This is an optimization exercise on Yosys and OpenROAD, whose aim is small area, a short achievable clock period and few clock cycles per item, not a production implementation.
At most, simulation tests tie the RTL to the original design; equivalence was not proved.
Some runs may be left out. An edit can pass the tests and still lose a function that they never use.
For runs 1 to 5, only the layout was checked, not whether the RTL still works.

## flow/flow/run.sh

```bash
#!/bin/bash
set -euo pipefail
bash standard.sh SETUP_SLACK_MARGIN=6.25 finish > standard.log 2>&1
```

## flow/config.mk

```make
export PLATFORM = sky130hd
export DESIGN_NAME = geofence
export DESIGN_NICKNAME = geofence
export VERILOG_FILES = /design/flow/design.v
export SDC_FILE = /design/flow/constraint.sdc
export NUM_CORES = 4
export LEC_CHECK = 0
export ABC_CLOCK_PERIOD_IN_PS = 4000
export CAP_MARGIN = 20
export CORE_MARGIN = 2
export CORE_UTILIZATION = 40
export SLEW_MARGIN = 20
export SYNTH_HIERARCHICAL = 1
```

## flow/standard.sh

```bash
#!/bin/bash
# synth_recipe.tcl (not shown) runs the flow's synth.tcl, then flattens the netlist and writes it again
# the make line also repeats each setting of config.mk as NAME=value (left out here)
make -C /OpenROAD-flow-scripts/flow DESIGN_CONFIG=/design/flow/config.mk WORK_HOME=/design/flow/orfs CLKGATE_MAP_FILE= SYNTH_SCRIPT=/design/flow/synth_recipe.tcl "${@:-finish}"
```

## flow/design.v

```verilog
module geofence (clk, reset, X, Y, valid, is_inside);
input clk;
input reset;
input [9:0] X;
input [9:0] Y;
output valid;
output is_inside;
reg  [3:0] cnt;       
reg  [9:0] px, py;
reg  [9:0] dmx, dmy_n, rmx_n, rmy, lmx_n, lmy;
reg        dsx, dsy, rsx, rsy, lsx, lsy;    
reg        in_flag;
wire [10:0] ex = {1'b0, X} - {1'b0, px};
wire [10:0] ey = {1'b0, Y} - {1'b0, py};
wire        nx = ex[10], ny = ey[10];
wire [9:0]  ox, oy;
assign ox[0] = 1'b0;
assign oy[0] = 1'b0;
genvar j;
generate
    for (j = 1; j < 10; j = j + 1) begin : g_abs
        assign ox[j] = ox[j-1] | ex[j-1];
        assign oy[j] = oy[j-1] | ey[j-1];
    end
endgenerate
wire        zx = ~(ox[9] | ex[9]), zy = ~(oy[9] | ey[9]);    
always @(posedge clk) begin
    dmx <= ex[9:0] ^ ({10{nx}} & ox);
    dmy_n <= ~(ey[9:0] ^ ({10{ny}} & oy));
    dsx <= nx | (zx & ny);
    dsy <= ny | (zy & ~nx);
end
wire tie = ~dsy;
wire npa, nql;
wire pa = ~npa, ql = ~nql;
cross_pos u_a (.usx(rsx), .unx(rmx_n), .usy(rsy), .umy(rmy),
               .wsx(dsx), .wmx(dmx), .wsy(dsy), .nwy(dmy_n), .tie(tie), .npos(npa));
cross_pos u_b (.usx(lsx), .unx(lmx_n), .usy(lsy), .umy(lmy),
               .wsx(dsx), .wmx(dmx), .wsy(dsy), .nwy(dmy_n), .tie(tie), .npos(nql));
wire pb = ~ql;        
always @(posedge clk or posedge reset) begin
    if (reset)            cnt <= 4'd0;
    else if (cnt[3])      cnt <= 4'd0;
    else                  cnt <= cnt + 4'd1;
end
wire first = (cnt == 4'd2);
always @(posedge clk) begin
    if (cnt == 4'd0) begin
        px <= X;
        py <= Y;
    end
    if (first || (!pa && pb)) begin
        rmx_n <= ~dmx; rsx <= dsx; rmy <= ~dmy_n; rsy <= dsy;
    end
    if (first || (pa && !pb)) begin
        lmx_n <= ~dmx; lsx <= dsx; lmy <= ~dmy_n; lsy <= dsy;
    end
    if (first)                          in_flag <= 1'b0;
    else if (!pa && !pb)               in_flag <= 1'b1;
end
assign valid = cnt[3];
assign is_inside = in_flag;
endmodule
module cross_pos (usx, unx, usy, umy, wsx, wmx, wsy, nwy, tie, npos);
input usx, usy, wsx, wsy, tie;
input [9:0] unx, umy, wmx, nwy;    
output npos;            
wire sa = usx ^ wsy;    
wire sb = usy ^ wsx;    
wire t = tie ^ sa;      
wire nsa = ~sa;
wire k1;
wire k2;
wire k3;
wire k4;
wire k5;
wire k6;
wire k7;
wire k8;
wire k9;
wire k10;
wire k11;
wire k12;
wire k13;
wire k14;
wire k15;
wire k16;
wire k17;
wire k18;
wire k19;
wire k20;
wire k21;
wire k22;
wire k23;
wire k24;
wire k25;
wire k26;
wire k27;
wire k28;
wire k29;
wire k30;
wire k31;
wire k32;
wire k33;
wire k34;
wire k35;
wire k36;
wire k37;
wire k38;
wire k39;
wire k40;
wire k41;
wire k42;
wire k43;
wire k44;
wire k45;
wire k46;
wire k47;
wire k48;
wire k49;
wire k50;
wire k51;
wire k52;
wire k53;
wire k54;
wire k55;
wire k56;
wire k57;
wire k58;
wire k59;
wire k60;
wire k61;
wire k62;
wire k63;
wire k64;
wire k65;
wire k66;
wire k67;
wire k68;
wire k69;
wire k70;
wire k71;
wire k72;
wire k73;
wire k74;
wire k75;
wire k76;
wire k77;
wire k78;
wire k79;
wire k80;
wire k81;
wire k82;
wire k83;
wire k84;
wire k85;
wire k86;
wire k87;
wire k88;
wire k89;
wire k90;
wire k91;
wire k92;
wire k93;
wire k94;
wire k95;
wire k96;
wire k97;
wire k98;
wire k99;
wire k100;
wire k101;
wire k102;
wire k103;
wire k104;
wire k105;
wire k106;
wire k107;
wire k108;
wire k109;
wire k110;
wire k111;
wire k112;
wire k113;
wire k114;
wire k115;
wire k116;
wire k117;
wire k118;
wire k119;
wire k120;
wire k121;
wire k122;
wire k123;
wire k124;
wire k125;
wire k126;
wire k127;
wire k128;
wire k129;
wire k130;
wire k131;
wire k132;
wire k133;
wire k134;
wire k135;
wire k136;
wire k137;
wire k138;
wire k139;
wire k140;
wire k141;
wire k142;
wire k143;
wire k144;
wire k145;
wire k146;
wire k147;
wire k148;
wire k149;
wire k150;
wire k151;
wire k152;
wire k153;
wire k154;
wire k155;
wire k156;
wire k157;
wire k158;
wire k159;
wire k160;
wire k161;
wire k162;
wire k163;
wire k164;
wire k165;
wire k166;
wire k167;
wire k168;
wire k169;
wire k170;
wire k171;
wire k172;
wire k173;
wire k174;
wire k175;
wire k176;
wire k177;
wire k178;
wire k179;
wire k180;
wire k181;
wire k182;
wire k183;
wire k184;
wire k185;
wire k186;
wire k187;
wire k188;
wire k189;
wire k190;
wire k191;
wire k192;
wire k193;
wire k194;
wire k195;
wire k196;
wire k197;
wire k198;
wire k199;
wire k200;
wire k201;
wire k202;
wire k203;
wire k204;
wire k205;
wire k206;
wire k207;
wire s208;
wire c209;
wire s210;
wire c211;
wire k212;
wire k213;
wire s214;
wire c215;
wire s216;
wire c217;
wire s218;
wire c219;
wire s220;
wire c221;
wire s222;
wire c223;
wire s224;
wire c225;
wire s226;
wire c227;
wire s228;
wire c229;
wire s230;
wire c231;
wire s232;
wire c233;
wire s234;
wire c235;
wire s236;
wire c237;
wire s238;
wire c239;
wire s240;
wire c241;
wire s242;
wire c243;
wire s244;
wire c245;
wire s246;
wire c247;
wire s248;
wire c249;
wire s250;
wire c251;
wire s252;
wire c253;
wire s254;
wire c255;
wire s256;
wire c257;
wire s258;
wire c259;
wire s260;
wire c261;
wire s262;
wire c263;
wire k264;
wire k265;
wire k266;
wire k267;
wire s268;
wire c269;
wire s270;
wire c271;
wire s272;
wire c273;
wire s274;
wire c275;
wire s276;
wire c277;
wire s278;
wire c279;
wire s280;
wire c281;
wire s282;
wire c283;
wire s284;
wire c285;
wire s286;
wire c287;
wire s288;
wire c289;
wire s290;
wire c291;
wire s292;
wire c293;
wire s294;
wire c295;
wire s296;
wire c297;
wire s298;
wire c299;
wire s300;
wire c301;
wire s302;
wire c303;
wire s304;
wire c305;
wire s306;
wire c307;
wire s308;
wire c309;
wire s310;
wire c311;
wire s312;
wire c313;
wire s314;
wire c315;
wire s316;
wire c317;
wire s318;
wire c319;
wire s320;
wire c321;
wire s322;
wire c323;
wire s324;
wire c325;
wire s326;
wire c327;
wire s328;
wire c329;
wire s330;
wire c331;
wire s332;
wire c333;
wire s334;
wire c335;
wire s336;
wire c337;
wire s338;
wire c339;
wire s340;
wire c341;
wire s342;
wire c343;
wire k344;
wire k345;
wire k346;
wire s347;
wire c348;
wire s349;
wire c350;
wire s351;
wire c352;
wire s353;
wire c354;
wire s355;
wire c356;
wire s357;
wire c358;
wire s359;
wire c360;
wire s361;
wire c362;
wire s363;
wire c364;
wire s365;
wire c366;
wire s367;
wire c368;
wire s369;
wire c370;
wire s371;
wire c372;
wire s373;
wire c374;
wire s375;
wire c376;
wire s377;
wire c378;
wire s379;
wire c380;
wire s381;
wire c382;
wire s383;
wire c384;
wire s385;
wire c386;
wire s387;
wire c388;
wire s389;
wire c390;
wire s391;
wire c392;
wire s393;
wire c394;
wire s395;
wire c396;
wire s397;
wire c398;
wire s399;
wire c400;
wire s401;
wire c402;
wire s403;
wire c404;
wire s405;
wire c406;
wire s407;
wire c408;
wire s409;
wire c410;
wire s411;
wire c412;
wire s413;
wire c414;
wire s415;
wire c416;
wire s417;
wire c418;
wire s419;
wire c420;
wire s421;
wire c422;
wire s423;
wire c424;
wire k425;
wire s426;
wire c427;
wire s428;
wire c429;
wire s430;
wire c431;
wire s432;
wire c433;
wire s434;
wire c435;
wire s436;
wire c437;
wire s438;
wire c439;
wire s440;
wire c441;
wire s442;
wire c443;
wire s444;
wire c445;
wire s446;
wire c447;
wire s448;
wire c449;
wire s450;
wire c451;
wire s452;
wire c453;
wire s454;
wire c455;
wire s456;
wire c457;
wire s458;
wire c459;
wire s460;
wire c461;
wire s462;
wire c463;
wire s464;
wire c465;
wire s466;
wire c467;
wire s468;
wire c469;
wire s470;
wire c471;
wire s472;
wire c473;
wire s474;
wire c475;
wire s476;
wire c477;
wire s478;
wire c479;
wire s480;
wire c481;
wire s482;
wire c483;
wire s484;
wire c485;
wire s486;
wire c487;
wire s488;
wire c489;
wire s490;
wire c491;
wire s492;
wire c493;
wire s494;
wire c495;
wire s496;
wire c497;
wire s498;
wire c499;
wire s500;
wire c501;
wire s502;
wire c503;
wire s504;
wire c505;
wire s506;
wire c507;
wire s508;
wire c509;
wire s510;
wire c511;
wire s512;
wire c513;
wire s514;
wire c515;
wire s516;
wire c517;
wire s518;
wire c519;
wire s520;
wire c521;
wire s522;
wire c523;
wire s524;
wire c525;
wire s526;
wire c527;
wire s528;
wire c529;
wire s530;
wire c531;
wire s532;
wire c533;
wire s534;
wire c535;
wire s536;
wire c537;
wire s538;
wire c539;
wire s540;
wire c541;
wire s542;
wire c543;
wire s544;
wire c545;
wire s546;
wire c547;
wire s548;
wire c549;
wire s550;
wire c551;
wire s552;
wire c553;
wire s554;
wire c555;
wire s556;
wire c557;
wire s558;
wire c559;
wire s560;
wire c561;
wire s562;
wire c563;
wire k564;
wire k565;
wire k566;
wire k567;
wire k568;
wire k569;
wire k570;
wire k571;
wire k572;
wire k573;
wire k574;
wire k575;
wire k576;
wire k577;
wire k578;
wire k579;
wire k580;
wire k581;
wire k582;
wire k583;
wire k584;
wire k585;
wire k586;
wire k587;
wire k588;
wire k589;
wire k590;
wire k591;
wire k592;
wire k593;
wire k594;
wire k595;
wire k596;
wire k597;
wire k598;
wire k599;
wire k600;
wire k601;
wire k602;
wire k603;
wire k604;
wire k605;
wire k606;
wire k607;
wire k608;
wire k609;
wire k610;
wire k611;
wire k612;
wire k613;
wire k614;
wire k615;
wire k616;
wire k617;
wire k618;
wire k619;
wire k620;
wire k621;
wire k622;
wire k623;
wire k624;
wire k625;
wire k626;
wire k627;
wire k628;
wire k629;
wire k630;
wire k631;
wire k632;
wire k633;
wire k634;
wire k635;
wire k636;
wire k637;
wire k638;
wire k639;
nor2_cell uk1 (.a(unx[0]), .b(nwy[0]), .y(k1));
nand2_cell uk2 (.a(umy[0]), .b(wmx[0]), .y(k2));
nor2_cell uk3 (.a(unx[0]), .b(nwy[1]), .y(k3));
nand2_cell uk4 (.a(umy[0]), .b(wmx[1]), .y(k4));
nor2_cell uk5 (.a(unx[0]), .b(nwy[2]), .y(k5));
nand2_cell uk6 (.a(umy[0]), .b(wmx[2]), .y(k6));
nor2_cell uk7 (.a(unx[0]), .b(nwy[3]), .y(k7));
nand2_cell uk8 (.a(umy[0]), .b(wmx[3]), .y(k8));
nor2_cell uk9 (.a(unx[0]), .b(nwy[4]), .y(k9));
nand2_cell uk10 (.a(umy[0]), .b(wmx[4]), .y(k10));
nor2_cell uk11 (.a(unx[0]), .b(nwy[5]), .y(k11));
nand2_cell uk12 (.a(umy[0]), .b(wmx[5]), .y(k12));
nor2_cell uk13 (.a(unx[0]), .b(nwy[6]), .y(k13));
nand2_cell uk14 (.a(umy[0]), .b(wmx[6]), .y(k14));
nor2_cell uk15 (.a(unx[0]), .b(nwy[7]), .y(k15));
nand2_cell uk16 (.a(umy[0]), .b(wmx[7]), .y(k16));
nor2_cell uk17 (.a(unx[0]), .b(nwy[8]), .y(k17));
nand2_cell uk18 (.a(umy[0]), .b(wmx[8]), .y(k18));
nor2_cell uk19 (.a(unx[0]), .b(nwy[9]), .y(k19));
nand2_cell uk20 (.a(umy[0]), .b(wmx[9]), .y(k20));
nor2_cell uk21 (.a(unx[1]), .b(nwy[0]), .y(k21));
nand2_cell uk22 (.a(umy[1]), .b(wmx[0]), .y(k22));
nor2_cell uk23 (.a(unx[1]), .b(nwy[1]), .y(k23));
nand2_cell uk24 (.a(umy[1]), .b(wmx[1]), .y(k24));
nor2_cell uk25 (.a(unx[1]), .b(nwy[2]), .y(k25));
nand2_cell uk26 (.a(umy[1]), .b(wmx[2]), .y(k26));
nor2_cell uk27 (.a(unx[1]), .b(nwy[3]), .y(k27));
nand2_cell uk28 (.a(umy[1]), .b(wmx[3]), .y(k28));
nor2_cell uk29 (.a(unx[1]), .b(nwy[4]), .y(k29));
nand2_cell uk30 (.a(umy[1]), .b(wmx[4]), .y(k30));
nor2_cell uk31 (.a(unx[1]), .b(nwy[5]), .y(k31));
nand2_cell uk32 (.a(umy[1]), .b(wmx[5]), .y(k32));
nor2_cell uk33 (.a(unx[1]), .b(nwy[6]), .y(k33));
nand2_cell uk34 (.a(umy[1]), .b(wmx[6]), .y(k34));
nor2_cell uk35 (.a(unx[1]), .b(nwy[7]), .y(k35));
nand2_cell uk36 (.a(umy[1]), .b(wmx[7]), .y(k36));
nor2_cell uk37 (.a(unx[1]), .b(nwy[8]), .y(k37));
nand2_cell uk38 (.a(umy[1]), .b(wmx[8]), .y(k38));
nor2_cell uk39 (.a(unx[1]), .b(nwy[9]), .y(k39));
nand2_cell uk40 (.a(umy[1]), .b(wmx[9]), .y(k40));
nor2_cell uk41 (.a(unx[2]), .b(nwy[0]), .y(k41));
nand2_cell uk42 (.a(umy[2]), .b(wmx[0]), .y(k42));
nor2_cell uk43 (.a(unx[2]), .b(nwy[1]), .y(k43));
nand2_cell uk44 (.a(umy[2]), .b(wmx[1]), .y(k44));
nor2_cell uk45 (.a(unx[2]), .b(nwy[2]), .y(k45));
nand2_cell uk46 (.a(umy[2]), .b(wmx[2]), .y(k46));
nor2_cell uk47 (.a(unx[2]), .b(nwy[3]), .y(k47));
nand2_cell uk48 (.a(umy[2]), .b(wmx[3]), .y(k48));
nor2_cell uk49 (.a(unx[2]), .b(nwy[4]), .y(k49));
nand2_cell uk50 (.a(umy[2]), .b(wmx[4]), .y(k50));
nor2_cell uk51 (.a(unx[2]), .b(nwy[5]), .y(k51));
nand2_cell uk52 (.a(umy[2]), .b(wmx[5]), .y(k52));
nor2_cell uk53 (.a(unx[2]), .b(nwy[6]), .y(k53));
nand2_cell uk54 (.a(umy[2]), .b(wmx[6]), .y(k54));
nor2_cell uk55 (.a(unx[2]), .b(nwy[7]), .y(k55));
nand2_cell uk56 (.a(umy[2]), .b(wmx[7]), .y(k56));
nor2_cell uk57 (.a(unx[2]), .b(nwy[8]), .y(k57));
nand2_cell uk58 (.a(umy[2]), .b(wmx[8]), .y(k58));
nor2_cell uk59 (.a(unx[2]), .b(nwy[9]), .y(k59));
nand2_cell uk60 (.a(umy[2]), .b(wmx[9]), .y(k60));
nor2_cell uk61 (.a(unx[3]), .b(nwy[0]), .y(k61));
nand2_cell uk62 (.a(umy[3]), .b(wmx[0]), .y(k62));
nor2_cell uk63 (.a(unx[3]), .b(nwy[1]), .y(k63));
nand2_cell uk64 (.a(umy[3]), .b(wmx[1]), .y(k64));
nor2_cell uk65 (.a(unx[3]), .b(nwy[2]), .y(k65));
nand2_cell uk66 (.a(umy[3]), .b(wmx[2]), .y(k66));
nor2_cell uk67 (.a(unx[3]), .b(nwy[3]), .y(k67));
nand2_cell uk68 (.a(umy[3]), .b(wmx[3]), .y(k68));
nor2_cell uk69 (.a(unx[3]), .b(nwy[4]), .y(k69));
nand2_cell uk70 (.a(umy[3]), .b(wmx[4]), .y(k70));
nor2_cell uk71 (.a(unx[3]), .b(nwy[5]), .y(k71));
nand2_cell uk72 (.a(umy[3]), .b(wmx[5]), .y(k72));
nor2_cell uk73 (.a(unx[3]), .b(nwy[6]), .y(k73));
nand2_cell uk74 (.a(umy[3]), .b(wmx[6]), .y(k74));
nor2_cell uk75 (.a(unx[3]), .b(nwy[7]), .y(k75));
nand2_cell uk76 (.a(umy[3]), .b(wmx[7]), .y(k76));
nor2_cell uk77 (.a(unx[3]), .b(nwy[8]), .y(k77));
nand2_cell uk78 (.a(umy[3]), .b(wmx[8]), .y(k78));
nor2_cell uk79 (.a(unx[3]), .b(nwy[9]), .y(k79));
nand2_cell uk80 (.a(umy[3]), .b(wmx[9]), .y(k80));
nor2_cell uk81 (.a(unx[4]), .b(nwy[0]), .y(k81));
nand2_cell uk82 (.a(umy[4]), .b(wmx[0]), .y(k82));
nor2_cell uk83 (.a(unx[4]), .b(nwy[1]), .y(k83));
nand2_cell uk84 (.a(umy[4]), .b(wmx[1]), .y(k84));
nor2_cell uk85 (.a(unx[4]), .b(nwy[2]), .y(k85));
nand2_cell uk86 (.a(umy[4]), .b(wmx[2]), .y(k86));
nor2_cell uk87 (.a(unx[4]), .b(nwy[3]), .y(k87));
nand2_cell uk88 (.a(umy[4]), .b(wmx[3]), .y(k88));
nor2_cell uk89 (.a(unx[4]), .b(nwy[4]), .y(k89));
nand2_cell uk90 (.a(umy[4]), .b(wmx[4]), .y(k90));
nor2_cell uk91 (.a(unx[4]), .b(nwy[5]), .y(k91));
nand2_cell uk92 (.a(umy[4]), .b(wmx[5]), .y(k92));
nor2_cell uk93 (.a(unx[4]), .b(nwy[6]), .y(k93));
nand2_cell uk94 (.a(umy[4]), .b(wmx[6]), .y(k94));
nor2_cell uk95 (.a(unx[4]), .b(nwy[7]), .y(k95));
nand2_cell uk96 (.a(umy[4]), .b(wmx[7]), .y(k96));
nor2_cell uk97 (.a(unx[4]), .b(nwy[8]), .y(k97));
nand2_cell uk98 (.a(umy[4]), .b(wmx[8]), .y(k98));
nor2_cell uk99 (.a(unx[4]), .b(nwy[9]), .y(k99));
nand2_cell uk100 (.a(umy[4]), .b(wmx[9]), .y(k100));
nor2_cell uk101 (.a(unx[5]), .b(nwy[0]), .y(k101));
nand2_cell uk102 (.a(umy[5]), .b(wmx[0]), .y(k102));
nor2_cell uk103 (.a(unx[5]), .b(nwy[1]), .y(k103));
nand2_cell uk104 (.a(umy[5]), .b(wmx[1]), .y(k104));
nor2_cell uk105 (.a(unx[5]), .b(nwy[2]), .y(k105));
nand2_cell uk106 (.a(umy[5]), .b(wmx[2]), .y(k106));
nor2_cell uk107 (.a(unx[5]), .b(nwy[3]), .y(k107));
nand2_cell uk108 (.a(umy[5]), .b(wmx[3]), .y(k108));
nor2_cell uk109 (.a(unx[5]), .b(nwy[4]), .y(k109));
nand2_cell uk110 (.a(umy[5]), .b(wmx[4]), .y(k110));
nor2_cell uk111 (.a(unx[5]), .b(nwy[5]), .y(k111));
nand2_cell uk112 (.a(umy[5]), .b(wmx[5]), .y(k112));
nor2_cell uk113 (.a(unx[5]), .b(nwy[6]), .y(k113));
nand2_cell uk114 (.a(umy[5]), .b(wmx[6]), .y(k114));
nor2_cell uk115 (.a(unx[5]), .b(nwy[7]), .y(k115));
nand2_cell uk116 (.a(umy[5]), .b(wmx[7]), .y(k116));
nor2_cell uk117 (.a(unx[5]), .b(nwy[8]), .y(k117));
nand2_cell uk118 (.a(umy[5]), .b(wmx[8]), .y(k118));
nor2_cell uk119 (.a(unx[5]), .b(nwy[9]), .y(k119));
nand2_cell uk120 (.a(umy[5]), .b(wmx[9]), .y(k120));
nor2_cell uk121 (.a(unx[6]), .b(nwy[0]), .y(k121));
nand2_cell uk122 (.a(umy[6]), .b(wmx[0]), .y(k122));
nor2_cell uk123 (.a(unx[6]), .b(nwy[1]), .y(k123));
nand2_cell uk124 (.a(umy[6]), .b(wmx[1]), .y(k124));
nor2_cell uk125 (.a(unx[6]), .b(nwy[2]), .y(k125));
nand2_cell uk126 (.a(umy[6]), .b(wmx[2]), .y(k126));
nor2_cell uk127 (.a(unx[6]), .b(nwy[3]), .y(k127));
nand2_cell uk128 (.a(umy[6]), .b(wmx[3]), .y(k128));
nor2_cell uk129 (.a(unx[6]), .b(nwy[4]), .y(k129));
nand2_cell uk130 (.a(umy[6]), .b(wmx[4]), .y(k130));
nor2_cell uk131 (.a(unx[6]), .b(nwy[5]), .y(k131));
nand2_cell uk132 (.a(umy[6]), .b(wmx[5]), .y(k132));
nor2_cell uk133 (.a(unx[6]), .b(nwy[6]), .y(k133));
nand2_cell uk134 (.a(umy[6]), .b(wmx[6]), .y(k134));
nor2_cell uk135 (.a(unx[6]), .b(nwy[7]), .y(k135));
nand2_cell uk136 (.a(umy[6]), .b(wmx[7]), .y(k136));
nor2_cell uk137 (.a(unx[6]), .b(nwy[8]), .y(k137));
nand2_cell uk138 (.a(umy[6]), .b(wmx[8]), .y(k138));
nor2_cell uk139 (.a(unx[6]), .b(nwy[9]), .y(k139));
nand2_cell uk140 (.a(umy[6]), .b(wmx[9]), .y(k140));
nor2_cell uk141 (.a(unx[7]), .b(nwy[0]), .y(k141));
nand2_cell uk142 (.a(umy[7]), .b(wmx[0]), .y(k142));
nor2_cell uk143 (.a(unx[7]), .b(nwy[1]), .y(k143));
nand2_cell uk144 (.a(umy[7]), .b(wmx[1]), .y(k144));
nor2_cell uk145 (.a(unx[7]), .b(nwy[2]), .y(k145));
nand2_cell uk146 (.a(umy[7]), .b(wmx[2]), .y(k146));
nor2_cell uk147 (.a(unx[7]), .b(nwy[3]), .y(k147));
nand2_cell uk148 (.a(umy[7]), .b(wmx[3]), .y(k148));
nor2_cell uk149 (.a(unx[7]), .b(nwy[4]), .y(k149));
nand2_cell uk150 (.a(umy[7]), .b(wmx[4]), .y(k150));
nor2_cell uk151 (.a(unx[7]), .b(nwy[5]), .y(k151));
nand2_cell uk152 (.a(umy[7]), .b(wmx[5]), .y(k152));
nor2_cell uk153 (.a(unx[7]), .b(nwy[6]), .y(k153));
nand2_cell uk154 (.a(umy[7]), .b(wmx[6]), .y(k154));
nor2_cell uk155 (.a(unx[7]), .b(nwy[7]), .y(k155));
nand2_cell uk156 (.a(umy[7]), .b(wmx[7]), .y(k156));
nor2_cell uk157 (.a(unx[7]), .b(nwy[8]), .y(k157));
nand2_cell uk158 (.a(umy[7]), .b(wmx[8]), .y(k158));
nor2_cell uk159 (.a(unx[7]), .b(nwy[9]), .y(k159));
nand2_cell uk160 (.a(umy[7]), .b(wmx[9]), .y(k160));
nor2_cell uk161 (.a(unx[8]), .b(nwy[0]), .y(k161));
nand2_cell uk162 (.a(umy[8]), .b(wmx[0]), .y(k162));
nor2_cell uk163 (.a(unx[8]), .b(nwy[1]), .y(k163));
nand2_cell uk164 (.a(umy[8]), .b(wmx[1]), .y(k164));
nor2_cell uk165 (.a(unx[8]), .b(nwy[2]), .y(k165));
nand2_cell uk166 (.a(umy[8]), .b(wmx[2]), .y(k166));
nor2_cell uk167 (.a(unx[8]), .b(nwy[3]), .y(k167));
nand2_cell uk168 (.a(umy[8]), .b(wmx[3]), .y(k168));
nor2_cell uk169 (.a(unx[8]), .b(nwy[4]), .y(k169));
nand2_cell uk170 (.a(umy[8]), .b(wmx[4]), .y(k170));
nor2_cell uk171 (.a(unx[8]), .b(nwy[5]), .y(k171));
nand2_cell uk172 (.a(umy[8]), .b(wmx[5]), .y(k172));
nor2_cell uk173 (.a(unx[8]), .b(nwy[6]), .y(k173));
nand2_cell uk174 (.a(umy[8]), .b(wmx[6]), .y(k174));
nor2_cell uk175 (.a(unx[8]), .b(nwy[7]), .y(k175));
nand2_cell uk176 (.a(umy[8]), .b(wmx[7]), .y(k176));
nor2_cell uk177 (.a(unx[8]), .b(nwy[8]), .y(k177));
nand2_cell uk178 (.a(umy[8]), .b(wmx[8]), .y(k178));
nor2_cell uk179 (.a(unx[8]), .b(nwy[9]), .y(k179));
nand2_cell uk180 (.a(umy[8]), .b(wmx[9]), .y(k180));
nor2_cell uk181 (.a(unx[9]), .b(nwy[0]), .y(k181));
nand2_cell uk182 (.a(umy[9]), .b(wmx[0]), .y(k182));
nor2_cell uk183 (.a(unx[9]), .b(nwy[1]), .y(k183));
nand2_cell uk184 (.a(umy[9]), .b(wmx[1]), .y(k184));
nor2_cell uk185 (.a(unx[9]), .b(nwy[2]), .y(k185));
nand2_cell uk186 (.a(umy[9]), .b(wmx[2]), .y(k186));
nor2_cell uk187 (.a(unx[9]), .b(nwy[3]), .y(k187));
nand2_cell uk188 (.a(umy[9]), .b(wmx[3]), .y(k188));
nor2_cell uk189 (.a(unx[9]), .b(nwy[4]), .y(k189));
nand2_cell uk190 (.a(umy[9]), .b(wmx[4]), .y(k190));
nor2_cell uk191 (.a(unx[9]), .b(nwy[5]), .y(k191));
nand2_cell uk192 (.a(umy[9]), .b(wmx[5]), .y(k192));
nor2_cell uk193 (.a(unx[9]), .b(nwy[6]), .y(k193));
nand2_cell uk194 (.a(umy[9]), .b(wmx[6]), .y(k194));
nor2_cell uk195 (.a(unx[9]), .b(nwy[7]), .y(k195));
nand2_cell uk196 (.a(umy[9]), .b(wmx[7]), .y(k196));
nor2_cell uk197 (.a(unx[9]), .b(nwy[8]), .y(k197));
nand2_cell uk198 (.a(umy[9]), .b(wmx[8]), .y(k198));
nor2_cell uk199 (.a(unx[9]), .b(nwy[9]), .y(k199));
nand2_cell uk200 (.a(umy[9]), .b(wmx[9]), .y(k200));
xnor2_cell uk201 (.a(k109), .b(k110), .y(k201));
or2_cell uk202 (.a(k109), .b(k110), .y(k202));
inv_cell uk203 (.a(k111), .y(k203));
xnor2_cell uk204 (.a(k103), .b(k104), .y(k204));
or2_cell uk205 (.a(k103), .b(k104), .y(k205));
xnor2_cell uk206 (.a(k105), .b(k106), .y(k206));
or2_cell uk207 (.a(k105), .b(k106), .y(k207));
fa_cell us208 (.a(k123), .b(k124), .c(k141), .s(s208), .co(c209));
assign s210 = k142 ^ k15;
assign c211 = k142 & k15;
xnor2_cell uk212 (.a(k107), .b(k108), .y(k212));
or2_cell uk213 (.a(k107), .b(k108), .y(k213));
fa_cell us214 (.a(k125), .b(k126), .c(k143), .s(s214), .co(c215));
fa_cell us216 (.a(k144), .b(k161), .c(k162), .s(s216), .co(c217));
fa_cell us218 (.a(k17), .b(k18), .c(k35), .s(s218), .co(c219));
assign s220 = k36 ^ k53;
assign c221 = k36 & k53;
fa_cell us222 (.a(k127), .b(k128), .c(k145), .s(s222), .co(c223));
fa_cell us224 (.a(k146), .b(k163), .c(k164), .s(s224), .co(c225));
fa_cell us226 (.a(k181), .b(k182), .c(k19), .s(s226), .co(c227));
fa_cell us228 (.a(k20), .b(k37), .c(k38), .s(s228), .co(c229));
fa_cell us230 (.a(k55), .b(k56), .c(k73), .s(s230), .co(c231));
assign s232 = k74 ^ k91;
assign c233 = k74 & k91;
fa_cell us234 (.a(k112), .b(k129), .c(k130), .s(s234), .co(c235));
fa_cell us236 (.a(k147), .b(k148), .c(k165), .s(s236), .co(c237));
fa_cell us238 (.a(k166), .b(k183), .c(k184), .s(s238), .co(c239));
fa_cell us240 (.a(k39), .b(k40), .c(k57), .s(s240), .co(c241));
fa_cell us242 (.a(k58), .b(k75), .c(k76), .s(s242), .co(c243));
fa_cell us244 (.a(k93), .b(k94), .c(k202), .s(s244), .co(c245));
fa_cell us246 (.a(k113), .b(k114), .c(k131), .s(s246), .co(c247));
fa_cell us248 (.a(k132), .b(k149), .c(k150), .s(s248), .co(c249));
fa_cell us250 (.a(k167), .b(k168), .c(k185), .s(s250), .co(c251));
fa_cell us252 (.a(k186), .b(k59), .c(k60), .s(s252), .co(c253));
fa_cell us254 (.a(k77), .b(k78), .c(k95), .s(s254), .co(c255));
fa_cell us256 (.a(k115), .b(k116), .c(k133), .s(s256), .co(c257));
fa_cell us258 (.a(k134), .b(k151), .c(k152), .s(s258), .co(c259));
fa_cell us260 (.a(k169), .b(k170), .c(k187), .s(s260), .co(c261));
fa_cell us262 (.a(k100), .b(k117), .c(k118), .s(s262), .co(c263));
xnor2_cell uk264 (.a(k10), .b(k27), .y(k264));
or2_cell uk265 (.a(k10), .b(k27), .y(k265));
xnor2_cell uk266 (.a(k101), .b(k102), .y(k266));
or2_cell uk267 (.a(k101), .b(k102), .y(k267));
fa_cell us268 (.a(k11), .b(k12), .c(k29), .s(s268), .co(c269));
assign s270 = k30 ^ k47;
assign c271 = k30 & k47;
fa_cell us272 (.a(k121), .b(k122), .c(k13), .s(s272), .co(c273));
fa_cell us274 (.a(k14), .b(k31), .c(k32), .s(s274), .co(c275));
fa_cell us276 (.a(k49), .b(k50), .c(k67), .s(s276), .co(c277));
assign s278 = k68 ^ k85;
assign c279 = k68 & k85;
fa_cell us280 (.a(k16), .b(k33), .c(k34), .s(s280), .co(c281));
fa_cell us282 (.a(k51), .b(k52), .c(k69), .s(s282), .co(c283));
fa_cell us284 (.a(k70), .b(k87), .c(k88), .s(s284), .co(c285));
fa_cell us286 (.a(k205), .b(k206), .c(s210), .s(s286), .co(c287));
fa_cell us288 (.a(k54), .b(k71), .c(k72), .s(s288), .co(c289));
fa_cell us290 (.a(k89), .b(k90), .c(k207), .s(s290), .co(c291));
fa_cell us292 (.a(c211), .b(k212), .c(s220), .s(s292), .co(c293));
fa_cell us294 (.a(c209), .b(s214), .c(s216), .s(s294), .co(c295));
fa_cell us296 (.a(k92), .b(k213), .c(c221), .s(s296), .co(c297));
fa_cell us298 (.a(k201), .b(s232), .c(c215), .s(s298), .co(c299));
fa_cell us300 (.a(c217), .b(c219), .c(s222), .s(s300), .co(c301));
fa_cell us302 (.a(s224), .b(s226), .c(s228), .s(s302), .co(c303));
fa_cell us304 (.a(c233), .b(k203), .c(c223), .s(s304), .co(c305));
fa_cell us306 (.a(c225), .b(c227), .c(c229), .s(s306), .co(c307));
fa_cell us308 (.a(c231), .b(s234), .c(s236), .s(s308), .co(c309));
fa_cell us310 (.a(s238), .b(s240), .c(s242), .s(s310), .co(c311));
fa_cell us312 (.a(k96), .b(k111), .c(c235), .s(s312), .co(c313));
fa_cell us314 (.a(c237), .b(c239), .c(c241), .s(s314), .co(c315));
fa_cell us316 (.a(c243), .b(s246), .c(s248), .s(s316), .co(c317));
fa_cell us318 (.a(s250), .b(s252), .c(s254), .s(s318), .co(c319));
fa_cell us320 (.a(k188), .b(k79), .c(k80), .s(s320), .co(c321));
fa_cell us322 (.a(k97), .b(k98), .c(c247), .s(s322), .co(c323));
fa_cell us324 (.a(c249), .b(c251), .c(c253), .s(s324), .co(c325));
fa_cell us326 (.a(c255), .b(s256), .c(s258), .s(s326), .co(c327));
fa_cell us328 (.a(k135), .b(k136), .c(k153), .s(s328), .co(c329));
fa_cell us330 (.a(k154), .b(k171), .c(k172), .s(s330), .co(c331));
fa_cell us332 (.a(k189), .b(k190), .c(k99), .s(s332), .co(c333));
fa_cell us334 (.a(c257), .b(c259), .c(c261), .s(s334), .co(c335));
fa_cell us336 (.a(k119), .b(k120), .c(k137), .s(s336), .co(c337));
fa_cell us338 (.a(k138), .b(k155), .c(k156), .s(s338), .co(c339));
fa_cell us340 (.a(k173), .b(k174), .c(k191), .s(s340), .co(c341));
fa_cell us342 (.a(k139), .b(k140), .c(k157), .s(s342), .co(c343));
inv_cell uk344 (.a(k23), .y(k344));
xnor2_cell uk345 (.a(k25), .b(k26), .y(k345));
or2_cell uk346 (.a(k25), .b(k26), .y(k346));
fa_cell us347 (.a(k43), .b(k44), .c(k61), .s(s347), .co(c348));
fa_cell us349 (.a(k28), .b(k45), .c(k46), .s(s349), .co(c350));
fa_cell us351 (.a(k63), .b(k64), .c(k81), .s(s351), .co(c352));
assign s353 = k82 ^ k9;
assign c354 = k82 & k9;
fa_cell us355 (.a(k48), .b(k65), .c(k66), .s(s355), .co(c356));
fa_cell us357 (.a(k83), .b(k84), .c(k265), .s(s357), .co(c358));
fa_cell us359 (.a(k266), .b(s270), .c(s268), .s(s359), .co(c360));
fa_cell us361 (.a(k86), .b(k267), .c(c271), .s(s361), .co(c362));
fa_cell us363 (.a(k204), .b(s278), .c(c269), .s(s363), .co(c364));
fa_cell us365 (.a(s272), .b(s274), .c(s276), .s(s365), .co(c366));
fa_cell us367 (.a(c279), .b(c273), .c(c275), .s(s367), .co(c368));
fa_cell us369 (.a(c277), .b(s208), .c(s280), .s(s369), .co(c370));
fa_cell us371 (.a(s282), .b(s284), .c(s286), .s(s371), .co(c372));
fa_cell us373 (.a(c281), .b(c283), .c(c285), .s(s373), .co(c374));
fa_cell us375 (.a(s218), .b(s288), .c(s290), .s(s375), .co(c376));
fa_cell us377 (.a(c287), .b(s292), .c(s294), .s(s377), .co(c378));
fa_cell us379 (.a(c289), .b(s230), .c(c291), .s(s379), .co(c380));
fa_cell us381 (.a(c293), .b(s296), .c(c295), .s(s381), .co(c382));
fa_cell us383 (.a(s298), .b(s300), .c(s302), .s(s383), .co(c384));
fa_cell us385 (.a(c297), .b(s244), .c(c299), .s(s385), .co(c386));
fa_cell us387 (.a(c301), .b(c303), .c(s304), .s(s387), .co(c388));
fa_cell us389 (.a(s306), .b(s308), .c(s310), .s(s389), .co(c390));
fa_cell us391 (.a(c245), .b(c305), .c(c307), .s(s391), .co(c392));
fa_cell us393 (.a(c309), .b(c311), .c(s312), .s(s393), .co(c394));
fa_cell us395 (.a(s314), .b(s316), .c(s318), .s(s395), .co(c396));
fa_cell us397 (.a(s260), .b(s320), .c(c313), .s(s397), .co(c398));
fa_cell us399 (.a(c315), .b(c317), .c(c319), .s(s399), .co(c400));
fa_cell us401 (.a(s322), .b(s324), .c(s326), .s(s401), .co(c402));
fa_cell us403 (.a(c321), .b(s262), .c(s328), .s(s403), .co(c404));
fa_cell us405 (.a(s330), .b(s332), .c(c323), .s(s405), .co(c406));
fa_cell us407 (.a(c325), .b(c327), .c(s334), .s(s407), .co(c408));
fa_cell us409 (.a(k192), .b(c263), .c(c329), .s(s409), .co(c410));
fa_cell us411 (.a(c331), .b(c333), .c(s336), .s(s411), .co(c412));
fa_cell us413 (.a(s338), .b(s340), .c(c335), .s(s413), .co(c414));
fa_cell us415 (.a(k158), .b(k175), .c(k176), .s(s415), .co(c416));
fa_cell us417 (.a(k193), .b(k194), .c(c337), .s(s417), .co(c418));
fa_cell us419 (.a(c339), .b(c341), .c(s342), .s(s419), .co(c420));
fa_cell us421 (.a(k159), .b(k160), .c(k177), .s(s421), .co(c422));
fa_cell us423 (.a(k178), .b(k195), .c(k196), .s(s423), .co(c424));
inv_cell uk425 (.a(k21), .y(k425));
fa_cell us426 (.a(k24), .b(k41), .c(k42), .s(s426), .co(c427));
assign s428 = k5 ^ k6;
assign c429 = k5 & k6;
fa_cell us430 (.a(k62), .b(k7), .c(k8), .s(s430), .co(c431));
fa_cell us432 (.a(k23), .b(k345), .c(s347), .s(s432), .co(c433));
fa_cell us434 (.a(k346), .b(k264), .c(s353), .s(s434), .co(c435));
fa_cell us436 (.a(c348), .b(s349), .c(s351), .s(s436), .co(c437));
fa_cell us438 (.a(c354), .b(c350), .c(c352), .s(s438), .co(c439));
fa_cell us440 (.a(s355), .b(s357), .c(s359), .s(s440), .co(c441));
fa_cell us442 (.a(c356), .b(c358), .c(s361), .s(s442), .co(c443));
fa_cell us444 (.a(c360), .b(s363), .c(s365), .s(s444), .co(c445));
fa_cell us446 (.a(c362), .b(c364), .c(c366), .s(s446), .co(c447));
fa_cell us448 (.a(s367), .b(s369), .c(s371), .s(s448), .co(c449));
fa_cell us450 (.a(c368), .b(c370), .c(s373), .s(s450), .co(c451));
fa_cell us452 (.a(s375), .b(c372), .c(s377), .s(s452), .co(c453));
fa_cell us454 (.a(c374), .b(c376), .c(s379), .s(s454), .co(c455));
fa_cell us456 (.a(c378), .b(s381), .c(s383), .s(s456), .co(c457));
fa_cell us458 (.a(c380), .b(c382), .c(s385), .s(s458), .co(c459));
fa_cell us460 (.a(c384), .b(s387), .c(s389), .s(s460), .co(c461));
fa_cell us462 (.a(c386), .b(c388), .c(s391), .s(s462), .co(c463));
fa_cell us464 (.a(c390), .b(s393), .c(s395), .s(s464), .co(c465));
fa_cell us466 (.a(c392), .b(c394), .c(s397), .s(s466), .co(c467));
fa_cell us468 (.a(c396), .b(s399), .c(s401), .s(s468), .co(c469));
fa_cell us470 (.a(s403), .b(c398), .c(c400), .s(s470), .co(c471));
fa_cell us472 (.a(s405), .b(c402), .c(s407), .s(s472), .co(c473));
fa_cell us474 (.a(c404), .b(s409), .c(s411), .s(s474), .co(c475));
fa_cell us476 (.a(c406), .b(c408), .c(s413), .s(s476), .co(c477));
fa_cell us478 (.a(s415), .b(c410), .c(c412), .s(s478), .co(c479));
fa_cell us480 (.a(s417), .b(s419), .c(c414), .s(s480), .co(c481));
fa_cell us482 (.a(c343), .b(c416), .c(s421), .s(s482), .co(c483));
fa_cell us484 (.a(s423), .b(c418), .c(c420), .s(s484), .co(c485));
fa_cell us486 (.a(k179), .b(k180), .c(k197), .s(s486), .co(c487));
fa_cell us488 (.a(k198), .b(c422), .c(c424), .s(s488), .co(c489));
assign s490 = k22 ^ k3;
assign c491 = k22 & k3;
fa_cell us492 (.a(k21), .b(k344), .c(s428), .s(s492), .co(c493));
fa_cell us494 (.a(c429), .b(c427), .c(s430), .s(s494), .co(c495));
fa_cell us496 (.a(c431), .b(s434), .c(c433), .s(s496), .co(c497));
fa_cell us498 (.a(c435), .b(c437), .c(s438), .s(s498), .co(c499));
fa_cell us500 (.a(c439), .b(s442), .c(c441), .s(s500), .co(c501));
fa_cell us502 (.a(c443), .b(c445), .c(s446), .s(s502), .co(c503));
fa_cell us504 (.a(c447), .b(s450), .c(c449), .s(s504), .co(c505));
fa_cell us506 (.a(c451), .b(s454), .c(c453), .s(s506), .co(c507));
fa_cell us508 (.a(c455), .b(s458), .c(c457), .s(s508), .co(c509));
fa_cell us510 (.a(c459), .b(s462), .c(c461), .s(s510), .co(c511));
fa_cell us512 (.a(c463), .b(s466), .c(c465), .s(s512), .co(c513));
fa_cell us514 (.a(c467), .b(s470), .c(c469), .s(s514), .co(c515));
fa_cell us516 (.a(s474), .b(c471), .c(c473), .s(s516), .co(c517));
fa_cell us518 (.a(c475), .b(s478), .c(s480), .s(s518), .co(c519));
fa_cell us520 (.a(s482), .b(c479), .c(s484), .s(s520), .co(c521));
fa_cell us522 (.a(s486), .b(c483), .c(s488), .s(s522), .co(c523));
fa_cell us524 (.a(k199), .b(k200), .c(c487), .s(s524), .co(c525));
assign s526 = t ^ k1;
assign c527 = t & k1;
fa_cell us528 (.a(k4), .b(k425), .c(s490), .s(s528), .co(c529));
fa_cell us530 (.a(c491), .b(s426), .c(s492), .s(s530), .co(c531));
fa_cell us532 (.a(c493), .b(s432), .c(s494), .s(s532), .co(c533));
fa_cell us534 (.a(c495), .b(s436), .c(s496), .s(s534), .co(c535));
fa_cell us536 (.a(c497), .b(s498), .c(s440), .s(s536), .co(c537));
fa_cell us538 (.a(c499), .b(s444), .c(s500), .s(s538), .co(c539));
fa_cell us540 (.a(s448), .b(c501), .c(s502), .s(s540), .co(c541));
fa_cell us542 (.a(c503), .b(s452), .c(s504), .s(s542), .co(c543));
fa_cell us544 (.a(s456), .b(c505), .c(s506), .s(s544), .co(c545));
fa_cell us546 (.a(s460), .b(c507), .c(s508), .s(s546), .co(c547));
fa_cell us548 (.a(s464), .b(c509), .c(s510), .s(s548), .co(c549));
fa_cell us550 (.a(s468), .b(c511), .c(s512), .s(s550), .co(c551));
fa_cell us552 (.a(s472), .b(c513), .c(s514), .s(s552), .co(c553));
fa_cell us554 (.a(s476), .b(s516), .c(c515), .s(s554), .co(c555));
fa_cell us556 (.a(c477), .b(s518), .c(c517), .s(s556), .co(c557));
fa_cell us558 (.a(c481), .b(s520), .c(c519), .s(s558), .co(c559));
fa_cell us560 (.a(c485), .b(s522), .c(c521), .s(s560), .co(c561));
fa_cell us562 (.a(c489), .b(s524), .c(c523), .s(s562), .co(c563));
nand2_cell uk564 (.a(s526), .b(k2), .y(k564));
nand2_cell uk565 (.a(c527), .b(s528), .y(k565));
nor2_cell uk566 (.a(c527), .b(s528), .y(k566));
nand2_cell uk567 (.a(c529), .b(s530), .y(k567));
nor2_cell uk568 (.a(c529), .b(s530), .y(k568));
nand2_cell uk569 (.a(c531), .b(s532), .y(k569));
nor2_cell uk570 (.a(c531), .b(s532), .y(k570));
nand2_cell uk571 (.a(c533), .b(s534), .y(k571));
nor2_cell uk572 (.a(c533), .b(s534), .y(k572));
nand2_cell uk573 (.a(c535), .b(s536), .y(k573));
nor2_cell uk574 (.a(c535), .b(s536), .y(k574));
nand2_cell uk575 (.a(c537), .b(s538), .y(k575));
nor2_cell uk576 (.a(c537), .b(s538), .y(k576));
nand2_cell uk577 (.a(c539), .b(s540), .y(k577));
nor2_cell uk578 (.a(c539), .b(s540), .y(k578));
nand2_cell uk579 (.a(c541), .b(s542), .y(k579));
nor2_cell uk580 (.a(c541), .b(s542), .y(k580));
nand2_cell uk581 (.a(c543), .b(s544), .y(k581));
nor2_cell uk582 (.a(c543), .b(s544), .y(k582));
nand2_cell uk583 (.a(c545), .b(s546), .y(k583));
nor2_cell uk584 (.a(c545), .b(s546), .y(k584));
nand2_cell uk585 (.a(c547), .b(s548), .y(k585));
nor2_cell uk586 (.a(c547), .b(s548), .y(k586));
nand2_cell uk587 (.a(c549), .b(s550), .y(k587));
nor2_cell uk588 (.a(c549), .b(s550), .y(k588));
nand2_cell uk589 (.a(c551), .b(s552), .y(k589));
nor2_cell uk590 (.a(c551), .b(s552), .y(k590));
nand2_cell uk591 (.a(c553), .b(s554), .y(k591));
nor2_cell uk592 (.a(c553), .b(s554), .y(k592));
nand2_cell uk593 (.a(c555), .b(s556), .y(k593));
nor2_cell uk594 (.a(c555), .b(s556), .y(k594));
nand2_cell uk595 (.a(c557), .b(s558), .y(k595));
nor2_cell uk596 (.a(c557), .b(s558), .y(k596));
nand2_cell uk597 (.a(c559), .b(s560), .y(k597));
nor2_cell uk598 (.a(c559), .b(s560), .y(k598));
nand2_cell uk599 (.a(c561), .b(s562), .y(k599));
nor2_cell uk600 (.a(c561), .b(s562), .y(k600));
nand2_cell uk601 (.a(c563), .b(c525), .y(k601));
nor2_cell uk602 (.a(c563), .b(c525), .y(k602));
oai21_cell uk603 (.a1(k602), .a2(k599), .b1(k601), .y(k603));
nor2_cell uk604 (.a(k602), .b(k600), .y(k604));
oai21_cell uk605 (.a1(k598), .a2(k595), .b1(k597), .y(k605));
nor2_cell uk606 (.a(k598), .b(k596), .y(k606));
oai21_cell uk607 (.a1(k594), .a2(k591), .b1(k593), .y(k607));
nor2_cell uk608 (.a(k594), .b(k592), .y(k608));
oai21_cell uk609 (.a1(k590), .a2(k587), .b1(k589), .y(k609));
nor2_cell uk610 (.a(k590), .b(k588), .y(k610));
oai21_cell uk611 (.a1(k586), .a2(k583), .b1(k585), .y(k611));
nor2_cell uk612 (.a(k586), .b(k584), .y(k612));
oai21_cell uk613 (.a1(k582), .a2(k579), .b1(k581), .y(k613));
nor2_cell uk614 (.a(k582), .b(k580), .y(k614));
oai21_cell uk615 (.a1(k578), .a2(k575), .b1(k577), .y(k615));
nor2_cell uk616 (.a(k578), .b(k576), .y(k616));
oai21_cell uk617 (.a1(k574), .a2(k571), .b1(k573), .y(k617));
nor2_cell uk618 (.a(k574), .b(k572), .y(k618));
oai21_cell uk619 (.a1(k570), .a2(k567), .b1(k569), .y(k619));
nor2_cell uk620 (.a(k570), .b(k568), .y(k620));
oai21_cell uk621 (.a1(k566), .a2(k564), .b1(k565), .y(k621));
aoi21_cell uk622 (.a1(k604), .a2(k605), .b1(k603), .y(k622));
nand2_cell uk623 (.a(k604), .b(k606), .y(k623));
aoi21_cell uk624 (.a1(k608), .a2(k609), .b1(k607), .y(k624));
nand2_cell uk625 (.a(k608), .b(k610), .y(k625));
aoi21_cell uk626 (.a1(k612), .a2(k613), .b1(k611), .y(k626));
nand2_cell uk627 (.a(k612), .b(k614), .y(k627));
aoi21_cell uk628 (.a1(k616), .a2(k617), .b1(k615), .y(k628));
nand2_cell uk629 (.a(k616), .b(k618), .y(k629));
aoi21_cell uk630 (.a1(k620), .a2(k621), .b1(k619), .y(k630));
oai21_cell uk631 (.a1(k623), .a2(k624), .b1(k622), .y(k631));
nor2_cell uk632 (.a(k623), .b(k625), .y(k632));
oai21_cell uk633 (.a1(k627), .a2(k628), .b1(k626), .y(k633));
nor2_cell uk634 (.a(k627), .b(k629), .y(k634));
inv_cell uk635 (.a(k630), .y(k635));
aoi21_cell uk636 (.a1(k632), .a2(k633), .b1(k631), .y(k636));
nand2_cell uk637 (.a(k632), .b(k634), .y(k637));
inv_cell uk638 (.a(k635), .y(k638));
oai21_cell uk639 (.a1(k637), .a2(k638), .b1(k636), .y(k639));
mux2i_cell u_sel (.s(k639), .a1(nsa), .a0(sb), .y(npos));
endmodule
module xnor2_cell (a, b, y);
input a, b;
output y;
assign y = ~(a ^ b);
endmodule
module or2_cell (a, b, y);
input a, b;
output y;
assign y = a | b;
endmodule
module nand2_cell (a, b, y);
input a, b;
output y;
assign y = ~(a & b);
endmodule
module nor2_cell (a, b, y);
input a, b;
output y;
assign y = ~(a | b);
endmodule
module inv_cell (a, y);
input a;
output y;
assign y = ~a;
endmodule
module aoi21_cell (a1, a2, b1, y);
input a1, a2, b1;
output y;
assign y = ~((a1 & a2) | b1);
endmodule
module oai21_cell (a1, a2, b1, y);
input a1, a2, b1;
output y;
assign y = ~((a1 | a2) & b1);
endmodule
module mux2i_cell (s, a1, a0, y);
input s, a1, a0;
output y;
assign y = ~(s ? a1 : a0);
endmodule
module fa_cell (a, b, c, s, co);
input a, b, c;
output s, co;
assign s = a ^ b ^ c;
assign co = (a & b) | (a & c) | (b & c);
endmodule
```

## flow/constraint.sdc

```tcl
create_clock -name core_clock -period 12.0 [get_ports {clk}]
set_input_delay 2.4000 -clock core_clock [delete_from_list [all_inputs] [get_ports {clk}]]
set_output_delay 2.4000 -clock core_clock [all_outputs]
set_load 0.01 [all_outputs]
```

==> qor.yml, run 1 <==
run_status:
  status: "finished clean"
grt:
  grt_pass1_wl_microns: 56060
  use_met1_pct: 27.59
  grt-busiest-layer: "met2"
  gr-total-overflow: 0
  grt_max_degree: 23
  grt_use_met3_pct: 3.921
  use_met2_pct: 34.57
  grt_pass1_vias: 10420
  grt_use_total_pct: 20.57
placement:
  placed_cells: 1742
  dp_hpwl_microns: 24930
  io_buffers: 23
sta:
  slew_headroom_pct: 23.03
  finalSetupViolations: 0
  max_freq_mhz: 178.8
  fin_crit_ps: 5593
  setup_ws_ps: 6407
  rsz0062_at_grt: "no"
synth:
  synth_xor_area_share_pct: 3.497
  syn_area_sq_um: 13380
  synthAdderAreaFrac_pct: 53.15
  synth_ff_type: "edfxtp_1"
  ys_types: 55
  yosysWarningCount: 7
  synthTopCellsByArea: "fa_1 49%, edfxtp_1 14%, nor2_1 7.8%"
  yosysMostFrequentCell: "fa_1"
  synth_seq_cells: 91
  avgSynthCellArea_sq_um: 10.54
  muxShareOfSynthArea_pct: 0.1496
clocking:
  cts_tree: "done"
  path_clk_slew_ps: 70
  htree_levels: 3
  clockRootBuffer: "clkbuf_16"
  cts_hold_buf: 0
floorplan:
  initial_utilization_pct: 40.92
  ios: 24
  die_w_microns: 186.9
  dieHeight_microns: 186.9
route:
  met1_length_microns: 13950
  top_layer: "met4"
  vias_per_cell: 5.316
  drt-initial-drc-count: 915
  ant_nets: 0
  drc: 0
worst_setup_path:
  reg2reg_depth: 17
  end_kind: "register"
  cp_max_fo: 11
  required_ps: 12110
  cp_common_cell: "fa_1"
  crit_path_cell_trace: "nand2_1 -> fa_1 -> fa_1 -> fa_1 -> fa_1 -> fa_1 -> fa_1 -> nor2_1 -> nor2_1 -> nand2_1 -> o21ai_1 -> a21oi_2 -> o21ai_2 -> mux2i_4 -> buf_4 -> o21bai_4 -> buf_12"
worst_hold_path:
  hp-class: "reg -> reg"
  hold_start: "cnt[0]$_DFF_PP0_"
cells_and_area:
  mostFrequentLayoutCells: "329 x fa_1, 278 x nor2_1, 262 x nand2_1"
  area_delta_synth_final_pct: 13.09
  fin_cells: 1818
  drive_gt1_share_pct: 9.084
  diodes: 0
job:
  drv_cap: 0
## run 1: timing repair
| item | in CTS | in global routing |
|---|---|---|
| endpoints found under the setup margin | 45 | 45 |
| resized for setup | 24 | 12 |
| hold endpoints to repair | 0 | 0 |
| gates cloned | 1 | 1 |
| setup buffers | 20 | 38 |
| pin swaps | 1 | 2 |
## run 1: worst max path at each step
stage / start / to / cells after the start
after floorplan: dmy_n[7]$_DFF_P_ / rmx_n[0]$_DFFE_PP_ / 15
after global placement: dmx[2]$_DFF_P_ / lmx_n[7]$_DFFE_PP_ / 15
after detailed placement: dmx[2]$_DFF_P_ / rmx_n[7]$_DFFE_PP_ / 15
after CTS: dmy_n[4]$_DFF_P_ / rmy[9]$_DFFE_PP_ / 15
after global routing: dmy_n[7]$_DFF_P_ / lmx_n[5]$_DFFE_PP_ / 18
final: rmy[3]$_DFFE_PP_ / lmx_n[9]$_DFFE_PP_ / 17
## run 1: sequential cells by signal (all words and copies together), names as in the netlist, 4 cells and up
register and count:
dmx 10, px 10, cnt 4, py 10, dmy_n 10, rmx_n 10
lmx_n 10, lmy 10, rmy 10
## run 1: area by class of cell
| cell class | instances | area (sq um) |
|---|---|---|
| inverter | 61 | 229.0 |
| timing repair buffer | 91 | 805.8 |
| clock buffer | 10 | 229.0 |
| multi-input combinational | 1117 | 10750 |
| sequential | 91 | 2521 |
| tap | 442 | 553.0 |
| fill | 3077 | 17570 |
| clock inverter | 6 | 47.55 |
## run 1: metrics by stage
step | instance area (sq um) | hold slack [ps]
6_report | 15130 | 459.1
5_1_grt | 15130 | 481.9
4_1_cts | 14730 | 467.7
3_5_place_dp | 14230 | 458.1
3_3_place_gp | 14230 | 457.1
2_1_floorplan | 13390 | 432.2
## run 1: cell families (layout without fill, tap and decap cells)
kind of cell	count (synthesis)	count (layout)
AO/OA/AOI/OAI	103	105
XOR/XNOR	50	50
adder cells (fa/ha/maj)	371	371
buffers and inverters	63	168
flip-flops	91	91
multiplexers	2	2
AND/OR/NAND/NOR	589	589
Figure 1. Cells colored by class (run 1).
Drawn at 2 px/micron.
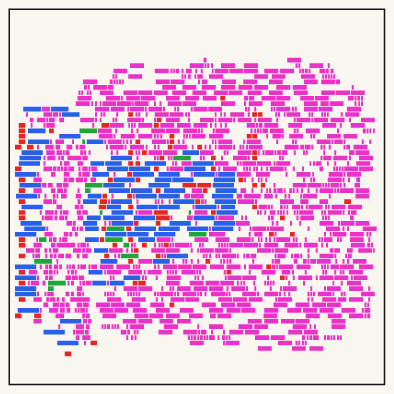
legend:
  red:
    class: remaining buffers and delay cells
    cells: 91
    share_of_their_area: 5.5%
  blue:
    class: registers
    cells: 91
    share_of_their_area: 17%
  magenta:
    class: remaining logic cells
    cells: 1178
    share_of_their_area: 75%
  green:
    class: clock drivers and dummy loads
    cells: 16
    share_of_their_area: 1.9%
core area: 32700 sq um
cell area after layout: 15130 sq um
fraction of area in registers: 16.66%
row count: 66

Figure 2. Clock distribution (run 1).
Drawn at 2 px/micron.
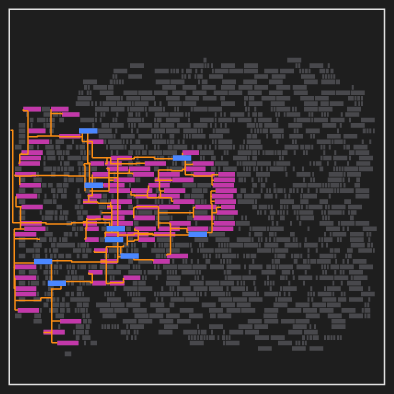
legend:
  blue:
    item: clock-net drivers
    count: 9
  magenta:
    item: flip-flops
    count: 91
  orange:
    item: clock wires
    length: 1210 microns
routed clock nets: 10
clk_skew: 8.857 ps

Figure 3. Signal wires by layer (run 1).
Drawn at 2 px/micron. Only two layers are drawn.
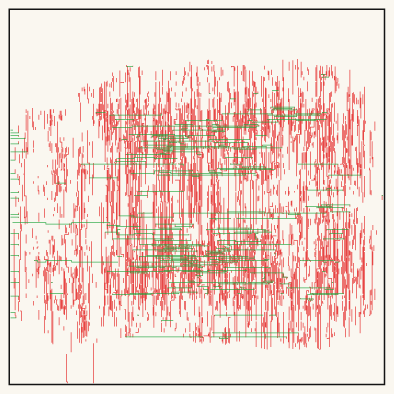
legend:
  green:
    layer: M3
    wire_length: 3040 microns
  red:
    layer: M2
    wire_length: 17200 microns
via count: 9665
final WL: 34880 microns

## Run 2: files that changed since run 1, shown whole
removed: flow/flow/run.sh
removed: flow/standard.sh
==> flow/design.v <==
module geofence (clk, reset, X, Y, valid, is_inside);
input clk;
input reset;
input [9:0] X;
input [9:0] Y;
output valid;
output is_inside;
reg  [2:0] cnt;       
reg  [9:0] px, py;
reg  [9:0] dmx, dmy, rmx, rmy, lmx, lmy;    
reg        dsx, dsy, rsx, rsy, lsx, lsy;    
reg        in_flag;
wire [10:0] ex = {1'b0, X} - {1'b0, px};
wire [10:0] ey = {1'b0, Y} - {1'b0, py};
wire [9:0]  fx = px - X;
wire [9:0]  fy = py - Y;
wire        nx = ex[10], ny = ey[10];
wire        zx = (X == px), zy = (Y == py);
always @(posedge clk) begin
    dmx <= nx ? fx : ex[9:0];
    dmy <= ny ? fy : ey[9:0];
    dsx <= nx | (zx & ny);
    dsy <= ny | (zy & ~nx);
end
wire gt_r = {dmy, dmx} > {rmy, rmx};
wire gt_l = {dmy, dmx} > {lmy, lmx};
wire tie_a = ~rsy ^ ((rsy == dsy) & gt_r);
wire tie_b = ~lsy ^ ((lsy == dsy) & gt_l);
wire pa, ql;
cross_pos u_a (.usx(rsx), .umx(rmx), .usy(rsy), .umy(rmy),
               .wsx(dsx), .wmx(dmx), .wsy(dsy), .wmy(dmy), .tie(tie_a), .pos(pa));
cross_pos u_b (.usx(lsx), .umx(lmx), .usy(lsy), .umy(lmy),
               .wsx(dsx), .wmx(dmx), .wsy(dsy), .wmy(dmy), .tie(tie_b), .pos(ql));
wire pb = ~ql;        
always @(posedge clk or posedge reset) begin
    if (reset) cnt <= 3'd0;
    else       cnt <= cnt + 3'd1;
end
wire first = (cnt == 3'd2);
always @(posedge clk) begin
    if (cnt == 3'd0) begin
        px <= X;
        py <= Y;
    end
    if (first || (!pa && pb)) begin
        rmx <= dmx; rsx <= dsx; rmy <= dmy; rsy <= dsy;
    end
    if (first || (pa && !pb)) begin
        lmx <= dmx; lsx <= dsx; lmy <= dmy; lsy <= dsy;
    end
    if (first)              in_flag <= 1'b0;
    else if (!pa && !pb)    in_flag <= 1'b1;
end
assign valid = (cnt == 3'd7);
assign is_inside = in_flag | (!pa && !pb);
endmodule
module cross_pos (usx, umx, usy, umy, wsx, wmx, wsy, wmy, tie, pos);
input usx, usy, wsx, wsy, tie;
input [9:0] umx, umy, wmx, wmy;
output pos;
wire sa = usx ^ wsy;    
wire sb = usy ^ wsx;    
wire t = tie ^ sa;      
wire ge;                
wire p1;
wire n2;
wire p3;
wire n4;
wire p5;
wire n6;
wire p7;
wire n8;
wire p9;
wire n10;
wire p11;
wire n12;
wire p13;
wire n14;
wire p15;
wire n16;
wire p17;
wire n18;
wire p19;
wire n20;
wire p21;
wire n22;
wire p23;
wire n24;
wire p25;
wire n26;
wire p27;
wire n28;
wire p29;
wire n30;
wire p31;
wire n32;
wire p33;
wire n34;
wire p35;
wire n36;
wire p37;
wire n38;
wire p39;
wire n40;
wire p41;
wire n42;
wire p43;
wire n44;
wire p45;
wire n46;
wire p47;
wire n48;
wire p49;
wire n50;
wire p51;
wire n52;
wire p53;
wire n54;
wire p55;
wire n56;
wire p57;
wire n58;
wire p59;
wire n60;
wire p61;
wire n62;
wire p63;
wire n64;
wire p65;
wire n66;
wire p67;
wire n68;
wire p69;
wire n70;
wire p71;
wire n72;
wire p73;
wire n74;
wire p75;
wire n76;
wire p77;
wire n78;
wire p79;
wire n80;
wire p81;
wire n82;
wire p83;
wire n84;
wire p85;
wire n86;
wire p87;
wire n88;
wire p89;
wire n90;
wire p91;
wire n92;
wire p93;
wire n94;
wire p95;
wire n96;
wire p97;
wire n98;
wire p99;
wire n100;
wire p101;
wire n102;
wire p103;
wire n104;
wire p105;
wire n106;
wire p107;
wire n108;
wire p109;
wire n110;
wire p111;
wire n112;
wire p113;
wire n114;
wire p115;
wire n116;
wire p117;
wire n118;
wire p119;
wire n120;
wire p121;
wire n122;
wire p123;
wire n124;
wire p125;
wire n126;
wire p127;
wire n128;
wire p129;
wire n130;
wire p131;
wire n132;
wire p133;
wire n134;
wire p135;
wire n136;
wire p137;
wire n138;
wire p139;
wire n140;
wire p141;
wire n142;
wire p143;
wire n144;
wire p145;
wire n146;
wire p147;
wire n148;
wire p149;
wire n150;
wire p151;
wire n152;
wire p153;
wire n154;
wire p155;
wire n156;
wire p157;
wire n158;
wire p159;
wire n160;
wire p161;
wire n162;
wire p163;
wire n164;
wire p165;
wire n166;
wire p167;
wire n168;
wire p169;
wire n170;
wire p171;
wire n172;
wire p173;
wire n174;
wire p175;
wire n176;
wire p177;
wire n178;
wire p179;
wire n180;
wire p181;
wire n182;
wire p183;
wire n184;
wire p185;
wire n186;
wire p187;
wire n188;
wire p189;
wire n190;
wire p191;
wire n192;
wire p193;
wire n194;
wire p195;
wire n196;
wire p197;
wire n198;
wire p199;
wire n200;
wire s201;
wire c202;
wire s203;
wire c204;
wire s205;
wire c206;
wire s207;
wire c208;
wire s209;
wire c210;
wire s211;
wire c212;
wire s213;
wire c214;
wire s215;
wire c216;
wire s217;
wire c218;
wire s219;
wire c220;
wire s221;
wire c222;
wire s223;
wire c224;
wire s225;
wire c226;
wire s227;
wire c228;
wire s229;
wire c230;
wire s231;
wire c232;
wire s233;
wire c234;
wire s235;
wire c236;
wire s237;
wire c238;
wire s239;
wire c240;
wire s241;
wire c242;
wire s243;
wire c244;
wire s245;
wire c246;
wire s247;
wire c248;
wire s249;
wire c250;
wire s251;
wire c252;
wire s253;
wire c254;
wire s255;
wire c256;
wire s257;
wire c258;
wire s259;
wire c260;
wire s261;
wire c262;
wire s263;
wire c264;
wire s265;
wire c266;
wire s267;
wire c268;
wire s269;
wire c270;
wire s271;
wire c272;
wire s273;
wire c274;
wire s275;
wire c276;
wire s277;
wire c278;
wire s279;
wire c280;
wire s281;
wire c282;
wire s283;
wire c284;
wire s285;
wire c286;
wire s287;
wire c288;
wire s289;
wire c290;
wire s291;
wire c292;
wire s293;
wire c294;
wire s295;
wire c296;
wire s297;
wire c298;
wire s299;
wire c300;
wire s301;
wire c302;
wire s303;
wire c304;
wire s305;
wire c306;
wire s307;
wire c308;
wire s309;
wire c310;
wire s311;
wire c312;
wire s313;
wire c314;
wire s315;
wire c316;
wire s317;
wire c318;
wire s319;
wire c320;
wire s321;
wire c322;
wire s323;
wire c324;
wire s325;
wire c326;
wire s327;
wire c328;
wire s329;
wire c330;
wire s331;
wire c332;
wire s333;
wire c334;
wire s335;
wire c336;
wire s337;
wire c338;
wire s339;
wire c340;
wire s341;
wire c342;
wire s343;
wire c344;
wire s345;
wire c346;
wire s347;
wire c348;
wire s349;
wire c350;
wire s351;
wire c352;
wire s353;
wire c354;
wire s355;
wire c356;
wire s357;
wire c358;
wire s359;
wire c360;
wire s361;
wire c362;
wire s363;
wire c364;
wire s365;
wire c366;
wire s367;
wire c368;
wire s369;
wire c370;
wire s371;
wire c372;
wire s373;
wire c374;
wire s375;
wire c376;
wire s377;
wire c378;
wire s379;
wire c380;
wire s381;
wire c382;
wire s383;
wire c384;
wire s385;
wire c386;
wire s387;
wire c388;
wire s389;
wire c390;
wire s391;
wire c392;
wire s393;
wire c394;
wire s395;
wire c396;
wire s397;
wire c398;
wire s399;
wire c400;
wire s401;
wire c402;
wire s403;
wire c404;
wire s405;
wire c406;
wire s407;
wire c408;
wire s409;
wire c410;
wire s411;
wire c412;
wire s413;
wire c414;
wire s415;
wire c416;
wire s417;
wire c418;
wire s419;
wire c420;
wire s421;
wire c422;
wire s423;
wire c424;
wire s425;
wire c426;
wire s427;
wire c428;
wire s429;
wire c430;
wire s431;
wire c432;
wire s433;
wire c434;
wire s435;
wire c436;
wire s437;
wire c438;
wire s439;
wire c440;
wire s441;
wire c442;
wire s443;
wire c444;
wire s445;
wire c446;
wire s447;
wire c448;
wire s449;
wire c450;
wire s451;
wire c452;
wire s453;
wire c454;
wire s455;
wire c456;
wire s457;
wire c458;
wire s459;
wire c460;
wire s461;
wire c462;
wire s463;
wire c464;
wire s465;
wire c466;
wire s467;
wire c468;
wire s469;
wire c470;
wire s471;
wire c472;
wire s473;
wire c474;
wire s475;
wire c476;
wire s477;
wire c478;
wire s479;
wire c480;
wire s481;
wire c482;
wire s483;
wire c484;
wire s485;
wire c486;
wire s487;
wire c488;
wire s489;
wire c490;
wire s491;
wire c492;
wire s493;
wire c494;
wire s495;
wire c496;
wire s497;
wire c498;
wire s499;
wire c500;
wire s501;
wire c502;
wire s503;
wire c504;
wire s505;
wire c506;
wire s507;
wire c508;
wire s509;
wire c510;
wire s511;
wire c512;
wire s513;
wire c514;
wire s515;
wire c516;
wire s517;
wire c518;
wire s519;
wire c520;
wire s521;
wire c522;
wire s523;
wire c524;
wire s525;
wire c526;
wire s527;
wire c528;
wire s529;
wire c530;
wire s531;
wire c532;
wire s533;
wire c534;
wire s535;
wire c536;
wire s537;
wire c538;
wire s539;
wire c540;
wire s541;
wire c542;
wire s543;
wire c544;
wire s545;
wire c546;
wire s547;
wire c548;
wire s549;
wire c550;
wire s551;
wire c552;
wire s553;
wire c554;
wire s555;
wire c556;
wire s557;
wire c558;
wire s559;
wire c560;
wire s561;
wire c562;
wire g563;
wire q564;
wire g565;
wire q566;
wire g567;
wire q568;
wire g569;
wire q570;
wire g571;
wire q572;
wire g573;
wire q574;
wire g575;
wire q576;
wire g577;
wire q578;
wire g579;
wire q580;
wire g581;
wire q582;
wire g583;
wire q584;
wire g585;
wire q586;
wire g587;
wire q588;
wire g589;
wire q590;
wire g591;
wire q592;
wire g593;
wire q594;
wire g595;
wire q596;
wire g597;
wire q598;
wire g599;
wire q600;
wire g601;
wire q602;
wire g603;
wire q604;
wire g605;
wire q606;
wire g607;
wire q608;
wire g609;
wire q610;
wire g611;
wire q612;
wire g613;
wire q614;
wire g615;
wire q616;
wire g617;
wire q618;
wire g619;
wire q620;
wire g621;
wire q622;
assign p1 = umx[0] & wmy[0];
assign n2 = ~(umy[0] & wmx[0]);
assign p3 = umx[0] & wmy[1];
assign n4 = ~(umy[0] & wmx[1]);
assign p5 = umx[0] & wmy[2];
assign n6 = ~(umy[0] & wmx[2]);
assign p7 = umx[0] & wmy[3];
assign n8 = ~(umy[0] & wmx[3]);
assign p9 = umx[0] & wmy[4];
assign n10 = ~(umy[0] & wmx[4]);
assign p11 = umx[0] & wmy[5];
assign n12 = ~(umy[0] & wmx[5]);
assign p13 = umx[0] & wmy[6];
assign n14 = ~(umy[0] & wmx[6]);
assign p15 = umx[0] & wmy[7];
assign n16 = ~(umy[0] & wmx[7]);
assign p17 = umx[0] & wmy[8];
assign n18 = ~(umy[0] & wmx[8]);
assign p19 = umx[0] & wmy[9];
assign n20 = ~(umy[0] & wmx[9]);
assign p21 = umx[1] & wmy[0];
assign n22 = ~(umy[1] & wmx[0]);
assign p23 = umx[1] & wmy[1];
assign n24 = ~(umy[1] & wmx[1]);
assign p25 = umx[1] & wmy[2];
assign n26 = ~(umy[1] & wmx[2]);
assign p27 = umx[1] & wmy[3];
assign n28 = ~(umy[1] & wmx[3]);
assign p29 = umx[1] & wmy[4];
assign n30 = ~(umy[1] & wmx[4]);
assign p31 = umx[1] & wmy[5];
assign n32 = ~(umy[1] & wmx[5]);
assign p33 = umx[1] & wmy[6];
assign n34 = ~(umy[1] & wmx[6]);
assign p35 = umx[1] & wmy[7];
assign n36 = ~(umy[1] & wmx[7]);
assign p37 = umx[1] & wmy[8];
assign n38 = ~(umy[1] & wmx[8]);
assign p39 = umx[1] & wmy[9];
assign n40 = ~(umy[1] & wmx[9]);
assign p41 = umx[2] & wmy[0];
assign n42 = ~(umy[2] & wmx[0]);
assign p43 = umx[2] & wmy[1];
assign n44 = ~(umy[2] & wmx[1]);
assign p45 = umx[2] & wmy[2];
assign n46 = ~(umy[2] & wmx[2]);
assign p47 = umx[2] & wmy[3];
assign n48 = ~(umy[2] & wmx[3]);
assign p49 = umx[2] & wmy[4];
assign n50 = ~(umy[2] & wmx[4]);
assign p51 = umx[2] & wmy[5];
assign n52 = ~(umy[2] & wmx[5]);
assign p53 = umx[2] & wmy[6];
assign n54 = ~(umy[2] & wmx[6]);
assign p55 = umx[2] & wmy[7];
assign n56 = ~(umy[2] & wmx[7]);
assign p57 = umx[2] & wmy[8];
assign n58 = ~(umy[2] & wmx[8]);
assign p59 = umx[2] & wmy[9];
assign n60 = ~(umy[2] & wmx[9]);
assign p61 = umx[3] & wmy[0];
assign n62 = ~(umy[3] & wmx[0]);
assign p63 = umx[3] & wmy[1];
assign n64 = ~(umy[3] & wmx[1]);
assign p65 = umx[3] & wmy[2];
assign n66 = ~(umy[3] & wmx[2]);
assign p67 = umx[3] & wmy[3];
assign n68 = ~(umy[3] & wmx[3]);
assign p69 = umx[3] & wmy[4];
assign n70 = ~(umy[3] & wmx[4]);
assign p71 = umx[3] & wmy[5];
assign n72 = ~(umy[3] & wmx[5]);
assign p73 = umx[3] & wmy[6];
assign n74 = ~(umy[3] & wmx[6]);
assign p75 = umx[3] & wmy[7];
assign n76 = ~(umy[3] & wmx[7]);
assign p77 = umx[3] & wmy[8];
assign n78 = ~(umy[3] & wmx[8]);
assign p79 = umx[3] & wmy[9];
assign n80 = ~(umy[3] & wmx[9]);
assign p81 = umx[4] & wmy[0];
assign n82 = ~(umy[4] & wmx[0]);
assign p83 = umx[4] & wmy[1];
assign n84 = ~(umy[4] & wmx[1]);
assign p85 = umx[4] & wmy[2];
assign n86 = ~(umy[4] & wmx[2]);
assign p87 = umx[4] & wmy[3];
assign n88 = ~(umy[4] & wmx[3]);
assign p89 = umx[4] & wmy[4];
assign n90 = ~(umy[4] & wmx[4]);
assign p91 = umx[4] & wmy[5];
assign n92 = ~(umy[4] & wmx[5]);
assign p93 = umx[4] & wmy[6];
assign n94 = ~(umy[4] & wmx[6]);
assign p95 = umx[4] & wmy[7];
assign n96 = ~(umy[4] & wmx[7]);
assign p97 = umx[4] & wmy[8];
assign n98 = ~(umy[4] & wmx[8]);
assign p99 = umx[4] & wmy[9];
assign n100 = ~(umy[4] & wmx[9]);
assign p101 = umx[5] & wmy[0];
assign n102 = ~(umy[5] & wmx[0]);
assign p103 = umx[5] & wmy[1];
assign n104 = ~(umy[5] & wmx[1]);
assign p105 = umx[5] & wmy[2];
assign n106 = ~(umy[5] & wmx[2]);
assign p107 = umx[5] & wmy[3];
assign n108 = ~(umy[5] & wmx[3]);
assign p109 = umx[5] & wmy[4];
assign n110 = ~(umy[5] & wmx[4]);
assign p111 = umx[5] & wmy[5];
assign n112 = ~(umy[5] & wmx[5]);
assign p113 = umx[5] & wmy[6];
assign n114 = ~(umy[5] & wmx[6]);
assign p115 = umx[5] & wmy[7];
assign n116 = ~(umy[5] & wmx[7]);
assign p117 = umx[5] & wmy[8];
assign n118 = ~(umy[5] & wmx[8]);
assign p119 = umx[5] & wmy[9];
assign n120 = ~(umy[5] & wmx[9]);
assign p121 = umx[6] & wmy[0];
assign n122 = ~(umy[6] & wmx[0]);
assign p123 = umx[6] & wmy[1];
assign n124 = ~(umy[6] & wmx[1]);
assign p125 = umx[6] & wmy[2];
assign n126 = ~(umy[6] & wmx[2]);
assign p127 = umx[6] & wmy[3];
assign n128 = ~(umy[6] & wmx[3]);
assign p129 = umx[6] & wmy[4];
assign n130 = ~(umy[6] & wmx[4]);
assign p131 = umx[6] & wmy[5];
assign n132 = ~(umy[6] & wmx[5]);
assign p133 = umx[6] & wmy[6];
assign n134 = ~(umy[6] & wmx[6]);
assign p135 = umx[6] & wmy[7];
assign n136 = ~(umy[6] & wmx[7]);
assign p137 = umx[6] & wmy[8];
assign n138 = ~(umy[6] & wmx[8]);
assign p139 = umx[6] & wmy[9];
assign n140 = ~(umy[6] & wmx[9]);
assign p141 = umx[7] & wmy[0];
assign n142 = ~(umy[7] & wmx[0]);
assign p143 = umx[7] & wmy[1];
assign n144 = ~(umy[7] & wmx[1]);
assign p145 = umx[7] & wmy[2];
assign n146 = ~(umy[7] & wmx[2]);
assign p147 = umx[7] & wmy[3];
assign n148 = ~(umy[7] & wmx[3]);
assign p149 = umx[7] & wmy[4];
assign n150 = ~(umy[7] & wmx[4]);
assign p151 = umx[7] & wmy[5];
assign n152 = ~(umy[7] & wmx[5]);
assign p153 = umx[7] & wmy[6];
assign n154 = ~(umy[7] & wmx[6]);
assign p155 = umx[7] & wmy[7];
assign n156 = ~(umy[7] & wmx[7]);
assign p157 = umx[7] & wmy[8];
assign n158 = ~(umy[7] & wmx[8]);
assign p159 = umx[7] & wmy[9];
assign n160 = ~(umy[7] & wmx[9]);
assign p161 = umx[8] & wmy[0];
assign n162 = ~(umy[8] & wmx[0]);
assign p163 = umx[8] & wmy[1];
assign n164 = ~(umy[8] & wmx[1]);
assign p165 = umx[8] & wmy[2];
assign n166 = ~(umy[8] & wmx[2]);
assign p167 = umx[8] & wmy[3];
assign n168 = ~(umy[8] & wmx[3]);
assign p169 = umx[8] & wmy[4];
assign n170 = ~(umy[8] & wmx[4]);
assign p171 = umx[8] & wmy[5];
assign n172 = ~(umy[8] & wmx[5]);
assign p173 = umx[8] & wmy[6];
assign n174 = ~(umy[8] & wmx[6]);
assign p175 = umx[8] & wmy[7];
assign n176 = ~(umy[8] & wmx[7]);
assign p177 = umx[8] & wmy[8];
assign n178 = ~(umy[8] & wmx[8]);
assign p179 = umx[8] & wmy[9];
assign n180 = ~(umy[8] & wmx[9]);
assign p181 = umx[9] & wmy[0];
assign n182 = ~(umy[9] & wmx[0]);
assign p183 = umx[9] & wmy[1];
assign n184 = ~(umy[9] & wmx[1]);
assign p185 = umx[9] & wmy[2];
assign n186 = ~(umy[9] & wmx[2]);
assign p187 = umx[9] & wmy[3];
assign n188 = ~(umy[9] & wmx[3]);
assign p189 = umx[9] & wmy[4];
assign n190 = ~(umy[9] & wmx[4]);
assign p191 = umx[9] & wmy[5];
assign n192 = ~(umy[9] & wmx[5]);
assign p193 = umx[9] & wmy[6];
assign n194 = ~(umy[9] & wmx[6]);
assign p195 = umx[9] & wmy[7];
assign n196 = ~(umy[9] & wmx[7]);
assign p197 = umx[9] & wmy[8];
assign n198 = ~(umy[9] & wmx[8]);
assign p199 = umx[9] & wmy[9];
assign n200 = ~(umy[9] & wmx[9]);
fa_cell us201 (.a(n2), .b(p1), .c(t), .s(s201), .co(c202));
fa_cell us203 (.a(1'b1), .b(n22), .c(n4), .s(s203), .co(c204));
fa_cell us205 (.a(p21), .b(p3), .c(s203), .s(s205), .co(c206));
fa_cell us207 (.a(1'b1), .b(n24), .c(n42), .s(s207), .co(c208));
fa_cell us209 (.a(n6), .b(p23), .c(p41), .s(s209), .co(c210));
fa_cell us211 (.a(p5), .b(c204), .c(s207), .s(s211), .co(c212));
fa_cell us213 (.a(s209), .b(c206), .c(s211), .s(s213), .co(c214));
fa_cell us215 (.a(1'b1), .b(n26), .c(n44), .s(s215), .co(c216));
fa_cell us217 (.a(n62), .b(n8), .c(p25), .s(s217), .co(c218));
fa_cell us219 (.a(p43), .b(p61), .c(p7), .s(s219), .co(c220));
fa_cell us221 (.a(c208), .b(c210), .c(s215), .s(s221), .co(c222));
fa_cell us223 (.a(s217), .b(s219), .c(c212), .s(s223), .co(c224));
fa_cell us225 (.a(s221), .b(c214), .c(s223), .s(s225), .co(c226));
fa_cell us227 (.a(1'b1), .b(n10), .c(n28), .s(s227), .co(c228));
fa_cell us229 (.a(n46), .b(n64), .c(n82), .s(s229), .co(c230));
fa_cell us231 (.a(p27), .b(p45), .c(p63), .s(s231), .co(c232));
fa_cell us233 (.a(p81), .b(p9), .c(c216), .s(s233), .co(c234));
fa_cell us235 (.a(c218), .b(c220), .c(s227), .s(s235), .co(c236));
fa_cell us237 (.a(s229), .b(s231), .c(c222), .s(s237), .co(c238));
fa_cell us239 (.a(s233), .b(s235), .c(c224), .s(s239), .co(c240));
fa_cell us241 (.a(s237), .b(c226), .c(s239), .s(s241), .co(c242));
fa_cell us243 (.a(1'b1), .b(n102), .c(n12), .s(s243), .co(c244));
fa_cell us245 (.a(n30), .b(n48), .c(n66), .s(s245), .co(c246));
fa_cell us247 (.a(n84), .b(p101), .c(p11), .s(s247), .co(c248));
fa_cell us249 (.a(p29), .b(p47), .c(p65), .s(s249), .co(c250));
fa_cell us251 (.a(p83), .b(c228), .c(c230), .s(s251), .co(c252));
fa_cell us253 (.a(c232), .b(s243), .c(s245), .s(s253), .co(c254));
fa_cell us255 (.a(s247), .b(s249), .c(c234), .s(s255), .co(c256));
fa_cell us257 (.a(c236), .b(s251), .c(s253), .s(s257), .co(c258));
fa_cell us259 (.a(c238), .b(s255), .c(s257), .s(s259), .co(c260));
fa_cell us261 (.a(c240), .b(s259), .c(c242), .s(s261), .co(c262));
fa_cell us263 (.a(1'b1), .b(n104), .c(n122), .s(s263), .co(c264));
fa_cell us265 (.a(n14), .b(n32), .c(n50), .s(s265), .co(c266));
fa_cell us267 (.a(n68), .b(n86), .c(p103), .s(s267), .co(c268));
fa_cell us269 (.a(p121), .b(p13), .c(p31), .s(s269), .co(c270));
fa_cell us271 (.a(p49), .b(p67), .c(p85), .s(s271), .co(c272));
fa_cell us273 (.a(c244), .b(c246), .c(c248), .s(s273), .co(c274));
fa_cell us275 (.a(c250), .b(s263), .c(s265), .s(s275), .co(c276));
fa_cell us277 (.a(s267), .b(s269), .c(s271), .s(s277), .co(c278));
fa_cell us279 (.a(c252), .b(c254), .c(s273), .s(s279), .co(c280));
fa_cell us281 (.a(s275), .b(s277), .c(c256), .s(s281), .co(c282));
fa_cell us283 (.a(c258), .b(s279), .c(s281), .s(s283), .co(c284));
fa_cell us285 (.a(c260), .b(s283), .c(c262), .s(s285), .co(c286));
fa_cell us287 (.a(1'b1), .b(n106), .c(n124), .s(s287), .co(c288));
fa_cell us289 (.a(n142), .b(n16), .c(n34), .s(s289), .co(c290));
fa_cell us291 (.a(n52), .b(n70), .c(n88), .s(s291), .co(c292));
fa_cell us293 (.a(p105), .b(p123), .c(p141), .s(s293), .co(c294));
fa_cell us295 (.a(p15), .b(p33), .c(p51), .s(s295), .co(c296));
fa_cell us297 (.a(p69), .b(p87), .c(c264), .s(s297), .co(c298));
fa_cell us299 (.a(c266), .b(c268), .c(c270), .s(s299), .co(c300));
fa_cell us301 (.a(c272), .b(s287), .c(s289), .s(s301), .co(c302));
fa_cell us303 (.a(s291), .b(s293), .c(s295), .s(s303), .co(c304));
fa_cell us305 (.a(c274), .b(c276), .c(c278), .s(s305), .co(c306));
fa_cell us307 (.a(s297), .b(s299), .c(s301), .s(s307), .co(c308));
fa_cell us309 (.a(s303), .b(c280), .c(s305), .s(s309), .co(c310));
fa_cell us311 (.a(s307), .b(c282), .c(s309), .s(s311), .co(c312));
fa_cell us313 (.a(c284), .b(s311), .c(c286), .s(s313), .co(c314));
fa_cell us315 (.a(1'b1), .b(n108), .c(n126), .s(s315), .co(c316));
fa_cell us317 (.a(n144), .b(n162), .c(n18), .s(s317), .co(c318));
fa_cell us319 (.a(n36), .b(n54), .c(n72), .s(s319), .co(c320));
fa_cell us321 (.a(n90), .b(p107), .c(p125), .s(s321), .co(c322));
fa_cell us323 (.a(p143), .b(p161), .c(p17), .s(s323), .co(c324));
fa_cell us325 (.a(p35), .b(p53), .c(p71), .s(s325), .co(c326));
fa_cell us327 (.a(p89), .b(c288), .c(c290), .s(s327), .co(c328));
fa_cell us329 (.a(c292), .b(c294), .c(c296), .s(s329), .co(c330));
fa_cell us331 (.a(s315), .b(s317), .c(s319), .s(s331), .co(c332));
fa_cell us333 (.a(s321), .b(s323), .c(s325), .s(s333), .co(c334));
fa_cell us335 (.a(c298), .b(c300), .c(c302), .s(s335), .co(c336));
fa_cell us337 (.a(c304), .b(s327), .c(s329), .s(s337), .co(c338));
fa_cell us339 (.a(s331), .b(s333), .c(c306), .s(s339), .co(c340));
fa_cell us341 (.a(c308), .b(s335), .c(s337), .s(s341), .co(c342));
fa_cell us343 (.a(c310), .b(s339), .c(s341), .s(s343), .co(c344));
fa_cell us345 (.a(c312), .b(s343), .c(c314), .s(s345), .co(c346));
fa_cell us347 (.a(1'b1), .b(n110), .c(n128), .s(s347), .co(c348));
fa_cell us349 (.a(n146), .b(n164), .c(n182), .s(s349), .co(c350));
fa_cell us351 (.a(n20), .b(n38), .c(n56), .s(s351), .co(c352));
fa_cell us353 (.a(n74), .b(n92), .c(p109), .s(s353), .co(c354));
fa_cell us355 (.a(p127), .b(p145), .c(p163), .s(s355), .co(c356));
fa_cell us357 (.a(p181), .b(p19), .c(p37), .s(s357), .co(c358));
fa_cell us359 (.a(p55), .b(p73), .c(p91), .s(s359), .co(c360));
fa_cell us361 (.a(c316), .b(c318), .c(c320), .s(s361), .co(c362));
fa_cell us363 (.a(c322), .b(c324), .c(c326), .s(s363), .co(c364));
fa_cell us365 (.a(s347), .b(s349), .c(s351), .s(s365), .co(c366));
fa_cell us367 (.a(s353), .b(s355), .c(s357), .s(s367), .co(c368));
fa_cell us369 (.a(s359), .b(c328), .c(c330), .s(s369), .co(c370));
fa_cell us371 (.a(c332), .b(c334), .c(s361), .s(s371), .co(c372));
fa_cell us373 (.a(s363), .b(s365), .c(s367), .s(s373), .co(c374));
fa_cell us375 (.a(c336), .b(c338), .c(s369), .s(s375), .co(c376));
fa_cell us377 (.a(s371), .b(s373), .c(c340), .s(s377), .co(c378));
fa_cell us379 (.a(c342), .b(s375), .c(s377), .s(s379), .co(c380));
fa_cell us381 (.a(c344), .b(s379), .c(c346), .s(s381), .co(c382));
fa_cell us383 (.a(1'b1), .b(n112), .c(n130), .s(s383), .co(c384));
fa_cell us385 (.a(n148), .b(n166), .c(n184), .s(s385), .co(c386));
fa_cell us387 (.a(n40), .b(n58), .c(n76), .s(s387), .co(c388));
fa_cell us389 (.a(n94), .b(p111), .c(p129), .s(s389), .co(c390));
fa_cell us391 (.a(p147), .b(p165), .c(p183), .s(s391), .co(c392));
fa_cell us393 (.a(p39), .b(p57), .c(p75), .s(s393), .co(c394));
fa_cell us395 (.a(p93), .b(c348), .c(c350), .s(s395), .co(c396));
fa_cell us397 (.a(c352), .b(c354), .c(c356), .s(s397), .co(c398));
fa_cell us399 (.a(c358), .b(c360), .c(s383), .s(s399), .co(c400));
fa_cell us401 (.a(s385), .b(s387), .c(s389), .s(s401), .co(c402));
fa_cell us403 (.a(s391), .b(s393), .c(c362), .s(s403), .co(c404));
fa_cell us405 (.a(c364), .b(c366), .c(c368), .s(s405), .co(c406));
fa_cell us407 (.a(s395), .b(s397), .c(s399), .s(s407), .co(c408));
fa_cell us409 (.a(s401), .b(c370), .c(c372), .s(s409), .co(c410));
fa_cell us411 (.a(s403), .b(c374), .c(s405), .s(s411), .co(c412));
fa_cell us413 (.a(s407), .b(c376), .c(s409), .s(s413), .co(c414));
fa_cell us415 (.a(s411), .b(c378), .c(s413), .s(s415), .co(c416));
fa_cell us417 (.a(c380), .b(s415), .c(c382), .s(s417), .co(c418));
fa_cell us419 (.a(n114), .b(n132), .c(n150), .s(s419), .co(c420));
fa_cell us421 (.a(n168), .b(n186), .c(n60), .s(s421), .co(c422));
fa_cell us423 (.a(n78), .b(n96), .c(p113), .s(s423), .co(c424));
fa_cell us425 (.a(p131), .b(p149), .c(p167), .s(s425), .co(c426));
fa_cell us427 (.a(p185), .b(p59), .c(p77), .s(s427), .co(c428));
fa_cell us429 (.a(p95), .b(c384), .c(c386), .s(s429), .co(c430));
fa_cell us431 (.a(c388), .b(c390), .c(c392), .s(s431), .co(c432));
fa_cell us433 (.a(c394), .b(s419), .c(s421), .s(s433), .co(c434));
fa_cell us435 (.a(s423), .b(s425), .c(s427), .s(s435), .co(c436));
fa_cell us437 (.a(c396), .b(c398), .c(c400), .s(s437), .co(c438));
fa_cell us439 (.a(c402), .b(s429), .c(s431), .s(s439), .co(c440));
fa_cell us441 (.a(s433), .b(s435), .c(c404), .s(s441), .co(c442));
fa_cell us443 (.a(c406), .b(c408), .c(s437), .s(s443), .co(c444));
fa_cell us445 (.a(s439), .b(s441), .c(c410), .s(s445), .co(c446));
fa_cell us447 (.a(c412), .b(s443), .c(c414), .s(s447), .co(c448));
fa_cell us449 (.a(s445), .b(c416), .c(s447), .s(s449), .co(c450));
fa_cell us451 (.a(n116), .b(n134), .c(n152), .s(s451), .co(c452));
fa_cell us453 (.a(n170), .b(n188), .c(n80), .s(s453), .co(c454));
fa_cell us455 (.a(n98), .b(p115), .c(p133), .s(s455), .co(c456));
fa_cell us457 (.a(p151), .b(p169), .c(p187), .s(s457), .co(c458));
fa_cell us459 (.a(p79), .b(p97), .c(c420), .s(s459), .co(c460));
fa_cell us461 (.a(c422), .b(c424), .c(c426), .s(s461), .co(c462));
fa_cell us463 (.a(c428), .b(s451), .c(s453), .s(s463), .co(c464));
fa_cell us465 (.a(s455), .b(s457), .c(c430), .s(s465), .co(c466));
fa_cell us467 (.a(c432), .b(c434), .c(c436), .s(s467), .co(c468));
fa_cell us469 (.a(s459), .b(s461), .c(s463), .s(s469), .co(c470));
fa_cell us471 (.a(c438), .b(c440), .c(s465), .s(s471), .co(c472));
fa_cell us473 (.a(s467), .b(s469), .c(c442), .s(s473), .co(c474));
fa_cell us475 (.a(c444), .b(s471), .c(s473), .s(s475), .co(c476));
fa_cell us477 (.a(c446), .b(s475), .c(c448), .s(s477), .co(c478));
fa_cell us479 (.a(n100), .b(n118), .c(n136), .s(s479), .co(c480));
fa_cell us481 (.a(n154), .b(n172), .c(n190), .s(s481), .co(c482));
fa_cell us483 (.a(p117), .b(p135), .c(p153), .s(s483), .co(c484));
fa_cell us485 (.a(p171), .b(p189), .c(p99), .s(s485), .co(c486));
fa_cell us487 (.a(c452), .b(c454), .c(c456), .s(s487), .co(c488));
fa_cell us489 (.a(c458), .b(s479), .c(s481), .s(s489), .co(c490));
fa_cell us491 (.a(s483), .b(s485), .c(c460), .s(s491), .co(c492));
fa_cell us493 (.a(c462), .b(c464), .c(s487), .s(s493), .co(c494));
fa_cell us495 (.a(s489), .b(c466), .c(c468), .s(s495), .co(c496));
fa_cell us497 (.a(s491), .b(c470), .c(s493), .s(s497), .co(c498));
fa_cell us499 (.a(c472), .b(s495), .c(s497), .s(s499), .co(c500));
fa_cell us501 (.a(c474), .b(s499), .c(c476), .s(s501), .co(c502));
fa_cell us503 (.a(n120), .b(n138), .c(n156), .s(s503), .co(c504));
fa_cell us505 (.a(n174), .b(n192), .c(p119), .s(s505), .co(c506));
fa_cell us507 (.a(p137), .b(p155), .c(p173), .s(s507), .co(c508));
fa_cell us509 (.a(p191), .b(c480), .c(c482), .s(s509), .co(c510));
fa_cell us511 (.a(c484), .b(c486), .c(s503), .s(s511), .co(c512));
fa_cell us513 (.a(s505), .b(s507), .c(c488), .s(s513), .co(c514));
fa_cell us515 (.a(c490), .b(s509), .c(s511), .s(s515), .co(c516));
fa_cell us517 (.a(c492), .b(c494), .c(s513), .s(s517), .co(c518));
fa_cell us519 (.a(s515), .b(c496), .c(c498), .s(s519), .co(c520));
fa_cell us521 (.a(s517), .b(s519), .c(c500), .s(s521), .co(c522));
fa_cell us523 (.a(n140), .b(n158), .c(n176), .s(s523), .co(c524));
fa_cell us525 (.a(n194), .b(p139), .c(p157), .s(s525), .co(c526));
fa_cell us527 (.a(p175), .b(p193), .c(c504), .s(s527), .co(c528));
fa_cell us529 (.a(c506), .b(c508), .c(s523), .s(s529), .co(c530));
fa_cell us531 (.a(s525), .b(c510), .c(c512), .s(s531), .co(c532));
fa_cell us533 (.a(s527), .b(s529), .c(c514), .s(s533), .co(c534));
fa_cell us535 (.a(c516), .b(s531), .c(s533), .s(s535), .co(c536));
fa_cell us537 (.a(c518), .b(s535), .c(c520), .s(s537), .co(c538));
fa_cell us539 (.a(n160), .b(n178), .c(n196), .s(s539), .co(c540));
fa_cell us541 (.a(p159), .b(p177), .c(p195), .s(s541), .co(c542));
fa_cell us543 (.a(c524), .b(c526), .c(s539), .s(s543), .co(c544));
fa_cell us545 (.a(s541), .b(c528), .c(c530), .s(s545), .co(c546));
fa_cell us547 (.a(s543), .b(c532), .c(s545), .s(s547), .co(c548));
fa_cell us549 (.a(c534), .b(s547), .c(c536), .s(s549), .co(c550));
fa_cell us551 (.a(n180), .b(n198), .c(p179), .s(s551), .co(c552));
fa_cell us553 (.a(p197), .b(c540), .c(c542), .s(s553), .co(c554));
fa_cell us555 (.a(s551), .b(c544), .c(s553), .s(s555), .co(c556));
fa_cell us557 (.a(c546), .b(s555), .c(c548), .s(s557), .co(c558));
fa_cell us559 (.a(n200), .b(p199), .c(c552), .s(s559), .co(c560));
fa_cell us561 (.a(c554), .b(s559), .c(c556), .s(s561), .co(c562));
assign g563 = s205 & c202;
assign q564 = s205 | c202;
assign g565 = s449 & c418;
assign q566 = s449 | c418;
assign g567 = c450 & s477;
assign q568 = c450 | s477;
assign g569 = s501 & c478;
assign q570 = s501 | c478;
assign g571 = s521 & c502;
assign q572 = s521 | c502;
assign g573 = s537 & c522;
assign q574 = s537 | c522;
assign g575 = s549 & c538;
assign q576 = s549 | c538;
assign g577 = s557 & c550;
assign q578 = s557 | c550;
assign g579 = s561 & c558;
assign q580 = s561 | c558;
assign g581 = c560 & c562;
assign q582 = c560 | c562;
assign g583 = g563 | (q564 & 1'b0);
assign q584 = q564 & s201;
assign g585 = 1'b0 | (s225 & 1'b0);
assign q586 = s225 & s213;
assign g587 = 1'b0 | (s261 & 1'b0);
assign q588 = s261 & s241;
assign g589 = 1'b0 | (s313 & 1'b0);
assign q590 = s313 & s285;
assign g591 = 1'b0 | (s381 & 1'b0);
assign q592 = s381 & s345;
assign g593 = g565 | (q566 & 1'b0);
assign q594 = q566 & s417;
assign g595 = g569 | (q570 & g567);
assign q596 = q570 & q568;
assign g597 = g573 | (q574 & g571);
assign q598 = q574 & q572;
assign g599 = g577 | (q578 & g575);
assign q600 = q578 & q576;
assign g601 = g581 | (q582 & g579);
assign q602 = q582 & q580;
assign g603 = g585 | (q586 & g583);
assign q604 = q586 & q584;
assign g605 = g589 | (q590 & g587);
assign q606 = q590 & q588;
assign g607 = g593 | (q594 & g591);
assign q608 = q594 & q592;
assign g609 = g597 | (q598 & g595);
assign q610 = q598 & q596;
assign g611 = g601 | (q602 & g599);
assign q612 = q602 & q600;
assign g613 = g605 | (q606 & g603);
assign q614 = q606 & q604;
assign g615 = g609 | (q610 & g607);
assign q616 = q610 & q608;
assign g617 = 1'b0 | (1'b1 & g611);
assign q618 = 1'b1 & q612;
assign g619 = g615 | (q616 & g613);
assign q620 = q616 & q614;
assign g621 = g617 | (q618 & g619);
assign q622 = q618 & q620;
assign ge = ~(g621 ^ 1'b1);
assign pos = (sa ^ sb) ? ~sa : (ge ^ sa);
endmodule
module fa_cell (a, b, c, s, co);
input a, b, c;
output s, co;
assign s = a ^ b ^ c;
assign co = (a & b) | (a & c) | (b & c);
endmodule
==> flow/run.sh <==
#!/bin/bash
# synth_recipe.tcl (not shown) runs the flow's synth.tcl, then flattens the netlist and writes it again
# the make line also repeats each setting of config.mk as NAME=value (left out here)
make -C /OpenROAD-flow-scripts/flow DESIGN_CONFIG=/design/flow/config.mk WORK_HOME=/design/flow/orfs CLKGATE_MAP_FILE= SYNTH_SCRIPT=/design/flow/synth_recipe.tcl finish
==> flow/config.mk <==
export PLATFORM = sky130hd
export DESIGN_NAME = geofence
export DESIGN_NICKNAME = geofence
export VERILOG_FILES = /design/flow/design.v
export SDC_FILE = /design/flow/constraint.sdc
export NUM_CORES = 4
export LEC_CHECK = 0
export CAP_MARGIN = 20
export CORE_MARGIN = 2
export CORE_UTILIZATION = 40
export SLEW_MARGIN = 20
export SYNTH_HIERARCHICAL = 1
==> run 2 against run 1 <==
  * Via count up 2.7%
  * Clock skew up 1.1 ps
  * Utilization down 2.6 points
  * Synthesized cell count up 6.5%
  * Sequential cell count down 1
  * Still clean
  * Die area up 13%
==> qor.yml, run 2 <==
run_status:
  status: "finished clean"  # unchanged
synth:
  netlist.area_leader.share_pct: 48.28  # was 49.22%
  yosysMostFrequentCell: "fa_1"  # unchanged
  synth_ff_type: "edfxtp_1"  # unchanged
  syn_area_sq_um: 15180  # was 13380 sq um
  synth_top_family_by_area: "adder cells"  # unchanged
  netlist_instances: 1351  # was 1269
  synthAdderAreaFrac_pct: 55.04  # was 53.15%
  synth_edf_count: 64  # unchanged
  ys_types: 59  # was 55
  yosysWarningCount: 7  # unchanged
  synth_seq_area_share_pct: 16.19  # was 18.55%
  synth_xor_area_share_pct: 1.154  # was 3.497%
  synth_seq_cells: 90  # was 91
  asyncSetResetFlopFracSynth_pct: 3.333  # was 4.396%
  avgSynthCellArea_sq_um: 11.23  # was 10.54 sq um
  muxShareOfSynthArea_pct: 1.270  # was 0.1496%
  synth-compound-area-share_pct: 5.845  # was 5.217%
  synthTopCellsByArea: "fa_1 48%, edfxtp_1 13%, and2_1 8.5%"  # was fa_1 49%, edfxtp_1 14%, nor2_1 7.8%
  synth_common_cells: "366 x fa_1, 226 x nand2_1, 205 x and2_1"  # was 329 x fa_1, 279 x nor2_1, 262 x nand2_1
  yosys.area_share.simple_pct: 16.89  # was 17.62%
route:
  vias_per_cell: 5.239  # was 5.316
  drt-initial-drc-count: 656  # was 915
  drc: 0  # unchanged
  ant_nets: 0  # unchanged
  drt_pass1_iterations: 5  # unchanged
clocking:
  clockRootBuffer: "clkbuf_16"  # unchanged
  htree_levels: 3  # unchanged
  cts_buffer_depth: 2  # unchanged
  cts_hold_buf: 0  # unchanged
  post_cts_resized: 0  # was 24
  cts.sinks: 90  # was 91
  postCtsSetupBuffers: 0  # was 20
  cts_buffers: 9  # unchanged
  insertion_delay_ps: 360  # was 350 ps
  cts_tree: "done"  # unchanged
  path_clk_slew_ps: 70  # about the same
floorplan:
  dieHeight_microns: 198.8  # was 186.9 microns
  initial_utilization_pct: 40.48  # was 40.92%
  die_w_microns: 198.8  # was 186.9 microns
  std_cell_rows: 71  # was 66
  ios: 24  # unchanged
  core_sq_um: 37490  # was 32700 sq um
  die_area_sq_um: 39510  # was 34930 sq um
worst_setup_path:
  cp-start-kind: "register"  # unchanged
  r2r_start: "dmx[1]$_DFF_P_"  # was rmy[3]$_DFFE_PP_
  required_ps: 9600  # was 12110 ps
  startpoint: "dmx[1]$_DFF_P_"  # was rmy[3]$_DFFE_PP_
  end_kind: "primary output"  # was register
  cp_max_fo: 13  # was 11
  cp.arrival_ps: 8180  # was 5710 ps
sta:
  setup_ws_ps: 1424  # was 6407 ps
  tns_ps: 0  # unchanged
  slew_headroom_pct: 32.44  # was 23.03%
  finalSetupViolations: 0  # unchanged
  worst_slew_pin_slew_ps: 1009  # was 1152 ps
  hold_slack_ps: 475.6  # was 459.1 ps
  period_share_pct: 88.13  # was 46.61%
  clock_skew_ps: 9.962  # was 8.857 ps
  fin_crit_ps: 10580  # was 5593 ps
  max_freq_mhz: 94.56  # was 178.8 MHz
  rsz0062_at_grt: "no"  # unchanged
cells_and_area:
  fin_util_pct: 43.71  # was 46.28%
  area_delta_synth_final_pct: 7.973  # was 13.09%
  fin_area_sq_um: 16390  # was 15130 sq um
  drive_gt1_share_pct: 4.121  # was 9.084%
  nets: 1848  # was 1764
  final_common_cell: "fa_1"  # unchanged
  mostFrequentLayoutCells: "366 x fa_1, 226 x nand2_1, 205 x and2_1"  # was 329 x fa_1, 278 x nor2_1, 262 x nand2_1
  multi_input_area_sq_um: 12260  # was 10750 sq um
  regArea_sq_um: 2457  # was 2521 sq um
  fillers: 3573  # was 3077
  fin_cells: 1894  # was 1818
  diodes: 0  # unchanged
worst_hold_path:
  hp-class: "reg -> reg"  # unchanged
  hold_start: "cnt[0]$_DFF_PP0_"  # unchanged
placement:
  placed_cell_area_sq_um: 16090  # was 14230 sq um
  dp_hpwl_microns: 28980  # was 24930 microns
  gp_congestion: 0.8860  # was 0.8355
  place_ws_ps: 1875  # was 5389 ps
  io_buffers: 23  # unchanged
  placed_cells: 1878  # was 1742
grt:
  gr-total-overflow: 0  # unchanged
  grt_pass1_vias: 11130  # was 10420
  grt_pass1_wl_microns: 62270  # was 56060 microns
  antenna_found_initial: 0  # unchanged
  grt_max_degree: 25  # was 23
job:
  drv_cap: 0  # unchanged
run 2: cell types whose count changed after synthesis, sizes merged, moves of 30 or more:
cell,delta
and2,+204
inv,+30
nor2,-252
xnor2,-34
nand2,-36
ha,+40
clkbuf,+38
fa,+37
run 2: layer usage:
layer	GRT usage [%]	up-vias	wire length, microns	share of wire (%)
li1	-	4373	-	-
met1	27.98	5221	16540	43
met2	36.25	297	19540	51
met3	2.679	31	1861	4.8
met4	3.952	0	535	1.4
met5	0	-	0	0
run 2: worst paths after layout:
path / endpoint / slack [ps] / depth (start not counted)
max: is_inside / 1420 / 21
min: cnt[0]$_DFF_PP0_ / 480 / 1
max reg2reg: lmx[3]$_DFFE_PP_ / 3770 / 20
min reg2reg: cnt[0]$_DFF_PP0_ / 480 / 1
max in group asynchronous: cnt[2]$_DFF_PP0_ / 9640 / 2
min in group asynchronous: cnt[0]$_DFF_PP0_ / 2230 / 2
run 2: area by class of cell:
type / instances / share of cell area (%)
Multi-Input combinational cell: 1141 / 74.82
Timing Repair Buffer: 45 / 2.413
Clock inverter: 7 / 0.4047
Inverter: 91 / 2.085
Clock buffer: 9 / 1.374
Tap cell: 511 / 3.902
Sequential cell: 90 / 15.00
run 2: worst max-delay path, stage by stage (launching register included):
cell             delay [ps]
dfxtp_1                 620
buf_4                   280
nand2_1                  90
fa_1                    540
fa_1                    430
fa_1                    410
fa_1                    440
fa_1                    430
fa_1                    390
fa_1                    390
fa_1                    400
fa_1                    390
fa_1                    390
fa_1                    500
nand4_1                 100
o41ai_2                 410
a211oi_1                180
o21ai_1                 240
mux2i_1                 410
inv_1                    80
a21o_1                  220
clkdlybuf4s50_1         480
run 2: cells by family (layout without fill, tap and decap cells):
kind of cell | count (synthesis) | after routing
xor+xnor | 20 | 20
other cells | 2 | 20
buf+inv | 138 | 152
simple gates | 510 | 510
mux | 19 | 19
flops | 90 | 90
fa+ha+maj | 448 | 448
compound gates | 124 | 124
run 2: Yosys stat by module, one instance, submodules excluded:
module / copies in the design / cells
geofence: 1 / 487
cross_pos: 2 / 251
fa_cell: 362 / 1
Figure 4. Cells colored by class (run 2).
Drawn at 2 px/micron.
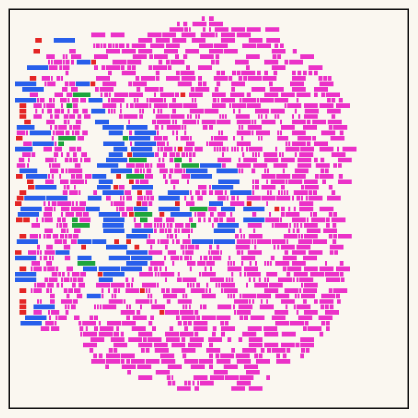
legend:
  magenta:
    class: remaining logic cells
    cells: 1232
    share_of_their_area: 80%
  green:
    class: clock drivers and dummy loads
    cells: 16
    share_of_their_area: 1.9%
  red:
    class: remaining buffers and delay cells
    cells: 45
    share_of_their_area: 2.5%
  blue:
    class: registers
    cells: 90
    share_of_their_area: 16%

Figure 5. Congestion heat map (run 2).
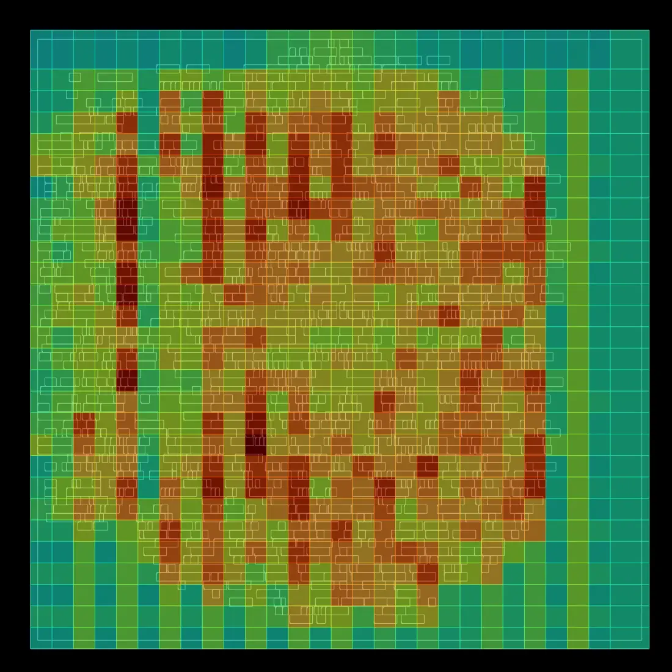
GR peak layer: met2
met1 Use GR: 27.98%
gr usage total: 20.77%

Figure 6. Clock distribution (run 2).
Drawn at 2 px/micron.
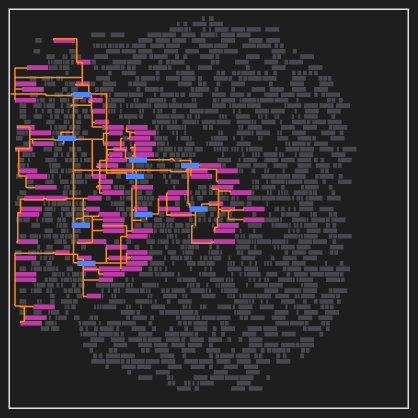
legend:
  blue:
    item: clock-net drivers
    count: 9
  magenta:
    item: flip-flops
    count: 90
  orange:
    item: clock wires
    length: 1240 microns
routed clock nets: 10

Figure 7. Signal wires by layer (run 2).
Drawn at 2 px/micron. Only two layers are drawn.
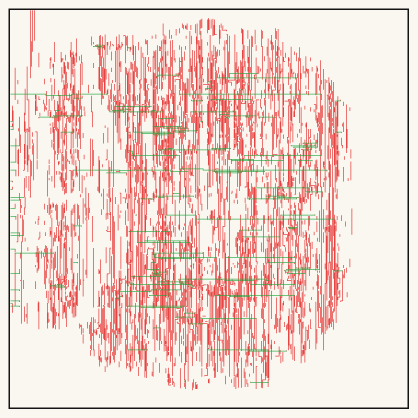
legend:
  green:
    layer: M3
    wire_length: 1860 microns
  red:
    layer: M2
    wire_length: 19500 microns
via count: 9922
final WL: 38480 microns
Routed WL per cell: 20.31 microns

## Run 3: what changed since run 2
--- a/flow/config.mk
+++ b/flow/config.mk
@@ -6,7 +6,9 @@
 export NUM_CORES = 4
 export LEC_CHECK = 0
+export ABC_CLOCK_PERIOD_IN_PS = 4000
 export CAP_MARGIN = 20
 export CORE_MARGIN = 2
 export CORE_UTILIZATION = 40
+export SETUP_SLACK_MARGIN = 4
 export SLEW_MARGIN = 20
 export SYNTH_HIERARCHICAL = 1
==> run 3 against run 2 <==
  * Still clean on timing, DRC and antenna
  * Wire length rose by 5.0%
  * Die area did not move
  * Worst setup slack improved by 1400 ps
  * Cell area grew 3.8%
  * Clock-buffer cell count increased by 1
  * Sequential share of layout area fell by 0.43 points
  * Largest cell class unchanged
  * Highest routed layer unchanged
==> qor.yml, run 3 <==
worst_setup_path:
  end_kind: "primary output"  # unchanged
  reg2reg_depth: 21  # was 20
  cp.arrival_ps: 6780  # was 8180 ps
  required_ps: 9600  # about the same
  r2r-end: "lmy[6]$_DFFE_PP_"  # was lmx[3]$_DFFE_PP_
  cp_max_fo: 3  # was 13
  r2r_start: "rmy[1]$_DFFE_PP_"  # was dmx[1]$_DFF_P_
  startpoint: "rmy[1]$_DFFE_PP_"  # was dmx[1]$_DFF_P_
  endpoint: "is_inside"  # unchanged
  cp-start-kind: "register"  # unchanged
route:
  wire_per_inst_microns: 20.78  # was 20.31 microns
  ant_nets: 0  # unchanged
  drt_pass1_iterations: 7  # was 5
  vias_per_cell: 5.329  # was 5.239
  drc: 0  # unchanged
  drt_wl_total_microns: 40410  # was 38480 microns
  drt-initial-drc-count: 632  # was 656
clocking:
  cts_tree: "done"  # unchanged
  htree_levels: 3  # unchanged
  path_clk_slew_ps: 70  # about the same
  cts_buffers: 9  # unchanged
  insertion_delay_ps: 340  # was 360 ps
  cts_buffer_depth: 2  # unchanged
  clockRootBuffer: "clkbuf_16"  # unchanged
  cts.sinks: 90  # unchanged
cells_and_area:
  fin_cells: 1945  # was 1894
  drive_gt1_share_pct: 9.972  # was 4.121%
  regArea_sq_um: 2477  # was 2457 sq um
  diodes: 0  # unchanged
  fillers: 3519  # was 3573
  mostFrequentLayoutCells: "347 x fa_1, 225 x nand2_1, 205 x and2_1"  # was 366 x fa_1, 226 x nand2_1, 205 x and2_1
  multi_input_area_sq_um: 12350  # was 12260 sq um
  nets: 1899  # was 1848
sta:
  max_freq_mhz: 108.9  # was 94.56 MHz
  tns_ps: 0  # unchanged
  slew_headroom_pct: 38.79  # was 32.44%
  fin_crit_ps: 9180  # was 10580 ps
  worst_slew_pin_slew_ps: 916.0  # was 1009 ps
  finalSetupViolations: 0  # unchanged
  rsz0062_at_grt: "yes"  # was no
  clock_skew_ps: 5.163  # was 9.962 ps
placement:
  placed_cell_area_sq_um: 16110  # was 16090 sq um
  dp_hpwl_microns: 29470  # was 28980 microns
  io_buffers: 23  # unchanged
  place_ws_ps: 2196  # was 1875 ps
  gp_congestion: 0.8634  # was 0.8860
grt:
  use_met2_pct: 37.59  # was 36.25%
  grt_pass1_wl_microns: 65340  # was 62270 microns
  gr-total-overflow: 0  # unchanged
  grt_pass1_vias: 11580  # was 11130
  grt_use_met3_pct: 2.645  # was 2.679%
  use_met1_pct: 29.29  # was 27.98%
synth:
  synthTopCellsByArea: "fa_1 48%, edfxtp_1 13%, and2_1 8.5%"  # unchanged
  netlist_instances: 1351  # unchanged
  syn_area_sq_um: 15180  # unchanged
  asyncSetResetFlopFracSynth_pct: 3.333  # unchanged
  synth_seq_cells: 90  # unchanged
  ys_types: 59  # unchanged
  yosysMostFrequentCell: "fa_1"  # unchanged
  synth_ff_type: "edfxtp_1"  # unchanged
  yosysWarningCount: 7  # unchanged
  synth_seq_area_share_pct: 16.19  # unchanged
  synth_edf_count: 64  # unchanged
  avgSynthCellArea_sq_um: 11.23  # unchanged
floorplan:
  ios: 24  # unchanged
  dieHeight_microns: 198.8  # unchanged
  core_sq_um: 37490  # unchanged
  die_area_sq_um: 39510  # unchanged
  die_w_microns: 198.8  # unchanged
  initial_utilization_pct: 40.48  # unchanged
run_status:
  status: "finished clean"  # unchanged
worst_hold_path:
  hp-class: "reg -> reg"  # unchanged
job:
  drv_cap: 0  # unchanged
-- run 3: layout make-up --
type / instances / share of cell area [%]
multi-input cells: 1141 / 72.66
clock buffers: 10 / 1.406
well taps: 511 / 3.760
repair buffers: 96 / 5.173
clock inverters: 6 / 0.4195
inverters: 91 / 2.009
flip-flops and latches: 90 / 14.57
-- run 3: cell families (layout without fill, tap and decap cells) --
kind of cell | Yosys count | count (layout) | synth area share (%)
xor+xnor | 20 | 20 | 1.154
buf+inv | 138 | 203 | 3.553
other cells | 2 | 20 | 0.04949
flops | 90 | 90 | 16.19
simple gates | 510 | 510 | 16.89
compound gates | 124 | 124 | 5.846
mux | 19 | 19 | 1.270
fa+ha+maj | 448 | 448 | 55.04
-- run 3: Yosys stat by module (local to each module, per instance) --
module	area, sq um	flops+latches
geofence	5401	90
fa_cell	20.02	0
cross_pos	1264	0
-- run 3: routing by layer --
metal	wire length, microns	up-vias	part of all wire (%)
li1	-	4471	-
met1	16800	5481	42
met2	20340	347	50
met3	2080	65	5.1
met4	1191	0	2.9
met5	0	-	0
-- run 3: critical path, stage by stage (launching register included) --
cell and delay (ps):
edfxtp_1 400, buf_4 160, buf_6 110, nand2_1 70, fa_1 440, fa_1 500
fa_1 580, fa_1 450, fa_2 350, fa_2 350, fa_2 380, fa_2 380
fa_2 340, fa_1 490, nand4_1 130, o41ai_4 300, a211oi_2 150, o21ai_2 170
mux2i_2 270, inv_1 60, a21o_1 190, buf_2 150
-- run 3: how the worst min path moves through the flow --
stage / from / endpoint / slack (ps) / cells past startpoint
5_1_grt: cnt[0]$_DFF_PP0_ / cnt[0]$_DFF_PP0_ / 530 / 1
6_report: cnt[0]$_DFF_PP0_ / cnt[0]$_DFF_PP0_ / 480 / 1
3_3_place_gp: cnt[0]$_DFF_PP0_ / cnt[0]$_DFF_PP0_ / 450 / 1
4_1_cts: cnt[0]$_DFF_PP0_ / cnt[0]$_DFF_PP0_ / 490 / 1
3_5_place_dp: cnt[0]$_DFF_PP0_ / cnt[0]$_DFF_PP0_ / 480 / 1
2_1_floorplan: cnt[0]$_DFF_PP0_ / cnt[0]$_DFF_PP0_ / 430 / 1
-- run 3: timing repair --
item | 4_1_cts | 5_1_grt
pin swaps | 16 | 1
buffers inserted | 51 | 2
hold endpoints to repair | 0 | 0
gates cloned | 2 | 0
setup endpoints to repair | 1 | 1
resized for setup | 33 | 1
Figure 8. Signal wires by layer (run 3).
Drawn at 2 px/micron. Only two layers are drawn.
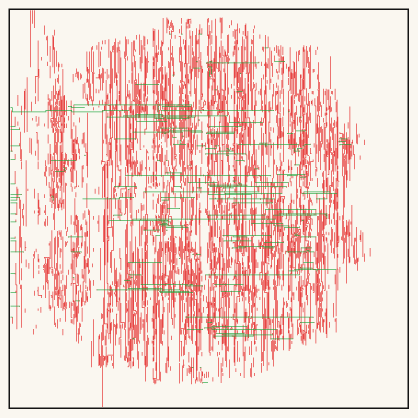
legend:
  red:
    layer: M2
    wire_length: 20.3 mm
  green:
    layer: M3
    wire_length: 2080 microns
gr usage total: 21.97%
via count: 10360

Figure 9. Power grid (run 3).
Drawn at 2 px/micron. Pins as bars on the die edge.
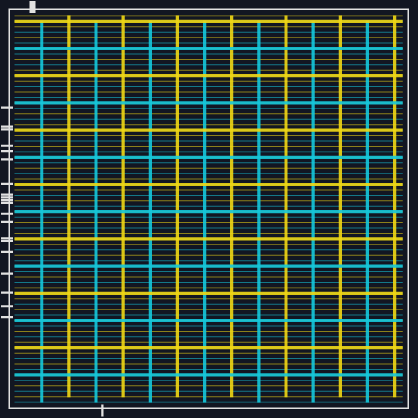
legend:
  cyan:
    net: VSS
  yellow:
    net: VDD
rows: 71
met5 straps: 14
met4 straps: 14

Figure 10. Cells colored by class (run 3).
Drawn at 2 px/micron.
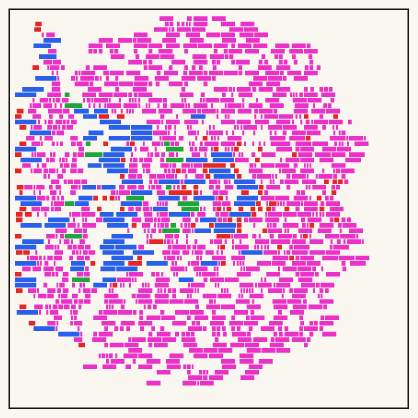
legend:
  blue:
    class: registers
    cells: 90
    share_of_their_area: 15%
  red:
    class: remaining buffers and delay cells
    cells: 96
    share_of_their_area: 5.4%
  magenta:
    class: remaining logic cells
    cells: 1232
    share_of_their_area: 78%
  green:
    class: clock drivers and dummy loads
    cells: 16
    share_of_their_area: 1.9%

Figure 11. Cell placement (run 3).
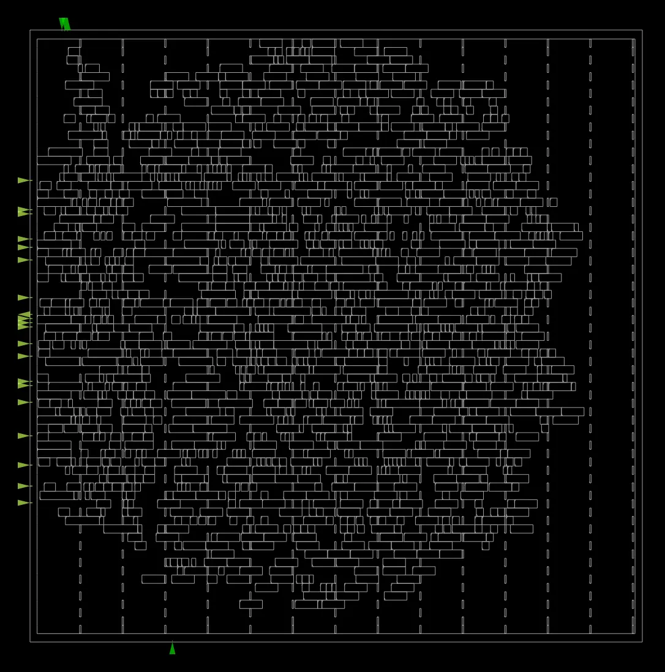
row count: 71
FFs & Latches: 90

## Run 4: files that changed since run 3, shown whole
==> flow/design.v <==
module geofence (clk, reset, X, Y, valid, is_inside);
input clk;
input reset;
input [9:0] X;
input [9:0] Y;
output valid;
output is_inside;
reg  [2:0] cnt;       
reg  [9:0] px, py;
reg  [9:0] dmx, dmy, rmx, rmy, lmx, lmy;    
reg        dsx, dsy, rsx, rsy, lsx, lsy;    
reg        in_flag;
wire [10:0] ex = {1'b0, X} - {1'b0, px};
wire [10:0] ey = {1'b0, Y} - {1'b0, py};
wire [9:0]  fx = px - X;
wire [9:0]  fy = py - Y;
wire        nx = ex[10], ny = ey[10];
wire        zx = (X == px), zy = (Y == py);
always @(posedge clk) begin
    dmx <= nx ? fx : ex[9:0];
    dmy <= ny ? fy : ey[9:0];
    dsx <= nx | (zx & ny);
    dsy <= ny | (zy & ~nx);
end
wire gt_r = {dmy, dmx} > {rmy, rmx};
wire gt_l = {dmy, dmx} > {lmy, lmx};
wire tie_a = ~rsy ^ ((rsy == dsy) & gt_r);
wire tie_b = ~lsy ^ ((lsy == dsy) & gt_l);
wire pa, ql;
cross_pos u_a (.usx(rsx), .umx(rmx), .usy(rsy), .umy(rmy),
               .wsx(dsx), .wmx(dmx), .wsy(dsy), .wmy(dmy), .tie(tie_a), .pos(pa));
cross_pos u_b (.usx(lsx), .umx(lmx), .usy(lsy), .umy(lmy),
               .wsx(dsx), .wmx(dmx), .wsy(dsy), .wmy(dmy), .tie(tie_b), .pos(ql));
wire pb = ~ql;        
always @(posedge clk or posedge reset) begin
    if (reset) cnt <= 3'd0;
    else       cnt <= cnt + 3'd1;
end
wire first = (cnt == 3'd2);
always @(posedge clk) begin
    if (cnt == 3'd0) begin
        px <= X;
        py <= Y;
    end
    if (first || (!pa && pb)) begin
        rmx <= dmx; rsx <= dsx; rmy <= dmy; rsy <= dsy;
    end
    if (first || (pa && !pb)) begin
        lmx <= dmx; lsx <= dsx; lmy <= dmy; lsy <= dsy;
    end
    if (first)              in_flag <= 1'b0;
    else if (!pa && !pb)    in_flag <= 1'b1;
end
assign valid = (cnt == 3'd7);
assign is_inside = in_flag | (!pa && !pb);
endmodule
module cross_pos (usx, umx, usy, umy, wsx, wmx, wsy, wmy, tie, pos);
input usx, usy, wsx, wsy, tie;
input [9:0] umx, umy, wmx, wmy;
output pos;
wire sa = usx ^ wsy;    
wire sb = usy ^ wsx;    
wire t = tie ^ sa;      
wire ge;                
wire p1;
wire n2;
wire p3;
wire n4;
wire p5;
wire n6;
wire p7;
wire n8;
wire p9;
wire n10;
wire p11;
wire n12;
wire p13;
wire n14;
wire p15;
wire n16;
wire p17;
wire n18;
wire p19;
wire n20;
wire p21;
wire n22;
wire p23;
wire n24;
wire p25;
wire n26;
wire p27;
wire n28;
wire p29;
wire n30;
wire p31;
wire n32;
wire p33;
wire n34;
wire p35;
wire n36;
wire p37;
wire n38;
wire p39;
wire n40;
wire p41;
wire n42;
wire p43;
wire n44;
wire p45;
wire n46;
wire p47;
wire n48;
wire p49;
wire n50;
wire p51;
wire n52;
wire p53;
wire n54;
wire p55;
wire n56;
wire p57;
wire n58;
wire p59;
wire n60;
wire p61;
wire n62;
wire p63;
wire n64;
wire p65;
wire n66;
wire p67;
wire n68;
wire p69;
wire n70;
wire p71;
wire n72;
wire p73;
wire n74;
wire p75;
wire n76;
wire p77;
wire n78;
wire p79;
wire n80;
wire p81;
wire n82;
wire p83;
wire n84;
wire p85;
wire n86;
wire p87;
wire n88;
wire p89;
wire n90;
wire p91;
wire n92;
wire p93;
wire n94;
wire p95;
wire n96;
wire p97;
wire n98;
wire p99;
wire n100;
wire p101;
wire n102;
wire p103;
wire n104;
wire p105;
wire n106;
wire p107;
wire n108;
wire p109;
wire n110;
wire p111;
wire n112;
wire p113;
wire n114;
wire p115;
wire n116;
wire p117;
wire n118;
wire p119;
wire n120;
wire p121;
wire n122;
wire p123;
wire n124;
wire p125;
wire n126;
wire p127;
wire n128;
wire p129;
wire n130;
wire p131;
wire n132;
wire p133;
wire n134;
wire p135;
wire n136;
wire p137;
wire n138;
wire p139;
wire n140;
wire p141;
wire n142;
wire p143;
wire n144;
wire p145;
wire n146;
wire p147;
wire n148;
wire p149;
wire n150;
wire p151;
wire n152;
wire p153;
wire n154;
wire p155;
wire n156;
wire p157;
wire n158;
wire p159;
wire n160;
wire p161;
wire n162;
wire p163;
wire n164;
wire p165;
wire n166;
wire p167;
wire n168;
wire p169;
wire n170;
wire p171;
wire n172;
wire p173;
wire n174;
wire p175;
wire n176;
wire p177;
wire n178;
wire p179;
wire n180;
wire p181;
wire n182;
wire p183;
wire n184;
wire p185;
wire n186;
wire p187;
wire n188;
wire p189;
wire n190;
wire p191;
wire n192;
wire p193;
wire n194;
wire p195;
wire n196;
wire p197;
wire n198;
wire p199;
wire n200;
wire s201;
wire c202;
wire s203;
wire c204;
wire s205;
wire c206;
wire s207;
wire c208;
wire s209;
wire c210;
wire s211;
wire c212;
wire s213;
wire c214;
wire s215;
wire c216;
wire s217;
wire c218;
wire s219;
wire c220;
wire s221;
wire c222;
wire s223;
wire c224;
wire s225;
wire c226;
wire s227;
wire c228;
wire s229;
wire c230;
wire s231;
wire c232;
wire s233;
wire c234;
wire s235;
wire c236;
wire s237;
wire c238;
wire s239;
wire c240;
wire s241;
wire c242;
wire s243;
wire c244;
wire s245;
wire c246;
wire s247;
wire c248;
wire s249;
wire c250;
wire s251;
wire c252;
wire s253;
wire c254;
wire s255;
wire c256;
wire s257;
wire c258;
wire s259;
wire c260;
wire s261;
wire c262;
wire s263;
wire c264;
wire s265;
wire c266;
wire s267;
wire c268;
wire s269;
wire c270;
wire s271;
wire c272;
wire s273;
wire c274;
wire s275;
wire c276;
wire s277;
wire c278;
wire s279;
wire c280;
wire s281;
wire c282;
wire s283;
wire c284;
wire s285;
wire c286;
wire s287;
wire c288;
wire s289;
wire c290;
wire s291;
wire c292;
wire s293;
wire c294;
wire s295;
wire c296;
wire s297;
wire c298;
wire s299;
wire c300;
wire s301;
wire c302;
wire s303;
wire c304;
wire s305;
wire c306;
wire s307;
wire c308;
wire s309;
wire c310;
wire s311;
wire c312;
wire s313;
wire c314;
wire s315;
wire c316;
wire s317;
wire c318;
wire s319;
wire c320;
wire s321;
wire c322;
wire s323;
wire c324;
wire s325;
wire c326;
wire s327;
wire c328;
wire s329;
wire c330;
wire s331;
wire c332;
wire s333;
wire c334;
wire s335;
wire c336;
wire s337;
wire c338;
wire s339;
wire c340;
wire s341;
wire c342;
wire s343;
wire c344;
wire s345;
wire c346;
wire s347;
wire c348;
wire s349;
wire c350;
wire s351;
wire c352;
wire s353;
wire c354;
wire s355;
wire c356;
wire s357;
wire c358;
wire s359;
wire c360;
wire s361;
wire c362;
wire s363;
wire c364;
wire s365;
wire c366;
wire s367;
wire c368;
wire s369;
wire c370;
wire s371;
wire c372;
wire s373;
wire c374;
wire s375;
wire c376;
wire s377;
wire c378;
wire s379;
wire c380;
wire s381;
wire c382;
wire s383;
wire c384;
wire s385;
wire c386;
wire s387;
wire c388;
wire s389;
wire c390;
wire s391;
wire c392;
wire s393;
wire c394;
wire s395;
wire c396;
wire s397;
wire c398;
wire s399;
wire c400;
wire s401;
wire c402;
wire s403;
wire c404;
wire s405;
wire c406;
wire s407;
wire c408;
wire s409;
wire c410;
wire s411;
wire c412;
wire s413;
wire c414;
wire s415;
wire c416;
wire s417;
wire c418;
wire s419;
wire c420;
wire s421;
wire c422;
wire s423;
wire c424;
wire s425;
wire c426;
wire s427;
wire c428;
wire s429;
wire c430;
wire s431;
wire c432;
wire s433;
wire c434;
wire s435;
wire c436;
wire s437;
wire c438;
wire s439;
wire c440;
wire s441;
wire c442;
wire s443;
wire c444;
wire s445;
wire c446;
wire s447;
wire c448;
wire s449;
wire c450;
wire s451;
wire c452;
wire s453;
wire c454;
wire s455;
wire c456;
wire s457;
wire c458;
wire s459;
wire c460;
wire s461;
wire c462;
wire s463;
wire c464;
wire s465;
wire c466;
wire s467;
wire c468;
wire s469;
wire c470;
wire s471;
wire c472;
wire s473;
wire c474;
wire s475;
wire c476;
wire s477;
wire c478;
wire s479;
wire c480;
wire s481;
wire c482;
wire s483;
wire c484;
wire s485;
wire c486;
wire s487;
wire c488;
wire s489;
wire c490;
wire s491;
wire c492;
wire s493;
wire c494;
wire s495;
wire c496;
wire s497;
wire c498;
wire s499;
wire c500;
wire s501;
wire c502;
wire s503;
wire c504;
wire s505;
wire c506;
wire s507;
wire c508;
wire s509;
wire c510;
wire s511;
wire c512;
wire s513;
wire c514;
wire s515;
wire c516;
wire s517;
wire c518;
wire s519;
wire c520;
wire s521;
wire c522;
wire s523;
wire c524;
wire s525;
wire c526;
wire s527;
wire c528;
wire s529;
wire c530;
wire s531;
wire c532;
wire s533;
wire c534;
wire s535;
wire c536;
wire s537;
wire c538;
wire s539;
wire c540;
wire s541;
wire c542;
wire s543;
wire c544;
wire s545;
wire c546;
wire s547;
wire c548;
wire s549;
wire c550;
wire s551;
wire c552;
wire s553;
wire c554;
wire s555;
wire c556;
wire s557;
wire c558;
wire s559;
wire c560;
wire s561;
wire c562;
wire s563;
wire c564;
wire s565;
wire c566;
wire g567;
wire q568;
wire g569;
wire q570;
wire g571;
wire q572;
wire g573;
wire q574;
wire g575;
wire q576;
wire g577;
wire q578;
wire g579;
wire q580;
wire g581;
wire q582;
wire g583;
wire q584;
wire g585;
wire q586;
wire g587;
wire q588;
wire g589;
wire q590;
wire g591;
wire q592;
wire g593;
wire q594;
wire g595;
wire q596;
wire g597;
wire q598;
wire g599;
wire q600;
wire g601;
wire q602;
wire g603;
wire q604;
wire g605;
wire q606;
wire g607;
wire q608;
wire g609;
wire q610;
wire g611;
wire q612;
wire g613;
wire q614;
wire g615;
wire q616;
wire g617;
wire q618;
wire g619;
wire q620;
wire g621;
wire q622;
wire g623;
wire q624;
wire g625;
wire q626;
wire g627;
wire q628;
wire g629;
wire q630;
wire g631;
wire q632;
wire g633;
wire q634;
wire g635;
wire q636;
wire g637;
wire q638;
wire g639;
wire q640;
wire g641;
wire q642;
wire g643;
wire q644;
wire g645;
wire q646;
assign p1 = umx[0] & wmy[0];
assign n2 = ~(umy[0] & wmx[0]);
assign p3 = umx[0] & wmy[1];
assign n4 = ~(umy[0] & wmx[1]);
assign p5 = umx[0] & wmy[2];
assign n6 = ~(umy[0] & wmx[2]);
assign p7 = umx[0] & wmy[3];
assign n8 = ~(umy[0] & wmx[3]);
assign p9 = umx[0] & wmy[4];
assign n10 = ~(umy[0] & wmx[4]);
assign p11 = umx[0] & wmy[5];
assign n12 = ~(umy[0] & wmx[5]);
assign p13 = umx[0] & wmy[6];
assign n14 = ~(umy[0] & wmx[6]);
assign p15 = umx[0] & wmy[7];
assign n16 = ~(umy[0] & wmx[7]);
assign p17 = umx[0] & wmy[8];
assign n18 = ~(umy[0] & wmx[8]);
assign p19 = umx[0] & wmy[9];
assign n20 = ~(umy[0] & wmx[9]);
assign p21 = umx[1] & wmy[0];
assign n22 = ~(umy[1] & wmx[0]);
assign p23 = umx[1] & wmy[1];
assign n24 = ~(umy[1] & wmx[1]);
assign p25 = umx[1] & wmy[2];
assign n26 = ~(umy[1] & wmx[2]);
assign p27 = umx[1] & wmy[3];
assign n28 = ~(umy[1] & wmx[3]);
assign p29 = umx[1] & wmy[4];
assign n30 = ~(umy[1] & wmx[4]);
assign p31 = umx[1] & wmy[5];
assign n32 = ~(umy[1] & wmx[5]);
assign p33 = umx[1] & wmy[6];
assign n34 = ~(umy[1] & wmx[6]);
assign p35 = umx[1] & wmy[7];
assign n36 = ~(umy[1] & wmx[7]);
assign p37 = umx[1] & wmy[8];
assign n38 = ~(umy[1] & wmx[8]);
assign p39 = umx[1] & wmy[9];
assign n40 = ~(umy[1] & wmx[9]);
assign p41 = umx[2] & wmy[0];
assign n42 = ~(umy[2] & wmx[0]);
assign p43 = umx[2] & wmy[1];
assign n44 = ~(umy[2] & wmx[1]);
assign p45 = umx[2] & wmy[2];
assign n46 = ~(umy[2] & wmx[2]);
assign p47 = umx[2] & wmy[3];
assign n48 = ~(umy[2] & wmx[3]);
assign p49 = umx[2] & wmy[4];
assign n50 = ~(umy[2] & wmx[4]);
assign p51 = umx[2] & wmy[5];
assign n52 = ~(umy[2] & wmx[5]);
assign p53 = umx[2] & wmy[6];
assign n54 = ~(umy[2] & wmx[6]);
assign p55 = umx[2] & wmy[7];
assign n56 = ~(umy[2] & wmx[7]);
assign p57 = umx[2] & wmy[8];
assign n58 = ~(umy[2] & wmx[8]);
assign p59 = umx[2] & wmy[9];
assign n60 = ~(umy[2] & wmx[9]);
assign p61 = umx[3] & wmy[0];
assign n62 = ~(umy[3] & wmx[0]);
assign p63 = umx[3] & wmy[1];
assign n64 = ~(umy[3] & wmx[1]);
assign p65 = umx[3] & wmy[2];
assign n66 = ~(umy[3] & wmx[2]);
assign p67 = umx[3] & wmy[3];
assign n68 = ~(umy[3] & wmx[3]);
assign p69 = umx[3] & wmy[4];
assign n70 = ~(umy[3] & wmx[4]);
assign p71 = umx[3] & wmy[5];
assign n72 = ~(umy[3] & wmx[5]);
assign p73 = umx[3] & wmy[6];
assign n74 = ~(umy[3] & wmx[6]);
assign p75 = umx[3] & wmy[7];
assign n76 = ~(umy[3] & wmx[7]);
assign p77 = umx[3] & wmy[8];
assign n78 = ~(umy[3] & wmx[8]);
assign p79 = umx[3] & wmy[9];
assign n80 = ~(umy[3] & wmx[9]);
assign p81 = umx[4] & wmy[0];
assign n82 = ~(umy[4] & wmx[0]);
assign p83 = umx[4] & wmy[1];
assign n84 = ~(umy[4] & wmx[1]);
assign p85 = umx[4] & wmy[2];
assign n86 = ~(umy[4] & wmx[2]);
assign p87 = umx[4] & wmy[3];
assign n88 = ~(umy[4] & wmx[3]);
assign p89 = umx[4] & wmy[4];
assign n90 = ~(umy[4] & wmx[4]);
assign p91 = umx[4] & wmy[5];
assign n92 = ~(umy[4] & wmx[5]);
assign p93 = umx[4] & wmy[6];
assign n94 = ~(umy[4] & wmx[6]);
assign p95 = umx[4] & wmy[7];
assign n96 = ~(umy[4] & wmx[7]);
assign p97 = umx[4] & wmy[8];
assign n98 = ~(umy[4] & wmx[8]);
assign p99 = umx[4] & wmy[9];
assign n100 = ~(umy[4] & wmx[9]);
assign p101 = umx[5] & wmy[0];
assign n102 = ~(umy[5] & wmx[0]);
assign p103 = umx[5] & wmy[1];
assign n104 = ~(umy[5] & wmx[1]);
assign p105 = umx[5] & wmy[2];
assign n106 = ~(umy[5] & wmx[2]);
assign p107 = umx[5] & wmy[3];
assign n108 = ~(umy[5] & wmx[3]);
assign p109 = umx[5] & wmy[4];
assign n110 = ~(umy[5] & wmx[4]);
assign p111 = umx[5] & wmy[5];
assign n112 = ~(umy[5] & wmx[5]);
assign p113 = umx[5] & wmy[6];
assign n114 = ~(umy[5] & wmx[6]);
assign p115 = umx[5] & wmy[7];
assign n116 = ~(umy[5] & wmx[7]);
assign p117 = umx[5] & wmy[8];
assign n118 = ~(umy[5] & wmx[8]);
assign p119 = umx[5] & wmy[9];
assign n120 = ~(umy[5] & wmx[9]);
assign p121 = umx[6] & wmy[0];
assign n122 = ~(umy[6] & wmx[0]);
assign p123 = umx[6] & wmy[1];
assign n124 = ~(umy[6] & wmx[1]);
assign p125 = umx[6] & wmy[2];
assign n126 = ~(umy[6] & wmx[2]);
assign p127 = umx[6] & wmy[3];
assign n128 = ~(umy[6] & wmx[3]);
assign p129 = umx[6] & wmy[4];
assign n130 = ~(umy[6] & wmx[4]);
assign p131 = umx[6] & wmy[5];
assign n132 = ~(umy[6] & wmx[5]);
assign p133 = umx[6] & wmy[6];
assign n134 = ~(umy[6] & wmx[6]);
assign p135 = umx[6] & wmy[7];
assign n136 = ~(umy[6] & wmx[7]);
assign p137 = umx[6] & wmy[8];
assign n138 = ~(umy[6] & wmx[8]);
assign p139 = umx[6] & wmy[9];
assign n140 = ~(umy[6] & wmx[9]);
assign p141 = umx[7] & wmy[0];
assign n142 = ~(umy[7] & wmx[0]);
assign p143 = umx[7] & wmy[1];
assign n144 = ~(umy[7] & wmx[1]);
assign p145 = umx[7] & wmy[2];
assign n146 = ~(umy[7] & wmx[2]);
assign p147 = umx[7] & wmy[3];
assign n148 = ~(umy[7] & wmx[3]);
assign p149 = umx[7] & wmy[4];
assign n150 = ~(umy[7] & wmx[4]);
assign p151 = umx[7] & wmy[5];
assign n152 = ~(umy[7] & wmx[5]);
assign p153 = umx[7] & wmy[6];
assign n154 = ~(umy[7] & wmx[6]);
assign p155 = umx[7] & wmy[7];
assign n156 = ~(umy[7] & wmx[7]);
assign p157 = umx[7] & wmy[8];
assign n158 = ~(umy[7] & wmx[8]);
assign p159 = umx[7] & wmy[9];
assign n160 = ~(umy[7] & wmx[9]);
assign p161 = umx[8] & wmy[0];
assign n162 = ~(umy[8] & wmx[0]);
assign p163 = umx[8] & wmy[1];
assign n164 = ~(umy[8] & wmx[1]);
assign p165 = umx[8] & wmy[2];
assign n166 = ~(umy[8] & wmx[2]);
assign p167 = umx[8] & wmy[3];
assign n168 = ~(umy[8] & wmx[3]);
assign p169 = umx[8] & wmy[4];
assign n170 = ~(umy[8] & wmx[4]);
assign p171 = umx[8] & wmy[5];
assign n172 = ~(umy[8] & wmx[5]);
assign p173 = umx[8] & wmy[6];
assign n174 = ~(umy[8] & wmx[6]);
assign p175 = umx[8] & wmy[7];
assign n176 = ~(umy[8] & wmx[7]);
assign p177 = umx[8] & wmy[8];
assign n178 = ~(umy[8] & wmx[8]);
assign p179 = umx[8] & wmy[9];
assign n180 = ~(umy[8] & wmx[9]);
assign p181 = umx[9] & wmy[0];
assign n182 = ~(umy[9] & wmx[0]);
assign p183 = umx[9] & wmy[1];
assign n184 = ~(umy[9] & wmx[1]);
assign p185 = umx[9] & wmy[2];
assign n186 = ~(umy[9] & wmx[2]);
assign p187 = umx[9] & wmy[3];
assign n188 = ~(umy[9] & wmx[3]);
assign p189 = umx[9] & wmy[4];
assign n190 = ~(umy[9] & wmx[4]);
assign p191 = umx[9] & wmy[5];
assign n192 = ~(umy[9] & wmx[5]);
assign p193 = umx[9] & wmy[6];
assign n194 = ~(umy[9] & wmx[6]);
assign p195 = umx[9] & wmy[7];
assign n196 = ~(umy[9] & wmx[7]);
assign p197 = umx[9] & wmy[8];
assign n198 = ~(umy[9] & wmx[8]);
assign p199 = umx[9] & wmy[9];
assign n200 = ~(umy[9] & wmx[9]);
fa_cell us201 (.a(1'b1), .b(n110), .c(n128), .s(s201), .co(c202));
assign s203 = 1'b1 ^ n112;
assign c204 = 1'b1 & n112;
fa_cell us205 (.a(1'b1), .b(n104), .c(n122), .s(s205), .co(c206));
fa_cell us207 (.a(1'b1), .b(n106), .c(n124), .s(s207), .co(c208));
fa_cell us209 (.a(n142), .b(n16), .c(n34), .s(s209), .co(c210));
assign s211 = n52 ^ n70;
assign c212 = n52 & n70;
fa_cell us213 (.a(1'b1), .b(n108), .c(n126), .s(s213), .co(c214));
fa_cell us215 (.a(n144), .b(n162), .c(n18), .s(s215), .co(c216));
fa_cell us217 (.a(n36), .b(n54), .c(n72), .s(s217), .co(c218));
fa_cell us219 (.a(n90), .b(p107), .c(p125), .s(s219), .co(c220));
assign s221 = p143 ^ p161;
assign c222 = p143 & p161;
fa_cell us223 (.a(n146), .b(n164), .c(n182), .s(s223), .co(c224));
fa_cell us225 (.a(n20), .b(n38), .c(n56), .s(s225), .co(c226));
fa_cell us227 (.a(n74), .b(n92), .c(p109), .s(s227), .co(c228));
fa_cell us229 (.a(p127), .b(p145), .c(p163), .s(s229), .co(c230));
fa_cell us231 (.a(p181), .b(p19), .c(p37), .s(s231), .co(c232));
assign s233 = p55 ^ p73;
assign c234 = p55 & p73;
fa_cell us235 (.a(n130), .b(n148), .c(n166), .s(s235), .co(c236));
fa_cell us237 (.a(n184), .b(n40), .c(n58), .s(s237), .co(c238));
fa_cell us239 (.a(n76), .b(n94), .c(p111), .s(s239), .co(c240));
fa_cell us241 (.a(p129), .b(p147), .c(p165), .s(s241), .co(c242));
fa_cell us243 (.a(p183), .b(p39), .c(p57), .s(s243), .co(c244));
fa_cell us245 (.a(p75), .b(p93), .c(s203), .s(s245), .co(c246));
fa_cell us247 (.a(n114), .b(n132), .c(n150), .s(s247), .co(c248));
fa_cell us249 (.a(n168), .b(n186), .c(n60), .s(s249), .co(c250));
fa_cell us251 (.a(n78), .b(n96), .c(p113), .s(s251), .co(c252));
fa_cell us253 (.a(p131), .b(p149), .c(p167), .s(s253), .co(c254));
fa_cell us255 (.a(p185), .b(p59), .c(p77), .s(s255), .co(c256));
fa_cell us257 (.a(n116), .b(n134), .c(n152), .s(s257), .co(c258));
fa_cell us259 (.a(n170), .b(n188), .c(n80), .s(s259), .co(c260));
fa_cell us261 (.a(n98), .b(p115), .c(p133), .s(s261), .co(c262));
fa_cell us263 (.a(n100), .b(n118), .c(n136), .s(s263), .co(c264));
fa_cell us265 (.a(1'b1), .b(n10), .c(n28), .s(s265), .co(c266));
fa_cell us267 (.a(1'b1), .b(n102), .c(n12), .s(s267), .co(c268));
fa_cell us269 (.a(n30), .b(n48), .c(n66), .s(s269), .co(c270));
assign s271 = n84 ^ p101;
assign c272 = n84 & p101;
fa_cell us273 (.a(n14), .b(n32), .c(n50), .s(s273), .co(c274));
fa_cell us275 (.a(n68), .b(n86), .c(p103), .s(s275), .co(c276));
fa_cell us277 (.a(p121), .b(p13), .c(p31), .s(s277), .co(c278));
assign s279 = p49 ^ p67;
assign c280 = p49 & p67;
fa_cell us281 (.a(n88), .b(p105), .c(p123), .s(s281), .co(c282));
fa_cell us283 (.a(p141), .b(p15), .c(p33), .s(s283), .co(c284));
fa_cell us285 (.a(p51), .b(p69), .c(p87), .s(s285), .co(c286));
fa_cell us287 (.a(s211), .b(c206), .c(s207), .s(s287), .co(c288));
fa_cell us289 (.a(p17), .b(p35), .c(p53), .s(s289), .co(c290));
fa_cell us291 (.a(p71), .b(p89), .c(c212), .s(s291), .co(c292));
fa_cell us293 (.a(s221), .b(c208), .c(c210), .s(s293), .co(c294));
fa_cell us295 (.a(s213), .b(s215), .c(s217), .s(s295), .co(c296));
fa_cell us297 (.a(p91), .b(c222), .c(s233), .s(s297), .co(c298));
fa_cell us299 (.a(c214), .b(c216), .c(c218), .s(s299), .co(c300));
fa_cell us301 (.a(c220), .b(s201), .c(s223), .s(s301), .co(c302));
fa_cell us303 (.a(s225), .b(s227), .c(s229), .s(s303), .co(c304));
fa_cell us305 (.a(c234), .b(c202), .c(c224), .s(s305), .co(c306));
fa_cell us307 (.a(c226), .b(c228), .c(c230), .s(s307), .co(c308));
fa_cell us309 (.a(c232), .b(s235), .c(s237), .s(s309), .co(c310));
fa_cell us311 (.a(s239), .b(s241), .c(s243), .s(s311), .co(c312));
fa_cell us313 (.a(p95), .b(c204), .c(c236), .s(s313), .co(c314));
fa_cell us315 (.a(c238), .b(c240), .c(c242), .s(s315), .co(c316));
fa_cell us317 (.a(c244), .b(s247), .c(s249), .s(s317), .co(c318));
fa_cell us319 (.a(s251), .b(s253), .c(s255), .s(s319), .co(c320));
fa_cell us321 (.a(p151), .b(p169), .c(p187), .s(s321), .co(c322));
fa_cell us323 (.a(p79), .b(p97), .c(c248), .s(s323), .co(c324));
fa_cell us325 (.a(c250), .b(c252), .c(c254), .s(s325), .co(c326));
fa_cell us327 (.a(c256), .b(s257), .c(s259), .s(s327), .co(c328));
fa_cell us329 (.a(n154), .b(n172), .c(n190), .s(s329), .co(c330));
fa_cell us331 (.a(p117), .b(p135), .c(p153), .s(s331), .co(c332));
fa_cell us333 (.a(p171), .b(p189), .c(p99), .s(s333), .co(c334));
fa_cell us335 (.a(c258), .b(c260), .c(c262), .s(s335), .co(c336));
fa_cell us337 (.a(n120), .b(n138), .c(n156), .s(s337), .co(c338));
fa_cell us339 (.a(n174), .b(n192), .c(p119), .s(s339), .co(c340));
fa_cell us341 (.a(p137), .b(p155), .c(p173), .s(s341), .co(c342));
fa_cell us343 (.a(n140), .b(n158), .c(n176), .s(s343), .co(c344));
assign s345 = 1'b1 ^ n24;
assign c346 = 1'b1 & n24;
fa_cell us347 (.a(1'b1), .b(n26), .c(n44), .s(s347), .co(c348));
fa_cell us349 (.a(n62), .b(n8), .c(p25), .s(s349), .co(c350));
fa_cell us351 (.a(n46), .b(n64), .c(n82), .s(s351), .co(c352));
fa_cell us353 (.a(p27), .b(p45), .c(p63), .s(s353), .co(c354));
assign s355 = p81 ^ p9;
assign c356 = p81 & p9;
fa_cell us357 (.a(p11), .b(p29), .c(p47), .s(s357), .co(c358));
fa_cell us359 (.a(p65), .b(p83), .c(s271), .s(s359), .co(c360));
fa_cell us361 (.a(c266), .b(s267), .c(s269), .s(s361), .co(c362));
fa_cell us363 (.a(p85), .b(c272), .c(s279), .s(s363), .co(c364));
fa_cell us365 (.a(c268), .b(c270), .c(s205), .s(s365), .co(c366));
fa_cell us367 (.a(s273), .b(s275), .c(s277), .s(s367), .co(c368));
fa_cell us369 (.a(c280), .b(c274), .c(c276), .s(s369), .co(c370));
fa_cell us371 (.a(c278), .b(s209), .c(s281), .s(s371), .co(c372));
fa_cell us373 (.a(s283), .b(s285), .c(s287), .s(s373), .co(c374));
fa_cell us375 (.a(c282), .b(c284), .c(c286), .s(s375), .co(c376));
fa_cell us377 (.a(s219), .b(s289), .c(s291), .s(s377), .co(c378));
fa_cell us379 (.a(c288), .b(s293), .c(s295), .s(s379), .co(c380));
fa_cell us381 (.a(c290), .b(s231), .c(c292), .s(s381), .co(c382));
fa_cell us383 (.a(s297), .b(c294), .c(c296), .s(s383), .co(c384));
fa_cell us385 (.a(s299), .b(s301), .c(s303), .s(s385), .co(c386));
fa_cell us387 (.a(c298), .b(s245), .c(c300), .s(s387), .co(c388));
fa_cell us389 (.a(c302), .b(c304), .c(s305), .s(s389), .co(c390));
fa_cell us391 (.a(s307), .b(s309), .c(s311), .s(s391), .co(c392));
fa_cell us393 (.a(c246), .b(c306), .c(c308), .s(s393), .co(c394));
fa_cell us395 (.a(c310), .b(c312), .c(s313), .s(s395), .co(c396));
fa_cell us397 (.a(s315), .b(s317), .c(s319), .s(s397), .co(c398));
fa_cell us399 (.a(s261), .b(s321), .c(c314), .s(s399), .co(c400));
fa_cell us401 (.a(c316), .b(c318), .c(c320), .s(s401), .co(c402));
fa_cell us403 (.a(s323), .b(s325), .c(s327), .s(s403), .co(c404));
fa_cell us405 (.a(c322), .b(s263), .c(s329), .s(s405), .co(c406));
fa_cell us407 (.a(s331), .b(s333), .c(c324), .s(s407), .co(c408));
fa_cell us409 (.a(c326), .b(c328), .c(s335), .s(s409), .co(c410));
fa_cell us411 (.a(p191), .b(c264), .c(c330), .s(s411), .co(c412));
fa_cell us413 (.a(c332), .b(c334), .c(s337), .s(s413), .co(c414));
fa_cell us415 (.a(s339), .b(s341), .c(c336), .s(s415), .co(c416));
fa_cell us417 (.a(n194), .b(p139), .c(p157), .s(s417), .co(c418));
fa_cell us419 (.a(p175), .b(p193), .c(c338), .s(s419), .co(c420));
fa_cell us421 (.a(c340), .b(c342), .c(s343), .s(s421), .co(c422));
fa_cell us423 (.a(n160), .b(n178), .c(n196), .s(s423), .co(c424));
fa_cell us425 (.a(p159), .b(p177), .c(p195), .s(s425), .co(c426));
assign s427 = 1'b1 ^ n22;
assign c428 = 1'b1 & n22;
fa_cell us429 (.a(n42), .b(n6), .c(p23), .s(s429), .co(c430));
assign s431 = p41 ^ p5;
assign c432 = p41 & p5;
fa_cell us433 (.a(p43), .b(p61), .c(p7), .s(s433), .co(c434));
fa_cell us435 (.a(c346), .b(s347), .c(s349), .s(s435), .co(c436));
fa_cell us437 (.a(s355), .b(c348), .c(c350), .s(s437), .co(c438));
fa_cell us439 (.a(s265), .b(s351), .c(s353), .s(s439), .co(c440));
fa_cell us441 (.a(c356), .b(c352), .c(c354), .s(s441), .co(c442));
fa_cell us443 (.a(s357), .b(s359), .c(s361), .s(s443), .co(c444));
fa_cell us445 (.a(c358), .b(c360), .c(s363), .s(s445), .co(c446));
fa_cell us447 (.a(c362), .b(s365), .c(s367), .s(s447), .co(c448));
fa_cell us449 (.a(c364), .b(c366), .c(c368), .s(s449), .co(c450));
fa_cell us451 (.a(s369), .b(s371), .c(s373), .s(s451), .co(c452));
fa_cell us453 (.a(c370), .b(c372), .c(s375), .s(s453), .co(c454));
fa_cell us455 (.a(s377), .b(c374), .c(s379), .s(s455), .co(c456));
fa_cell us457 (.a(c376), .b(c378), .c(s381), .s(s457), .co(c458));
fa_cell us459 (.a(c380), .b(s383), .c(s385), .s(s459), .co(c460));
fa_cell us461 (.a(c382), .b(c384), .c(s387), .s(s461), .co(c462));
fa_cell us463 (.a(c386), .b(s389), .c(s391), .s(s463), .co(c464));
fa_cell us465 (.a(c388), .b(c390), .c(s393), .s(s465), .co(c466));
fa_cell us467 (.a(c392), .b(s395), .c(s397), .s(s467), .co(c468));
fa_cell us469 (.a(c394), .b(c396), .c(s399), .s(s469), .co(c470));
fa_cell us471 (.a(c398), .b(s401), .c(s403), .s(s471), .co(c472));
fa_cell us473 (.a(s405), .b(c400), .c(c402), .s(s473), .co(c474));
fa_cell us475 (.a(s407), .b(c404), .c(s409), .s(s475), .co(c476));
fa_cell us477 (.a(c406), .b(s411), .c(s413), .s(s477), .co(c478));
fa_cell us479 (.a(c408), .b(c410), .c(s415), .s(s479), .co(c480));
fa_cell us481 (.a(s417), .b(c412), .c(c414), .s(s481), .co(c482));
fa_cell us483 (.a(s419), .b(s421), .c(c416), .s(s483), .co(c484));
fa_cell us485 (.a(c344), .b(c418), .c(s423), .s(s485), .co(c486));
fa_cell us487 (.a(s425), .b(c420), .c(c422), .s(s487), .co(c488));
fa_cell us489 (.a(n180), .b(n198), .c(p179), .s(s489), .co(c490));
fa_cell us491 (.a(p197), .b(c424), .c(c426), .s(s491), .co(c492));
assign s493 = n4 ^ p21;
assign c494 = n4 & p21;
fa_cell us495 (.a(c428), .b(s345), .c(s431), .s(s495), .co(c496));
fa_cell us497 (.a(c432), .b(c430), .c(s433), .s(s497), .co(c498));
fa_cell us499 (.a(c434), .b(c436), .c(s437), .s(s499), .co(c500));
fa_cell us501 (.a(c438), .b(c440), .c(s441), .s(s501), .co(c502));
fa_cell us503 (.a(c442), .b(s445), .c(c444), .s(s503), .co(c504));
fa_cell us505 (.a(c446), .b(c448), .c(s449), .s(s505), .co(c506));
fa_cell us507 (.a(c450), .b(s453), .c(c452), .s(s507), .co(c508));
fa_cell us509 (.a(c454), .b(s457), .c(c456), .s(s509), .co(c510));
fa_cell us511 (.a(c458), .b(s461), .c(c460), .s(s511), .co(c512));
fa_cell us513 (.a(c462), .b(s465), .c(c464), .s(s513), .co(c514));
fa_cell us515 (.a(c466), .b(s469), .c(c468), .s(s515), .co(c516));
fa_cell us517 (.a(c470), .b(s473), .c(c472), .s(s517), .co(c518));
fa_cell us519 (.a(s477), .b(c474), .c(c476), .s(s519), .co(c520));
fa_cell us521 (.a(c478), .b(s481), .c(s483), .s(s521), .co(c522));
fa_cell us523 (.a(s485), .b(c482), .c(s487), .s(s523), .co(c524));
fa_cell us525 (.a(s489), .b(c486), .c(s491), .s(s525), .co(c526));
fa_cell us527 (.a(n200), .b(p199), .c(c490), .s(s527), .co(c528));
assign s529 = n2 ^ p1;
assign c530 = n2 & p1;
fa_cell us531 (.a(p3), .b(s427), .c(s493), .s(s531), .co(c532));
fa_cell us533 (.a(c494), .b(s429), .c(s495), .s(s533), .co(c534));
fa_cell us535 (.a(c496), .b(s435), .c(s497), .s(s535), .co(c536));
fa_cell us537 (.a(c498), .b(s439), .c(s499), .s(s537), .co(c538));
fa_cell us539 (.a(c500), .b(s501), .c(s443), .s(s539), .co(c540));
fa_cell us541 (.a(c502), .b(s447), .c(s503), .s(s541), .co(c542));
fa_cell us543 (.a(c504), .b(s505), .c(s451), .s(s543), .co(c544));
fa_cell us545 (.a(c506), .b(s455), .c(s507), .s(s545), .co(c546));
fa_cell us547 (.a(s459), .b(c508), .c(s509), .s(s547), .co(c548));
fa_cell us549 (.a(s463), .b(c510), .c(s511), .s(s549), .co(c550));
fa_cell us551 (.a(s467), .b(c512), .c(s513), .s(s551), .co(c552));
fa_cell us553 (.a(s471), .b(c514), .c(s515), .s(s553), .co(c554));
fa_cell us555 (.a(s475), .b(c516), .c(s517), .s(s555), .co(c556));
fa_cell us557 (.a(s479), .b(s519), .c(c518), .s(s557), .co(c558));
fa_cell us559 (.a(c480), .b(s521), .c(c520), .s(s559), .co(c560));
fa_cell us561 (.a(c484), .b(s523), .c(c522), .s(s561), .co(c562));
fa_cell us563 (.a(c488), .b(s525), .c(c524), .s(s563), .co(c564));
fa_cell us565 (.a(c492), .b(s527), .c(c526), .s(s565), .co(c566));
assign g567 = s529 & t;
assign q568 = s529 | t;
assign g569 = c530 & s531;
assign q570 = c530 | s531;
assign g571 = c532 & s533;
assign q572 = c532 | s533;
assign g573 = c534 & s535;
assign q574 = c534 | s535;
assign g575 = c536 & s537;
assign q576 = c536 | s537;
assign g577 = c538 & s539;
assign q578 = c538 | s539;
assign g579 = c540 & s541;
assign q580 = c540 | s541;
assign g581 = c542 & s543;
assign q582 = c542 | s543;
assign g583 = c544 & s545;
assign q584 = c544 | s545;
assign g585 = c546 & s547;
assign q586 = c546 | s547;
assign g587 = c548 & s549;
assign q588 = c548 | s549;
assign g589 = c550 & s551;
assign q590 = c550 | s551;
assign g591 = c552 & s553;
assign q592 = c552 | s553;
assign g593 = c554 & s555;
assign q594 = c554 | s555;
assign g595 = c556 & s557;
assign q596 = c556 | s557;
assign g597 = s559 & c558;
assign q598 = s559 | c558;
assign g599 = s561 & c560;
assign q600 = s561 | c560;
assign g601 = s563 & c562;
assign q602 = s563 | c562;
assign g603 = s565 & c564;
assign q604 = s565 | c564;
assign g605 = c528 & c566;
assign q606 = c528 | c566;
assign g607 = g569 | (q570 & g567);
assign q608 = q570 & q568;
assign g609 = g573 | (q574 & g571);
assign q610 = q574 & q572;
assign g611 = g577 | (q578 & g575);
assign q612 = q578 & q576;
assign g613 = g581 | (q582 & g579);
assign q614 = q582 & q580;
assign g615 = g585 | (q586 & g583);
assign q616 = q586 & q584;
assign g617 = g589 | (q590 & g587);
assign q618 = q590 & q588;
assign g619 = g593 | (q594 & g591);
assign q620 = q594 & q592;
assign g621 = g597 | (q598 & g595);
assign q622 = q598 & q596;
assign g623 = g601 | (q602 & g599);
assign q624 = q602 & q600;
assign g625 = g605 | (q606 & g603);
assign q626 = q606 & q604;
assign g627 = g609 | (q610 & g607);
assign q628 = q610 & q608;
assign g629 = g613 | (q614 & g611);
assign q630 = q614 & q612;
assign g631 = g617 | (q618 & g615);
assign q632 = q618 & q616;
assign g633 = g621 | (q622 & g619);
assign q634 = q622 & q620;
assign g635 = g625 | (q626 & g623);
assign q636 = q626 & q624;
assign g637 = g629 | (q630 & g627);
assign q638 = q630 & q628;
assign g639 = g633 | (q634 & g631);
assign q640 = q634 & q632;
assign g641 = 1'b0 | (1'b1 & g635);
assign q642 = 1'b1 & q636;
assign g643 = g639 | (q640 & g637);
assign q644 = q640 & q638;
assign g645 = g641 | (q642 & g643);
assign q646 = q642 & q644;
assign ge = ~(g645 ^ 1'b1);
assign pos = (sa ^ sb) ? ~sa : (ge ^ sa);
endmodule
module fa_cell (a, b, c, s, co);
input a, b, c;
output s, co;
assign s = a ^ b ^ c;
assign co = (a & b) | (a & c) | (b & c);
endmodule
==> flow/config.mk <==
export PLATFORM = sky130hd
export DESIGN_NAME = geofence
export DESIGN_NICKNAME = geofence
export VERILOG_FILES = /design/flow/design.v
export SDC_FILE = /design/flow/constraint.sdc
export NUM_CORES = 4
export LEC_CHECK = 0
export ABC_CLOCK_PERIOD_IN_PS = 4000
export CAP_MARGIN = 20
export CORE_MARGIN = 2
export CORE_UTILIZATION = 40
export SETUP_SLACK_MARGIN = 5
export SLEW_MARGIN = 20
export SYNTH_HIERARCHICAL = 1
==> run 4 against run 3 <==
  * Highest routed layer is now met5
  * Sequential cell count unchanged
  * Still clean on timing, DRC and antenna
  * Global-route usage increased by 1.3 points
  * Critical endpoint unchanged
  * Clock skew grew 8.5 ps
  * Synthesized area up 0.71%
  * Non-clock buffer count grew 35
==> qor.yml, run 4 <==
sta:
  slew_headroom_pct: 31.77  # was 38.79%
  max_freq_mhz: 125.2  # was 108.9 MHz
  fin_crit_ps: 7989  # was 9180 ps
  report.final.hold_viol_count: 0  # unchanged
  tns_ps: 0  # unchanged
  rsz0062_at_grt: "yes"  # unchanged
  worst_slew_pin_slew_ps: 1019  # was 916.0 ps
  hold_slack_ps: 469.1  # was 478.0 ps
  drv_slew: 0  # unchanged
  period_share_pct: 66.58  # was 76.50%
  clock_skew_ps: 13.71  # was 5.163 ps
  finalSetupViolations: 0  # unchanged
clocking:
  htree_levels: 3  # unchanged
  cts_buffer_depth: 2  # unchanged
  clockRootBuffer: "clkbuf_16"  # unchanged
  cts_buffers: 9  # unchanged
  post_cts_resized: 45  # was 33
  postCtsSetupBuffers: 101  # was 51
  cts_tree: "done"  # unchanged
  path_clk_slew_ps: 70  # about the same
  insertion_delay_ps: 360  # was 340 ps
  cts_hold_buf: 0  # unchanged
  cts.sinks: 90  # unchanged
synth:
  synth_edf_count: 64  # unchanged
  yosysMostFrequentCell: "fa_1"  # unchanged
  asyncSetResetFlopFracSynth_pct: 3.333  # unchanged
  synthTopCellsByArea: "fa_1 45%, edfxtp_1 13%, and2_1 8.4%"  # was fa_1 48%, edfxtp_1 13%, and2_1 8.5%
  synth_ff_type: "edfxtp_1"  # unchanged
  netlist.area_leader.share_pct: 45.32  # was 48.28%
  netlist_instances: 1397  # was 1351
  yosysWarningCount: 7  # unchanged
  yosysTopAreaCell: "fa_1"  # unchanged
  ys_types: 63  # was 59
  synth_common_cells: "346 x fa_1, 226 x nand2_1, 205 x and2_1"  # was 366 x fa_1, 226 x nand2_1, 205 x and2_1
  synth_seq_area_share_pct: 16.08  # was 16.19%
  avgSynthCellArea_sq_um: 10.94  # was 11.23 sq um
  synth_seq_cells: 90  # unchanged
  syn_area_sq_um: 15280  # was 15180 sq um
floorplan:
  dieHeight_microns: 199.5  # was 198.8 microns
  die_w_microns: 199.5  # was 198.8 microns
  die_area_sq_um: 39790  # was 39510 sq um
  core_sq_um: 37670  # was 37490 sq um
  initial_utilization_pct: 40.58  # was 40.48%
  std_cell_rows: 71  # unchanged
  ios: 24  # unchanged
cells_and_area:
  final_common_cell: "fa_1"  # unchanged
  area_delta_synth_final_pct: 13.96  # was 12.04%
  drive_gt1_share_pct: 12.46  # was 9.972%
  mostFrequentLayoutCells: "330 x fa_1, 226 x nand2_1, 196 x and2_1"  # was 347 x fa_1, 225 x nand2_1, 205 x and2_1
  multi_input_area_sq_um: 12410  # was 12350 sq um
  nets: 1972  # was 1899
  regArea_sq_um: 2511  # was 2477 sq um
route:
  vias_per_cell: 5.439  # was 5.329
  met3_length_microns: 3235  # was 2080 microns
  ant_nets: 0  # unchanged
  met1_length_microns: 17700  # was 16800 microns
  top_layer: "met5"  # was met4
  drc: 0  # unchanged
  drt-initial-drc-count: 845  # was 632
  drt_pass1_iterations: 5  # was 7
  wl_met2_microns: 20880  # was 20340 microns
worst_setup_path:
  cp_max_fo: 6  # was 3
  end_kind: "primary output"  # unchanged
  crit_slowest_cell: "edfxtp_1"  # was fa_1
  cp_common_cell: "fa_1"
  path_delay_family: "adder cells"  # unchanged
  criticalPathCategory: "reg -> out"  # unchanged
  cp-start-kind: "register"  # unchanged
  critical-path-max-stage-delay_ps: 530  # was 580 ps
  cp.arrival_ps: 5590  # was 6780 ps
  required_ps: 9600  # about the same
  crit_path_cell_trace: "buf_4 -> and2_1 -> fa_1 -> fa_1 -> fa_1 -> fa_1 -> fa_1 -> fa_1 -> o22ai_1 -> nor2_1 -> o211ai_1 -> nor2_1 -> a211oi_2 -> mux2_4 -> a21o_4 -> buf_2"  # was buf_4 -> buf_6 -> nand2_1 -> fa_1 -> fa_1 -> fa_1 -> fa_1 -> fa_2 -> fa_2 -> fa_2 -> fa_2 -> fa_2 -> fa_1 -> nand4_1 -> o41ai_4 -> a211oi_2 -> o21ai_2 -> mux2i_2 -> inv_1 -> a21o_1 -> buf_2
  path_buf_inv: 2  # was 4
placement:
  io_buffers: 23  # unchanged
  dp_hpwl_microns: 28290  # was 29470 microns
  gp_congestion: 0.8178  # was 0.8634
grt:
  grt-busiest-layer: "met2"  # unchanged
  gr-total-overflow: 0  # unchanged
  grt_pass1_vias: 11980  # was 11580
  antenna_found_initial: 4  # was 1
  grt_pass1_wl_microns: 68510  # was 65340 microns
  grt_max_degree: 25  # unchanged
worst_hold_path:
  hp-class: "reg -> reg"  # unchanged
job:
  drv_cap: 0  # unchanged
run_status:
  status: "finished clean"  # unchanged
==> run 4: cell types whose count changed after synthesis, moves of 4 or more <==
cell     delta
o22ai_1     +8
nor2_1      +6
inv_1       +6
fa_1       -20
ha_1       +18
a22o_1      +4
o21ai_0     +8
nand4_1     -4
a21oi_1     +8
a31oi_1     +4
==> run 4: logic make-up (layout without fill, tap and decap cells) <==
| kind of cell | count (synthesis) | in the layout | synth area share (%) |
|---|---|---|---|
| compound gates | 166 | 166 | 7.573 |
| xor+xnor | 20 | 20 | 1.146 |
| fa+ha+maj | 446 | 446 | 53.51 |
| buf+inv | 144 | 244 | 3.676 |
| flops | 90 | 90 | 16.08 |
| mux | 19 | 19 | 1.277 |
| other cells | 2 | 15 | 0.04914 |
| simple gates | 510 | 510 | 16.69 |
==> run 4: metrics by stage <==
stage,std cells,area [sq um],setup slack [ps]
after global routing,2020,17410,3891
after detailed placement,1902,16090,3485
after global placement,1902,16090,3519
after CTS,2019,17370,3975
after floorplan,1409,15540,4969
final,2021,17420,4011
==> run 4: path summary, 6_finish.rpt <==
| path | cells past startpoint | endpoint | slack (ps) | from |
|---|---|---|---|---|
| min in group asynchronous | 2 | cnt[2]$_DFF_PP0_ | 2210 | reset |
| setup / recovery | 16 | is_inside | 4010 | lmx[5]$_DFFE_PP_ |
| hold reg to reg | 1 | cnt[0]$_DFF_PP0_ | 470 | cnt[0]$_DFF_PP0_ |
| hold / removal | 1 | cnt[0]$_DFF_PP0_ | 470 | cnt[0]$_DFF_PP0_ |
| max in group asynchronous | 2 | cnt[0]$_DFF_PP0_ | 9660 | reset |
| setup reg to reg | 17 | lmy[6]$_DFFE_PP_ | 5960 | rmx[9]$_DFFE_PP_ |
==> run 4: cell type report <==
| type | count | share of cell area, % |
|---|---|---|
| Multi-Input combinational cell | 1175 | 71.24 |
| Sequential cell | 90 | 14.42 |
| Timing Repair Buffer | 131 | 6.846 |
| Tap cell | 511 | 3.671 |
| Inverter | 97 | 2.091 |
| Clock buffer | 9 | 1.293 |
| Clock inverter | 7 | 0.4310 |
| Antenna cell | 1 | 0.01437 |
==> run 4: per-module statistics from Yosys, one instance, submodules excluded <==
module     flip-flops and latches  area [sq um]  copies in the design
fa_cell                         0         20.02                   342
geofence                       90          5401                     1
cross_pos                       0          1518                     2
Figure 12. Power grid (run 4).
Drawn at 2 px/micron. Pins as bars on the die edge.
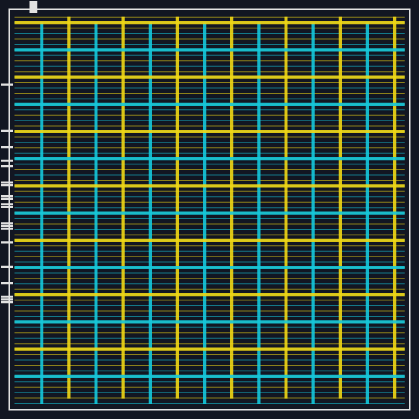
legend:
  yellow:
    net: VDD
  cyan:
    net: VSS
met1 rails: 72
met4 straps: 14
met5 straps: 14
rows: 71
signal pins: 24

Figure 13. Cell placement (run 4).
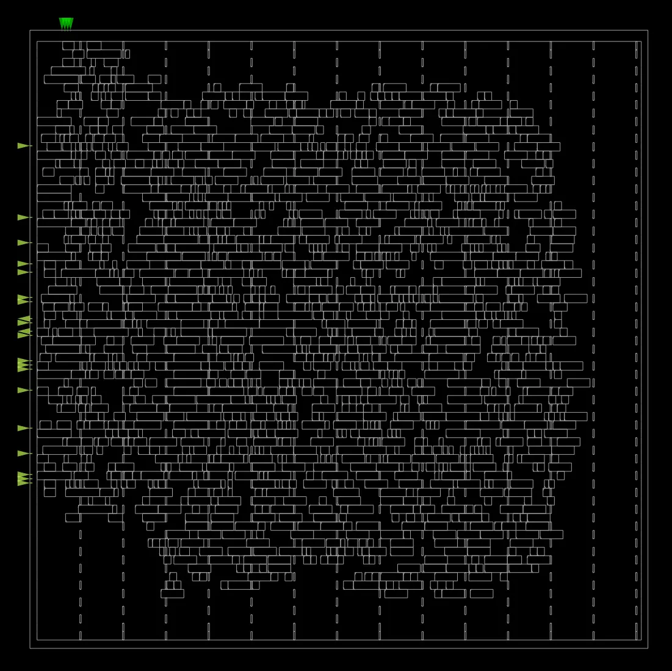
Post-Layout Cell Count: 2021
fraction of area in registers: 14.42%
Final Util: 46.24%
Fillers: 3484
n_taps: 511

Figure 14. Signal wires by layer (run 4).
Drawn at 2 px/micron. Only two layers are drawn.
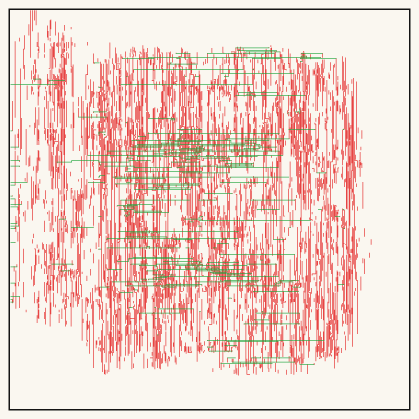
legend:
  red:
    layer: M2
    wire_length: 20.9 mm
  green:
    layer: M3
    wire_length: 3240 microns
final WL: 43190 microns
Routed WL per cell: 21.37 microns
via count: 10990
gr usage total: 23.23%

Figure 15. Congestion heat map (run 4).
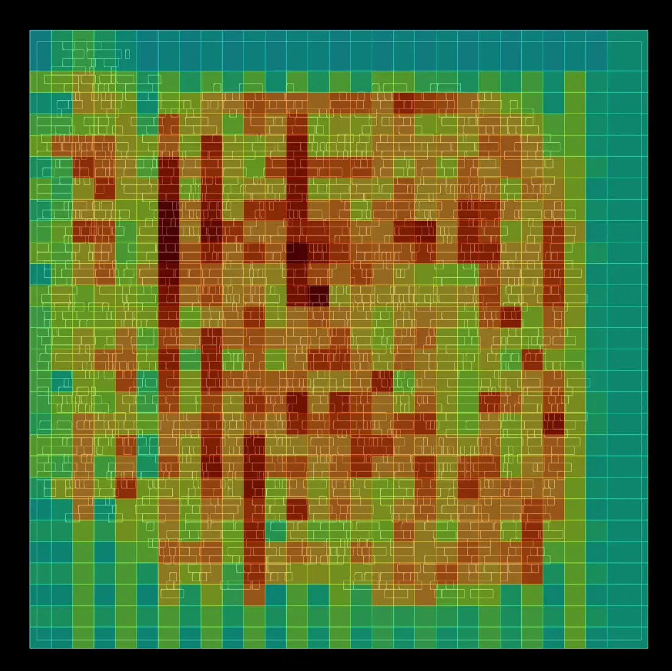
M2 GR Usage: 38.65%
met3 capacity usage during global routing: 4.574%
met1 Use GR: 30.79%

## Run 5: what changed since run 4
--- a/flow/config.mk
+++ b/flow/config.mk
@@ -6,9 +6,9 @@
 export NUM_CORES = 4
 export LEC_CHECK = 0
-export ABC_CLOCK_PERIOD_IN_PS = 4000
+export ABC_CLOCK_PERIOD_IN_PS = 6000
 export CAP_MARGIN = 20
 export CORE_MARGIN = 2
 export CORE_UTILIZATION = 40
-export SETUP_SLACK_MARGIN = 5
+export SETUP_SLACK_MARGIN = 3
 export SLEW_MARGIN = 20
 export SYNTH_HIERARCHICAL = 1
==> run 5 against run 4 <==
  * Synthesized area did not move
  * Die area did not move
  * Cell area fell by 5.6%
  * Sequential share of layout area rose by 0.60 points
  * Hold slack improved by 0.77 ps
  * Cell count fell by 4.6%
  * Non-clock buffer count fell by 92
  * First-iteration DRC count fell by 20%
  * Critical path depth did not move
  * Worst setup slack got worse by 710 ps
  * Sequential cell count did not move
  * Global-route usage fell by 2.4 points
  * Highest routed layer is now met4
==> qor.yml, run 5 <==
worst_hold_path:
  hp-class: "reg -> reg"  # unchanged
  hold_start: "cnt[0]$_DFF_PP0_"  # unchanged
  hold_depth: 1  # unchanged
  worstHoldEndpoint: "cnt[0]$_DFF_PP0_"  # unchanged
sta:
  worst_slew_pin_slew_ps: 1007  # was 1019 ps
  finalSetupViolations: 0  # unchanged
  slew_headroom_pct: 32.53  # was 31.77%
  fin_crit_ps: 8699  # was 7989 ps
  max_freq_mhz: 115.0  # was 125.2 MHz
  tns_ps: 0  # unchanged
  hold_slack_ps: 469.9  # was 469.1 ps
  rsz0062_at_grt: "no"  # was yes
  drv_slew: 0  # unchanged
  report.final.hold_viol_count: 0  # unchanged
  period_share_pct: 72.49  # was 66.58%
worst_setup_path:
  path_buf_inv: 2  # unchanged
  cp-start-kind: "register"  # unchanged
  cp.arrival_ps: 6300  # was 5590 ps
  startpoint: "rmx[6]$_DFFE_PP_"  # was lmx[5]$_DFFE_PP_
  critical-path-max-stage-delay_ps: 640  # was 530 ps
  crit_cells: 16  # unchanged
  criticalPathCategory: "reg -> out"  # unchanged
  cp_common_cell: "fa_1"  # unchanged
  crit_path_cell_trace: "and2_1 -> fa_1 -> fa_1 -> fa_1 -> fa_1 -> fa_1 -> fa_1 -> o2111ai_1 -> o21ai_0 -> o21ai_0 -> a21oi_1 -> a211oi_2 -> mux2_1 -> inv_1 -> a21o_1 -> clkdlybuf4s50_1"  # was buf_4 -> and2_1 -> fa_1 -> fa_1 -> fa_1 -> fa_1 -> fa_1 -> fa_1 -> o22ai_1 -> nor2_1 -> o211ai_1 -> nor2_1 -> a211oi_2 -> mux2_4 -> a21o_4 -> buf_2
  end_kind: "primary output"  # unchanged
  endpoint: "is_inside"  # unchanged
  r2r_slack_ps: 5750  # was 5960 ps
  required_ps: 9600  # about the same
  reg2reg_depth: 15  # was 17
  path_delay_family: "adder cells"  # unchanged
  cp_max_fo: 11  # was 6
  r2r_start: "lmy[5]$_DFFE_PP_"  # was rmx[9]$_DFFE_PP_
  r2r-end: "lsx$_DFFE_PP_"  # was lmy[6]$_DFFE_PP_
  crit_slowest_cell: "edfxtp_1"  # unchanged
clocking:
  cts_buffer_depth: 2  # unchanged
  clockRootBuffer: "clkbuf_16"  # unchanged
  insertion_delay_ps: 350  # was 360 ps
  cts_tree: "done"  # unchanged
  postCtsSetupBuffers: 0  # was 101
  htree_levels: 3  # unchanged
  cts.sinks: 90  # unchanged
  cts_buffers: 9  # unchanged
  path_clk_slew_ps: 70  # about the same
job:
  drv_cap: 0  # unchanged
synth:
  synth_edf_count: 64  # unchanged
  netlist_instances: 1397  # unchanged
  synth_common_cells: "346 x fa_1, 226 x nand2_1, 205 x and2_1"  # unchanged
  synth_seq_area_share_pct: 16.08  # unchanged
  syn_area_sq_um: 15280  # unchanged
  yosysTopAreaCell: "fa_1"  # unchanged
  ys_types: 63  # unchanged
  synthTopCellsByArea: "fa_1 45%, edfxtp_1 13%, and2_1 8.4%"  # unchanged
  yosysWarningCount: 7  # unchanged
  synth_ff_type: "edfxtp_1"  # unchanged
  avgSynthCellArea_sq_um: 10.94  # unchanged
  synth_seq_cells: 90  # unchanged
  netlist.area_leader.share_pct: 45.32  # unchanged
  yosysMostFrequentCell: "fa_1"  # unchanged
  asyncSetResetFlopFracSynth_pct: 3.333  # unchanged
grt:
  gr-total-overflow: 0  # unchanged
  grt_max_degree: 25  # unchanged
  grt_pass1_vias: 11820  # was 11980
  grt_use_total_pct: 20.84  # was 23.23%
  antenna_found_initial: 0  # was 4
  grt_pass1_wl_microns: 63530  # was 68510 microns
cells_and_area:
  nets: 1880  # was 1972
  multi_input_area_sq_um: 12320  # was 12410 sq um
  diodes: 0  # was 1
  mostFrequentLayoutCells: "346 x fa_1, 226 x nand2_1, 205 x and2_1"  # was 330 x fa_1, 226 x nand2_1, 196 x and2_1
  area_delta_synth_final_pct: 7.524  # was 13.96%
  regArea_sq_um: 2467  # was 2511 sq um
  drive_gt1_share_pct: 4.023  # was 12.46%
  final_common_cell: "fa_1"  # unchanged
floorplan:
  dieHeight_microns: 199.5  # unchanged
  die_area_sq_um: 39790  # unchanged
  initial_utilization_pct: 40.58  # unchanged
  ios: 24  # unchanged
  die_w_microns: 199.5  # unchanged
  std_cell_rows: 71  # unchanged
route:
  drt_pass1_iterations: 5  # unchanged
  wire_per_inst_microns: 19.63  # was 21.37 microns
  vias_per_cell: 5.352  # was 5.439
  drt-initial-drc-count: 676  # was 845
  drc: 0  # unchanged
  ant_nets: 0  # unchanged
placement:
  gp_congestion: 0.8768  # was 0.8178
  io_buffers: 23  # unchanged
  dp_hpwl_microns: 28260  # was 28290 microns
  placed_cells: 1912  # was 1902
run_status:
  status: "finished clean"  # unchanged
==> run 5: changes by cell type in the layout (fill, tap and decap cells not counted), sizes merged <==
| cell | previous run | this run |
|---|---|---|
| inv | 99 | 103 |
| clkdlybuf4s50 | 22 | 23 |
| diode | 1 | 0 |
| clkinvlp | 3 | 0 |
| buf | 109 | 16 |
| bufinv | 1 | 0 |
==> run 5: layout make-up <==
type | count | area share (%)
Multi-Input combinational cell | 1175 | 74.99
Tap cell | 511 | 3.891
Clock inverter | 7 | 0.3883
Sequential cell | 90 | 15.01
Inverter | 97 | 2.216
Timing Repair Buffer | 39 | 2.132
Clock buffer | 9 | 1.370
==> run 5: cell families (layout without fill, tap and decap cells) <==
group / after synthesis / in the layout / synth area share (%)
AOI/OAI and AO/OA: 166 / 166 / 7.573
other: 2 / 14 / 0.04914
muxes: 19 / 19 / 1.277
buffers and inverters: 144 / 152 / 3.676
and+or+nand+nor: 510 / 510 / 16.69
DFF: 90 / 90 / 16.08
xor gates and xnor gates: 20 / 20 / 1.146
adders and majority gates: 446 / 446 / 53.51
==> run 5: per-module statistics from Yosys (local to each module, per instance) <==
| module | cell area [sq um] | flip-flops and latches |
|---|---|---|
| cross_pos | 1518 | 0 |
| fa_cell | 20.02 | 0 |
| geofence | 5401 | 90 |
==> run 5: what timing repair did <==
| action | CTS | global route |
|---|---|---|
| gates resized for setup | 2 | 5 |
| hold buffers | 0 | 0 |
| gates cloned | 0 | 0 |
| endpoints found under the setup margin | 1 | 1 |
==> run 5: layer usage <==
layer	vias to the layer above	GRT usage (%)	share of wire (%)
li1	4561	-	-
met1	5413	29.15	45
met2	292	34.48	49
met3	53	2.768	4.4
met4	0	5.240	1.9
met5	-	0	0
==> run 5: metrics by stage <==
stage	area [sq um]	worst slack, ps
after floorplan	15330	4774
after global placement	16130	3401
after detailed placement	16130	3376
after CTS	16420	3004
after global routing	16430	3009
final	16430	3301
Figure 16. Cell placement (run 5).
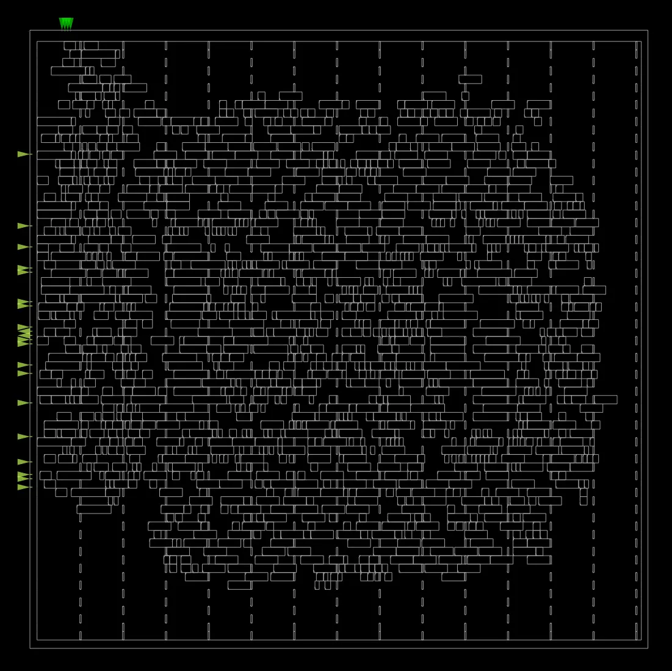
Fillers: 3571
Post-Layout Cell Count: 1928
Final Util: 43.63%
core area: 37670 sq um

Figure 17. Signal wires by layer (run 5).
Drawn at 2 px/micron. Only two layers are drawn.
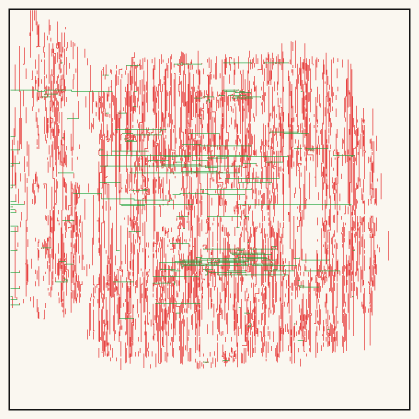
legend:
  green:
    layer: M3
    wire_length: 1670 microns
  red:
    layer: M2
    wire_length: 18500 microns
final WL: 37840 microns
via count: 10320

Figure 18. Power grid (run 5).
Drawn at 2 px/micron. Pins as bars on the die edge.
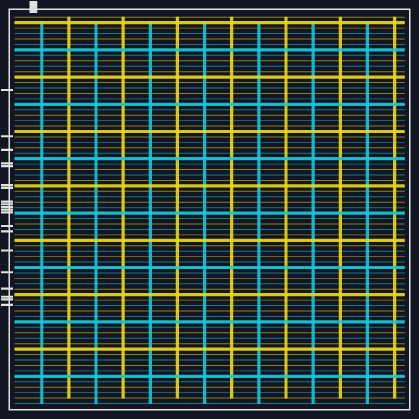
legend:
  cyan:
    net: VSS
  yellow:
    net: VDD
met4 straps: 14
met1 rails: 72
signal pins: 24
met5 straps: 14

Figure 19. Clock distribution (run 5).
Drawn at 2 px/micron.
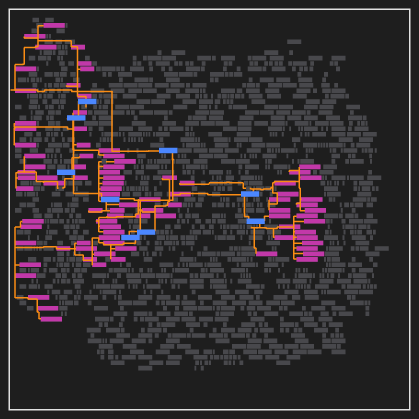
legend:
  blue:
    item: clock-net drivers
    count: 9
  magenta:
    item: flip-flops
    count: 90
  orange:
    item: clock wires
    length: 1140 microns
routed clock nets: 10
clk_skew: 15.40 ps

## Run 6: what changed since run 5
--- a/flow/design.v
+++ b/flow/design.v
@@ -23,13 +23,10 @@
     dsy <= ny | (zy & ~nx);
 end
-wire gt_r = {dmy, dmx} > {rmy, rmx};
-wire gt_l = {dmy, dmx} > {lmy, lmx};
-wire tie_a = ~rsy ^ ((rsy == dsy) & gt_r);
-wire tie_b = ~lsy ^ ((lsy == dsy) & gt_l);
+wire tie = ~dsy;
 wire pa, ql;
 cross_pos u_a (.usx(rsx), .umx(rmx), .usy(rsy), .umy(rmy),
-               .wsx(dsx), .wmx(dmx), .wsy(dsy), .wmy(dmy), .tie(tie_a), .pos(pa));
+               .wsx(dsx), .wmx(dmx), .wsy(dsy), .wmy(dmy), .tie(tie), .pos(pa));
 cross_pos u_b (.usx(lsx), .umx(lmx), .usy(lsy), .umy(lmy),
-               .wsx(dsx), .wmx(dmx), .wsy(dsy), .wmy(dmy), .tie(tie_b), .pos(ql));
+               .wsx(dsx), .wmx(dmx), .wsy(dsy), .wmy(dmy), .tie(tie), .pos(ql));
 wire pb = ~ql;        
 always @(posedge clk or posedge reset) begin
--- a/flow/config.mk
+++ b/flow/config.mk
@@ -6,9 +6,9 @@
 export NUM_CORES = 4
 export LEC_CHECK = 0
-export ABC_CLOCK_PERIOD_IN_PS = 6000
+export ABC_CLOCK_PERIOD_IN_PS = 4000
 export CAP_MARGIN = 20
 export CORE_MARGIN = 2
 export CORE_UTILIZATION = 40
-export SETUP_SLACK_MARGIN = 3
+export SETUP_SLACK_MARGIN = 5
 export SLEW_MARGIN = 20
 export SYNTH_HIERARCHICAL = 1
==> run 6 against run 5 <==
  * Critical path depth is 1 lower
  * Still clean on timing, DRC and antenna
  * Hold slack better by 5.3 ps
  * Sequential share of layout area is 0.59 points higher
  * Utilization is 1.9 points higher
  * Highest routed layer unchanged
  * Global-route usage is 0.49 points higher
==> qor.yml, run 6 <==
route:
  drt_wl_total_microns: 37090  # was 37840 microns
  drt-initial-drc-count: 645  # was 676
  ant_nets: 0  # unchanged
  drt_pass1_iterations: 5  # unchanged
  drc: 0  # unchanged
  vias_per_cell: 5.329  # was 5.352
sta:
  finalSetupViolations: 0  # unchanged
  tns_ps: 0  # unchanged
  hold_slack_ps: 475.1  # was 469.9 ps
  rsz0062_at_grt: "yes"  # was no
  max_freq_mhz: 126.3  # was 115.0 MHz
  worst_slew_pin_slew_ps: 964.9  # was 1007 ps
  fin_crit_ps: 7916  # was 8699 ps
  period_share_pct: 65.97  # was 72.49%
  slew_headroom_pct: 35.52  # was 32.53%
  setup_ws_ps: 4084  # was 3301 ps
  drv_slew: 0  # unchanged
  report.final.hold_viol_count: 0  # unchanged
cells_and_area:
  final_common_cell: "fa_1"  # unchanged
  mostFrequentLayoutCells: "329 x fa_1, 209 x nand2_1, 186 x and2_1"  # was 346 x fa_1, 226 x nand2_1, 205 x and2_1
  fin_cells: 1806  # was 1928
  drive_gt1_share_pct: 12.71  # was 4.023%
  fin_util_pct: 45.55  # was 43.63%
  diodes: 0  # unchanged
  fin_area_sq_um: 16090  # was 16430 sq um
  area_delta_synth_final_pct: 13.02  # was 7.524%
  nets: 1768  # was 1880
clocking:
  clockRootBuffer: "clkbuf_16"  # unchanged
  path_clk_slew_ps: 70  # about the same
  htree_levels: 3  # unchanged
  cts.sinks: 90  # unchanged
  cts_tree: "done"  # unchanged
  cts_buffers: 9  # unchanged
  cts_buffer_depth: 2  # unchanged
  cts_hold_buf: 0  # unchanged
worst_setup_path:
  required_ps: 9600  # about the same
  crit_slowest_cell: "fa_1"  # was edfxtp_1
  r2r_start: "lmx[5]$_DFFE_PP_"  # was lmy[5]$_DFFE_PP_
  cp_common_cell: "fa_1"  # unchanged
  critical-path-max-stage-delay_ps: 580  # was 640 ps
  r2r_slack_ps: 5920  # was 5750 ps
  endpoint: "is_inside"  # unchanged
  cp-start-kind: "register"  # unchanged
  r2r-end: "lmy[8]$_DFFE_PP_"  # was lsx$_DFFE_PP_
  criticalPathCategory: "reg -> out"  # unchanged
  startpoint: "lmx[5]$_DFFE_PP_"  # was rmx[6]$_DFFE_PP_
  cp.arrival_ps: 5520  # was 6300 ps
  end_kind: "primary output"  # unchanged
  crit_path_cell_trace: "and2_4 -> fa_1 -> fa_1 -> fa_1 -> fa_2 -> fa_1 -> fa_1 -> o22ai_1 -> nor2_1 -> a31oi_1 -> a21oi_1 -> a211oi_2 -> mux2_4 -> a21o_1 -> buf_6"  # was and2_1 -> fa_1 -> fa_1 -> fa_1 -> fa_1 -> fa_1 -> fa_1 -> o2111ai_1 -> o21ai_0 -> o21ai_0 -> a21oi_1 -> a211oi_2 -> mux2_1 -> inv_1 -> a21o_1 -> clkdlybuf4s50_1
  cp_max_fo: 6  # was 11
  reg2reg_depth: 16  # was 15
placement:
  io_buffers: 23  # unchanged
  gp_congestion: 0.8689  # was 0.8768
  placed_cells: 1702  # was 1912
  dp_hpwl_microns: 26470  # was 28260 microns
  placed_cell_area_sq_um: 14960  # was 16130 sq um
  place_ws_ps: 3561  # was 3376 ps
grt:
  gr-total-overflow: 0  # unchanged
  antenna_found_initial: 0  # unchanged
  grt_pass1_vias: 10700  # was 11820
  grt_max_degree: 23  # was 25
  grt_pass1_wl_microns: 59070  # was 63530 microns
  use_met2_pct: 36.28  # was 34.48%
  use_met1_pct: 27.90  # was 29.15%
  grt_use_met3_pct: 3.837  # was 2.768%
  grt-busiest-layer: "met2"  # unchanged
floorplan:
  ios: 24  # unchanged
  std_cell_rows: 69  # was 71
  initial_utilization_pct: 40.31  # was 40.58%
  die_area_sq_um: 37110  # was 39790 sq um
synth:
  synth_seq_cells: 90  # unchanged
  avgSynthCellArea_sq_um: 11.38  # was 10.94 sq um
  yosysWarningCount: 7  # unchanged
  yosysMostFrequentCell: "fa_1"  # unchanged
  yosysTopAreaCell: "fa_1"  # unchanged
  synthTopCellsByArea: "fa_1 49%, edfxtp_1 14%, and2_1 8.9%"  # was fa_1 45%, edfxtp_1 13%, and2_1 8.4%
  synth_edf_count: 64  # unchanged
  synth_common_cells: "346 x fa_1, 209 x nand2_1, 202 x and2_1"  # was 346 x fa_1, 226 x nand2_1, 205 x and2_1
  netlist.area_leader.share_pct: 48.67  # was 45.32%
  ys_types: 51  # was 63
  synth_ff_type: "edfxtp_1"  # unchanged
  syn_area_sq_um: 14230  # was 15280 sq um
  asyncSetResetFlopFracSynth_pct: 3.333  # unchanged
  netlist_instances: 1251  # was 1397
  synth_seq_area_share_pct: 17.27  # was 16.08%
run_status:
  status: "finished clean"  # unchanged
worst_hold_path:
  hp-class: "reg -> reg"  # unchanged
job:
  drv_cap: 0  # unchanged
Testbench counts for the RTL of run 6, summed over its fixed seeds: cycles 9,600, objects 1,200.
## run 6: cell types whose count changed in the layout (fill, tap and decap cells not counted), moves of 11 or more
cell	previous run	this run
fa_2	0	17
inv_1	97	57
buf_4	16	82
a21oi_1	43	29
ha_1	100	60
and2_4	0	16
nand2_1	226	209
buf_6	0	11
fa_1	346	329
and2_1	205	186
dfxtp_4	1	14
## run 6: what timing repair did
item                                    4_1_cts  5_1_grt
pin swaps                                    21       11
buffers inserted                             75       13
gates resized for setup                      50       17
endpoints found under the hold margin         0        0
endpoints found under the setup margin        1        1
## run 6: worst min-delay path by stage
stage	from	endpoint	slack [ps]	depth (start not counted)
after detailed placement	cnt[0]$_DFF_PP0_	cnt[0]$_DFF_PP0_	460	1
after CTS	cnt[0]$_DFF_PP0_	cnt[0]$_DFF_PP0_	480	1
after global placement	cnt[0]$_DFF_PP0_	cnt[0]$_DFF_PP0_	450	1
final	cnt[0]$_DFF_PP0_	cnt[0]$_DFF_PP0_	480	1
after floorplan	cnt[0]$_DFF_PP0_	cnt[0]$_DFF_PP0_	430	1
after global routing	cnt[0]$_DFF_PP0_	cnt[0]$_DFF_PP0_	510	1
## run 6: worst max-delay path: cells and delay by family (launching register included)
kind            cells  cell delay [ps]
flops               1              530
buf+inv             1              130
mux                 1              340
compound gates      5              920
fa+ha+maj           6             2950
simple gates        2              280
## run 6: Yosys stat by module (local to each module, per instance)
module	area, sq um	times used	cells inside
geofence	4350	1	341
cross_pos	1518	2	284
fa_cell	20.02	342	1
## run 6: logic make-up after synthesis
logic type	synth area share [%]
AO/OA/AOI/OAI	6.831
XOR/XNOR	1.354
adder cells (fa/ha/maj)	53.94
buffers and inverters	3.007
flip-flops	17.27
multiplexers	1.283
other	0.05277
AND/OR/NAND/NOR	16.26
## run 6: area by class of cell
type	count	area (sq um)	share of cell area (%)
Multi-Input combinational cell	1065	11510	71.56
Sequential cell	90	2510	15.60
Timing Repair Buffer	117	988.4	6.145
Tap cell	461	576.8	3.586
Clock buffer	10	229.0	1.423
Inverter	57	214.0	1.330
Clock inverter	6	56.30	0.3500
## run 6: per-layer routing
layer / routed length, microns / share of wire, %
met4: 1001 / 2.7
met3: 2204 / 5.9
met1: 15280 / 41
met2: 18600 / 50
met5: 0 / 0
Figure 20. Cell placement (run 6).
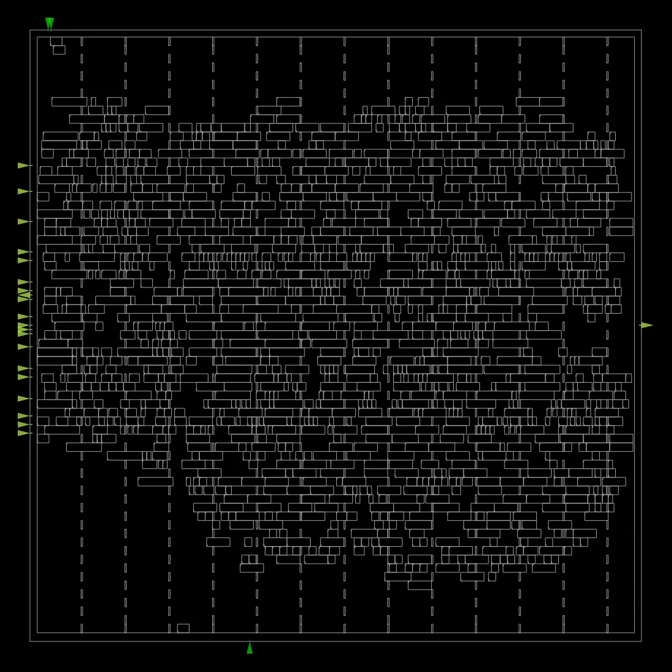
core area: 35310 sq um
Fillers: 3264
n_taps: 461
fraction of area in registers: 15.60%

Figure 21. Power grid (run 6).
Drawn at 2 px/micron. Pins as bars on the die edge.
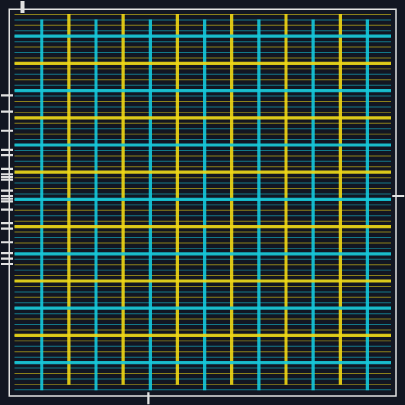
legend:
  yellow:
    net: VDD
  cyan:
    net: VSS
met5 straps: 13
rows: 69
met4 straps: 13
met1 rails: 70
chip height: 192.6 microns
die width: 192.6 microns

Figure 22. Signal wires by layer (run 6).
Drawn at 2 px/micron. Only two layers are drawn.
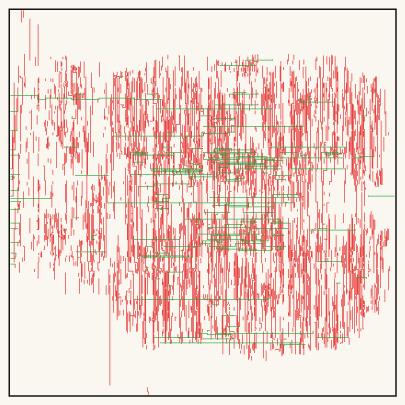
legend:
  green:
    layer: M3
    wire_length: 2200 microns
  red:
    layer: M2
    wire_length: 18600 microns
gr usage total: 21.33%
Routed WL per cell: 20.54 microns
via count: 9625

Figure 23. Clock distribution (run 6).
Drawn at 2 px/micron.
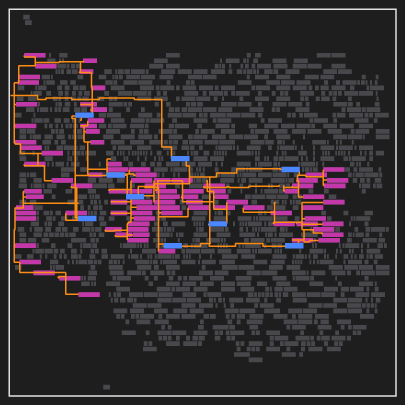
legend:
  orange:
    item: clock wires
    length: 1280 microns
  magenta:
    item: flip-flops
    count: 90
  blue:
    item: clock-net drivers
    count: 9
routed clock nets: 10
Clk Latency, worst-skew pair: 370 ps
clk_skew: 16.03 ps

## Run 7: what changed since run 6
--- a/flow/config.mk
+++ b/flow/config.mk
@@ -9,5 +9,5 @@
 export CAP_MARGIN = 20
 export CORE_MARGIN = 2
-export CORE_UTILIZATION = 40
+export CORE_UTILIZATION = 65
 export SETUP_SLACK_MARGIN = 5
 export SLEW_MARGIN = 20
==> run 7 against run 6 <==
  * Global-route usage rose by 13 points
  * Sequential cell count did not move
  * Non-clock buffer count rose by 10
  * Utilization rose by 28 points
==> qor.yml, run 7 <==
run_status:
  status: "finished clean"  # unchanged
route:
  drt_pass1_iterations: 6  # was 5
  drc: 0  # unchanged
  drt_wl_total_microns: 37120  # was 37090 microns
  ant_nets: 0  # unchanged
  drt-initial-drc-count: 895  # was 645
  dr_total_vias: 10070  # was 9625
  wire_per_inst_microns: 22.70  # was 20.54 microns
  vias_per_cell: 6.157  # was 5.329
placement:
  dp_hpwl_microns: 25700  # was 26470 microns
  place_ws_ps: 3556  # was 3561 ps
  io_buffers: 23  # unchanged
  gp_congestion: 0.8836  # was 0.8689
  placed_cell_area_sq_um: 14720  # was 14960 sq um
  placed_cells: 1520  # was 1702
synth:
  synth_edf_count: 64  # unchanged
  synth_seq_area_share_pct: 17.27  # unchanged
  yosysTopAreaCell: "fa_1"  # unchanged
  avgSynthCellArea_sq_um: 11.38  # unchanged
  asyncSetResetFlopFracSynth_pct: 3.333  # unchanged
  syn_area_sq_um: 14230  # unchanged
  netlist.area_leader.share_pct: 48.67  # unchanged
  yosysMostFrequentCell: "fa_1"  # unchanged
  synth_common_cells: "346 x fa_1, 209 x nand2_1, 202 x and2_1"  # unchanged
  synthTopCellsByArea: "fa_1 49%, edfxtp_1 14%, and2_1 8.9%"  # unchanged
  ys_types: 51  # unchanged
  yosysWarningCount: 7  # unchanged
  synth_seq_cells: 90  # unchanged
  netlist_instances: 1251  # unchanged
  synth_ff_type: "edfxtp_1"  # unchanged
worst_setup_path:
  criticalPathCategory: "reg -> out"  # unchanged
  cp_max_fo: 5  # was 6
  end_kind: "primary output"  # unchanged
  required_ps: 9600  # about the same
  cp-start-kind: "register"  # unchanged
  cp.arrival_ps: 5440  # was 5520 ps
sta:
  slew_headroom_pct: 37.78  # was 35.52%
  period_share_pct: 65.34  # was 65.97%
  report.final.hold_viol_count: 0  # unchanged
  tns_ps: 0  # unchanged
  hold_slack_ps: 468.3  # was 475.1 ps
  clock_skew_ps: 6.785  # was 16.03 ps
  setup_ws_ps: 4159  # was 4084 ps
  fin_crit_ps: 7841  # was 7916 ps
  worst_slew_pin_slew_ps: 931.1  # was 964.9 ps
  drv_slew: 0  # unchanged
  finalSetupViolations: 0  # unchanged
  max_freq_mhz: 127.5  # was 126.3 MHz
  rsz0062_at_grt: "yes"  # unchanged
floorplan:
  initial_utilization_pct: 65.62  # was 40.31%
  die_area_sq_um: 23090  # was 37110 sq um
  ios: 24  # unchanged
grt:
  grt_pass1_wl_microns: 59390  # was 59070 microns
  gr-total-overflow: 0  # unchanged
  grt_max_degree: 23  # unchanged
  antenna_found_initial: 0  # unchanged
  grt_use_total_pct: 33.93  # was 21.33%
  grt_pass1_vias: 11080  # was 10700
clocking:
  path_clk_slew_ps: 70  # about the same
  cts_hold_buf: 0  # unchanged
  post_cts_resized: 56  # was 50
  insertion_delay_ps: 360  # was 370 ps
  cts_tree: "done"  # unchanged
  cts_buffers: 9  # unchanged
  postCtsSetupBuffers: 93  # was 75
  cts_buffer_depth: 2  # unchanged
  cts.sinks: 90  # unchanged
  clockRootBuffer: "clkbuf_16"  # unchanged
  htree_levels: 3  # unchanged
cells_and_area:
  fin_area_sq_um: 15940  # was 16090 sq um
  diodes: 0  # unchanged
  drive_gt1_share_pct: 13.21  # was 12.71%
  area_delta_synth_final_pct: 11.99  # was 13.02%
  mostFrequentLayoutCells: "328 x fa_1, 209 x nand2_1, 190 x and2_1"  # was 329 x fa_1, 209 x nand2_1, 186 x and2_1
  nets: 1778  # was 1768
  regArea_sq_um: 2517  # was 2510 sq um
  fin_util_pct: 73.49  # was 45.55%
  final_common_cell: "fa_1"  # unchanged
  multi_input_area_sq_um: 11500  # was 11510 sq um
job:
  drv_cap: 0  # unchanged
worst_hold_path:
  hp-class: "reg -> reg"  # unchanged
## run 7: cell counts after synthesis
No cell type changed its count.
## run 7: per-module statistics from Yosys (local to each module, per instance)
module,flip-flops and latches,copies in the design,area [sq um],cells
fa_cell,0,342,20.02,1
geofence,90,1,4350,341
cross_pos,0,2,1518,284
## run 7: final timing paths
kind                       slack, ps  cells past startpoint             start          endpoint
setup / recovery                4160                     16  lmx[5]$_DFFE_PP_         is_inside
max in group asynchronous       9670                      2             reset  cnt[0]$_DFF_PP0_
hold reg to reg                  470                      1  cnt[0]$_DFF_PP0_  cnt[0]$_DFF_PP0_
hold / removal                   470                      1  cnt[0]$_DFF_PP0_  cnt[0]$_DFF_PP0_
min in group asynchronous       2200                      2             reset  cnt[1]$_DFF_PP0_
setup reg to reg                5900                     18  lmx[5]$_DFFE_PP_  lmy[6]$_DFFE_PP_
## run 7: worst max-delay path, stage by stage, from the launching register on
cell      delay [ps]
edfxtp_1         400
buf_4            180
and2_1           160
fa_1             480
fa_1             580
fa_2             450
fa_1             400
fa_1             510
fa_1             430
o22ai_1          180
nor2_1            80
a31oi_1          170
a21oi_1          100
a211oi_2         300
mux2_4           360
a21o_1           170
buf_2            140
## run 7: kinds of logic (layout without fill, tap and decap cells)
logic type	after synthesis	after routing	share of synthesized area (%)
flops	90	90	17.27
simple gates	465	465	16.26
fa+ha+maj	406	406	53.94
mux	18	18	1.283
other cells	2	14	0.05277
buf+inv	108	200	3.007
compound gates	140	140	6.831
xor+xnor	22	22	1.354
## run 7: routing by layer
| layer | track usage (%) | up-vias | share of wire [%] |
|---|---|---|---|
| li1 | - | 4226 | - |
| met1 | 43.67 | 5151 | 37 |
| met2 | 57.42 | 539 | 50 |
| met3 | 5.647 | 151 | 7.9 |
| met4 | 15.13 | 0 | 5.4 |
| met5 | 0 | - | 0 |
## run 7: area by class of cell
cell class | count | share of cell area (%)
clock buffer | 9 | 1.413
sequential | 90 | 15.79
inverter | 57 | 1.342
timing repair buffer | 127 | 6.735
clock inverter | 7 | 0.3689
tap | 280 | 2.198
multi-input combinational | 1065 | 72.15
Figure 24. Cell placement (run 7).
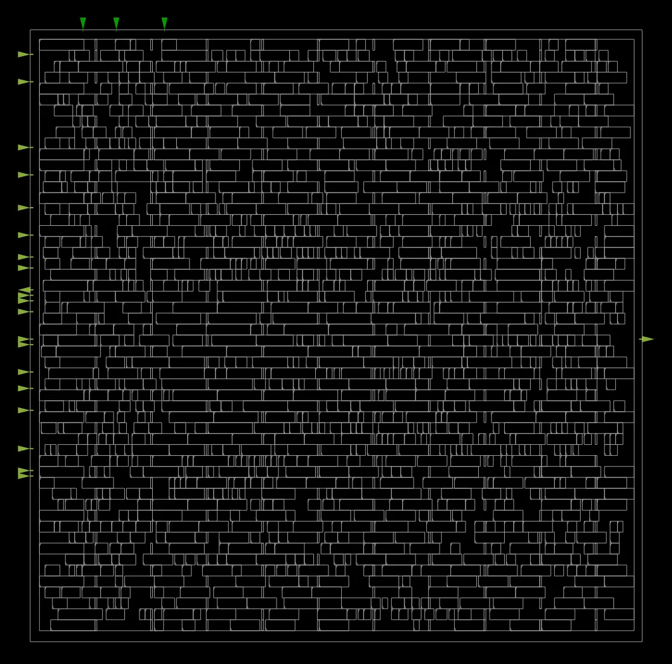
Fillers: 1512
n_taps: 280
Post-Layout Cell Count: 1635
row count: 54

Figure 25. Power grid (run 7).
Drawn at 3 px/micron. Pins as bars on the die edge.
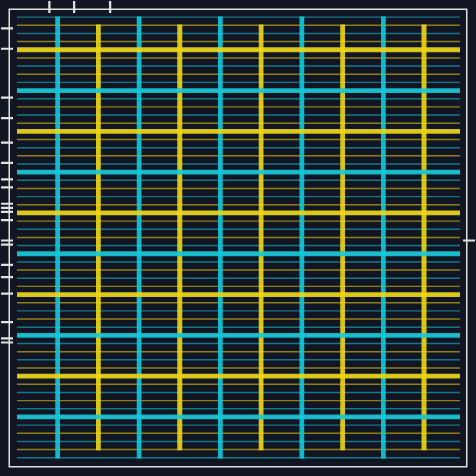
legend:
  yellow:
    net: VDD
  cyan:
    net: VSS
signal pins: 24
rows: 54
met1 rails: 55
met4 straps: 10
met5 straps: 10
die width: 152.0 microns
core area: 21690 sq um

Figure 26. Signal wires by layer (run 7).
Drawn at 3 px/micron. Only two layers are drawn.
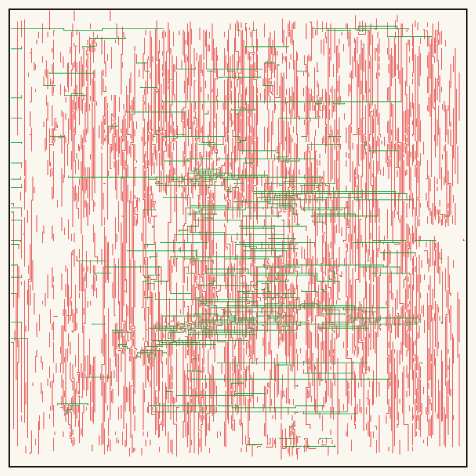
legend:
  green:
    layer: M3
    wire_length: 2930 microns
  red:
    layer: M2
    wire_length: 18500 microns

Figure 27. Clock distribution (run 7).
Drawn at 2 px/micron.
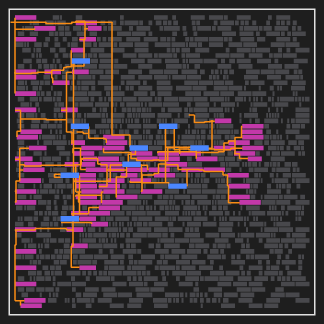
legend:
  orange:
    item: clock wires
    length: 1280 microns
  magenta:
    item: flip-flops
    count: 90
  blue:
    item: clock-net drivers
    count: 9
routed clock nets: 10

## Run 8: what changed since run 7
--- a/flow/design.v
+++ b/flow/design.v
@@ -6,5 +6,5 @@
 output valid;
 output is_inside;
-reg  [2:0] cnt;       
+reg  [3:0] cnt;       
 reg  [9:0] px, py;
 reg  [9:0] dmx, dmy, rmx, rmy, lmx, lmy;    
@@ -31,10 +31,11 @@
 wire pb = ~ql;        
 always @(posedge clk or posedge reset) begin
-    if (reset) cnt <= 3'd0;
-    else       cnt <= cnt + 3'd1;
+    if (reset)            cnt <= 4'd0;
+    else if (cnt[3])      cnt <= 4'd0;
+    else                  cnt <= cnt + 4'd1;
 end
-wire first = (cnt == 3'd2);
+wire first = (cnt == 4'd2);
 always @(posedge clk) begin
-    if (cnt == 3'd0) begin
+    if (cnt == 4'd0) begin
         px <= X;
         py <= Y;
@@ -46,9 +47,9 @@
         lmx <= dmx; lsx <= dsx; lmy <= dmy; lsy <= dsy;
     end
-    if (first)              in_flag <= 1'b0;
-    else if (!pa && !pb)    in_flag <= 1'b1;
+    if (first)                          in_flag <= 1'b0;
+    else if (!pa && !pb)               in_flag <= 1'b1;
 end
-assign valid = (cnt == 3'd7);
-assign is_inside = in_flag | (!pa && !pb);
+assign valid = cnt[3];
+assign is_inside = in_flag;
 endmodule
 module cross_pos (usx, umx, usy, umy, wsx, wmx, wsy, wmy, tie, pos);
--- a/flow/config.mk
+++ b/flow/config.mk
@@ -9,5 +9,5 @@
 export CAP_MARGIN = 20
 export CORE_MARGIN = 2
-export CORE_UTILIZATION = 65
+export CORE_UTILIZATION = 40
 export SETUP_SLACK_MARGIN = 5
 export SLEW_MARGIN = 20
==> run 8 against run 7 <==
  * Still clean
  * Via count shrank 8.5%
  * Wire length decreased by 7.2%
  * Hold slack worse by 5.2 ps
  * Non-clock buffer count decreased by 92
  * Clock skew rose by 13 ps
  * Fmax is 22% higher
  * Synthesized area about the same
  * Critical path type is now reg -> reg
  * Critical endpoint is now lmx[1]$_DFFE_PP_
==> qor.yml, run 8 <==
worst_setup_path:
  cp-start-kind: "register"  # unchanged
  path_buf_inv: 0  # was 2
  crit_path_cell_trace: "nand2_1 -> fa_1 -> fa_1 -> fa_1 -> fa_1 -> fa_1 -> fa_1 -> o2111ai_1 -> o21ai_0 -> o21ai_0 -> a21oi_1 -> a211oi_2 -> mux2_1 -> a21o_1"  # was buf_4 -> and2_1 -> fa_1 -> fa_1 -> fa_2 -> fa_1 -> fa_1 -> fa_1 -> o22ai_1 -> nor2_1 -> a31oi_1 -> a21oi_1 -> a211oi_2 -> mux2_4 -> a21o_1 -> buf_2
  cp_max_fo: 22  # was 5
  required_ps: 11970  # was 9600 ps
  end_kind: "register"  # was primary output
  cp_common_cell: "fa_1"  # unchanged
  path_delay_family: "adder cells"  # unchanged
  crit_slowest_cell: "dfxtp_1"  # was fa_1
  r2r_slack_ps: 5550  # was 5900 ps
  critical-path-max-stage-delay_ps: 1050  # was 580 ps
  criticalPathCategory: "reg -> reg"  # was reg -> out
  cp.arrival_ps: 6410  # was 5440 ps
floorplan:
  dieHeight_microns: 192.6  # was 152.0 microns
  initial_utilization_pct: 40.28  # was 65.62%
  ios: 24  # unchanged
  die_w_microns: 192.6  # was 152.0 microns
  die_area_sq_um: 37080  # was 23090 sq um
sta:
  report.final.hold_viol_count: 0  # unchanged
  setup_ws_ps: 5554  # was 4159 ps
  period_share_pct: 53.72  # was 65.34%
  tns_ps: 0  # unchanged
  finalSetupViolations: 0  # unchanged
  max_freq_mhz: 155.1  # was 127.5 MHz
  drv_slew: 0  # unchanged
  fin_crit_ps: 6446  # was 7841 ps
  rsz0062_at_grt: "no"  # was yes
  slew_headroom_pct: 25.95  # was 37.78%
  worst_slew_pin_slew_ps: 1109  # was 931.1 ps
placement:
  io_buffers: 23  # unchanged
  placed_cell_area_sq_um: 14960  # was 14720 sq um
  place_ws_ps: 5328  # was 3556 ps
  dp_hpwl_microns: 25970  # was 25700 microns
  gp_congestion: 0.8472  # was 0.8836
synth:
  avgSynthCellArea_sq_um: 11.35  # was 11.38 sq um
  synth_edf_count: 64  # unchanged
  netlist.area_leader.share_pct: 48.70  # was 48.67%
  asyncSetResetFlopFracSynth_pct: 4.396  # was 3.333%
  synth_seq_area_share_pct: 17.45  # was 17.27%
  yosysWarningCount: 7  # unchanged
  syn_area_sq_um: 14220  # was 14230 sq um
  synthTopCellsByArea: "fa_1 49%, edfxtp_1 14%, and2_1 8.9%"  # unchanged
  synth_common_cells: "346 x fa_1, 209 x nand2_1, 203 x and2_1"  # was 346 x fa_1, 209 x nand2_1, 202 x and2_1
  synth_seq_cells: 91  # was 90
  ys_types: 53  # was 51
  yosysMostFrequentCell: "fa_1"  # unchanged
  synth_ff_type: "edfxtp_1"  # unchanged
  netlist_instances: 1253  # was 1251
  yosysTopAreaCell: "fa_1"  # unchanged
clocking:
  cts_buffer_depth: 2  # unchanged
  clockRootBuffer: "clkbuf_16"  # unchanged
  cts_buffers: 9  # unchanged
  post_cts_resized: 0  # was 56
  postCtsSetupBuffers: 0  # was 93
  cts_hold_buf: 0  # unchanged
  path_clk_slew_ps: 70  # about the same
  htree_levels: 3  # unchanged
  cts.sinks: 91  # was 90
  cts_tree: "done"  # unchanged
cells_and_area:
  mostFrequentLayoutCells: "346 x fa_1, 209 x nand2_1, 203 x and2_1"  # was 328 x fa_1, 209 x nand2_1, 190 x and2_1
  fin_area_sq_um: 15310  # was 15940 sq um
  diodes: 0  # unchanged
  drive_gt1_share_pct: 2.920  # was 13.21%
  final_common_cell: "fa_1"  # unchanged
  multi_input_area_sq_um: 11370  # was 11500 sq um
  nets: 1689  # was 1778
  area_delta_synth_final_pct: 7.636  # was 11.99%
  regArea_sq_um: 2482  # was 2517 sq um
run_status:
  status: "finished clean"  # unchanged
job:
  drv_cap: 0  # unchanged
route:
  drt_wl_total_microns: 34450  # was 37120 microns
  drt-initial-drc-count: 624  # was 895
  drc: 0  # unchanged
  ant_nets: 0  # unchanged
  vias_per_cell: 5.332  # was 6.157
  drt_pass1_iterations: 5  # was 6
  dr_total_vias: 9213  # was 10070
grt:
  grt_pass1_wl_microns: 58190  # was 59390 microns
  grt_pass1_vias: 10730  # was 11080
  grt_use_total_pct: 20.58  # was 33.93%
  gr-total-overflow: 0  # unchanged
  grt_max_degree: 23  # unchanged
  antenna_found_initial: 0  # unchanged
worst_hold_path:
  hp-class: "reg -> reg"  # unchanged
Testbench counts for the RTL of run 8, summed over its fixed seeds: cycles 10,800, objects 1,200.
==> run 8: layout make-up <==
type | count | area share [%]
Tap cell | 461 | 3.768
Inverter | 57 | 1.398
Sequential cell | 91 | 16.22
Timing Repair Buffer | 35 | 2.117
Clock inverter | 7 | 0.7601
Clock buffer | 9 | 1.471
Multi-Input combinational cell | 1068 | 74.27
==> run 8: worst paths after layout <==
path,start,endpoint,depth (start not counted)
max in group asynchronous,reset,cnt[1]$_DFF_PP0_,2
setup / recovery,dmx[4]$_DFF_P_,lmx[1]$_DFFE_PP_,14
min in group asynchronous,reset,cnt[3]$_DFF_PP0_,2
hold reg to reg,cnt[0]$_DFF_PP0_,cnt[0]$_DFF_PP0_,1
hold / removal,cnt[0]$_DFF_PP0_,cnt[0]$_DFF_PP0_,1
setup reg to reg,dmx[4]$_DFF_P_,lmx[1]$_DFFE_PP_,14
==> run 8: logic make-up (layout without fill, tap and decap cells) <==
logic type,count (synthesis),in the layout,share of synthesized area [%]
other cells,2,14,0.05280
flops,91,91,17.45
fa+ha+maj,405,405,53.89
simple gates,469,469,16.41
xor+xnor,23,23,1.416
mux,18,18,1.284
compound gates,139,139,6.510
buf+inv,106,108,2.982
==> run 8: per-layer routing <==
layer | wire [microns] | track usage, %
met4 | 510 | 4.022
met5 | 0 | 0
met2 | 17120 | 34.88
met3 | 1804 | 3.728
met1 | 15010 | 27.86
==> run 8: per-module statistics from Yosys (local to each module, per instance) <==
module,cells inside,cell area [sq um],flops+latches
fa_cell,1,20.02,0
cross_pos,284,1518,0
geofence,343,4340,91
==> run 8: worst reg2reg max path, stage by stage (launching register included) <==
cell       delay [ps]
dfxtp_1          1050
nand2_1           200
fa_1              580
fa_1              450
fa_1              450
fa_1              490
fa_1              540
fa_1              470
o2111ai_1         210
o21ai_0           110
o21ai_0           170
a21oi_1           100
a211oi_2          280
mux2_1            240
a21o_1            720
==> run 8: stage by stage <==
stage	hold WS [ps]	utilization, %	cells
detailed placement	452.0	42.36	1711
CTS	462.7	43.32	1727
global placement	450.3	42.36	1711
global route	518.8	43.35	1728
finish	463.0	43.35	1728
floorplan	432.2	-	1265
Figure 28. Cell placement (run 8).
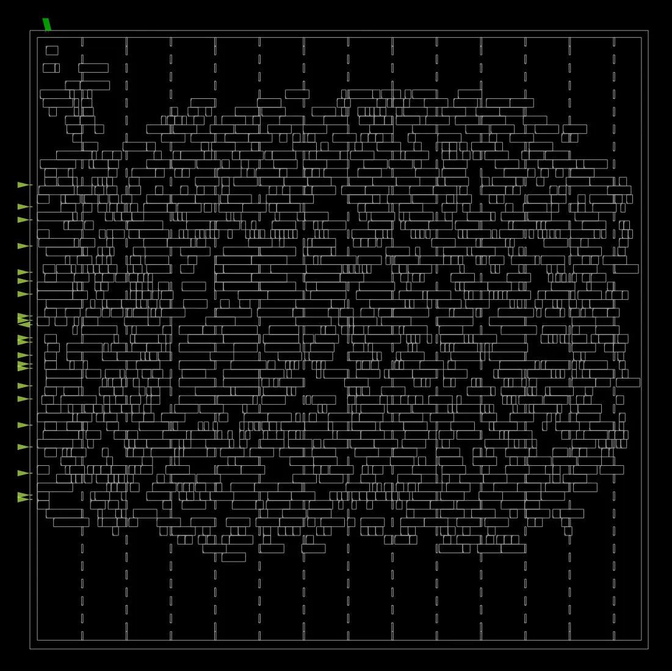
row count: 69
Post-Layout Cell Count: 1728
Fillers: 3323
core area: 35310 sq um

Figure 29. Congestion heat map (run 8).
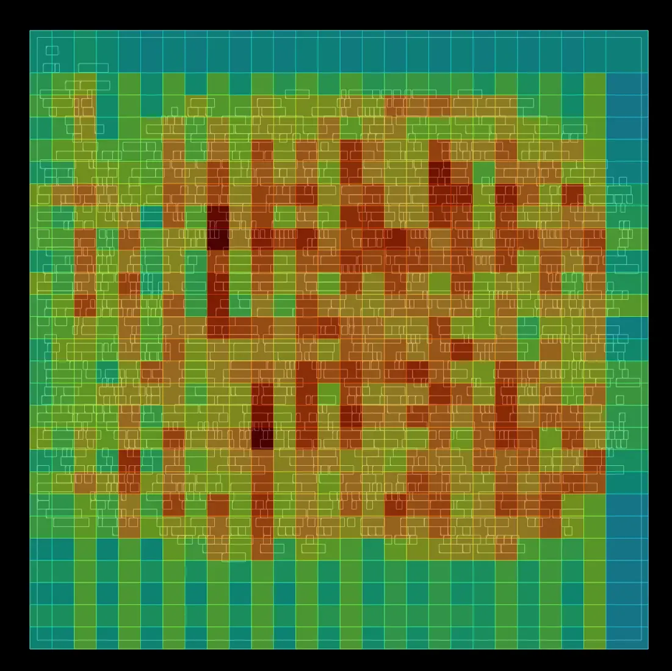
Routed WL per cell: 19.93 microns
M2 GR Usage: 34.88%
met3 capacity usage during global routing: 3.728%

Figure 30. Cells colored by class (run 8).
Drawn at 2 px/micron.
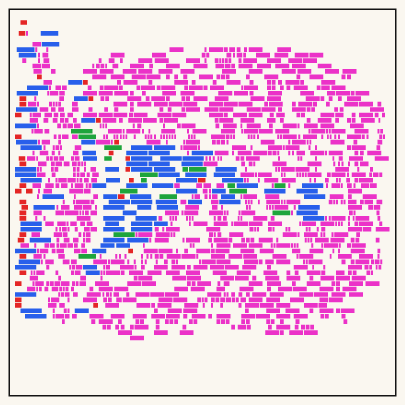
legend:
  red:
    class: remaining buffers and delay cells
    cells: 35
    share_of_their_area: 2.2%
  magenta:
    class: remaining logic cells
    cells: 1125
    share_of_their_area: 79%
  blue:
    class: registers
    cells: 91
    share_of_their_area: 17%
  green:
    class: clock drivers and dummy loads
    cells: 16
    share_of_their_area: 2.3%

Figure 31. Clock distribution (run 8).
Drawn at 2 px/micron.
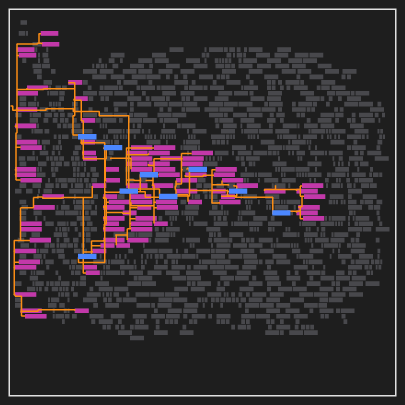
legend:
  blue:
    item: clock-net drivers
    count: 9
  magenta:
    item: flip-flops
    count: 91
  orange:
    item: clock wires
    length: 1160 microns
routed clock nets: 10
Clk Latency, worst-skew pair: 360 ps
clk_skew: 19.61 ps

## Run 9: what changed since run 8
==> flow/flow/run.sh (new file) <==
#!/bin/bash
set -euo pipefail
bash standard.sh SETUP_SLACK_MARGIN=7 finish > standard.log 2>&1
==> flow/standard.sh (new file) <==
#!/bin/bash
# synth_recipe.tcl (not shown) runs the flow's synth.tcl, then flattens the netlist and writes it again
# the make line also repeats each setting of config.mk as NAME=value (left out here)
make -C /OpenROAD-flow-scripts/flow DESIGN_CONFIG=/design/flow/config.mk WORK_HOME=/design/flow/orfs CLKGATE_MAP_FILE= SYNTH_SCRIPT=/design/flow/synth_recipe.tcl "${@:-finish}"
--- a/flow/config.mk
+++ b/flow/config.mk
@@ -10,5 +10,4 @@
 export CORE_MARGIN = 2
 export CORE_UTILIZATION = 40
-export SETUP_SLACK_MARGIN = 5
 export SLEW_MARGIN = 20
 export SYNTH_HIERARCHICAL = 1
removed: flow/run.sh
==> run 9 against run 8 <==
  * Sequential cell count stayed put
  * Fmax is 17% higher
  * Clock-buffer cell count stayed put
  * Via count is 7.1% higher
  * Still clean on timing, DRC and antenna
  * Critical path type unchanged
  * Register-to-register slack better by 940 ps
  * Sequential share of layout area is 0.77 points lower
  * Utilization is 2.9 points higher
  * Clock skew is 7.8 ps lower
  * Synthesized cell count stayed put
==> qor.yml, run 9 <==
synth:
  avgSynthCellArea_sq_um: 11.35  # unchanged
  synth_common_cells: "346 x fa_1, 209 x nand2_1, 203 x and2_1"  # unchanged
  synth_seq_area_share_pct: 17.45  # unchanged
  netlist_instances: 1253  # unchanged
  ys_types: 53  # unchanged
  synth_edf_count: 64  # unchanged
  yosysMostFrequentCell: "fa_1"  # unchanged
  syn_area_sq_um: 14220  # unchanged
  synth_seq_cells: 91  # unchanged
  yosysTopAreaCell: "fa_1"  # unchanged
  synthTopCellsByArea: "fa_1 49%, edfxtp_1 14%, and2_1 8.9%"  # unchanged
  synth_ff_type: "edfxtp_1"  # unchanged
  netlist.area_leader.share_pct: 48.70  # unchanged
  asyncSetResetFlopFracSynth_pct: 4.396  # unchanged
  yosysWarningCount: 7  # unchanged
sta:
  drv_slew: 0  # unchanged
  tns_ps: 0  # unchanged
  rsz0062_at_grt: "yes"  # was no
  period_share_pct: 45.91  # was 53.72%
  max_freq_mhz: 181.5  # was 155.1 MHz
  fin_crit_ps: 5509  # was 6446 ps
  finalSetupViolations: 0  # unchanged
  report.final.hold_viol_count: 0  # unchanged
  clock_skew_ps: 11.83  # was 19.61 ps
  slew_headroom_pct: 51.48  # was 25.95%
  worst_slew_pin_slew_ps: 724.6  # was 1109 ps
worst_setup_path:
  cp-start-kind: "register"  # unchanged
  critical-path-max-stage-delay_ps: 570  # was 1050 ps
  end_kind: "register"  # unchanged
  crit_path_cell_trace: "and2_4 -> fa_1 -> fa_1 -> fa_1 -> fa_2 -> fa_1 -> fa_2 -> o22ai_1 -> nor2_1 -> a31oi_1 -> a21oi_1 -> a211oi_2 -> mux2_4 -> o21bai_4 -> buf_12"  # was nand2_1 -> fa_1 -> fa_1 -> fa_1 -> fa_1 -> fa_1 -> fa_1 -> o2111ai_1 -> o21ai_0 -> o21ai_0 -> a21oi_1 -> a211oi_2 -> mux2_1 -> a21o_1
  criticalPathCategory: "reg -> reg"  # unchanged
  cp_max_fo: 11  # was 22
  required_ps: 12040  # was 11970 ps
  r2r_slack_ps: 6490  # was 5550 ps
  path_buf_inv: 1  # was 0
  cp_common_cell: "fa_1"  # unchanged
  cp.arrival_ps: 5550  # was 6410 ps
  path_delay_family: "adder cells"  # unchanged
  crit_slowest_cell: "fa_1"  # was dfxtp_1
  startpoint: "lmx[5]$_DFFE_PP_"  # was dmx[4]$_DFF_P_
  r2r_start: "lmx[5]$_DFFE_PP_"  # was dmx[4]$_DFF_P_
grt:
  grt_pass1_vias: 11080  # was 10730
  grt_pass1_wl_microns: 61220  # was 58190 microns
  grt_use_total_pct: 21.94  # was 20.58%
  grt_max_degree: 23  # unchanged
  gr-total-overflow: 0  # unchanged
  antenna_found_initial: 2  # was 0
floorplan:
  initial_utilization_pct: 40.28  # unchanged
  std_cell_rows: 69  # unchanged
  core_sq_um: 35310  # unchanged
  die_area_sq_um: 37080  # unchanged
  ios: 24  # unchanged
route:
  drt_wl_total_microns: 38370  # was 34450 microns
  wire_per_inst_microns: 21.11  # was 19.93 microns
  vias_per_cell: 5.428  # was 5.332
  dr_total_vias: 9868  # was 9213
  drt-initial-drc-count: 874  # was 624
  drt_pass1_iterations: 5  # unchanged
  ant_nets: 0  # unchanged
  drc: 0  # unchanged
cells_and_area:
  nets: 1778  # was 1689
  drive_gt1_share_pct: 12.98  # was 2.920%
  final_common_cell: "fa_1"  # unchanged
  area_delta_synth_final_pct: 14.74  # was 7.636%
  mostFrequentLayoutCells: "325 x fa_1, 209 x nand2_1, 190 x and2_1"  # was 346 x fa_1, 209 x nand2_1, 203 x and2_1
  fin_cells: 1818  # was 1728
job:
  drv_cap: 0  # unchanged
clocking:
  clockRootBuffer: "clkbuf_16"  # unchanged
  cts_hold_buf: 0  # unchanged
  cts_buffers: 9  # unchanged
  path_clk_slew_ps: 70  # about the same
  cts_tree: "done"  # unchanged
  cts.sinks: 91  # unchanged
  htree_levels: 3  # unchanged
  cts_buffer_depth: 2  # unchanged
  insertion_delay_ps: 340  # was 360 ps
placement:
  io_buffers: 23  # unchanged
  dp_hpwl_microns: 26120  # was 25970 microns
  gp_congestion: 0.8575  # was 0.8472
  placed_cells: 1711  # unchanged
run_status:
  status: "finished clean"  # unchanged
worst_hold_path:
  hp-class: "reg -> reg"  # unchanged
  hold_start: "cnt[0]$_DFF_PP0_"  # unchanged
## run 9: cell counts after synthesis
No cell type changed its count.
## run 9: area by class of cell
type,instances,area (sq um)
clock inverter,7,92.59
multi-input combinational,1071,11540
timing repair buffer,121,1149
clock buffer,9,225.2
sequential,91,2520
antenna,1,2.502
tap,461,576.8
fill,3233,18990
inverter,57,214.0
## run 9: per-stage QoR
| step | hold slack [ps] | cell area (sq um) | worst slack, ps |
|---|---|---|---|
| floorplan | 432.2 | 14470 | 6800 |
| global placement | 449.7 | 15040 | 5784 |
| detailed placement | 459.2 | 15040 | 5693 |
| CTS | 468.2 | 16120 | 6534 |
| global route | 490.1 | 16320 | 6342 |
| finish | 464.2 | 16320 | 6491 |
## run 9: path summary, 6_finish.rpt
kind | end | depth (start not counted)
worst max-delay path | rmy[6]$_DFFE_PP_ | 15
worst min-delay path | cnt[0]$_DFF_PP0_ | 1
worst min register to register | cnt[0]$_DFF_PP0_ | 1
worst max register to register | rmy[6]$_DFFE_PP_ | 15
max in group asynchronous | cnt[1]$_DFF_PP0_ | 2
min in group asynchronous | cnt[3]$_DFF_PP0_ | 2
## run 9: metal layers
layer / part of all wire [%] / GRT usage, %
met5: 0 / 0
met4: 3.5 / 6.459
met3: 7.2 / 4.037
met2: 48 / 36.61
met1: 41 / 29.26
## run 9: what timing repair did
action | in CTS | in global routing
setup endpoints to repair | 48 | 55
gates cloned | 3 | 0
resized for setup | 35 | 12
buffers inserted | 73 | 14
endpoints found under the hold margin | 0 | 0
pin swaps | 13 | 9
## run 9: modules after synthesis, one instance, submodules excluded
module	flip-flops and latches	area, sq um
cross_pos	0	1518
fa_cell	0	20.02
geofence	91	4340
## run 9: kinds of logic after synthesis
logic type / after synthesis / synth area share, %
buffers and inverters: 106 / 2.982
adders and majority gates: 405 / 53.89
muxes: 18 / 1.284
and+or+nand+nor: 469 / 16.41
xor gates and xnor gates: 23 / 1.416
AOI/OAI and AO/OA: 139 / 6.510
DFF: 91 / 17.45
other: 2 / 0.05280
Figure 32. Power grid (run 9).
Drawn at 2 px/micron. Pins as bars on the die edge.
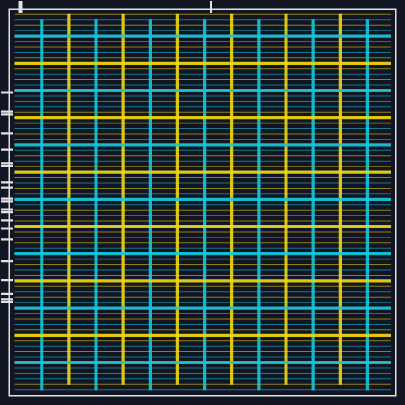
legend:
  yellow:
    net: VDD
  cyan:
    net: VSS
signal pins: 24
met4 straps: 13
chip height: 192.6 microns
die width: 192.6 microns

Figure 33. Congestion heat map (run 9).
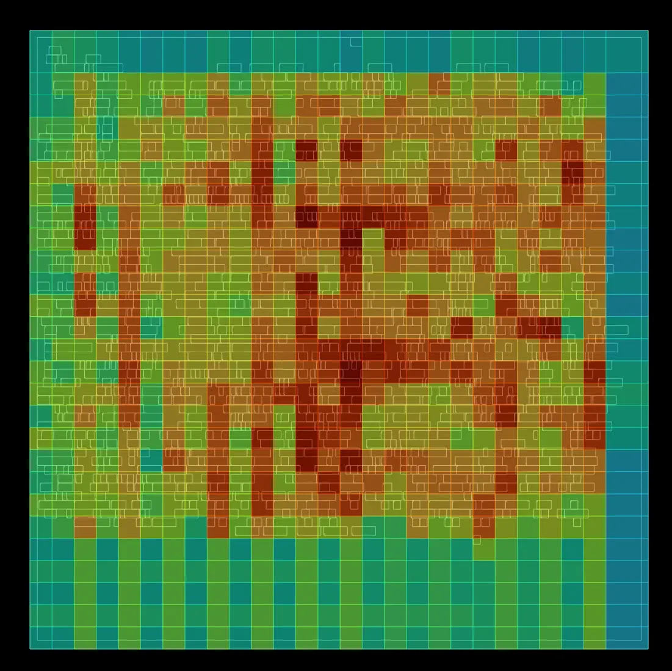
Final Util: 46.22%
met3 capacity usage during global routing: 4.037%

Figure 34. Cells colored by class (run 9).
Drawn at 2 px/micron.
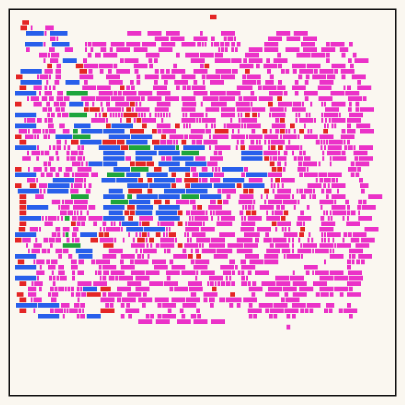
legend:
  red:
    class: remaining buffers and delay cells
    cells: 121
    share_of_their_area: 7.3%
  magenta:
    class: remaining logic cells
    cells: 1128
    share_of_their_area: 75%
  blue:
    class: registers
    cells: 91
    share_of_their_area: 16%
  green:
    class: clock drivers and dummy loads
    cells: 16
    share_of_their_area: 2.0%

Figure 35. Cell placement (run 9).
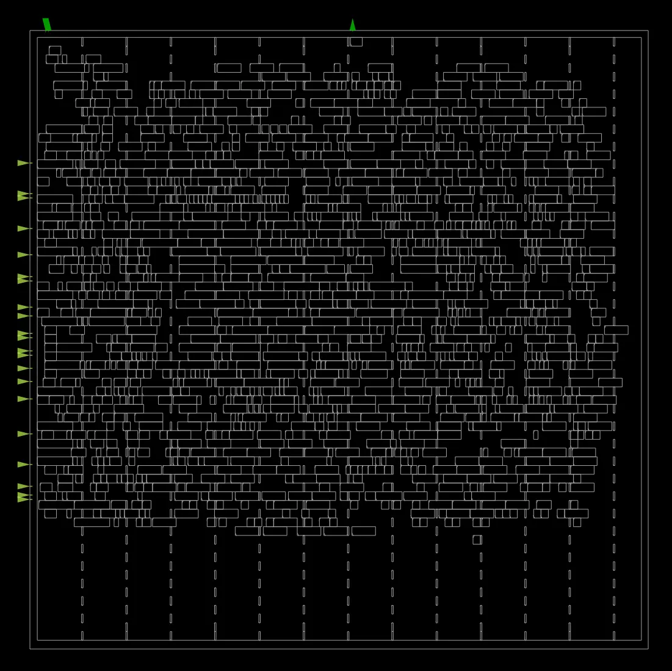
n_taps: 461
fraction of area in registers: 15.44%
FFs & Latches: 91

## Run 10: what changed since run 9
==> flow/flow/run.sh (replaced) <==
#!/bin/bash
set -euo pipefail
bash standard.sh SETUP_SLACK_MARGIN=6.5 finish > standard.log 2>&1
==> run 10 against run 9 <==
  * Synthesized cell count stayed put
  * Via count shrank 0.75%
  * Clock-buffer cell count did not move
  * Critical endpoint is now rmx[2]$_DFFE_PP_
  * Cell count rose by 0.44%
  * Register-to-register slack gained 50 ps
  * Non-clock buffer count is 10 higher
  * Critical path depth is the same
  * Synthesized area stayed put
==> qor.yml, run 10 <==
route:
  drt-initial-drc-count: 706  # was 874
  drt_pass1_iterations: 7  # was 5
  drt_wl_total_microns: 37380  # was 38370 microns
  dr_total_vias: 9794  # was 9868
  wire_per_inst_microns: 20.47  # was 21.11 microns
  drc: 0  # unchanged
worst_setup_path:
  crit_cells: 15  # unchanged
  criticalPathCategory: "reg -> reg"  # unchanged
  critical-path-max-stage-delay_ps: 590  # was 570 ps
  end_kind: "register"  # unchanged
  crit_slowest_cell: "fa_1"  # unchanged
  path_delay_family: "adder cells"  # unchanged
  crit_path_cell_trace: "and2_1 -> fa_1 -> fa_1 -> fa_1 -> fa_2 -> fa_1 -> fa_2 -> o22ai_1 -> nor2_1 -> a31oi_1 -> a21oi_1 -> a211oi_2 -> mux2_4 -> o21bai_4 -> buf_12"  # was and2_4 -> fa_1 -> fa_1 -> fa_1 -> fa_2 -> fa_1 -> fa_2 -> o22ai_1 -> nor2_1 -> a31oi_1 -> a21oi_1 -> a211oi_2 -> mux2_4 -> o21bai_4 -> buf_12
  cp.arrival_ps: 5520  # was 5550 ps
  required_ps: 12070  # was 12040 ps
  reg2reg_depth: 15  # unchanged
  cp_common_cell: "fa_1"  # unchanged
clocking:
  cts_tree: "done"  # unchanged
  cts_buffers: 9  # unchanged
  cts_buffer_depth: 2  # unchanged
  cts_hold_buf: 0  # unchanged
  cts.sinks: 91  # unchanged
synth:
  ys_types: 53  # unchanged
  yosysWarningCount: 7  # unchanged
  syn_area_sq_um: 14220  # unchanged
  synth_edf_count: 64  # unchanged
  synth_seq_cells: 91  # unchanged
  synth_ff_type: "edfxtp_1"  # unchanged
  yosysMostFrequentCell: "fa_1"  # unchanged
  synthTopCellsByArea: "fa_1 49%, edfxtp_1 14%, and2_1 8.9%"  # unchanged
  synth_seq_area_share_pct: 17.45  # unchanged
  asyncSetResetFlopFracSynth_pct: 4.396  # unchanged
floorplan:
  ios: 24  # unchanged
  std_cell_rows: 69  # unchanged
  dieHeight_microns: 192.6  # unchanged
  core_sq_um: 35310  # unchanged
placement:
  gp_congestion: 0.8189  # was 0.8575
  dp_hpwl_microns: 26220  # was 26120 microns
  io_buffers: 23  # unchanged
sta:
  slew_headroom_pct: 11.99  # was 51.48%
  worst_slew_pin_slew_ps: 1317  # was 724.6 ps
  max_freq_mhz: 183.3  # was 181.5 MHz
  fin_crit_ps: 5455  # was 5509 ps
  report.final.hold_viol_count: 0  # unchanged
  hold_slack_ps: 462.8  # was 464.2 ps
  clock_skew_ps: 10.96  # was 11.83 ps
  period_share_pct: 45.46  # was 45.91%
worst_hold_path:
  hold_depth: 1  # unchanged
grt:
  grt-busiest-layer: "met2"  # unchanged
  antenna_found_initial: 1  # was 2
  grt_max_degree: 23  # unchanged
cells_and_area:
  final_common_cell: "fa_1"  # unchanged
  nets: 1787  # was 1778
job:
  drv_cap: 0  # unchanged
run_status:
  status: "finished clean"  # unchanged
-- run 10: cell counts after synthesis --
Identical to the previous run, type by type.
-- run 10: logic make-up (layout without fill, tap and decap cells) --
family / after synthesis / after routing / synth area share [%]
and+or+nand+nor: 469 / 469 / 16.41
adders and majority gates: 405 / 405 / 53.89
AOI/OAI and AO/OA: 139 / 141 / 6.510
buffers and inverters: 106 / 204 / 2.982
DFF: 91 / 91 / 17.45
xor gates and xnor gates: 23 / 23 / 1.416
muxes: 18 / 18 / 1.284
other: 2 / 14 / 0.05280
-- run 10: repair_timing --
| item | CTS | global route |
|---|---|---|
| endpoints found under the setup margin | 45 | 45 |
| gates resized for setup | 47 | 32 |
| buffers inserted | 79 | 17 |
| gates cloned | 1 | 1 |
| pin swaps | 12 | 14 |
-- run 10: per-module statistics from Yosys (local to each module, per instance) --
module     times used  cell area [sq um]  cells inside
fa_cell           342              20.02             1
geofence            1               4340           343
cross_pos           2               1518           284
-- run 10: worst paths after layout --
path                            slack [ps]              from               end
worst max-delay path                  6540  lmx[9]$_DFFE_PP_  rmx[2]$_DFFE_PP_
worst min-delay path                   460  cnt[0]$_DFF_PP0_  cnt[0]$_DFF_PP0_
worst max register to register        6540  lmx[9]$_DFFE_PP_  rmx[2]$_DFFE_PP_
worst min register to register         460  cnt[0]$_DFF_PP0_  cnt[0]$_DFF_PP0_
max in group asynchronous             9630             reset  cnt[1]$_DFF_PP0_
min in group asynchronous             2230             reset  cnt[3]$_DFF_PP0_
-- run 10: layout make-up --
class,count,area share (%)
multi-input cells,1070,70.68
inverters,57,1.313
clock buffers,9,1.382
flip-flops and latches,91,15.44
repair buffers,131,7.240
clock inverters,7,0.3993
well taps,461,3.540
-- run 10: stage by stage --
step                      cells  util, %  instance area, sq um
after floorplan            1265        -                 14280
after global placement     1712    42.40                 14970
after detailed placement   1712    42.40                 14970
after CTS                  1808    45.45                 16050
after global routing       1826    46.15                 16300
final                      1826    46.15                 16300
-- run 10: routing by layer --
metal / part of all wire (%) / wire (microns)
met4: 2.4 / 892
met5: 0.035 / 13
met1: 41 / 15420
met3: 7.1 / 2642
met2: 49 / 18410
Figure 36. Power grid (run 10).
Drawn at 2 px/micron. Pins as bars on the die edge.
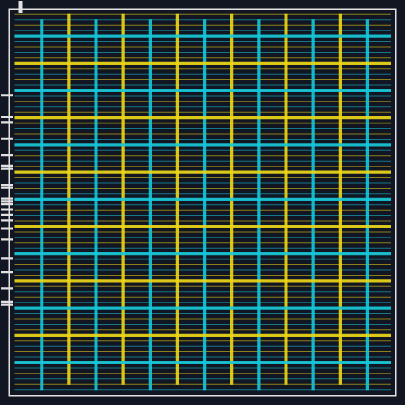
legend:
  yellow:
    net: VDD
  cyan:
    net: VSS
rows: 69
met5 straps: 13
signal pins: 24

Figure 37. Cells colored by class (run 10).
Drawn at 2 px/micron.
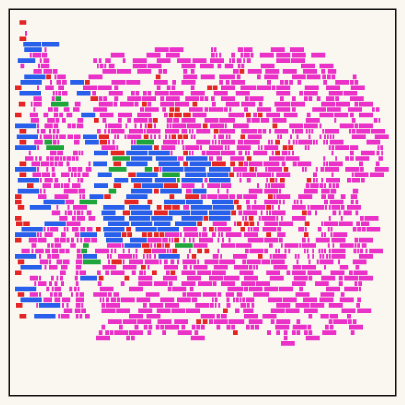
legend:
  red:
    class: remaining buffers and delay cells
    cells: 131
    share_of_their_area: 7.5%
  magenta:
    class: remaining logic cells
    cells: 1127
    share_of_their_area: 75%
  green:
    class: clock drivers and dummy loads
    cells: 16
    share_of_their_area: 1.8%
  blue:
    class: registers
    cells: 91
    share_of_their_area: 16%

Figure 38. Congestion heat map (run 10).
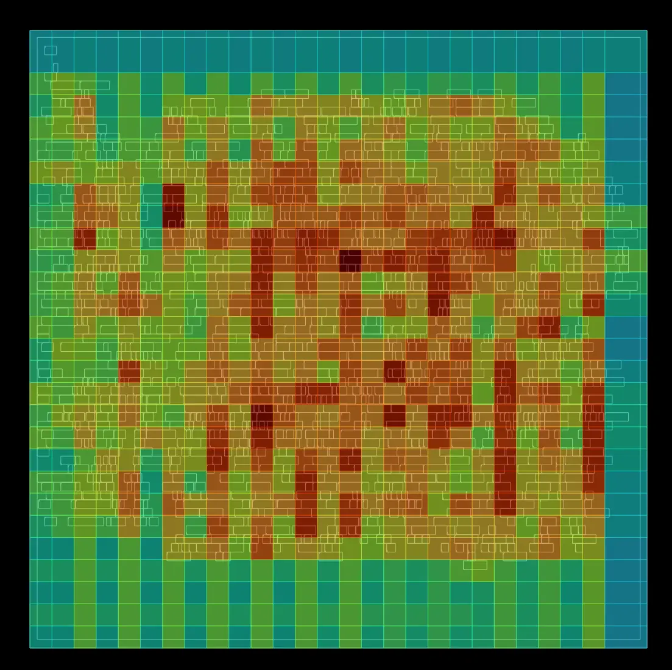
met3 capacity usage during global routing: 2.746%
M2 GR Usage: 35.20%
Final Util: 46.15%
met1 Use GR: 28.30%
gr usage total: 20.82%

Figure 39. Cell placement (run 10).
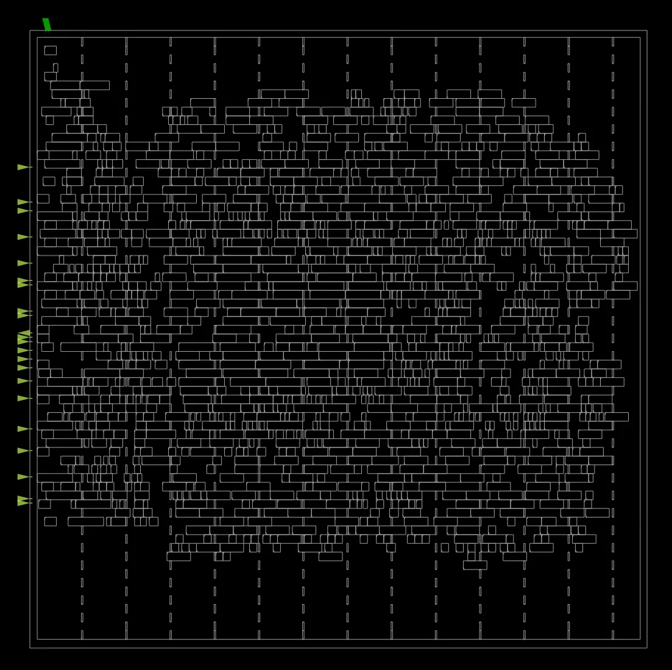
fraction of area in registers: 15.44%
Post-Layout Cell Count: 1826
Fillers: 3221

## Run 11: what changed since run 10
==> flow/flow/run.sh (replaced) <==
#!/bin/bash
set -euo pipefail
bash standard.sh SETUP_SLACK_MARGIN=6 finish > standard.log 2>&1
--- a/flow/config.mk
+++ b/flow/config.mk
@@ -9,5 +9,5 @@
 export CAP_MARGIN = 20
 export CORE_MARGIN = 2
-export CORE_UTILIZATION = 40
+export CORE_UTILIZATION = 60
 export SLEW_MARGIN = 20
 export SYNTH_HIERARCHICAL = 1
==> run 11 against run 10 <==
  * Critical path type unchanged
  * First-iteration DRC count fell by 0.71%
  * Sequential cell count did not move
  * Still clean on timing, DRC and antenna
  * Non-clock buffer count fell by 95
  * Wire length fell by 5.5%
  * Clock-buffer cell count rose by 2
  * Critical endpoint is now rmx[5]$_DFFE_PP_
==> qor.yml, run 11 <==
grt:
  grt_use_total_pct: 30.45  # was 20.82%
  grt_pass1_vias: 10320  # was 10740
  gr-total-overflow: 0  # unchanged
  antenna_found_initial: 0  # was 1
  grt_max_degree: 23  # unchanged
synth:
  synth_common_cells: "346 x fa_1, 209 x nand2_1, 203 x and2_1"  # unchanged
  yosysWarningCount: 7  # unchanged
  synth_ff_type: "edfxtp_1"  # unchanged
  synth_seq_cells: 91  # unchanged
  netlist.area_leader.share_pct: 48.70  # unchanged
  synthTopCellsByArea: "fa_1 49%, edfxtp_1 14%, and2_1 8.9%"  # unchanged
  yosysMostFrequentCell: "fa_1"  # unchanged
  asyncSetResetFlopFracSynth_pct: 4.396  # unchanged
  ys_types: 53  # unchanged
  avgSynthCellArea_sq_um: 11.35  # unchanged
  netlist_instances: 1253  # unchanged
route:
  drt-initial-drc-count: 701  # was 706
  wire_per_inst_microns: 22.25  # was 20.47 microns
  drt_wl_total_microns: 35330  # was 37380 microns
  dr_total_vias: 9386  # was 9794
  drt_pass1_iterations: 5  # was 7
clocking:
  htree_levels: 3  # unchanged
  clockRootBuffer: "clkbuf_16"  # unchanged
  cts_tree: "done"  # unchanged
  path_clk_slew_ps: 70  # about the same
  cts_hold_buf: 0  # unchanged
  cts.sinks: 91  # unchanged
cells_and_area:
  area_delta_synth_final_pct: 6.607  # was 14.58%
  final_common_cell: "fa_1"  # unchanged
  diodes: 0  # unchanged
  nets: 1691  # was 1787
  mostFrequentLayoutCells: "346 x fa_1, 209 x nand2_1, 203 x and2_1"  # was 327 x fa_1, 209 x nand2_1, 190 x and2_1
placement:
  io_buffers: 23  # unchanged
worst_setup_path:
  crit_slowest_cell: "edfxtp_1"  # was fa_1
  cp_common_cell: "fa_1"  # unchanged
  reg2reg_depth: 15  # unchanged
  criticalPathCategory: "reg -> reg"  # unchanged
  r2r_slack_ps: 6250  # was 6540 ps
  startpoint: "rmx[6]$_DFFE_PP_"  # was lmx[9]$_DFFE_PP_
  endpoint: "rmx[5]$_DFFE_PP_"  # was rmx[2]$_DFFE_PP_
  required_ps: 12060  # was 12070 ps
  r2r-end: "rmx[5]$_DFFE_PP_"  # was rmx[2]$_DFFE_PP_
  crit_path_cell_trace: "and2_1 -> fa_1 -> fa_1 -> fa_1 -> fa_1 -> fa_1 -> fa_1 -> o2111ai_1 -> o21ai_0 -> o21ai_0 -> a21oi_1 -> a211oi_2 -> mux2_2 -> o21bai_4 -> buf_12"  # was and2_1 -> fa_1 -> fa_1 -> fa_1 -> fa_2 -> fa_1 -> fa_2 -> o22ai_1 -> nor2_1 -> a31oi_1 -> a21oi_1 -> a211oi_2 -> mux2_4 -> o21bai_4 -> buf_12
  r2r_start: "rmx[6]$_DFFE_PP_"  # was lmx[9]$_DFFE_PP_
run_status:
  status: "finished clean"  # unchanged
floorplan:
  initial_utilization_pct: 60.77  # was 40.28%
  core_sq_um: 23400  # was 35310 sq um
  ios: 24  # unchanged
sta:
  finalSetupViolations: 0  # unchanged
  fin_crit_ps: 5753  # was 5455 ps
  clock_skew_ps: 9.235  # was 10.96 ps
  report.final.hold_viol_count: 0  # unchanged
  period_share_pct: 47.94  # was 45.46%
  worst_slew_pin_slew_ps: 991.4  # was 1317 ps
  rsz0062_at_grt: "no"  # was yes
  max_freq_mhz: 173.8  # was 183.3 MHz
worst_hold_path:
  hold_depth: 1  # unchanged
  worstHoldEndpoint: "cnt[0]$_DFF_PP0_"  # unchanged
job:
  drv_cap: 0  # unchanged
## run 11: cell counts after synthesis
Identical to the previous run, type by type.
## run 11: repair_timing
action,4_1_cts,5_1_grt
pin swaps,0,2
resized for setup,12,12
endpoints found under the setup margin,44,44
setup buffers,0,2
gates cloned,1,0
hold endpoints to repair,0,0
## run 11: area by class of cell
cell class / count / area, sq um / share of cell area [%]
Clock buffer: 11 / 232.7 / 1.535
Inverter: 57 / 214.0 / 1.411
Multi-Input combinational cell: 1069 / 11400 / 75.21
Tap cell: 319 / 399.1 / 2.632
Timing Repair Buffer: 36 / 356.6 / 2.352
Sequential cell: 91 / 2514 / 16.58
Clock inverter: 5 / 42.54 / 0.2806
## run 11: routing by layer
layer,track usage [%],vias up,part of all wire (%)
met4,7.508,0,2.2
met3,5.174,64,5.7
li1,-,4048,-
met5,0,-,0
met2,50.91,322,50
met1,42.10,4952,42
## run 11: cells by family (layout without fill, tap and decap cells)
kind of cell / Yosys count / count (layout) / share of synthesized area (%)
AND/OR/NAND/NOR: 469 / 469 / 16.41
other: 2 / 14 / 0.05280
flip-flops: 91 / 91 / 17.45
AO/OA/AOI/OAI: 139 / 140 / 6.510
multiplexers: 18 / 18 / 1.284
adder cells (fa/ha/maj): 405 / 405 / 53.89
buffers and inverters: 106 / 109 / 2.982
XOR/XNOR: 23 / 23 / 1.416
## run 11: critical path: cells and delay by family (launching register included)
family / cells / cell delay, ps
multiplexers: 1 / 460
AO/OA/AOI/OAI: 6 / 1060
AND/OR/NAND/NOR: 1 / 280
buffers and inverters: 1 / 150
adder cells (fa/ha/maj): 6 / 2890
flip-flops: 1 / 610
## run 11: metrics by stage
step / std cells / setup slack, ps / hold slack, ps / area, sq um / utilization (%)
2_1_floorplan: 1265 / 6363 / 432.2 / 14270 / -
3_3_place_gp: 1569 / 5386 / 452.0 / 14780 / 63.15
3_5_place_dp: 1569 / 5319 / 460.1 / 14780 / 63.15
4_1_cts: 1586 / 6004 / 468.6 / 15090 / 64.46
5_1_grt: 1588 / 5989 / 492.1 / 15160 / 64.79
6_report: 1588 / 6247 / 470.2 / 15160 / 64.79
Figure 40. Clock distribution (run 11).
Drawn at 2 px/micron.
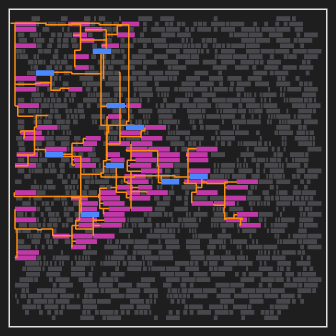
legend:
  blue:
    item: clock-net drivers
    count: 9
  magenta:
    item: flip-flops
    count: 91
  orange:
    item: clock wires
    length: 1160 microns
routed clock nets: 10

Figure 41. Power grid (run 11).
Drawn at 3 px/micron. Pins as bars on the die edge.
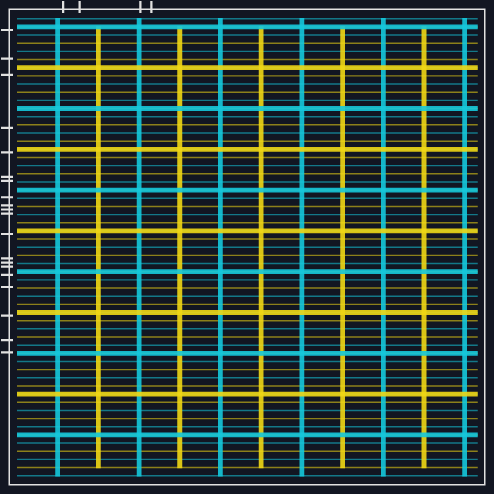
legend:
  yellow:
    net: VDD
  cyan:
    net: VSS
met4 straps: 11
met5 straps: 11
met1 rails: 57
rows: 56
signal pins: 24
die width: 158.0 microns

Figure 42. Cell placement (run 11).
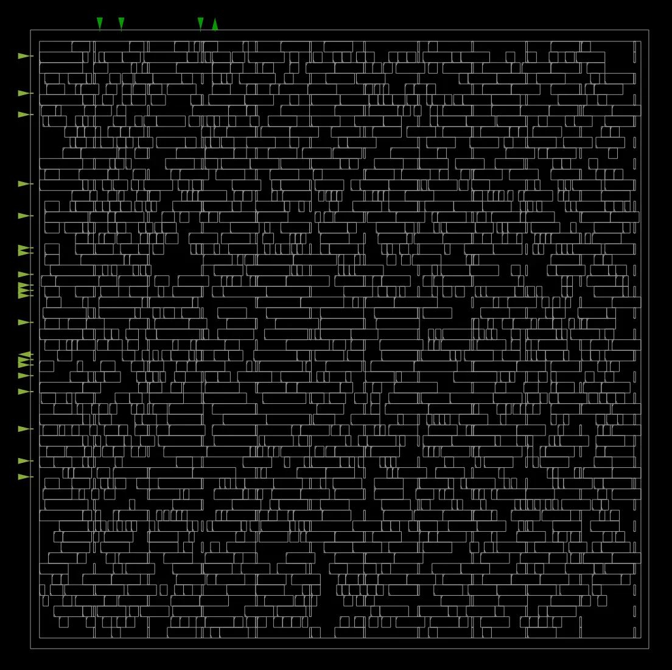
n_taps: 319
Final Util: 64.79%
Fillers: 1931
row count: 56
Post-Layout Cell Count: 1588

Figure 43. Signal wires by layer (run 11).
Drawn at 3 px/micron. Only two layers are drawn.
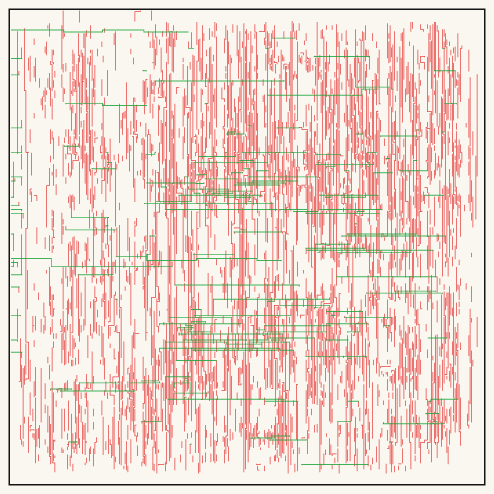
legend:
  green:
    layer: M3
    wire_length: 2020 microns
  red:
    layer: M2
    wire_length: 17600 microns

## Run 12: what changed since run 11
--- a/flow/config.mk
+++ b/flow/config.mk
@@ -9,5 +9,6 @@
 export CAP_MARGIN = 20
 export CORE_MARGIN = 2
-export CORE_UTILIZATION = 60
+export CORE_UTILIZATION = 40
+export PLACE_DENSITY = 0.75
 export SLEW_MARGIN = 20
 export SYNTH_HIERARCHICAL = 1
==> run 12 against run 11 <==
  * Worst setup slack improved by 5.1 ps
  * Highest routed layer unchanged
  * Register-to-register slack barely moved
==> qor.yml, run 12 <==
sta:
  slew_headroom_pct: 26.18  # was 33.79%
  max_freq_mhz: 174.0  # was 173.8 MHz
  worst_slew_pin_slew_ps: 1105  # was 991.4 ps
  report.final.hold_viol_count: 0  # unchanged
  hold_slack_ps: 464.1  # was 470.2 ps
  drv_slew: 0  # unchanged
  rsz0062_at_grt: "no"  # unchanged
  period_share_pct: 47.90  # was 47.94%
  fin_crit_ps: 5748  # was 5753 ps
  finalSetupViolations: 0  # unchanged
  tns_ps: 0  # unchanged
floorplan:
  core_sq_um: 35310  # was 23400 sq um
  ios: 24  # unchanged
  initial_utilization_pct: 40.28  # was 60.77%
  die_w_microns: 192.6  # was 158.0 microns
  die_area_sq_um: 37080  # was 24950 sq um
  dieHeight_microns: 192.6  # was 158.0 microns
placement:
  gp_congestion: 0.8816  # was 0.8878
  io_buffers: 23  # unchanged
  dp_hpwl_microns: 25500  # was 25740 microns
clocking:
  cts_buffer_depth: 2  # unchanged
  cts.sinks: 91  # unchanged
  cts_hold_buf: 0  # unchanged
  path_clk_slew_ps: 70  # about the same
  cts_tree: "done"  # unchanged
  htree_levels: 3  # unchanged
  post_cts_resized: 17  # was 12
  insertion_delay_ps: 350  # about the same
  clockRootBuffer: "clkbuf_16"  # unchanged
  cts_buffers: 9  # unchanged
synth:
  synth_xor_area_share_pct: 1.416  # unchanged
  synthTopCellsByArea: "fa_1 49%, edfxtp_1 14%, and2_1 8.9%"  # unchanged
  yosys.area_share.simple_pct: 16.41  # unchanged
  muxShareOfSynthArea_pct: 1.284  # unchanged
  synth_common_cells: "346 x fa_1, 209 x nand2_1, 203 x and2_1"  # unchanged
  netlist.area_leader.share_pct: 48.70  # unchanged
  synth_edf_count: 64  # unchanged
  syn_area_sq_um: 14220  # unchanged
  yosysTopAreaCell: "fa_1"  # unchanged
  yosysWarningCount: 7  # unchanged
  ys_types: 53  # unchanged
  avgSynthCellArea_sq_um: 11.35  # unchanged
  yosysMostFrequentCell: "fa_1"  # unchanged
  netlist_instances: 1253  # unchanged
  synth_seq_area_share_pct: 17.45  # unchanged
  synth_top_family_by_area: "adder cells"  # unchanged
  synth-compound-area-share_pct: 6.510  # unchanged
  synth_seq_cells: 91  # unchanged
grt:
  grt_max_degree: 23  # unchanged
  gr-total-overflow: 0  # unchanged
  grt_pass1_vias: 11040  # was 10320
  antenna_found_initial: 0  # unchanged
route:
  drc: 0  # unchanged
  drt-initial-drc-count: 990  # was 701
  ant_nets: 0  # unchanged
  vias_per_cell: 5.543  # was 5.911
worst_setup_path:
  cp_max_fo: 22  # was 11
  cp_common_cell: "fa_1"  # unchanged
  cp-start-kind: "register"  # unchanged
  path_buf_inv: 0  # was 1
  crit_path_cell_trace: "nand2_1 -> fa_1 -> fa_1 -> fa_1 -> fa_1 -> fa_1 -> fa_1 -> o2111ai_1 -> o21ai_0 -> o21ai_0 -> a21oi_1 -> a211oi_2 -> mux2_1 -> a21o_4"  # was and2_1 -> fa_1 -> fa_1 -> fa_1 -> fa_1 -> fa_1 -> fa_1 -> o2111ai_1 -> o21ai_0 -> o21ai_0 -> a21oi_1 -> a211oi_2 -> mux2_2 -> o21bai_4 -> buf_12
  path_delay_family: "adder cells"  # unchanged
  critical-path-max-stage-delay_ps: 620  # was 610 ps
  crit_slowest_cell: "edfxtp_1"  # unchanged
worst_hold_path:
  hp-class: "reg -> reg"  # unchanged
cells_and_area:
  final_common_cell: "fa_1"  # unchanged
  area_delta_synth_final_pct: 8.331  # was 6.607%
  drive_gt1_share_pct: 4.553  # was 3.940%
  mostFrequentLayoutCells: "346 x fa_1, 209 x nand2_1, 203 x and2_1"  # unchanged
job:
  drv_cap: 0  # unchanged
run_status:
  status: "finished clean"  # unchanged
==> run 12: worst paths after layout <==
check,from,endpoint,slack [ps],depth (start not counted)
worst max-delay path,rmy[5]$_DFFE_PP_,lmy[1]$_DFFE_PP_,6250,14
worst min-delay path,cnt[0]$_DFF_PP0_,cnt[0]$_DFF_PP0_,460,1
worst max register to register,rmy[5]$_DFFE_PP_,lmy[1]$_DFFE_PP_,6250,14
worst min register to register,cnt[0]$_DFF_PP0_,cnt[0]$_DFF_PP0_,460,1
max in group asynchronous,reset,cnt[1]$_DFF_PP0_,9610,2
min in group asynchronous,reset,cnt[0]$_DFF_PP0_,2240,2
==> run 12: routing by layer <==
| layer | part of all wire (%) | GRT usage (%) |
|---|---|---|
| met2 | 50 | 33.16 |
| met5 | 0 | 0 |
| met3 | 8.8 | 5.074 |
| met4 | 2.7 | 6.577 |
| met1 | 38 | 24.53 |
==> run 12: final cells by class <==
type,count,area (sq um)
clock inverters,7,62.56
fillers,3212,19900
flip-flops and latches,91,2522
clock buffers,9,225.2
repair buffers,41,402.9
well taps,461,576.8
inverters,57,214.0
multi-input cells,1069,11400
==> run 12: worst register-to-register path: stages, from the launching register on <==
cell and delay [ps]:
edfxtp_1 620, nand2_1 150, fa_1 600, fa_1 470
fa_1 500, fa_1 400, fa_1 510, fa_1 460
o2111ai_1 220, o21ai_0 130, o21ai_0 180, a21oi_1 100
a211oi_2 260, mux2_1 480, a21o_4 370
==> run 12: metrics by stage <==
step,instance area (sq um),setup WS [ps],cells
after floorplan,14270,6363,1265
after global placement,14930,5550,1707
after detailed placement,14930,5397,1707
after CTS,15260,6099,1724
after global routing,15410,5991,1735
final,15410,6252,1735
==> run 12: cell families (layout without fill, tap and decap cells) <==
logic type | after synthesis | after routing
xor gates and xnor gates | 23 | 23
DFF | 91 | 91
other | 2 | 14
and+or+nand+nor | 469 | 469
buffers and inverters | 106 | 114
adders and majority gates | 405 | 405
muxes | 18 | 18
AOI/OAI and AO/OA | 139 | 140
==> run 12: modules after synthesis (local to each module, per instance) <==
module	times used	area (sq um)	cells
geofence	1	4340	343
cross_pos	2	1518	284
fa_cell	342	20.02	1
Figure 44. Cells colored by class (run 12).
Drawn at 2 px/micron.
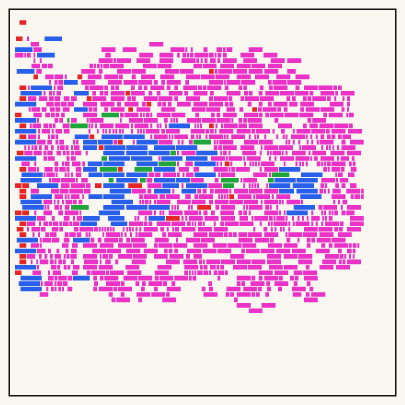
legend:
  green:
    class: clock drivers and dummy loads
    cells: 16
    share_of_their_area: 1.9%
  magenta:
    class: remaining logic cells
    cells: 1126
    share_of_their_area: 78%
  red:
    class: remaining buffers and delay cells
    cells: 41
    share_of_their_area: 2.7%
  blue:
    class: registers
    cells: 91
    share_of_their_area: 17%

Figure 45. Congestion heat map (run 12).
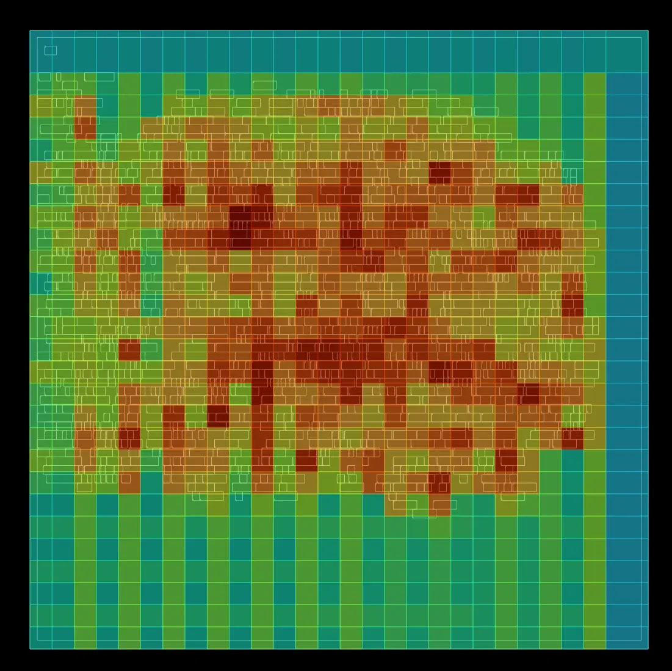
Routed WL per cell: 19.61 microns
met3 capacity usage during global routing: 5.074%

Figure 46. Cell placement (run 12).
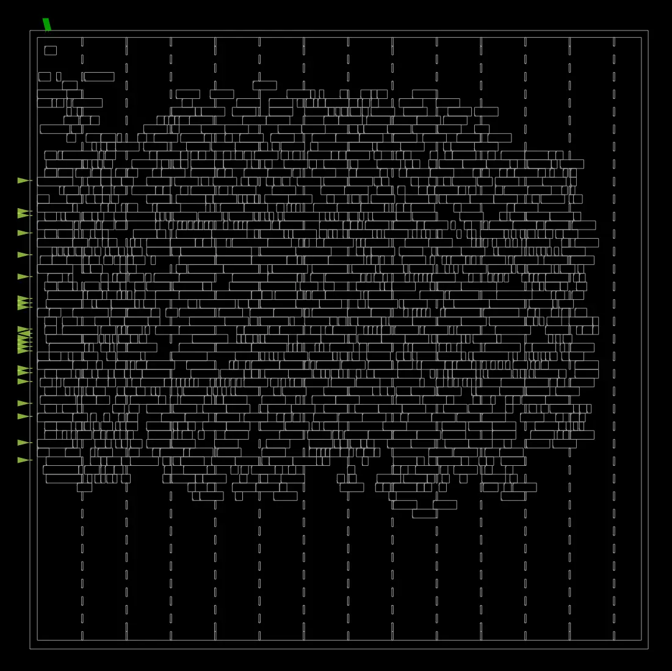
fraction of area in registers: 16.37%
row count: 69
n_taps: 461
Post-Layout Cell Count: 1735
Final Util: 43.63%

Figure 47. Signal wires by layer (run 12).
Drawn at 2 px/micron. Only two layers are drawn.
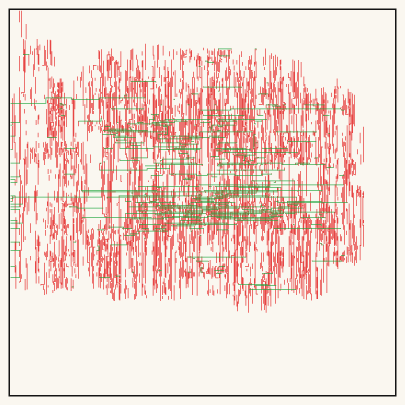
legend:
  green:
    layer: M3
    wire_length: 2980 microns
  red:
    layer: M2
    wire_length: 17100 microns
gr usage total: 19.62%
via count: 9617
final WL: 34020 microns


## Gallery

Congestion heat map.
Plate I
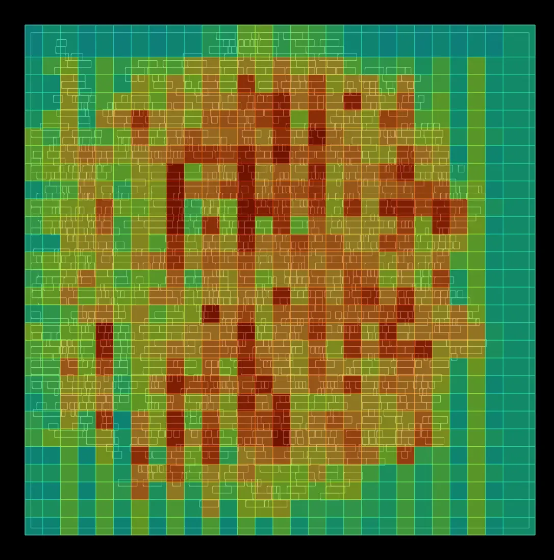
Plate II
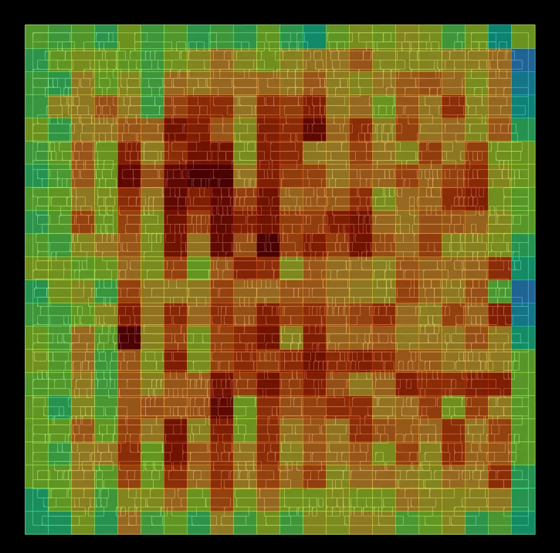
Plate III
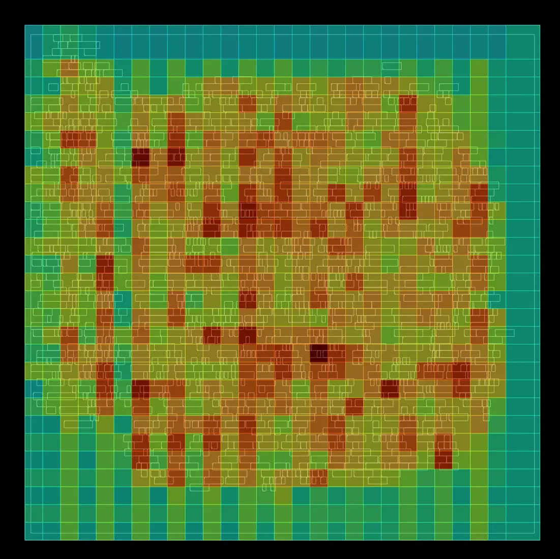
Plate IV
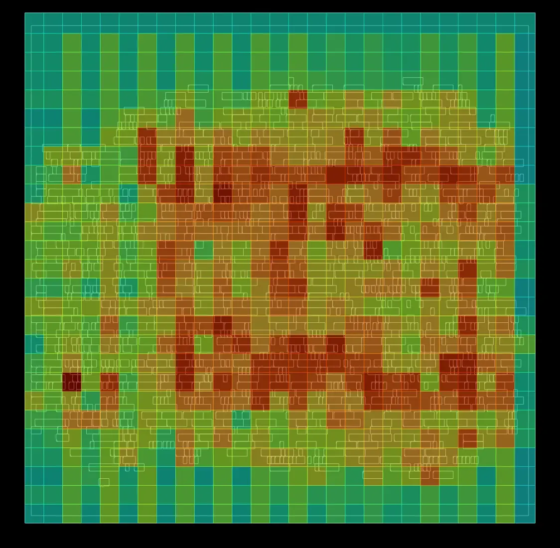
Plate V
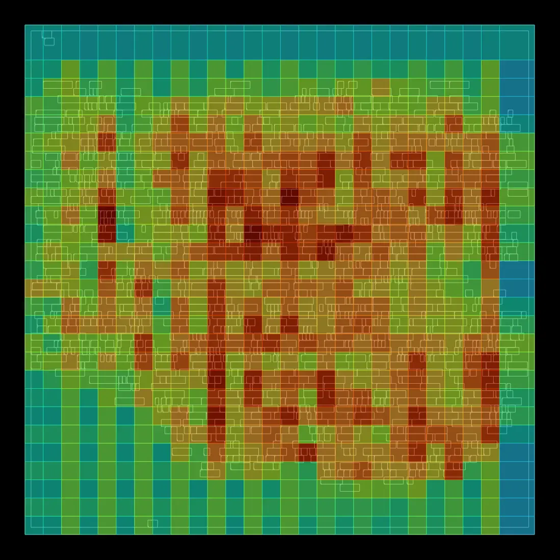
Plate VI
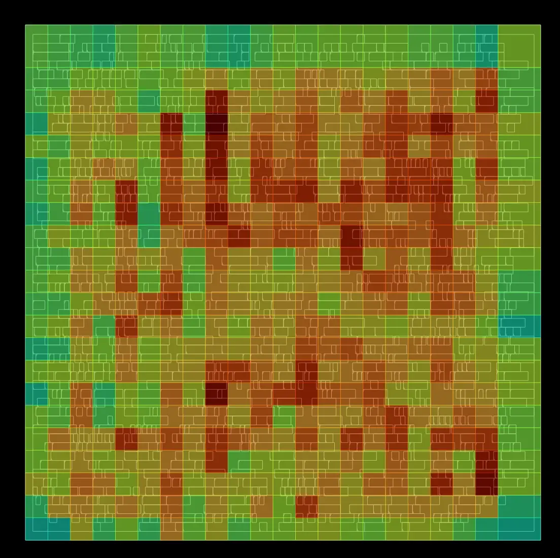
run 1: Plate IV
run 6: Plate V
run 11: Plate VI
run 5: Plate III
run 7: Plate II
run 3: Plate I

## static timing again, ports no longer ideal
The flow's constraints put no driver on any port. The routed layouts listed below were extracted and timed again, unchanged, in two steps. Step 1 sets driving cells, clkbuf_16 on the clock port and buf_2 on the other inputs (assumed; they add their load-dependent delay and slew). Step 2 times the ports against the registers' clock, not the clock port: input delays grow and output delays shrink by t, the midpoint of the rising clock arrivals with the driver on. a / b / c = ideal / step 1 / step 2; a / b = the first two.
| run | t, ns | slack for setup (ns) | worst hold slack (ns) | cell pins on the clock port's net |
|---|---|---|---|---|
| run 1 | 0.385 | 6.407 / 6.407 / 6.407 | 0.459 / 0.459 / 0.459 | 1 |
| run 2 | 0.389 | 1.424 / 1.386 / 1.775 | 0.476 / 0.476 / 0.476 | 1 |
| run 3 | 0.384 | 2.820 / 2.779 / 3.162 | 0.478 / 0.478 / 0.478 | 1 |
| run 4 | 0.395 | 4.011 / 3.967 / 4.362 | 0.469 / 0.469 / 0.469 | 1 |
| run 5 | 0.387 | 3.301 / 3.261 / 3.648 | 0.470 / 0.470 / 0.470 | 1 |
| run 6 | 0.406 | 4.084 / 4.040 / 4.446 | 0.475 / 0.475 / 0.475 | 1 |
| run 7 | 0.397 | 4.159 / 4.115 / 4.512 | 0.468 / 0.468 / 0.468 | 1 |
| run 8 | 0.394 | 5.554 / 5.554 / 5.554 | 0.463 / 0.463 / 0.463 | 1 |
| run 9 | 0.373 | 6.491 / 6.491 / 6.491 | 0.464 / 0.464 / 0.464 | 1 |
| run 10 | 0.382 | 6.545 / 6.545 / 6.545 | 0.463 / 0.463 / 0.463 | 1 |
| run 11 | 0.388 | 6.247 / 6.247 / 6.247 | 0.470 / 0.470 / 0.470 | 1 |
| run 12 | 0.384 | 6.252 / 6.252 / 6.252 | 0.464 / 0.464 / 0.464 | 1 |
After both steps every run listed still meets setup and hold.
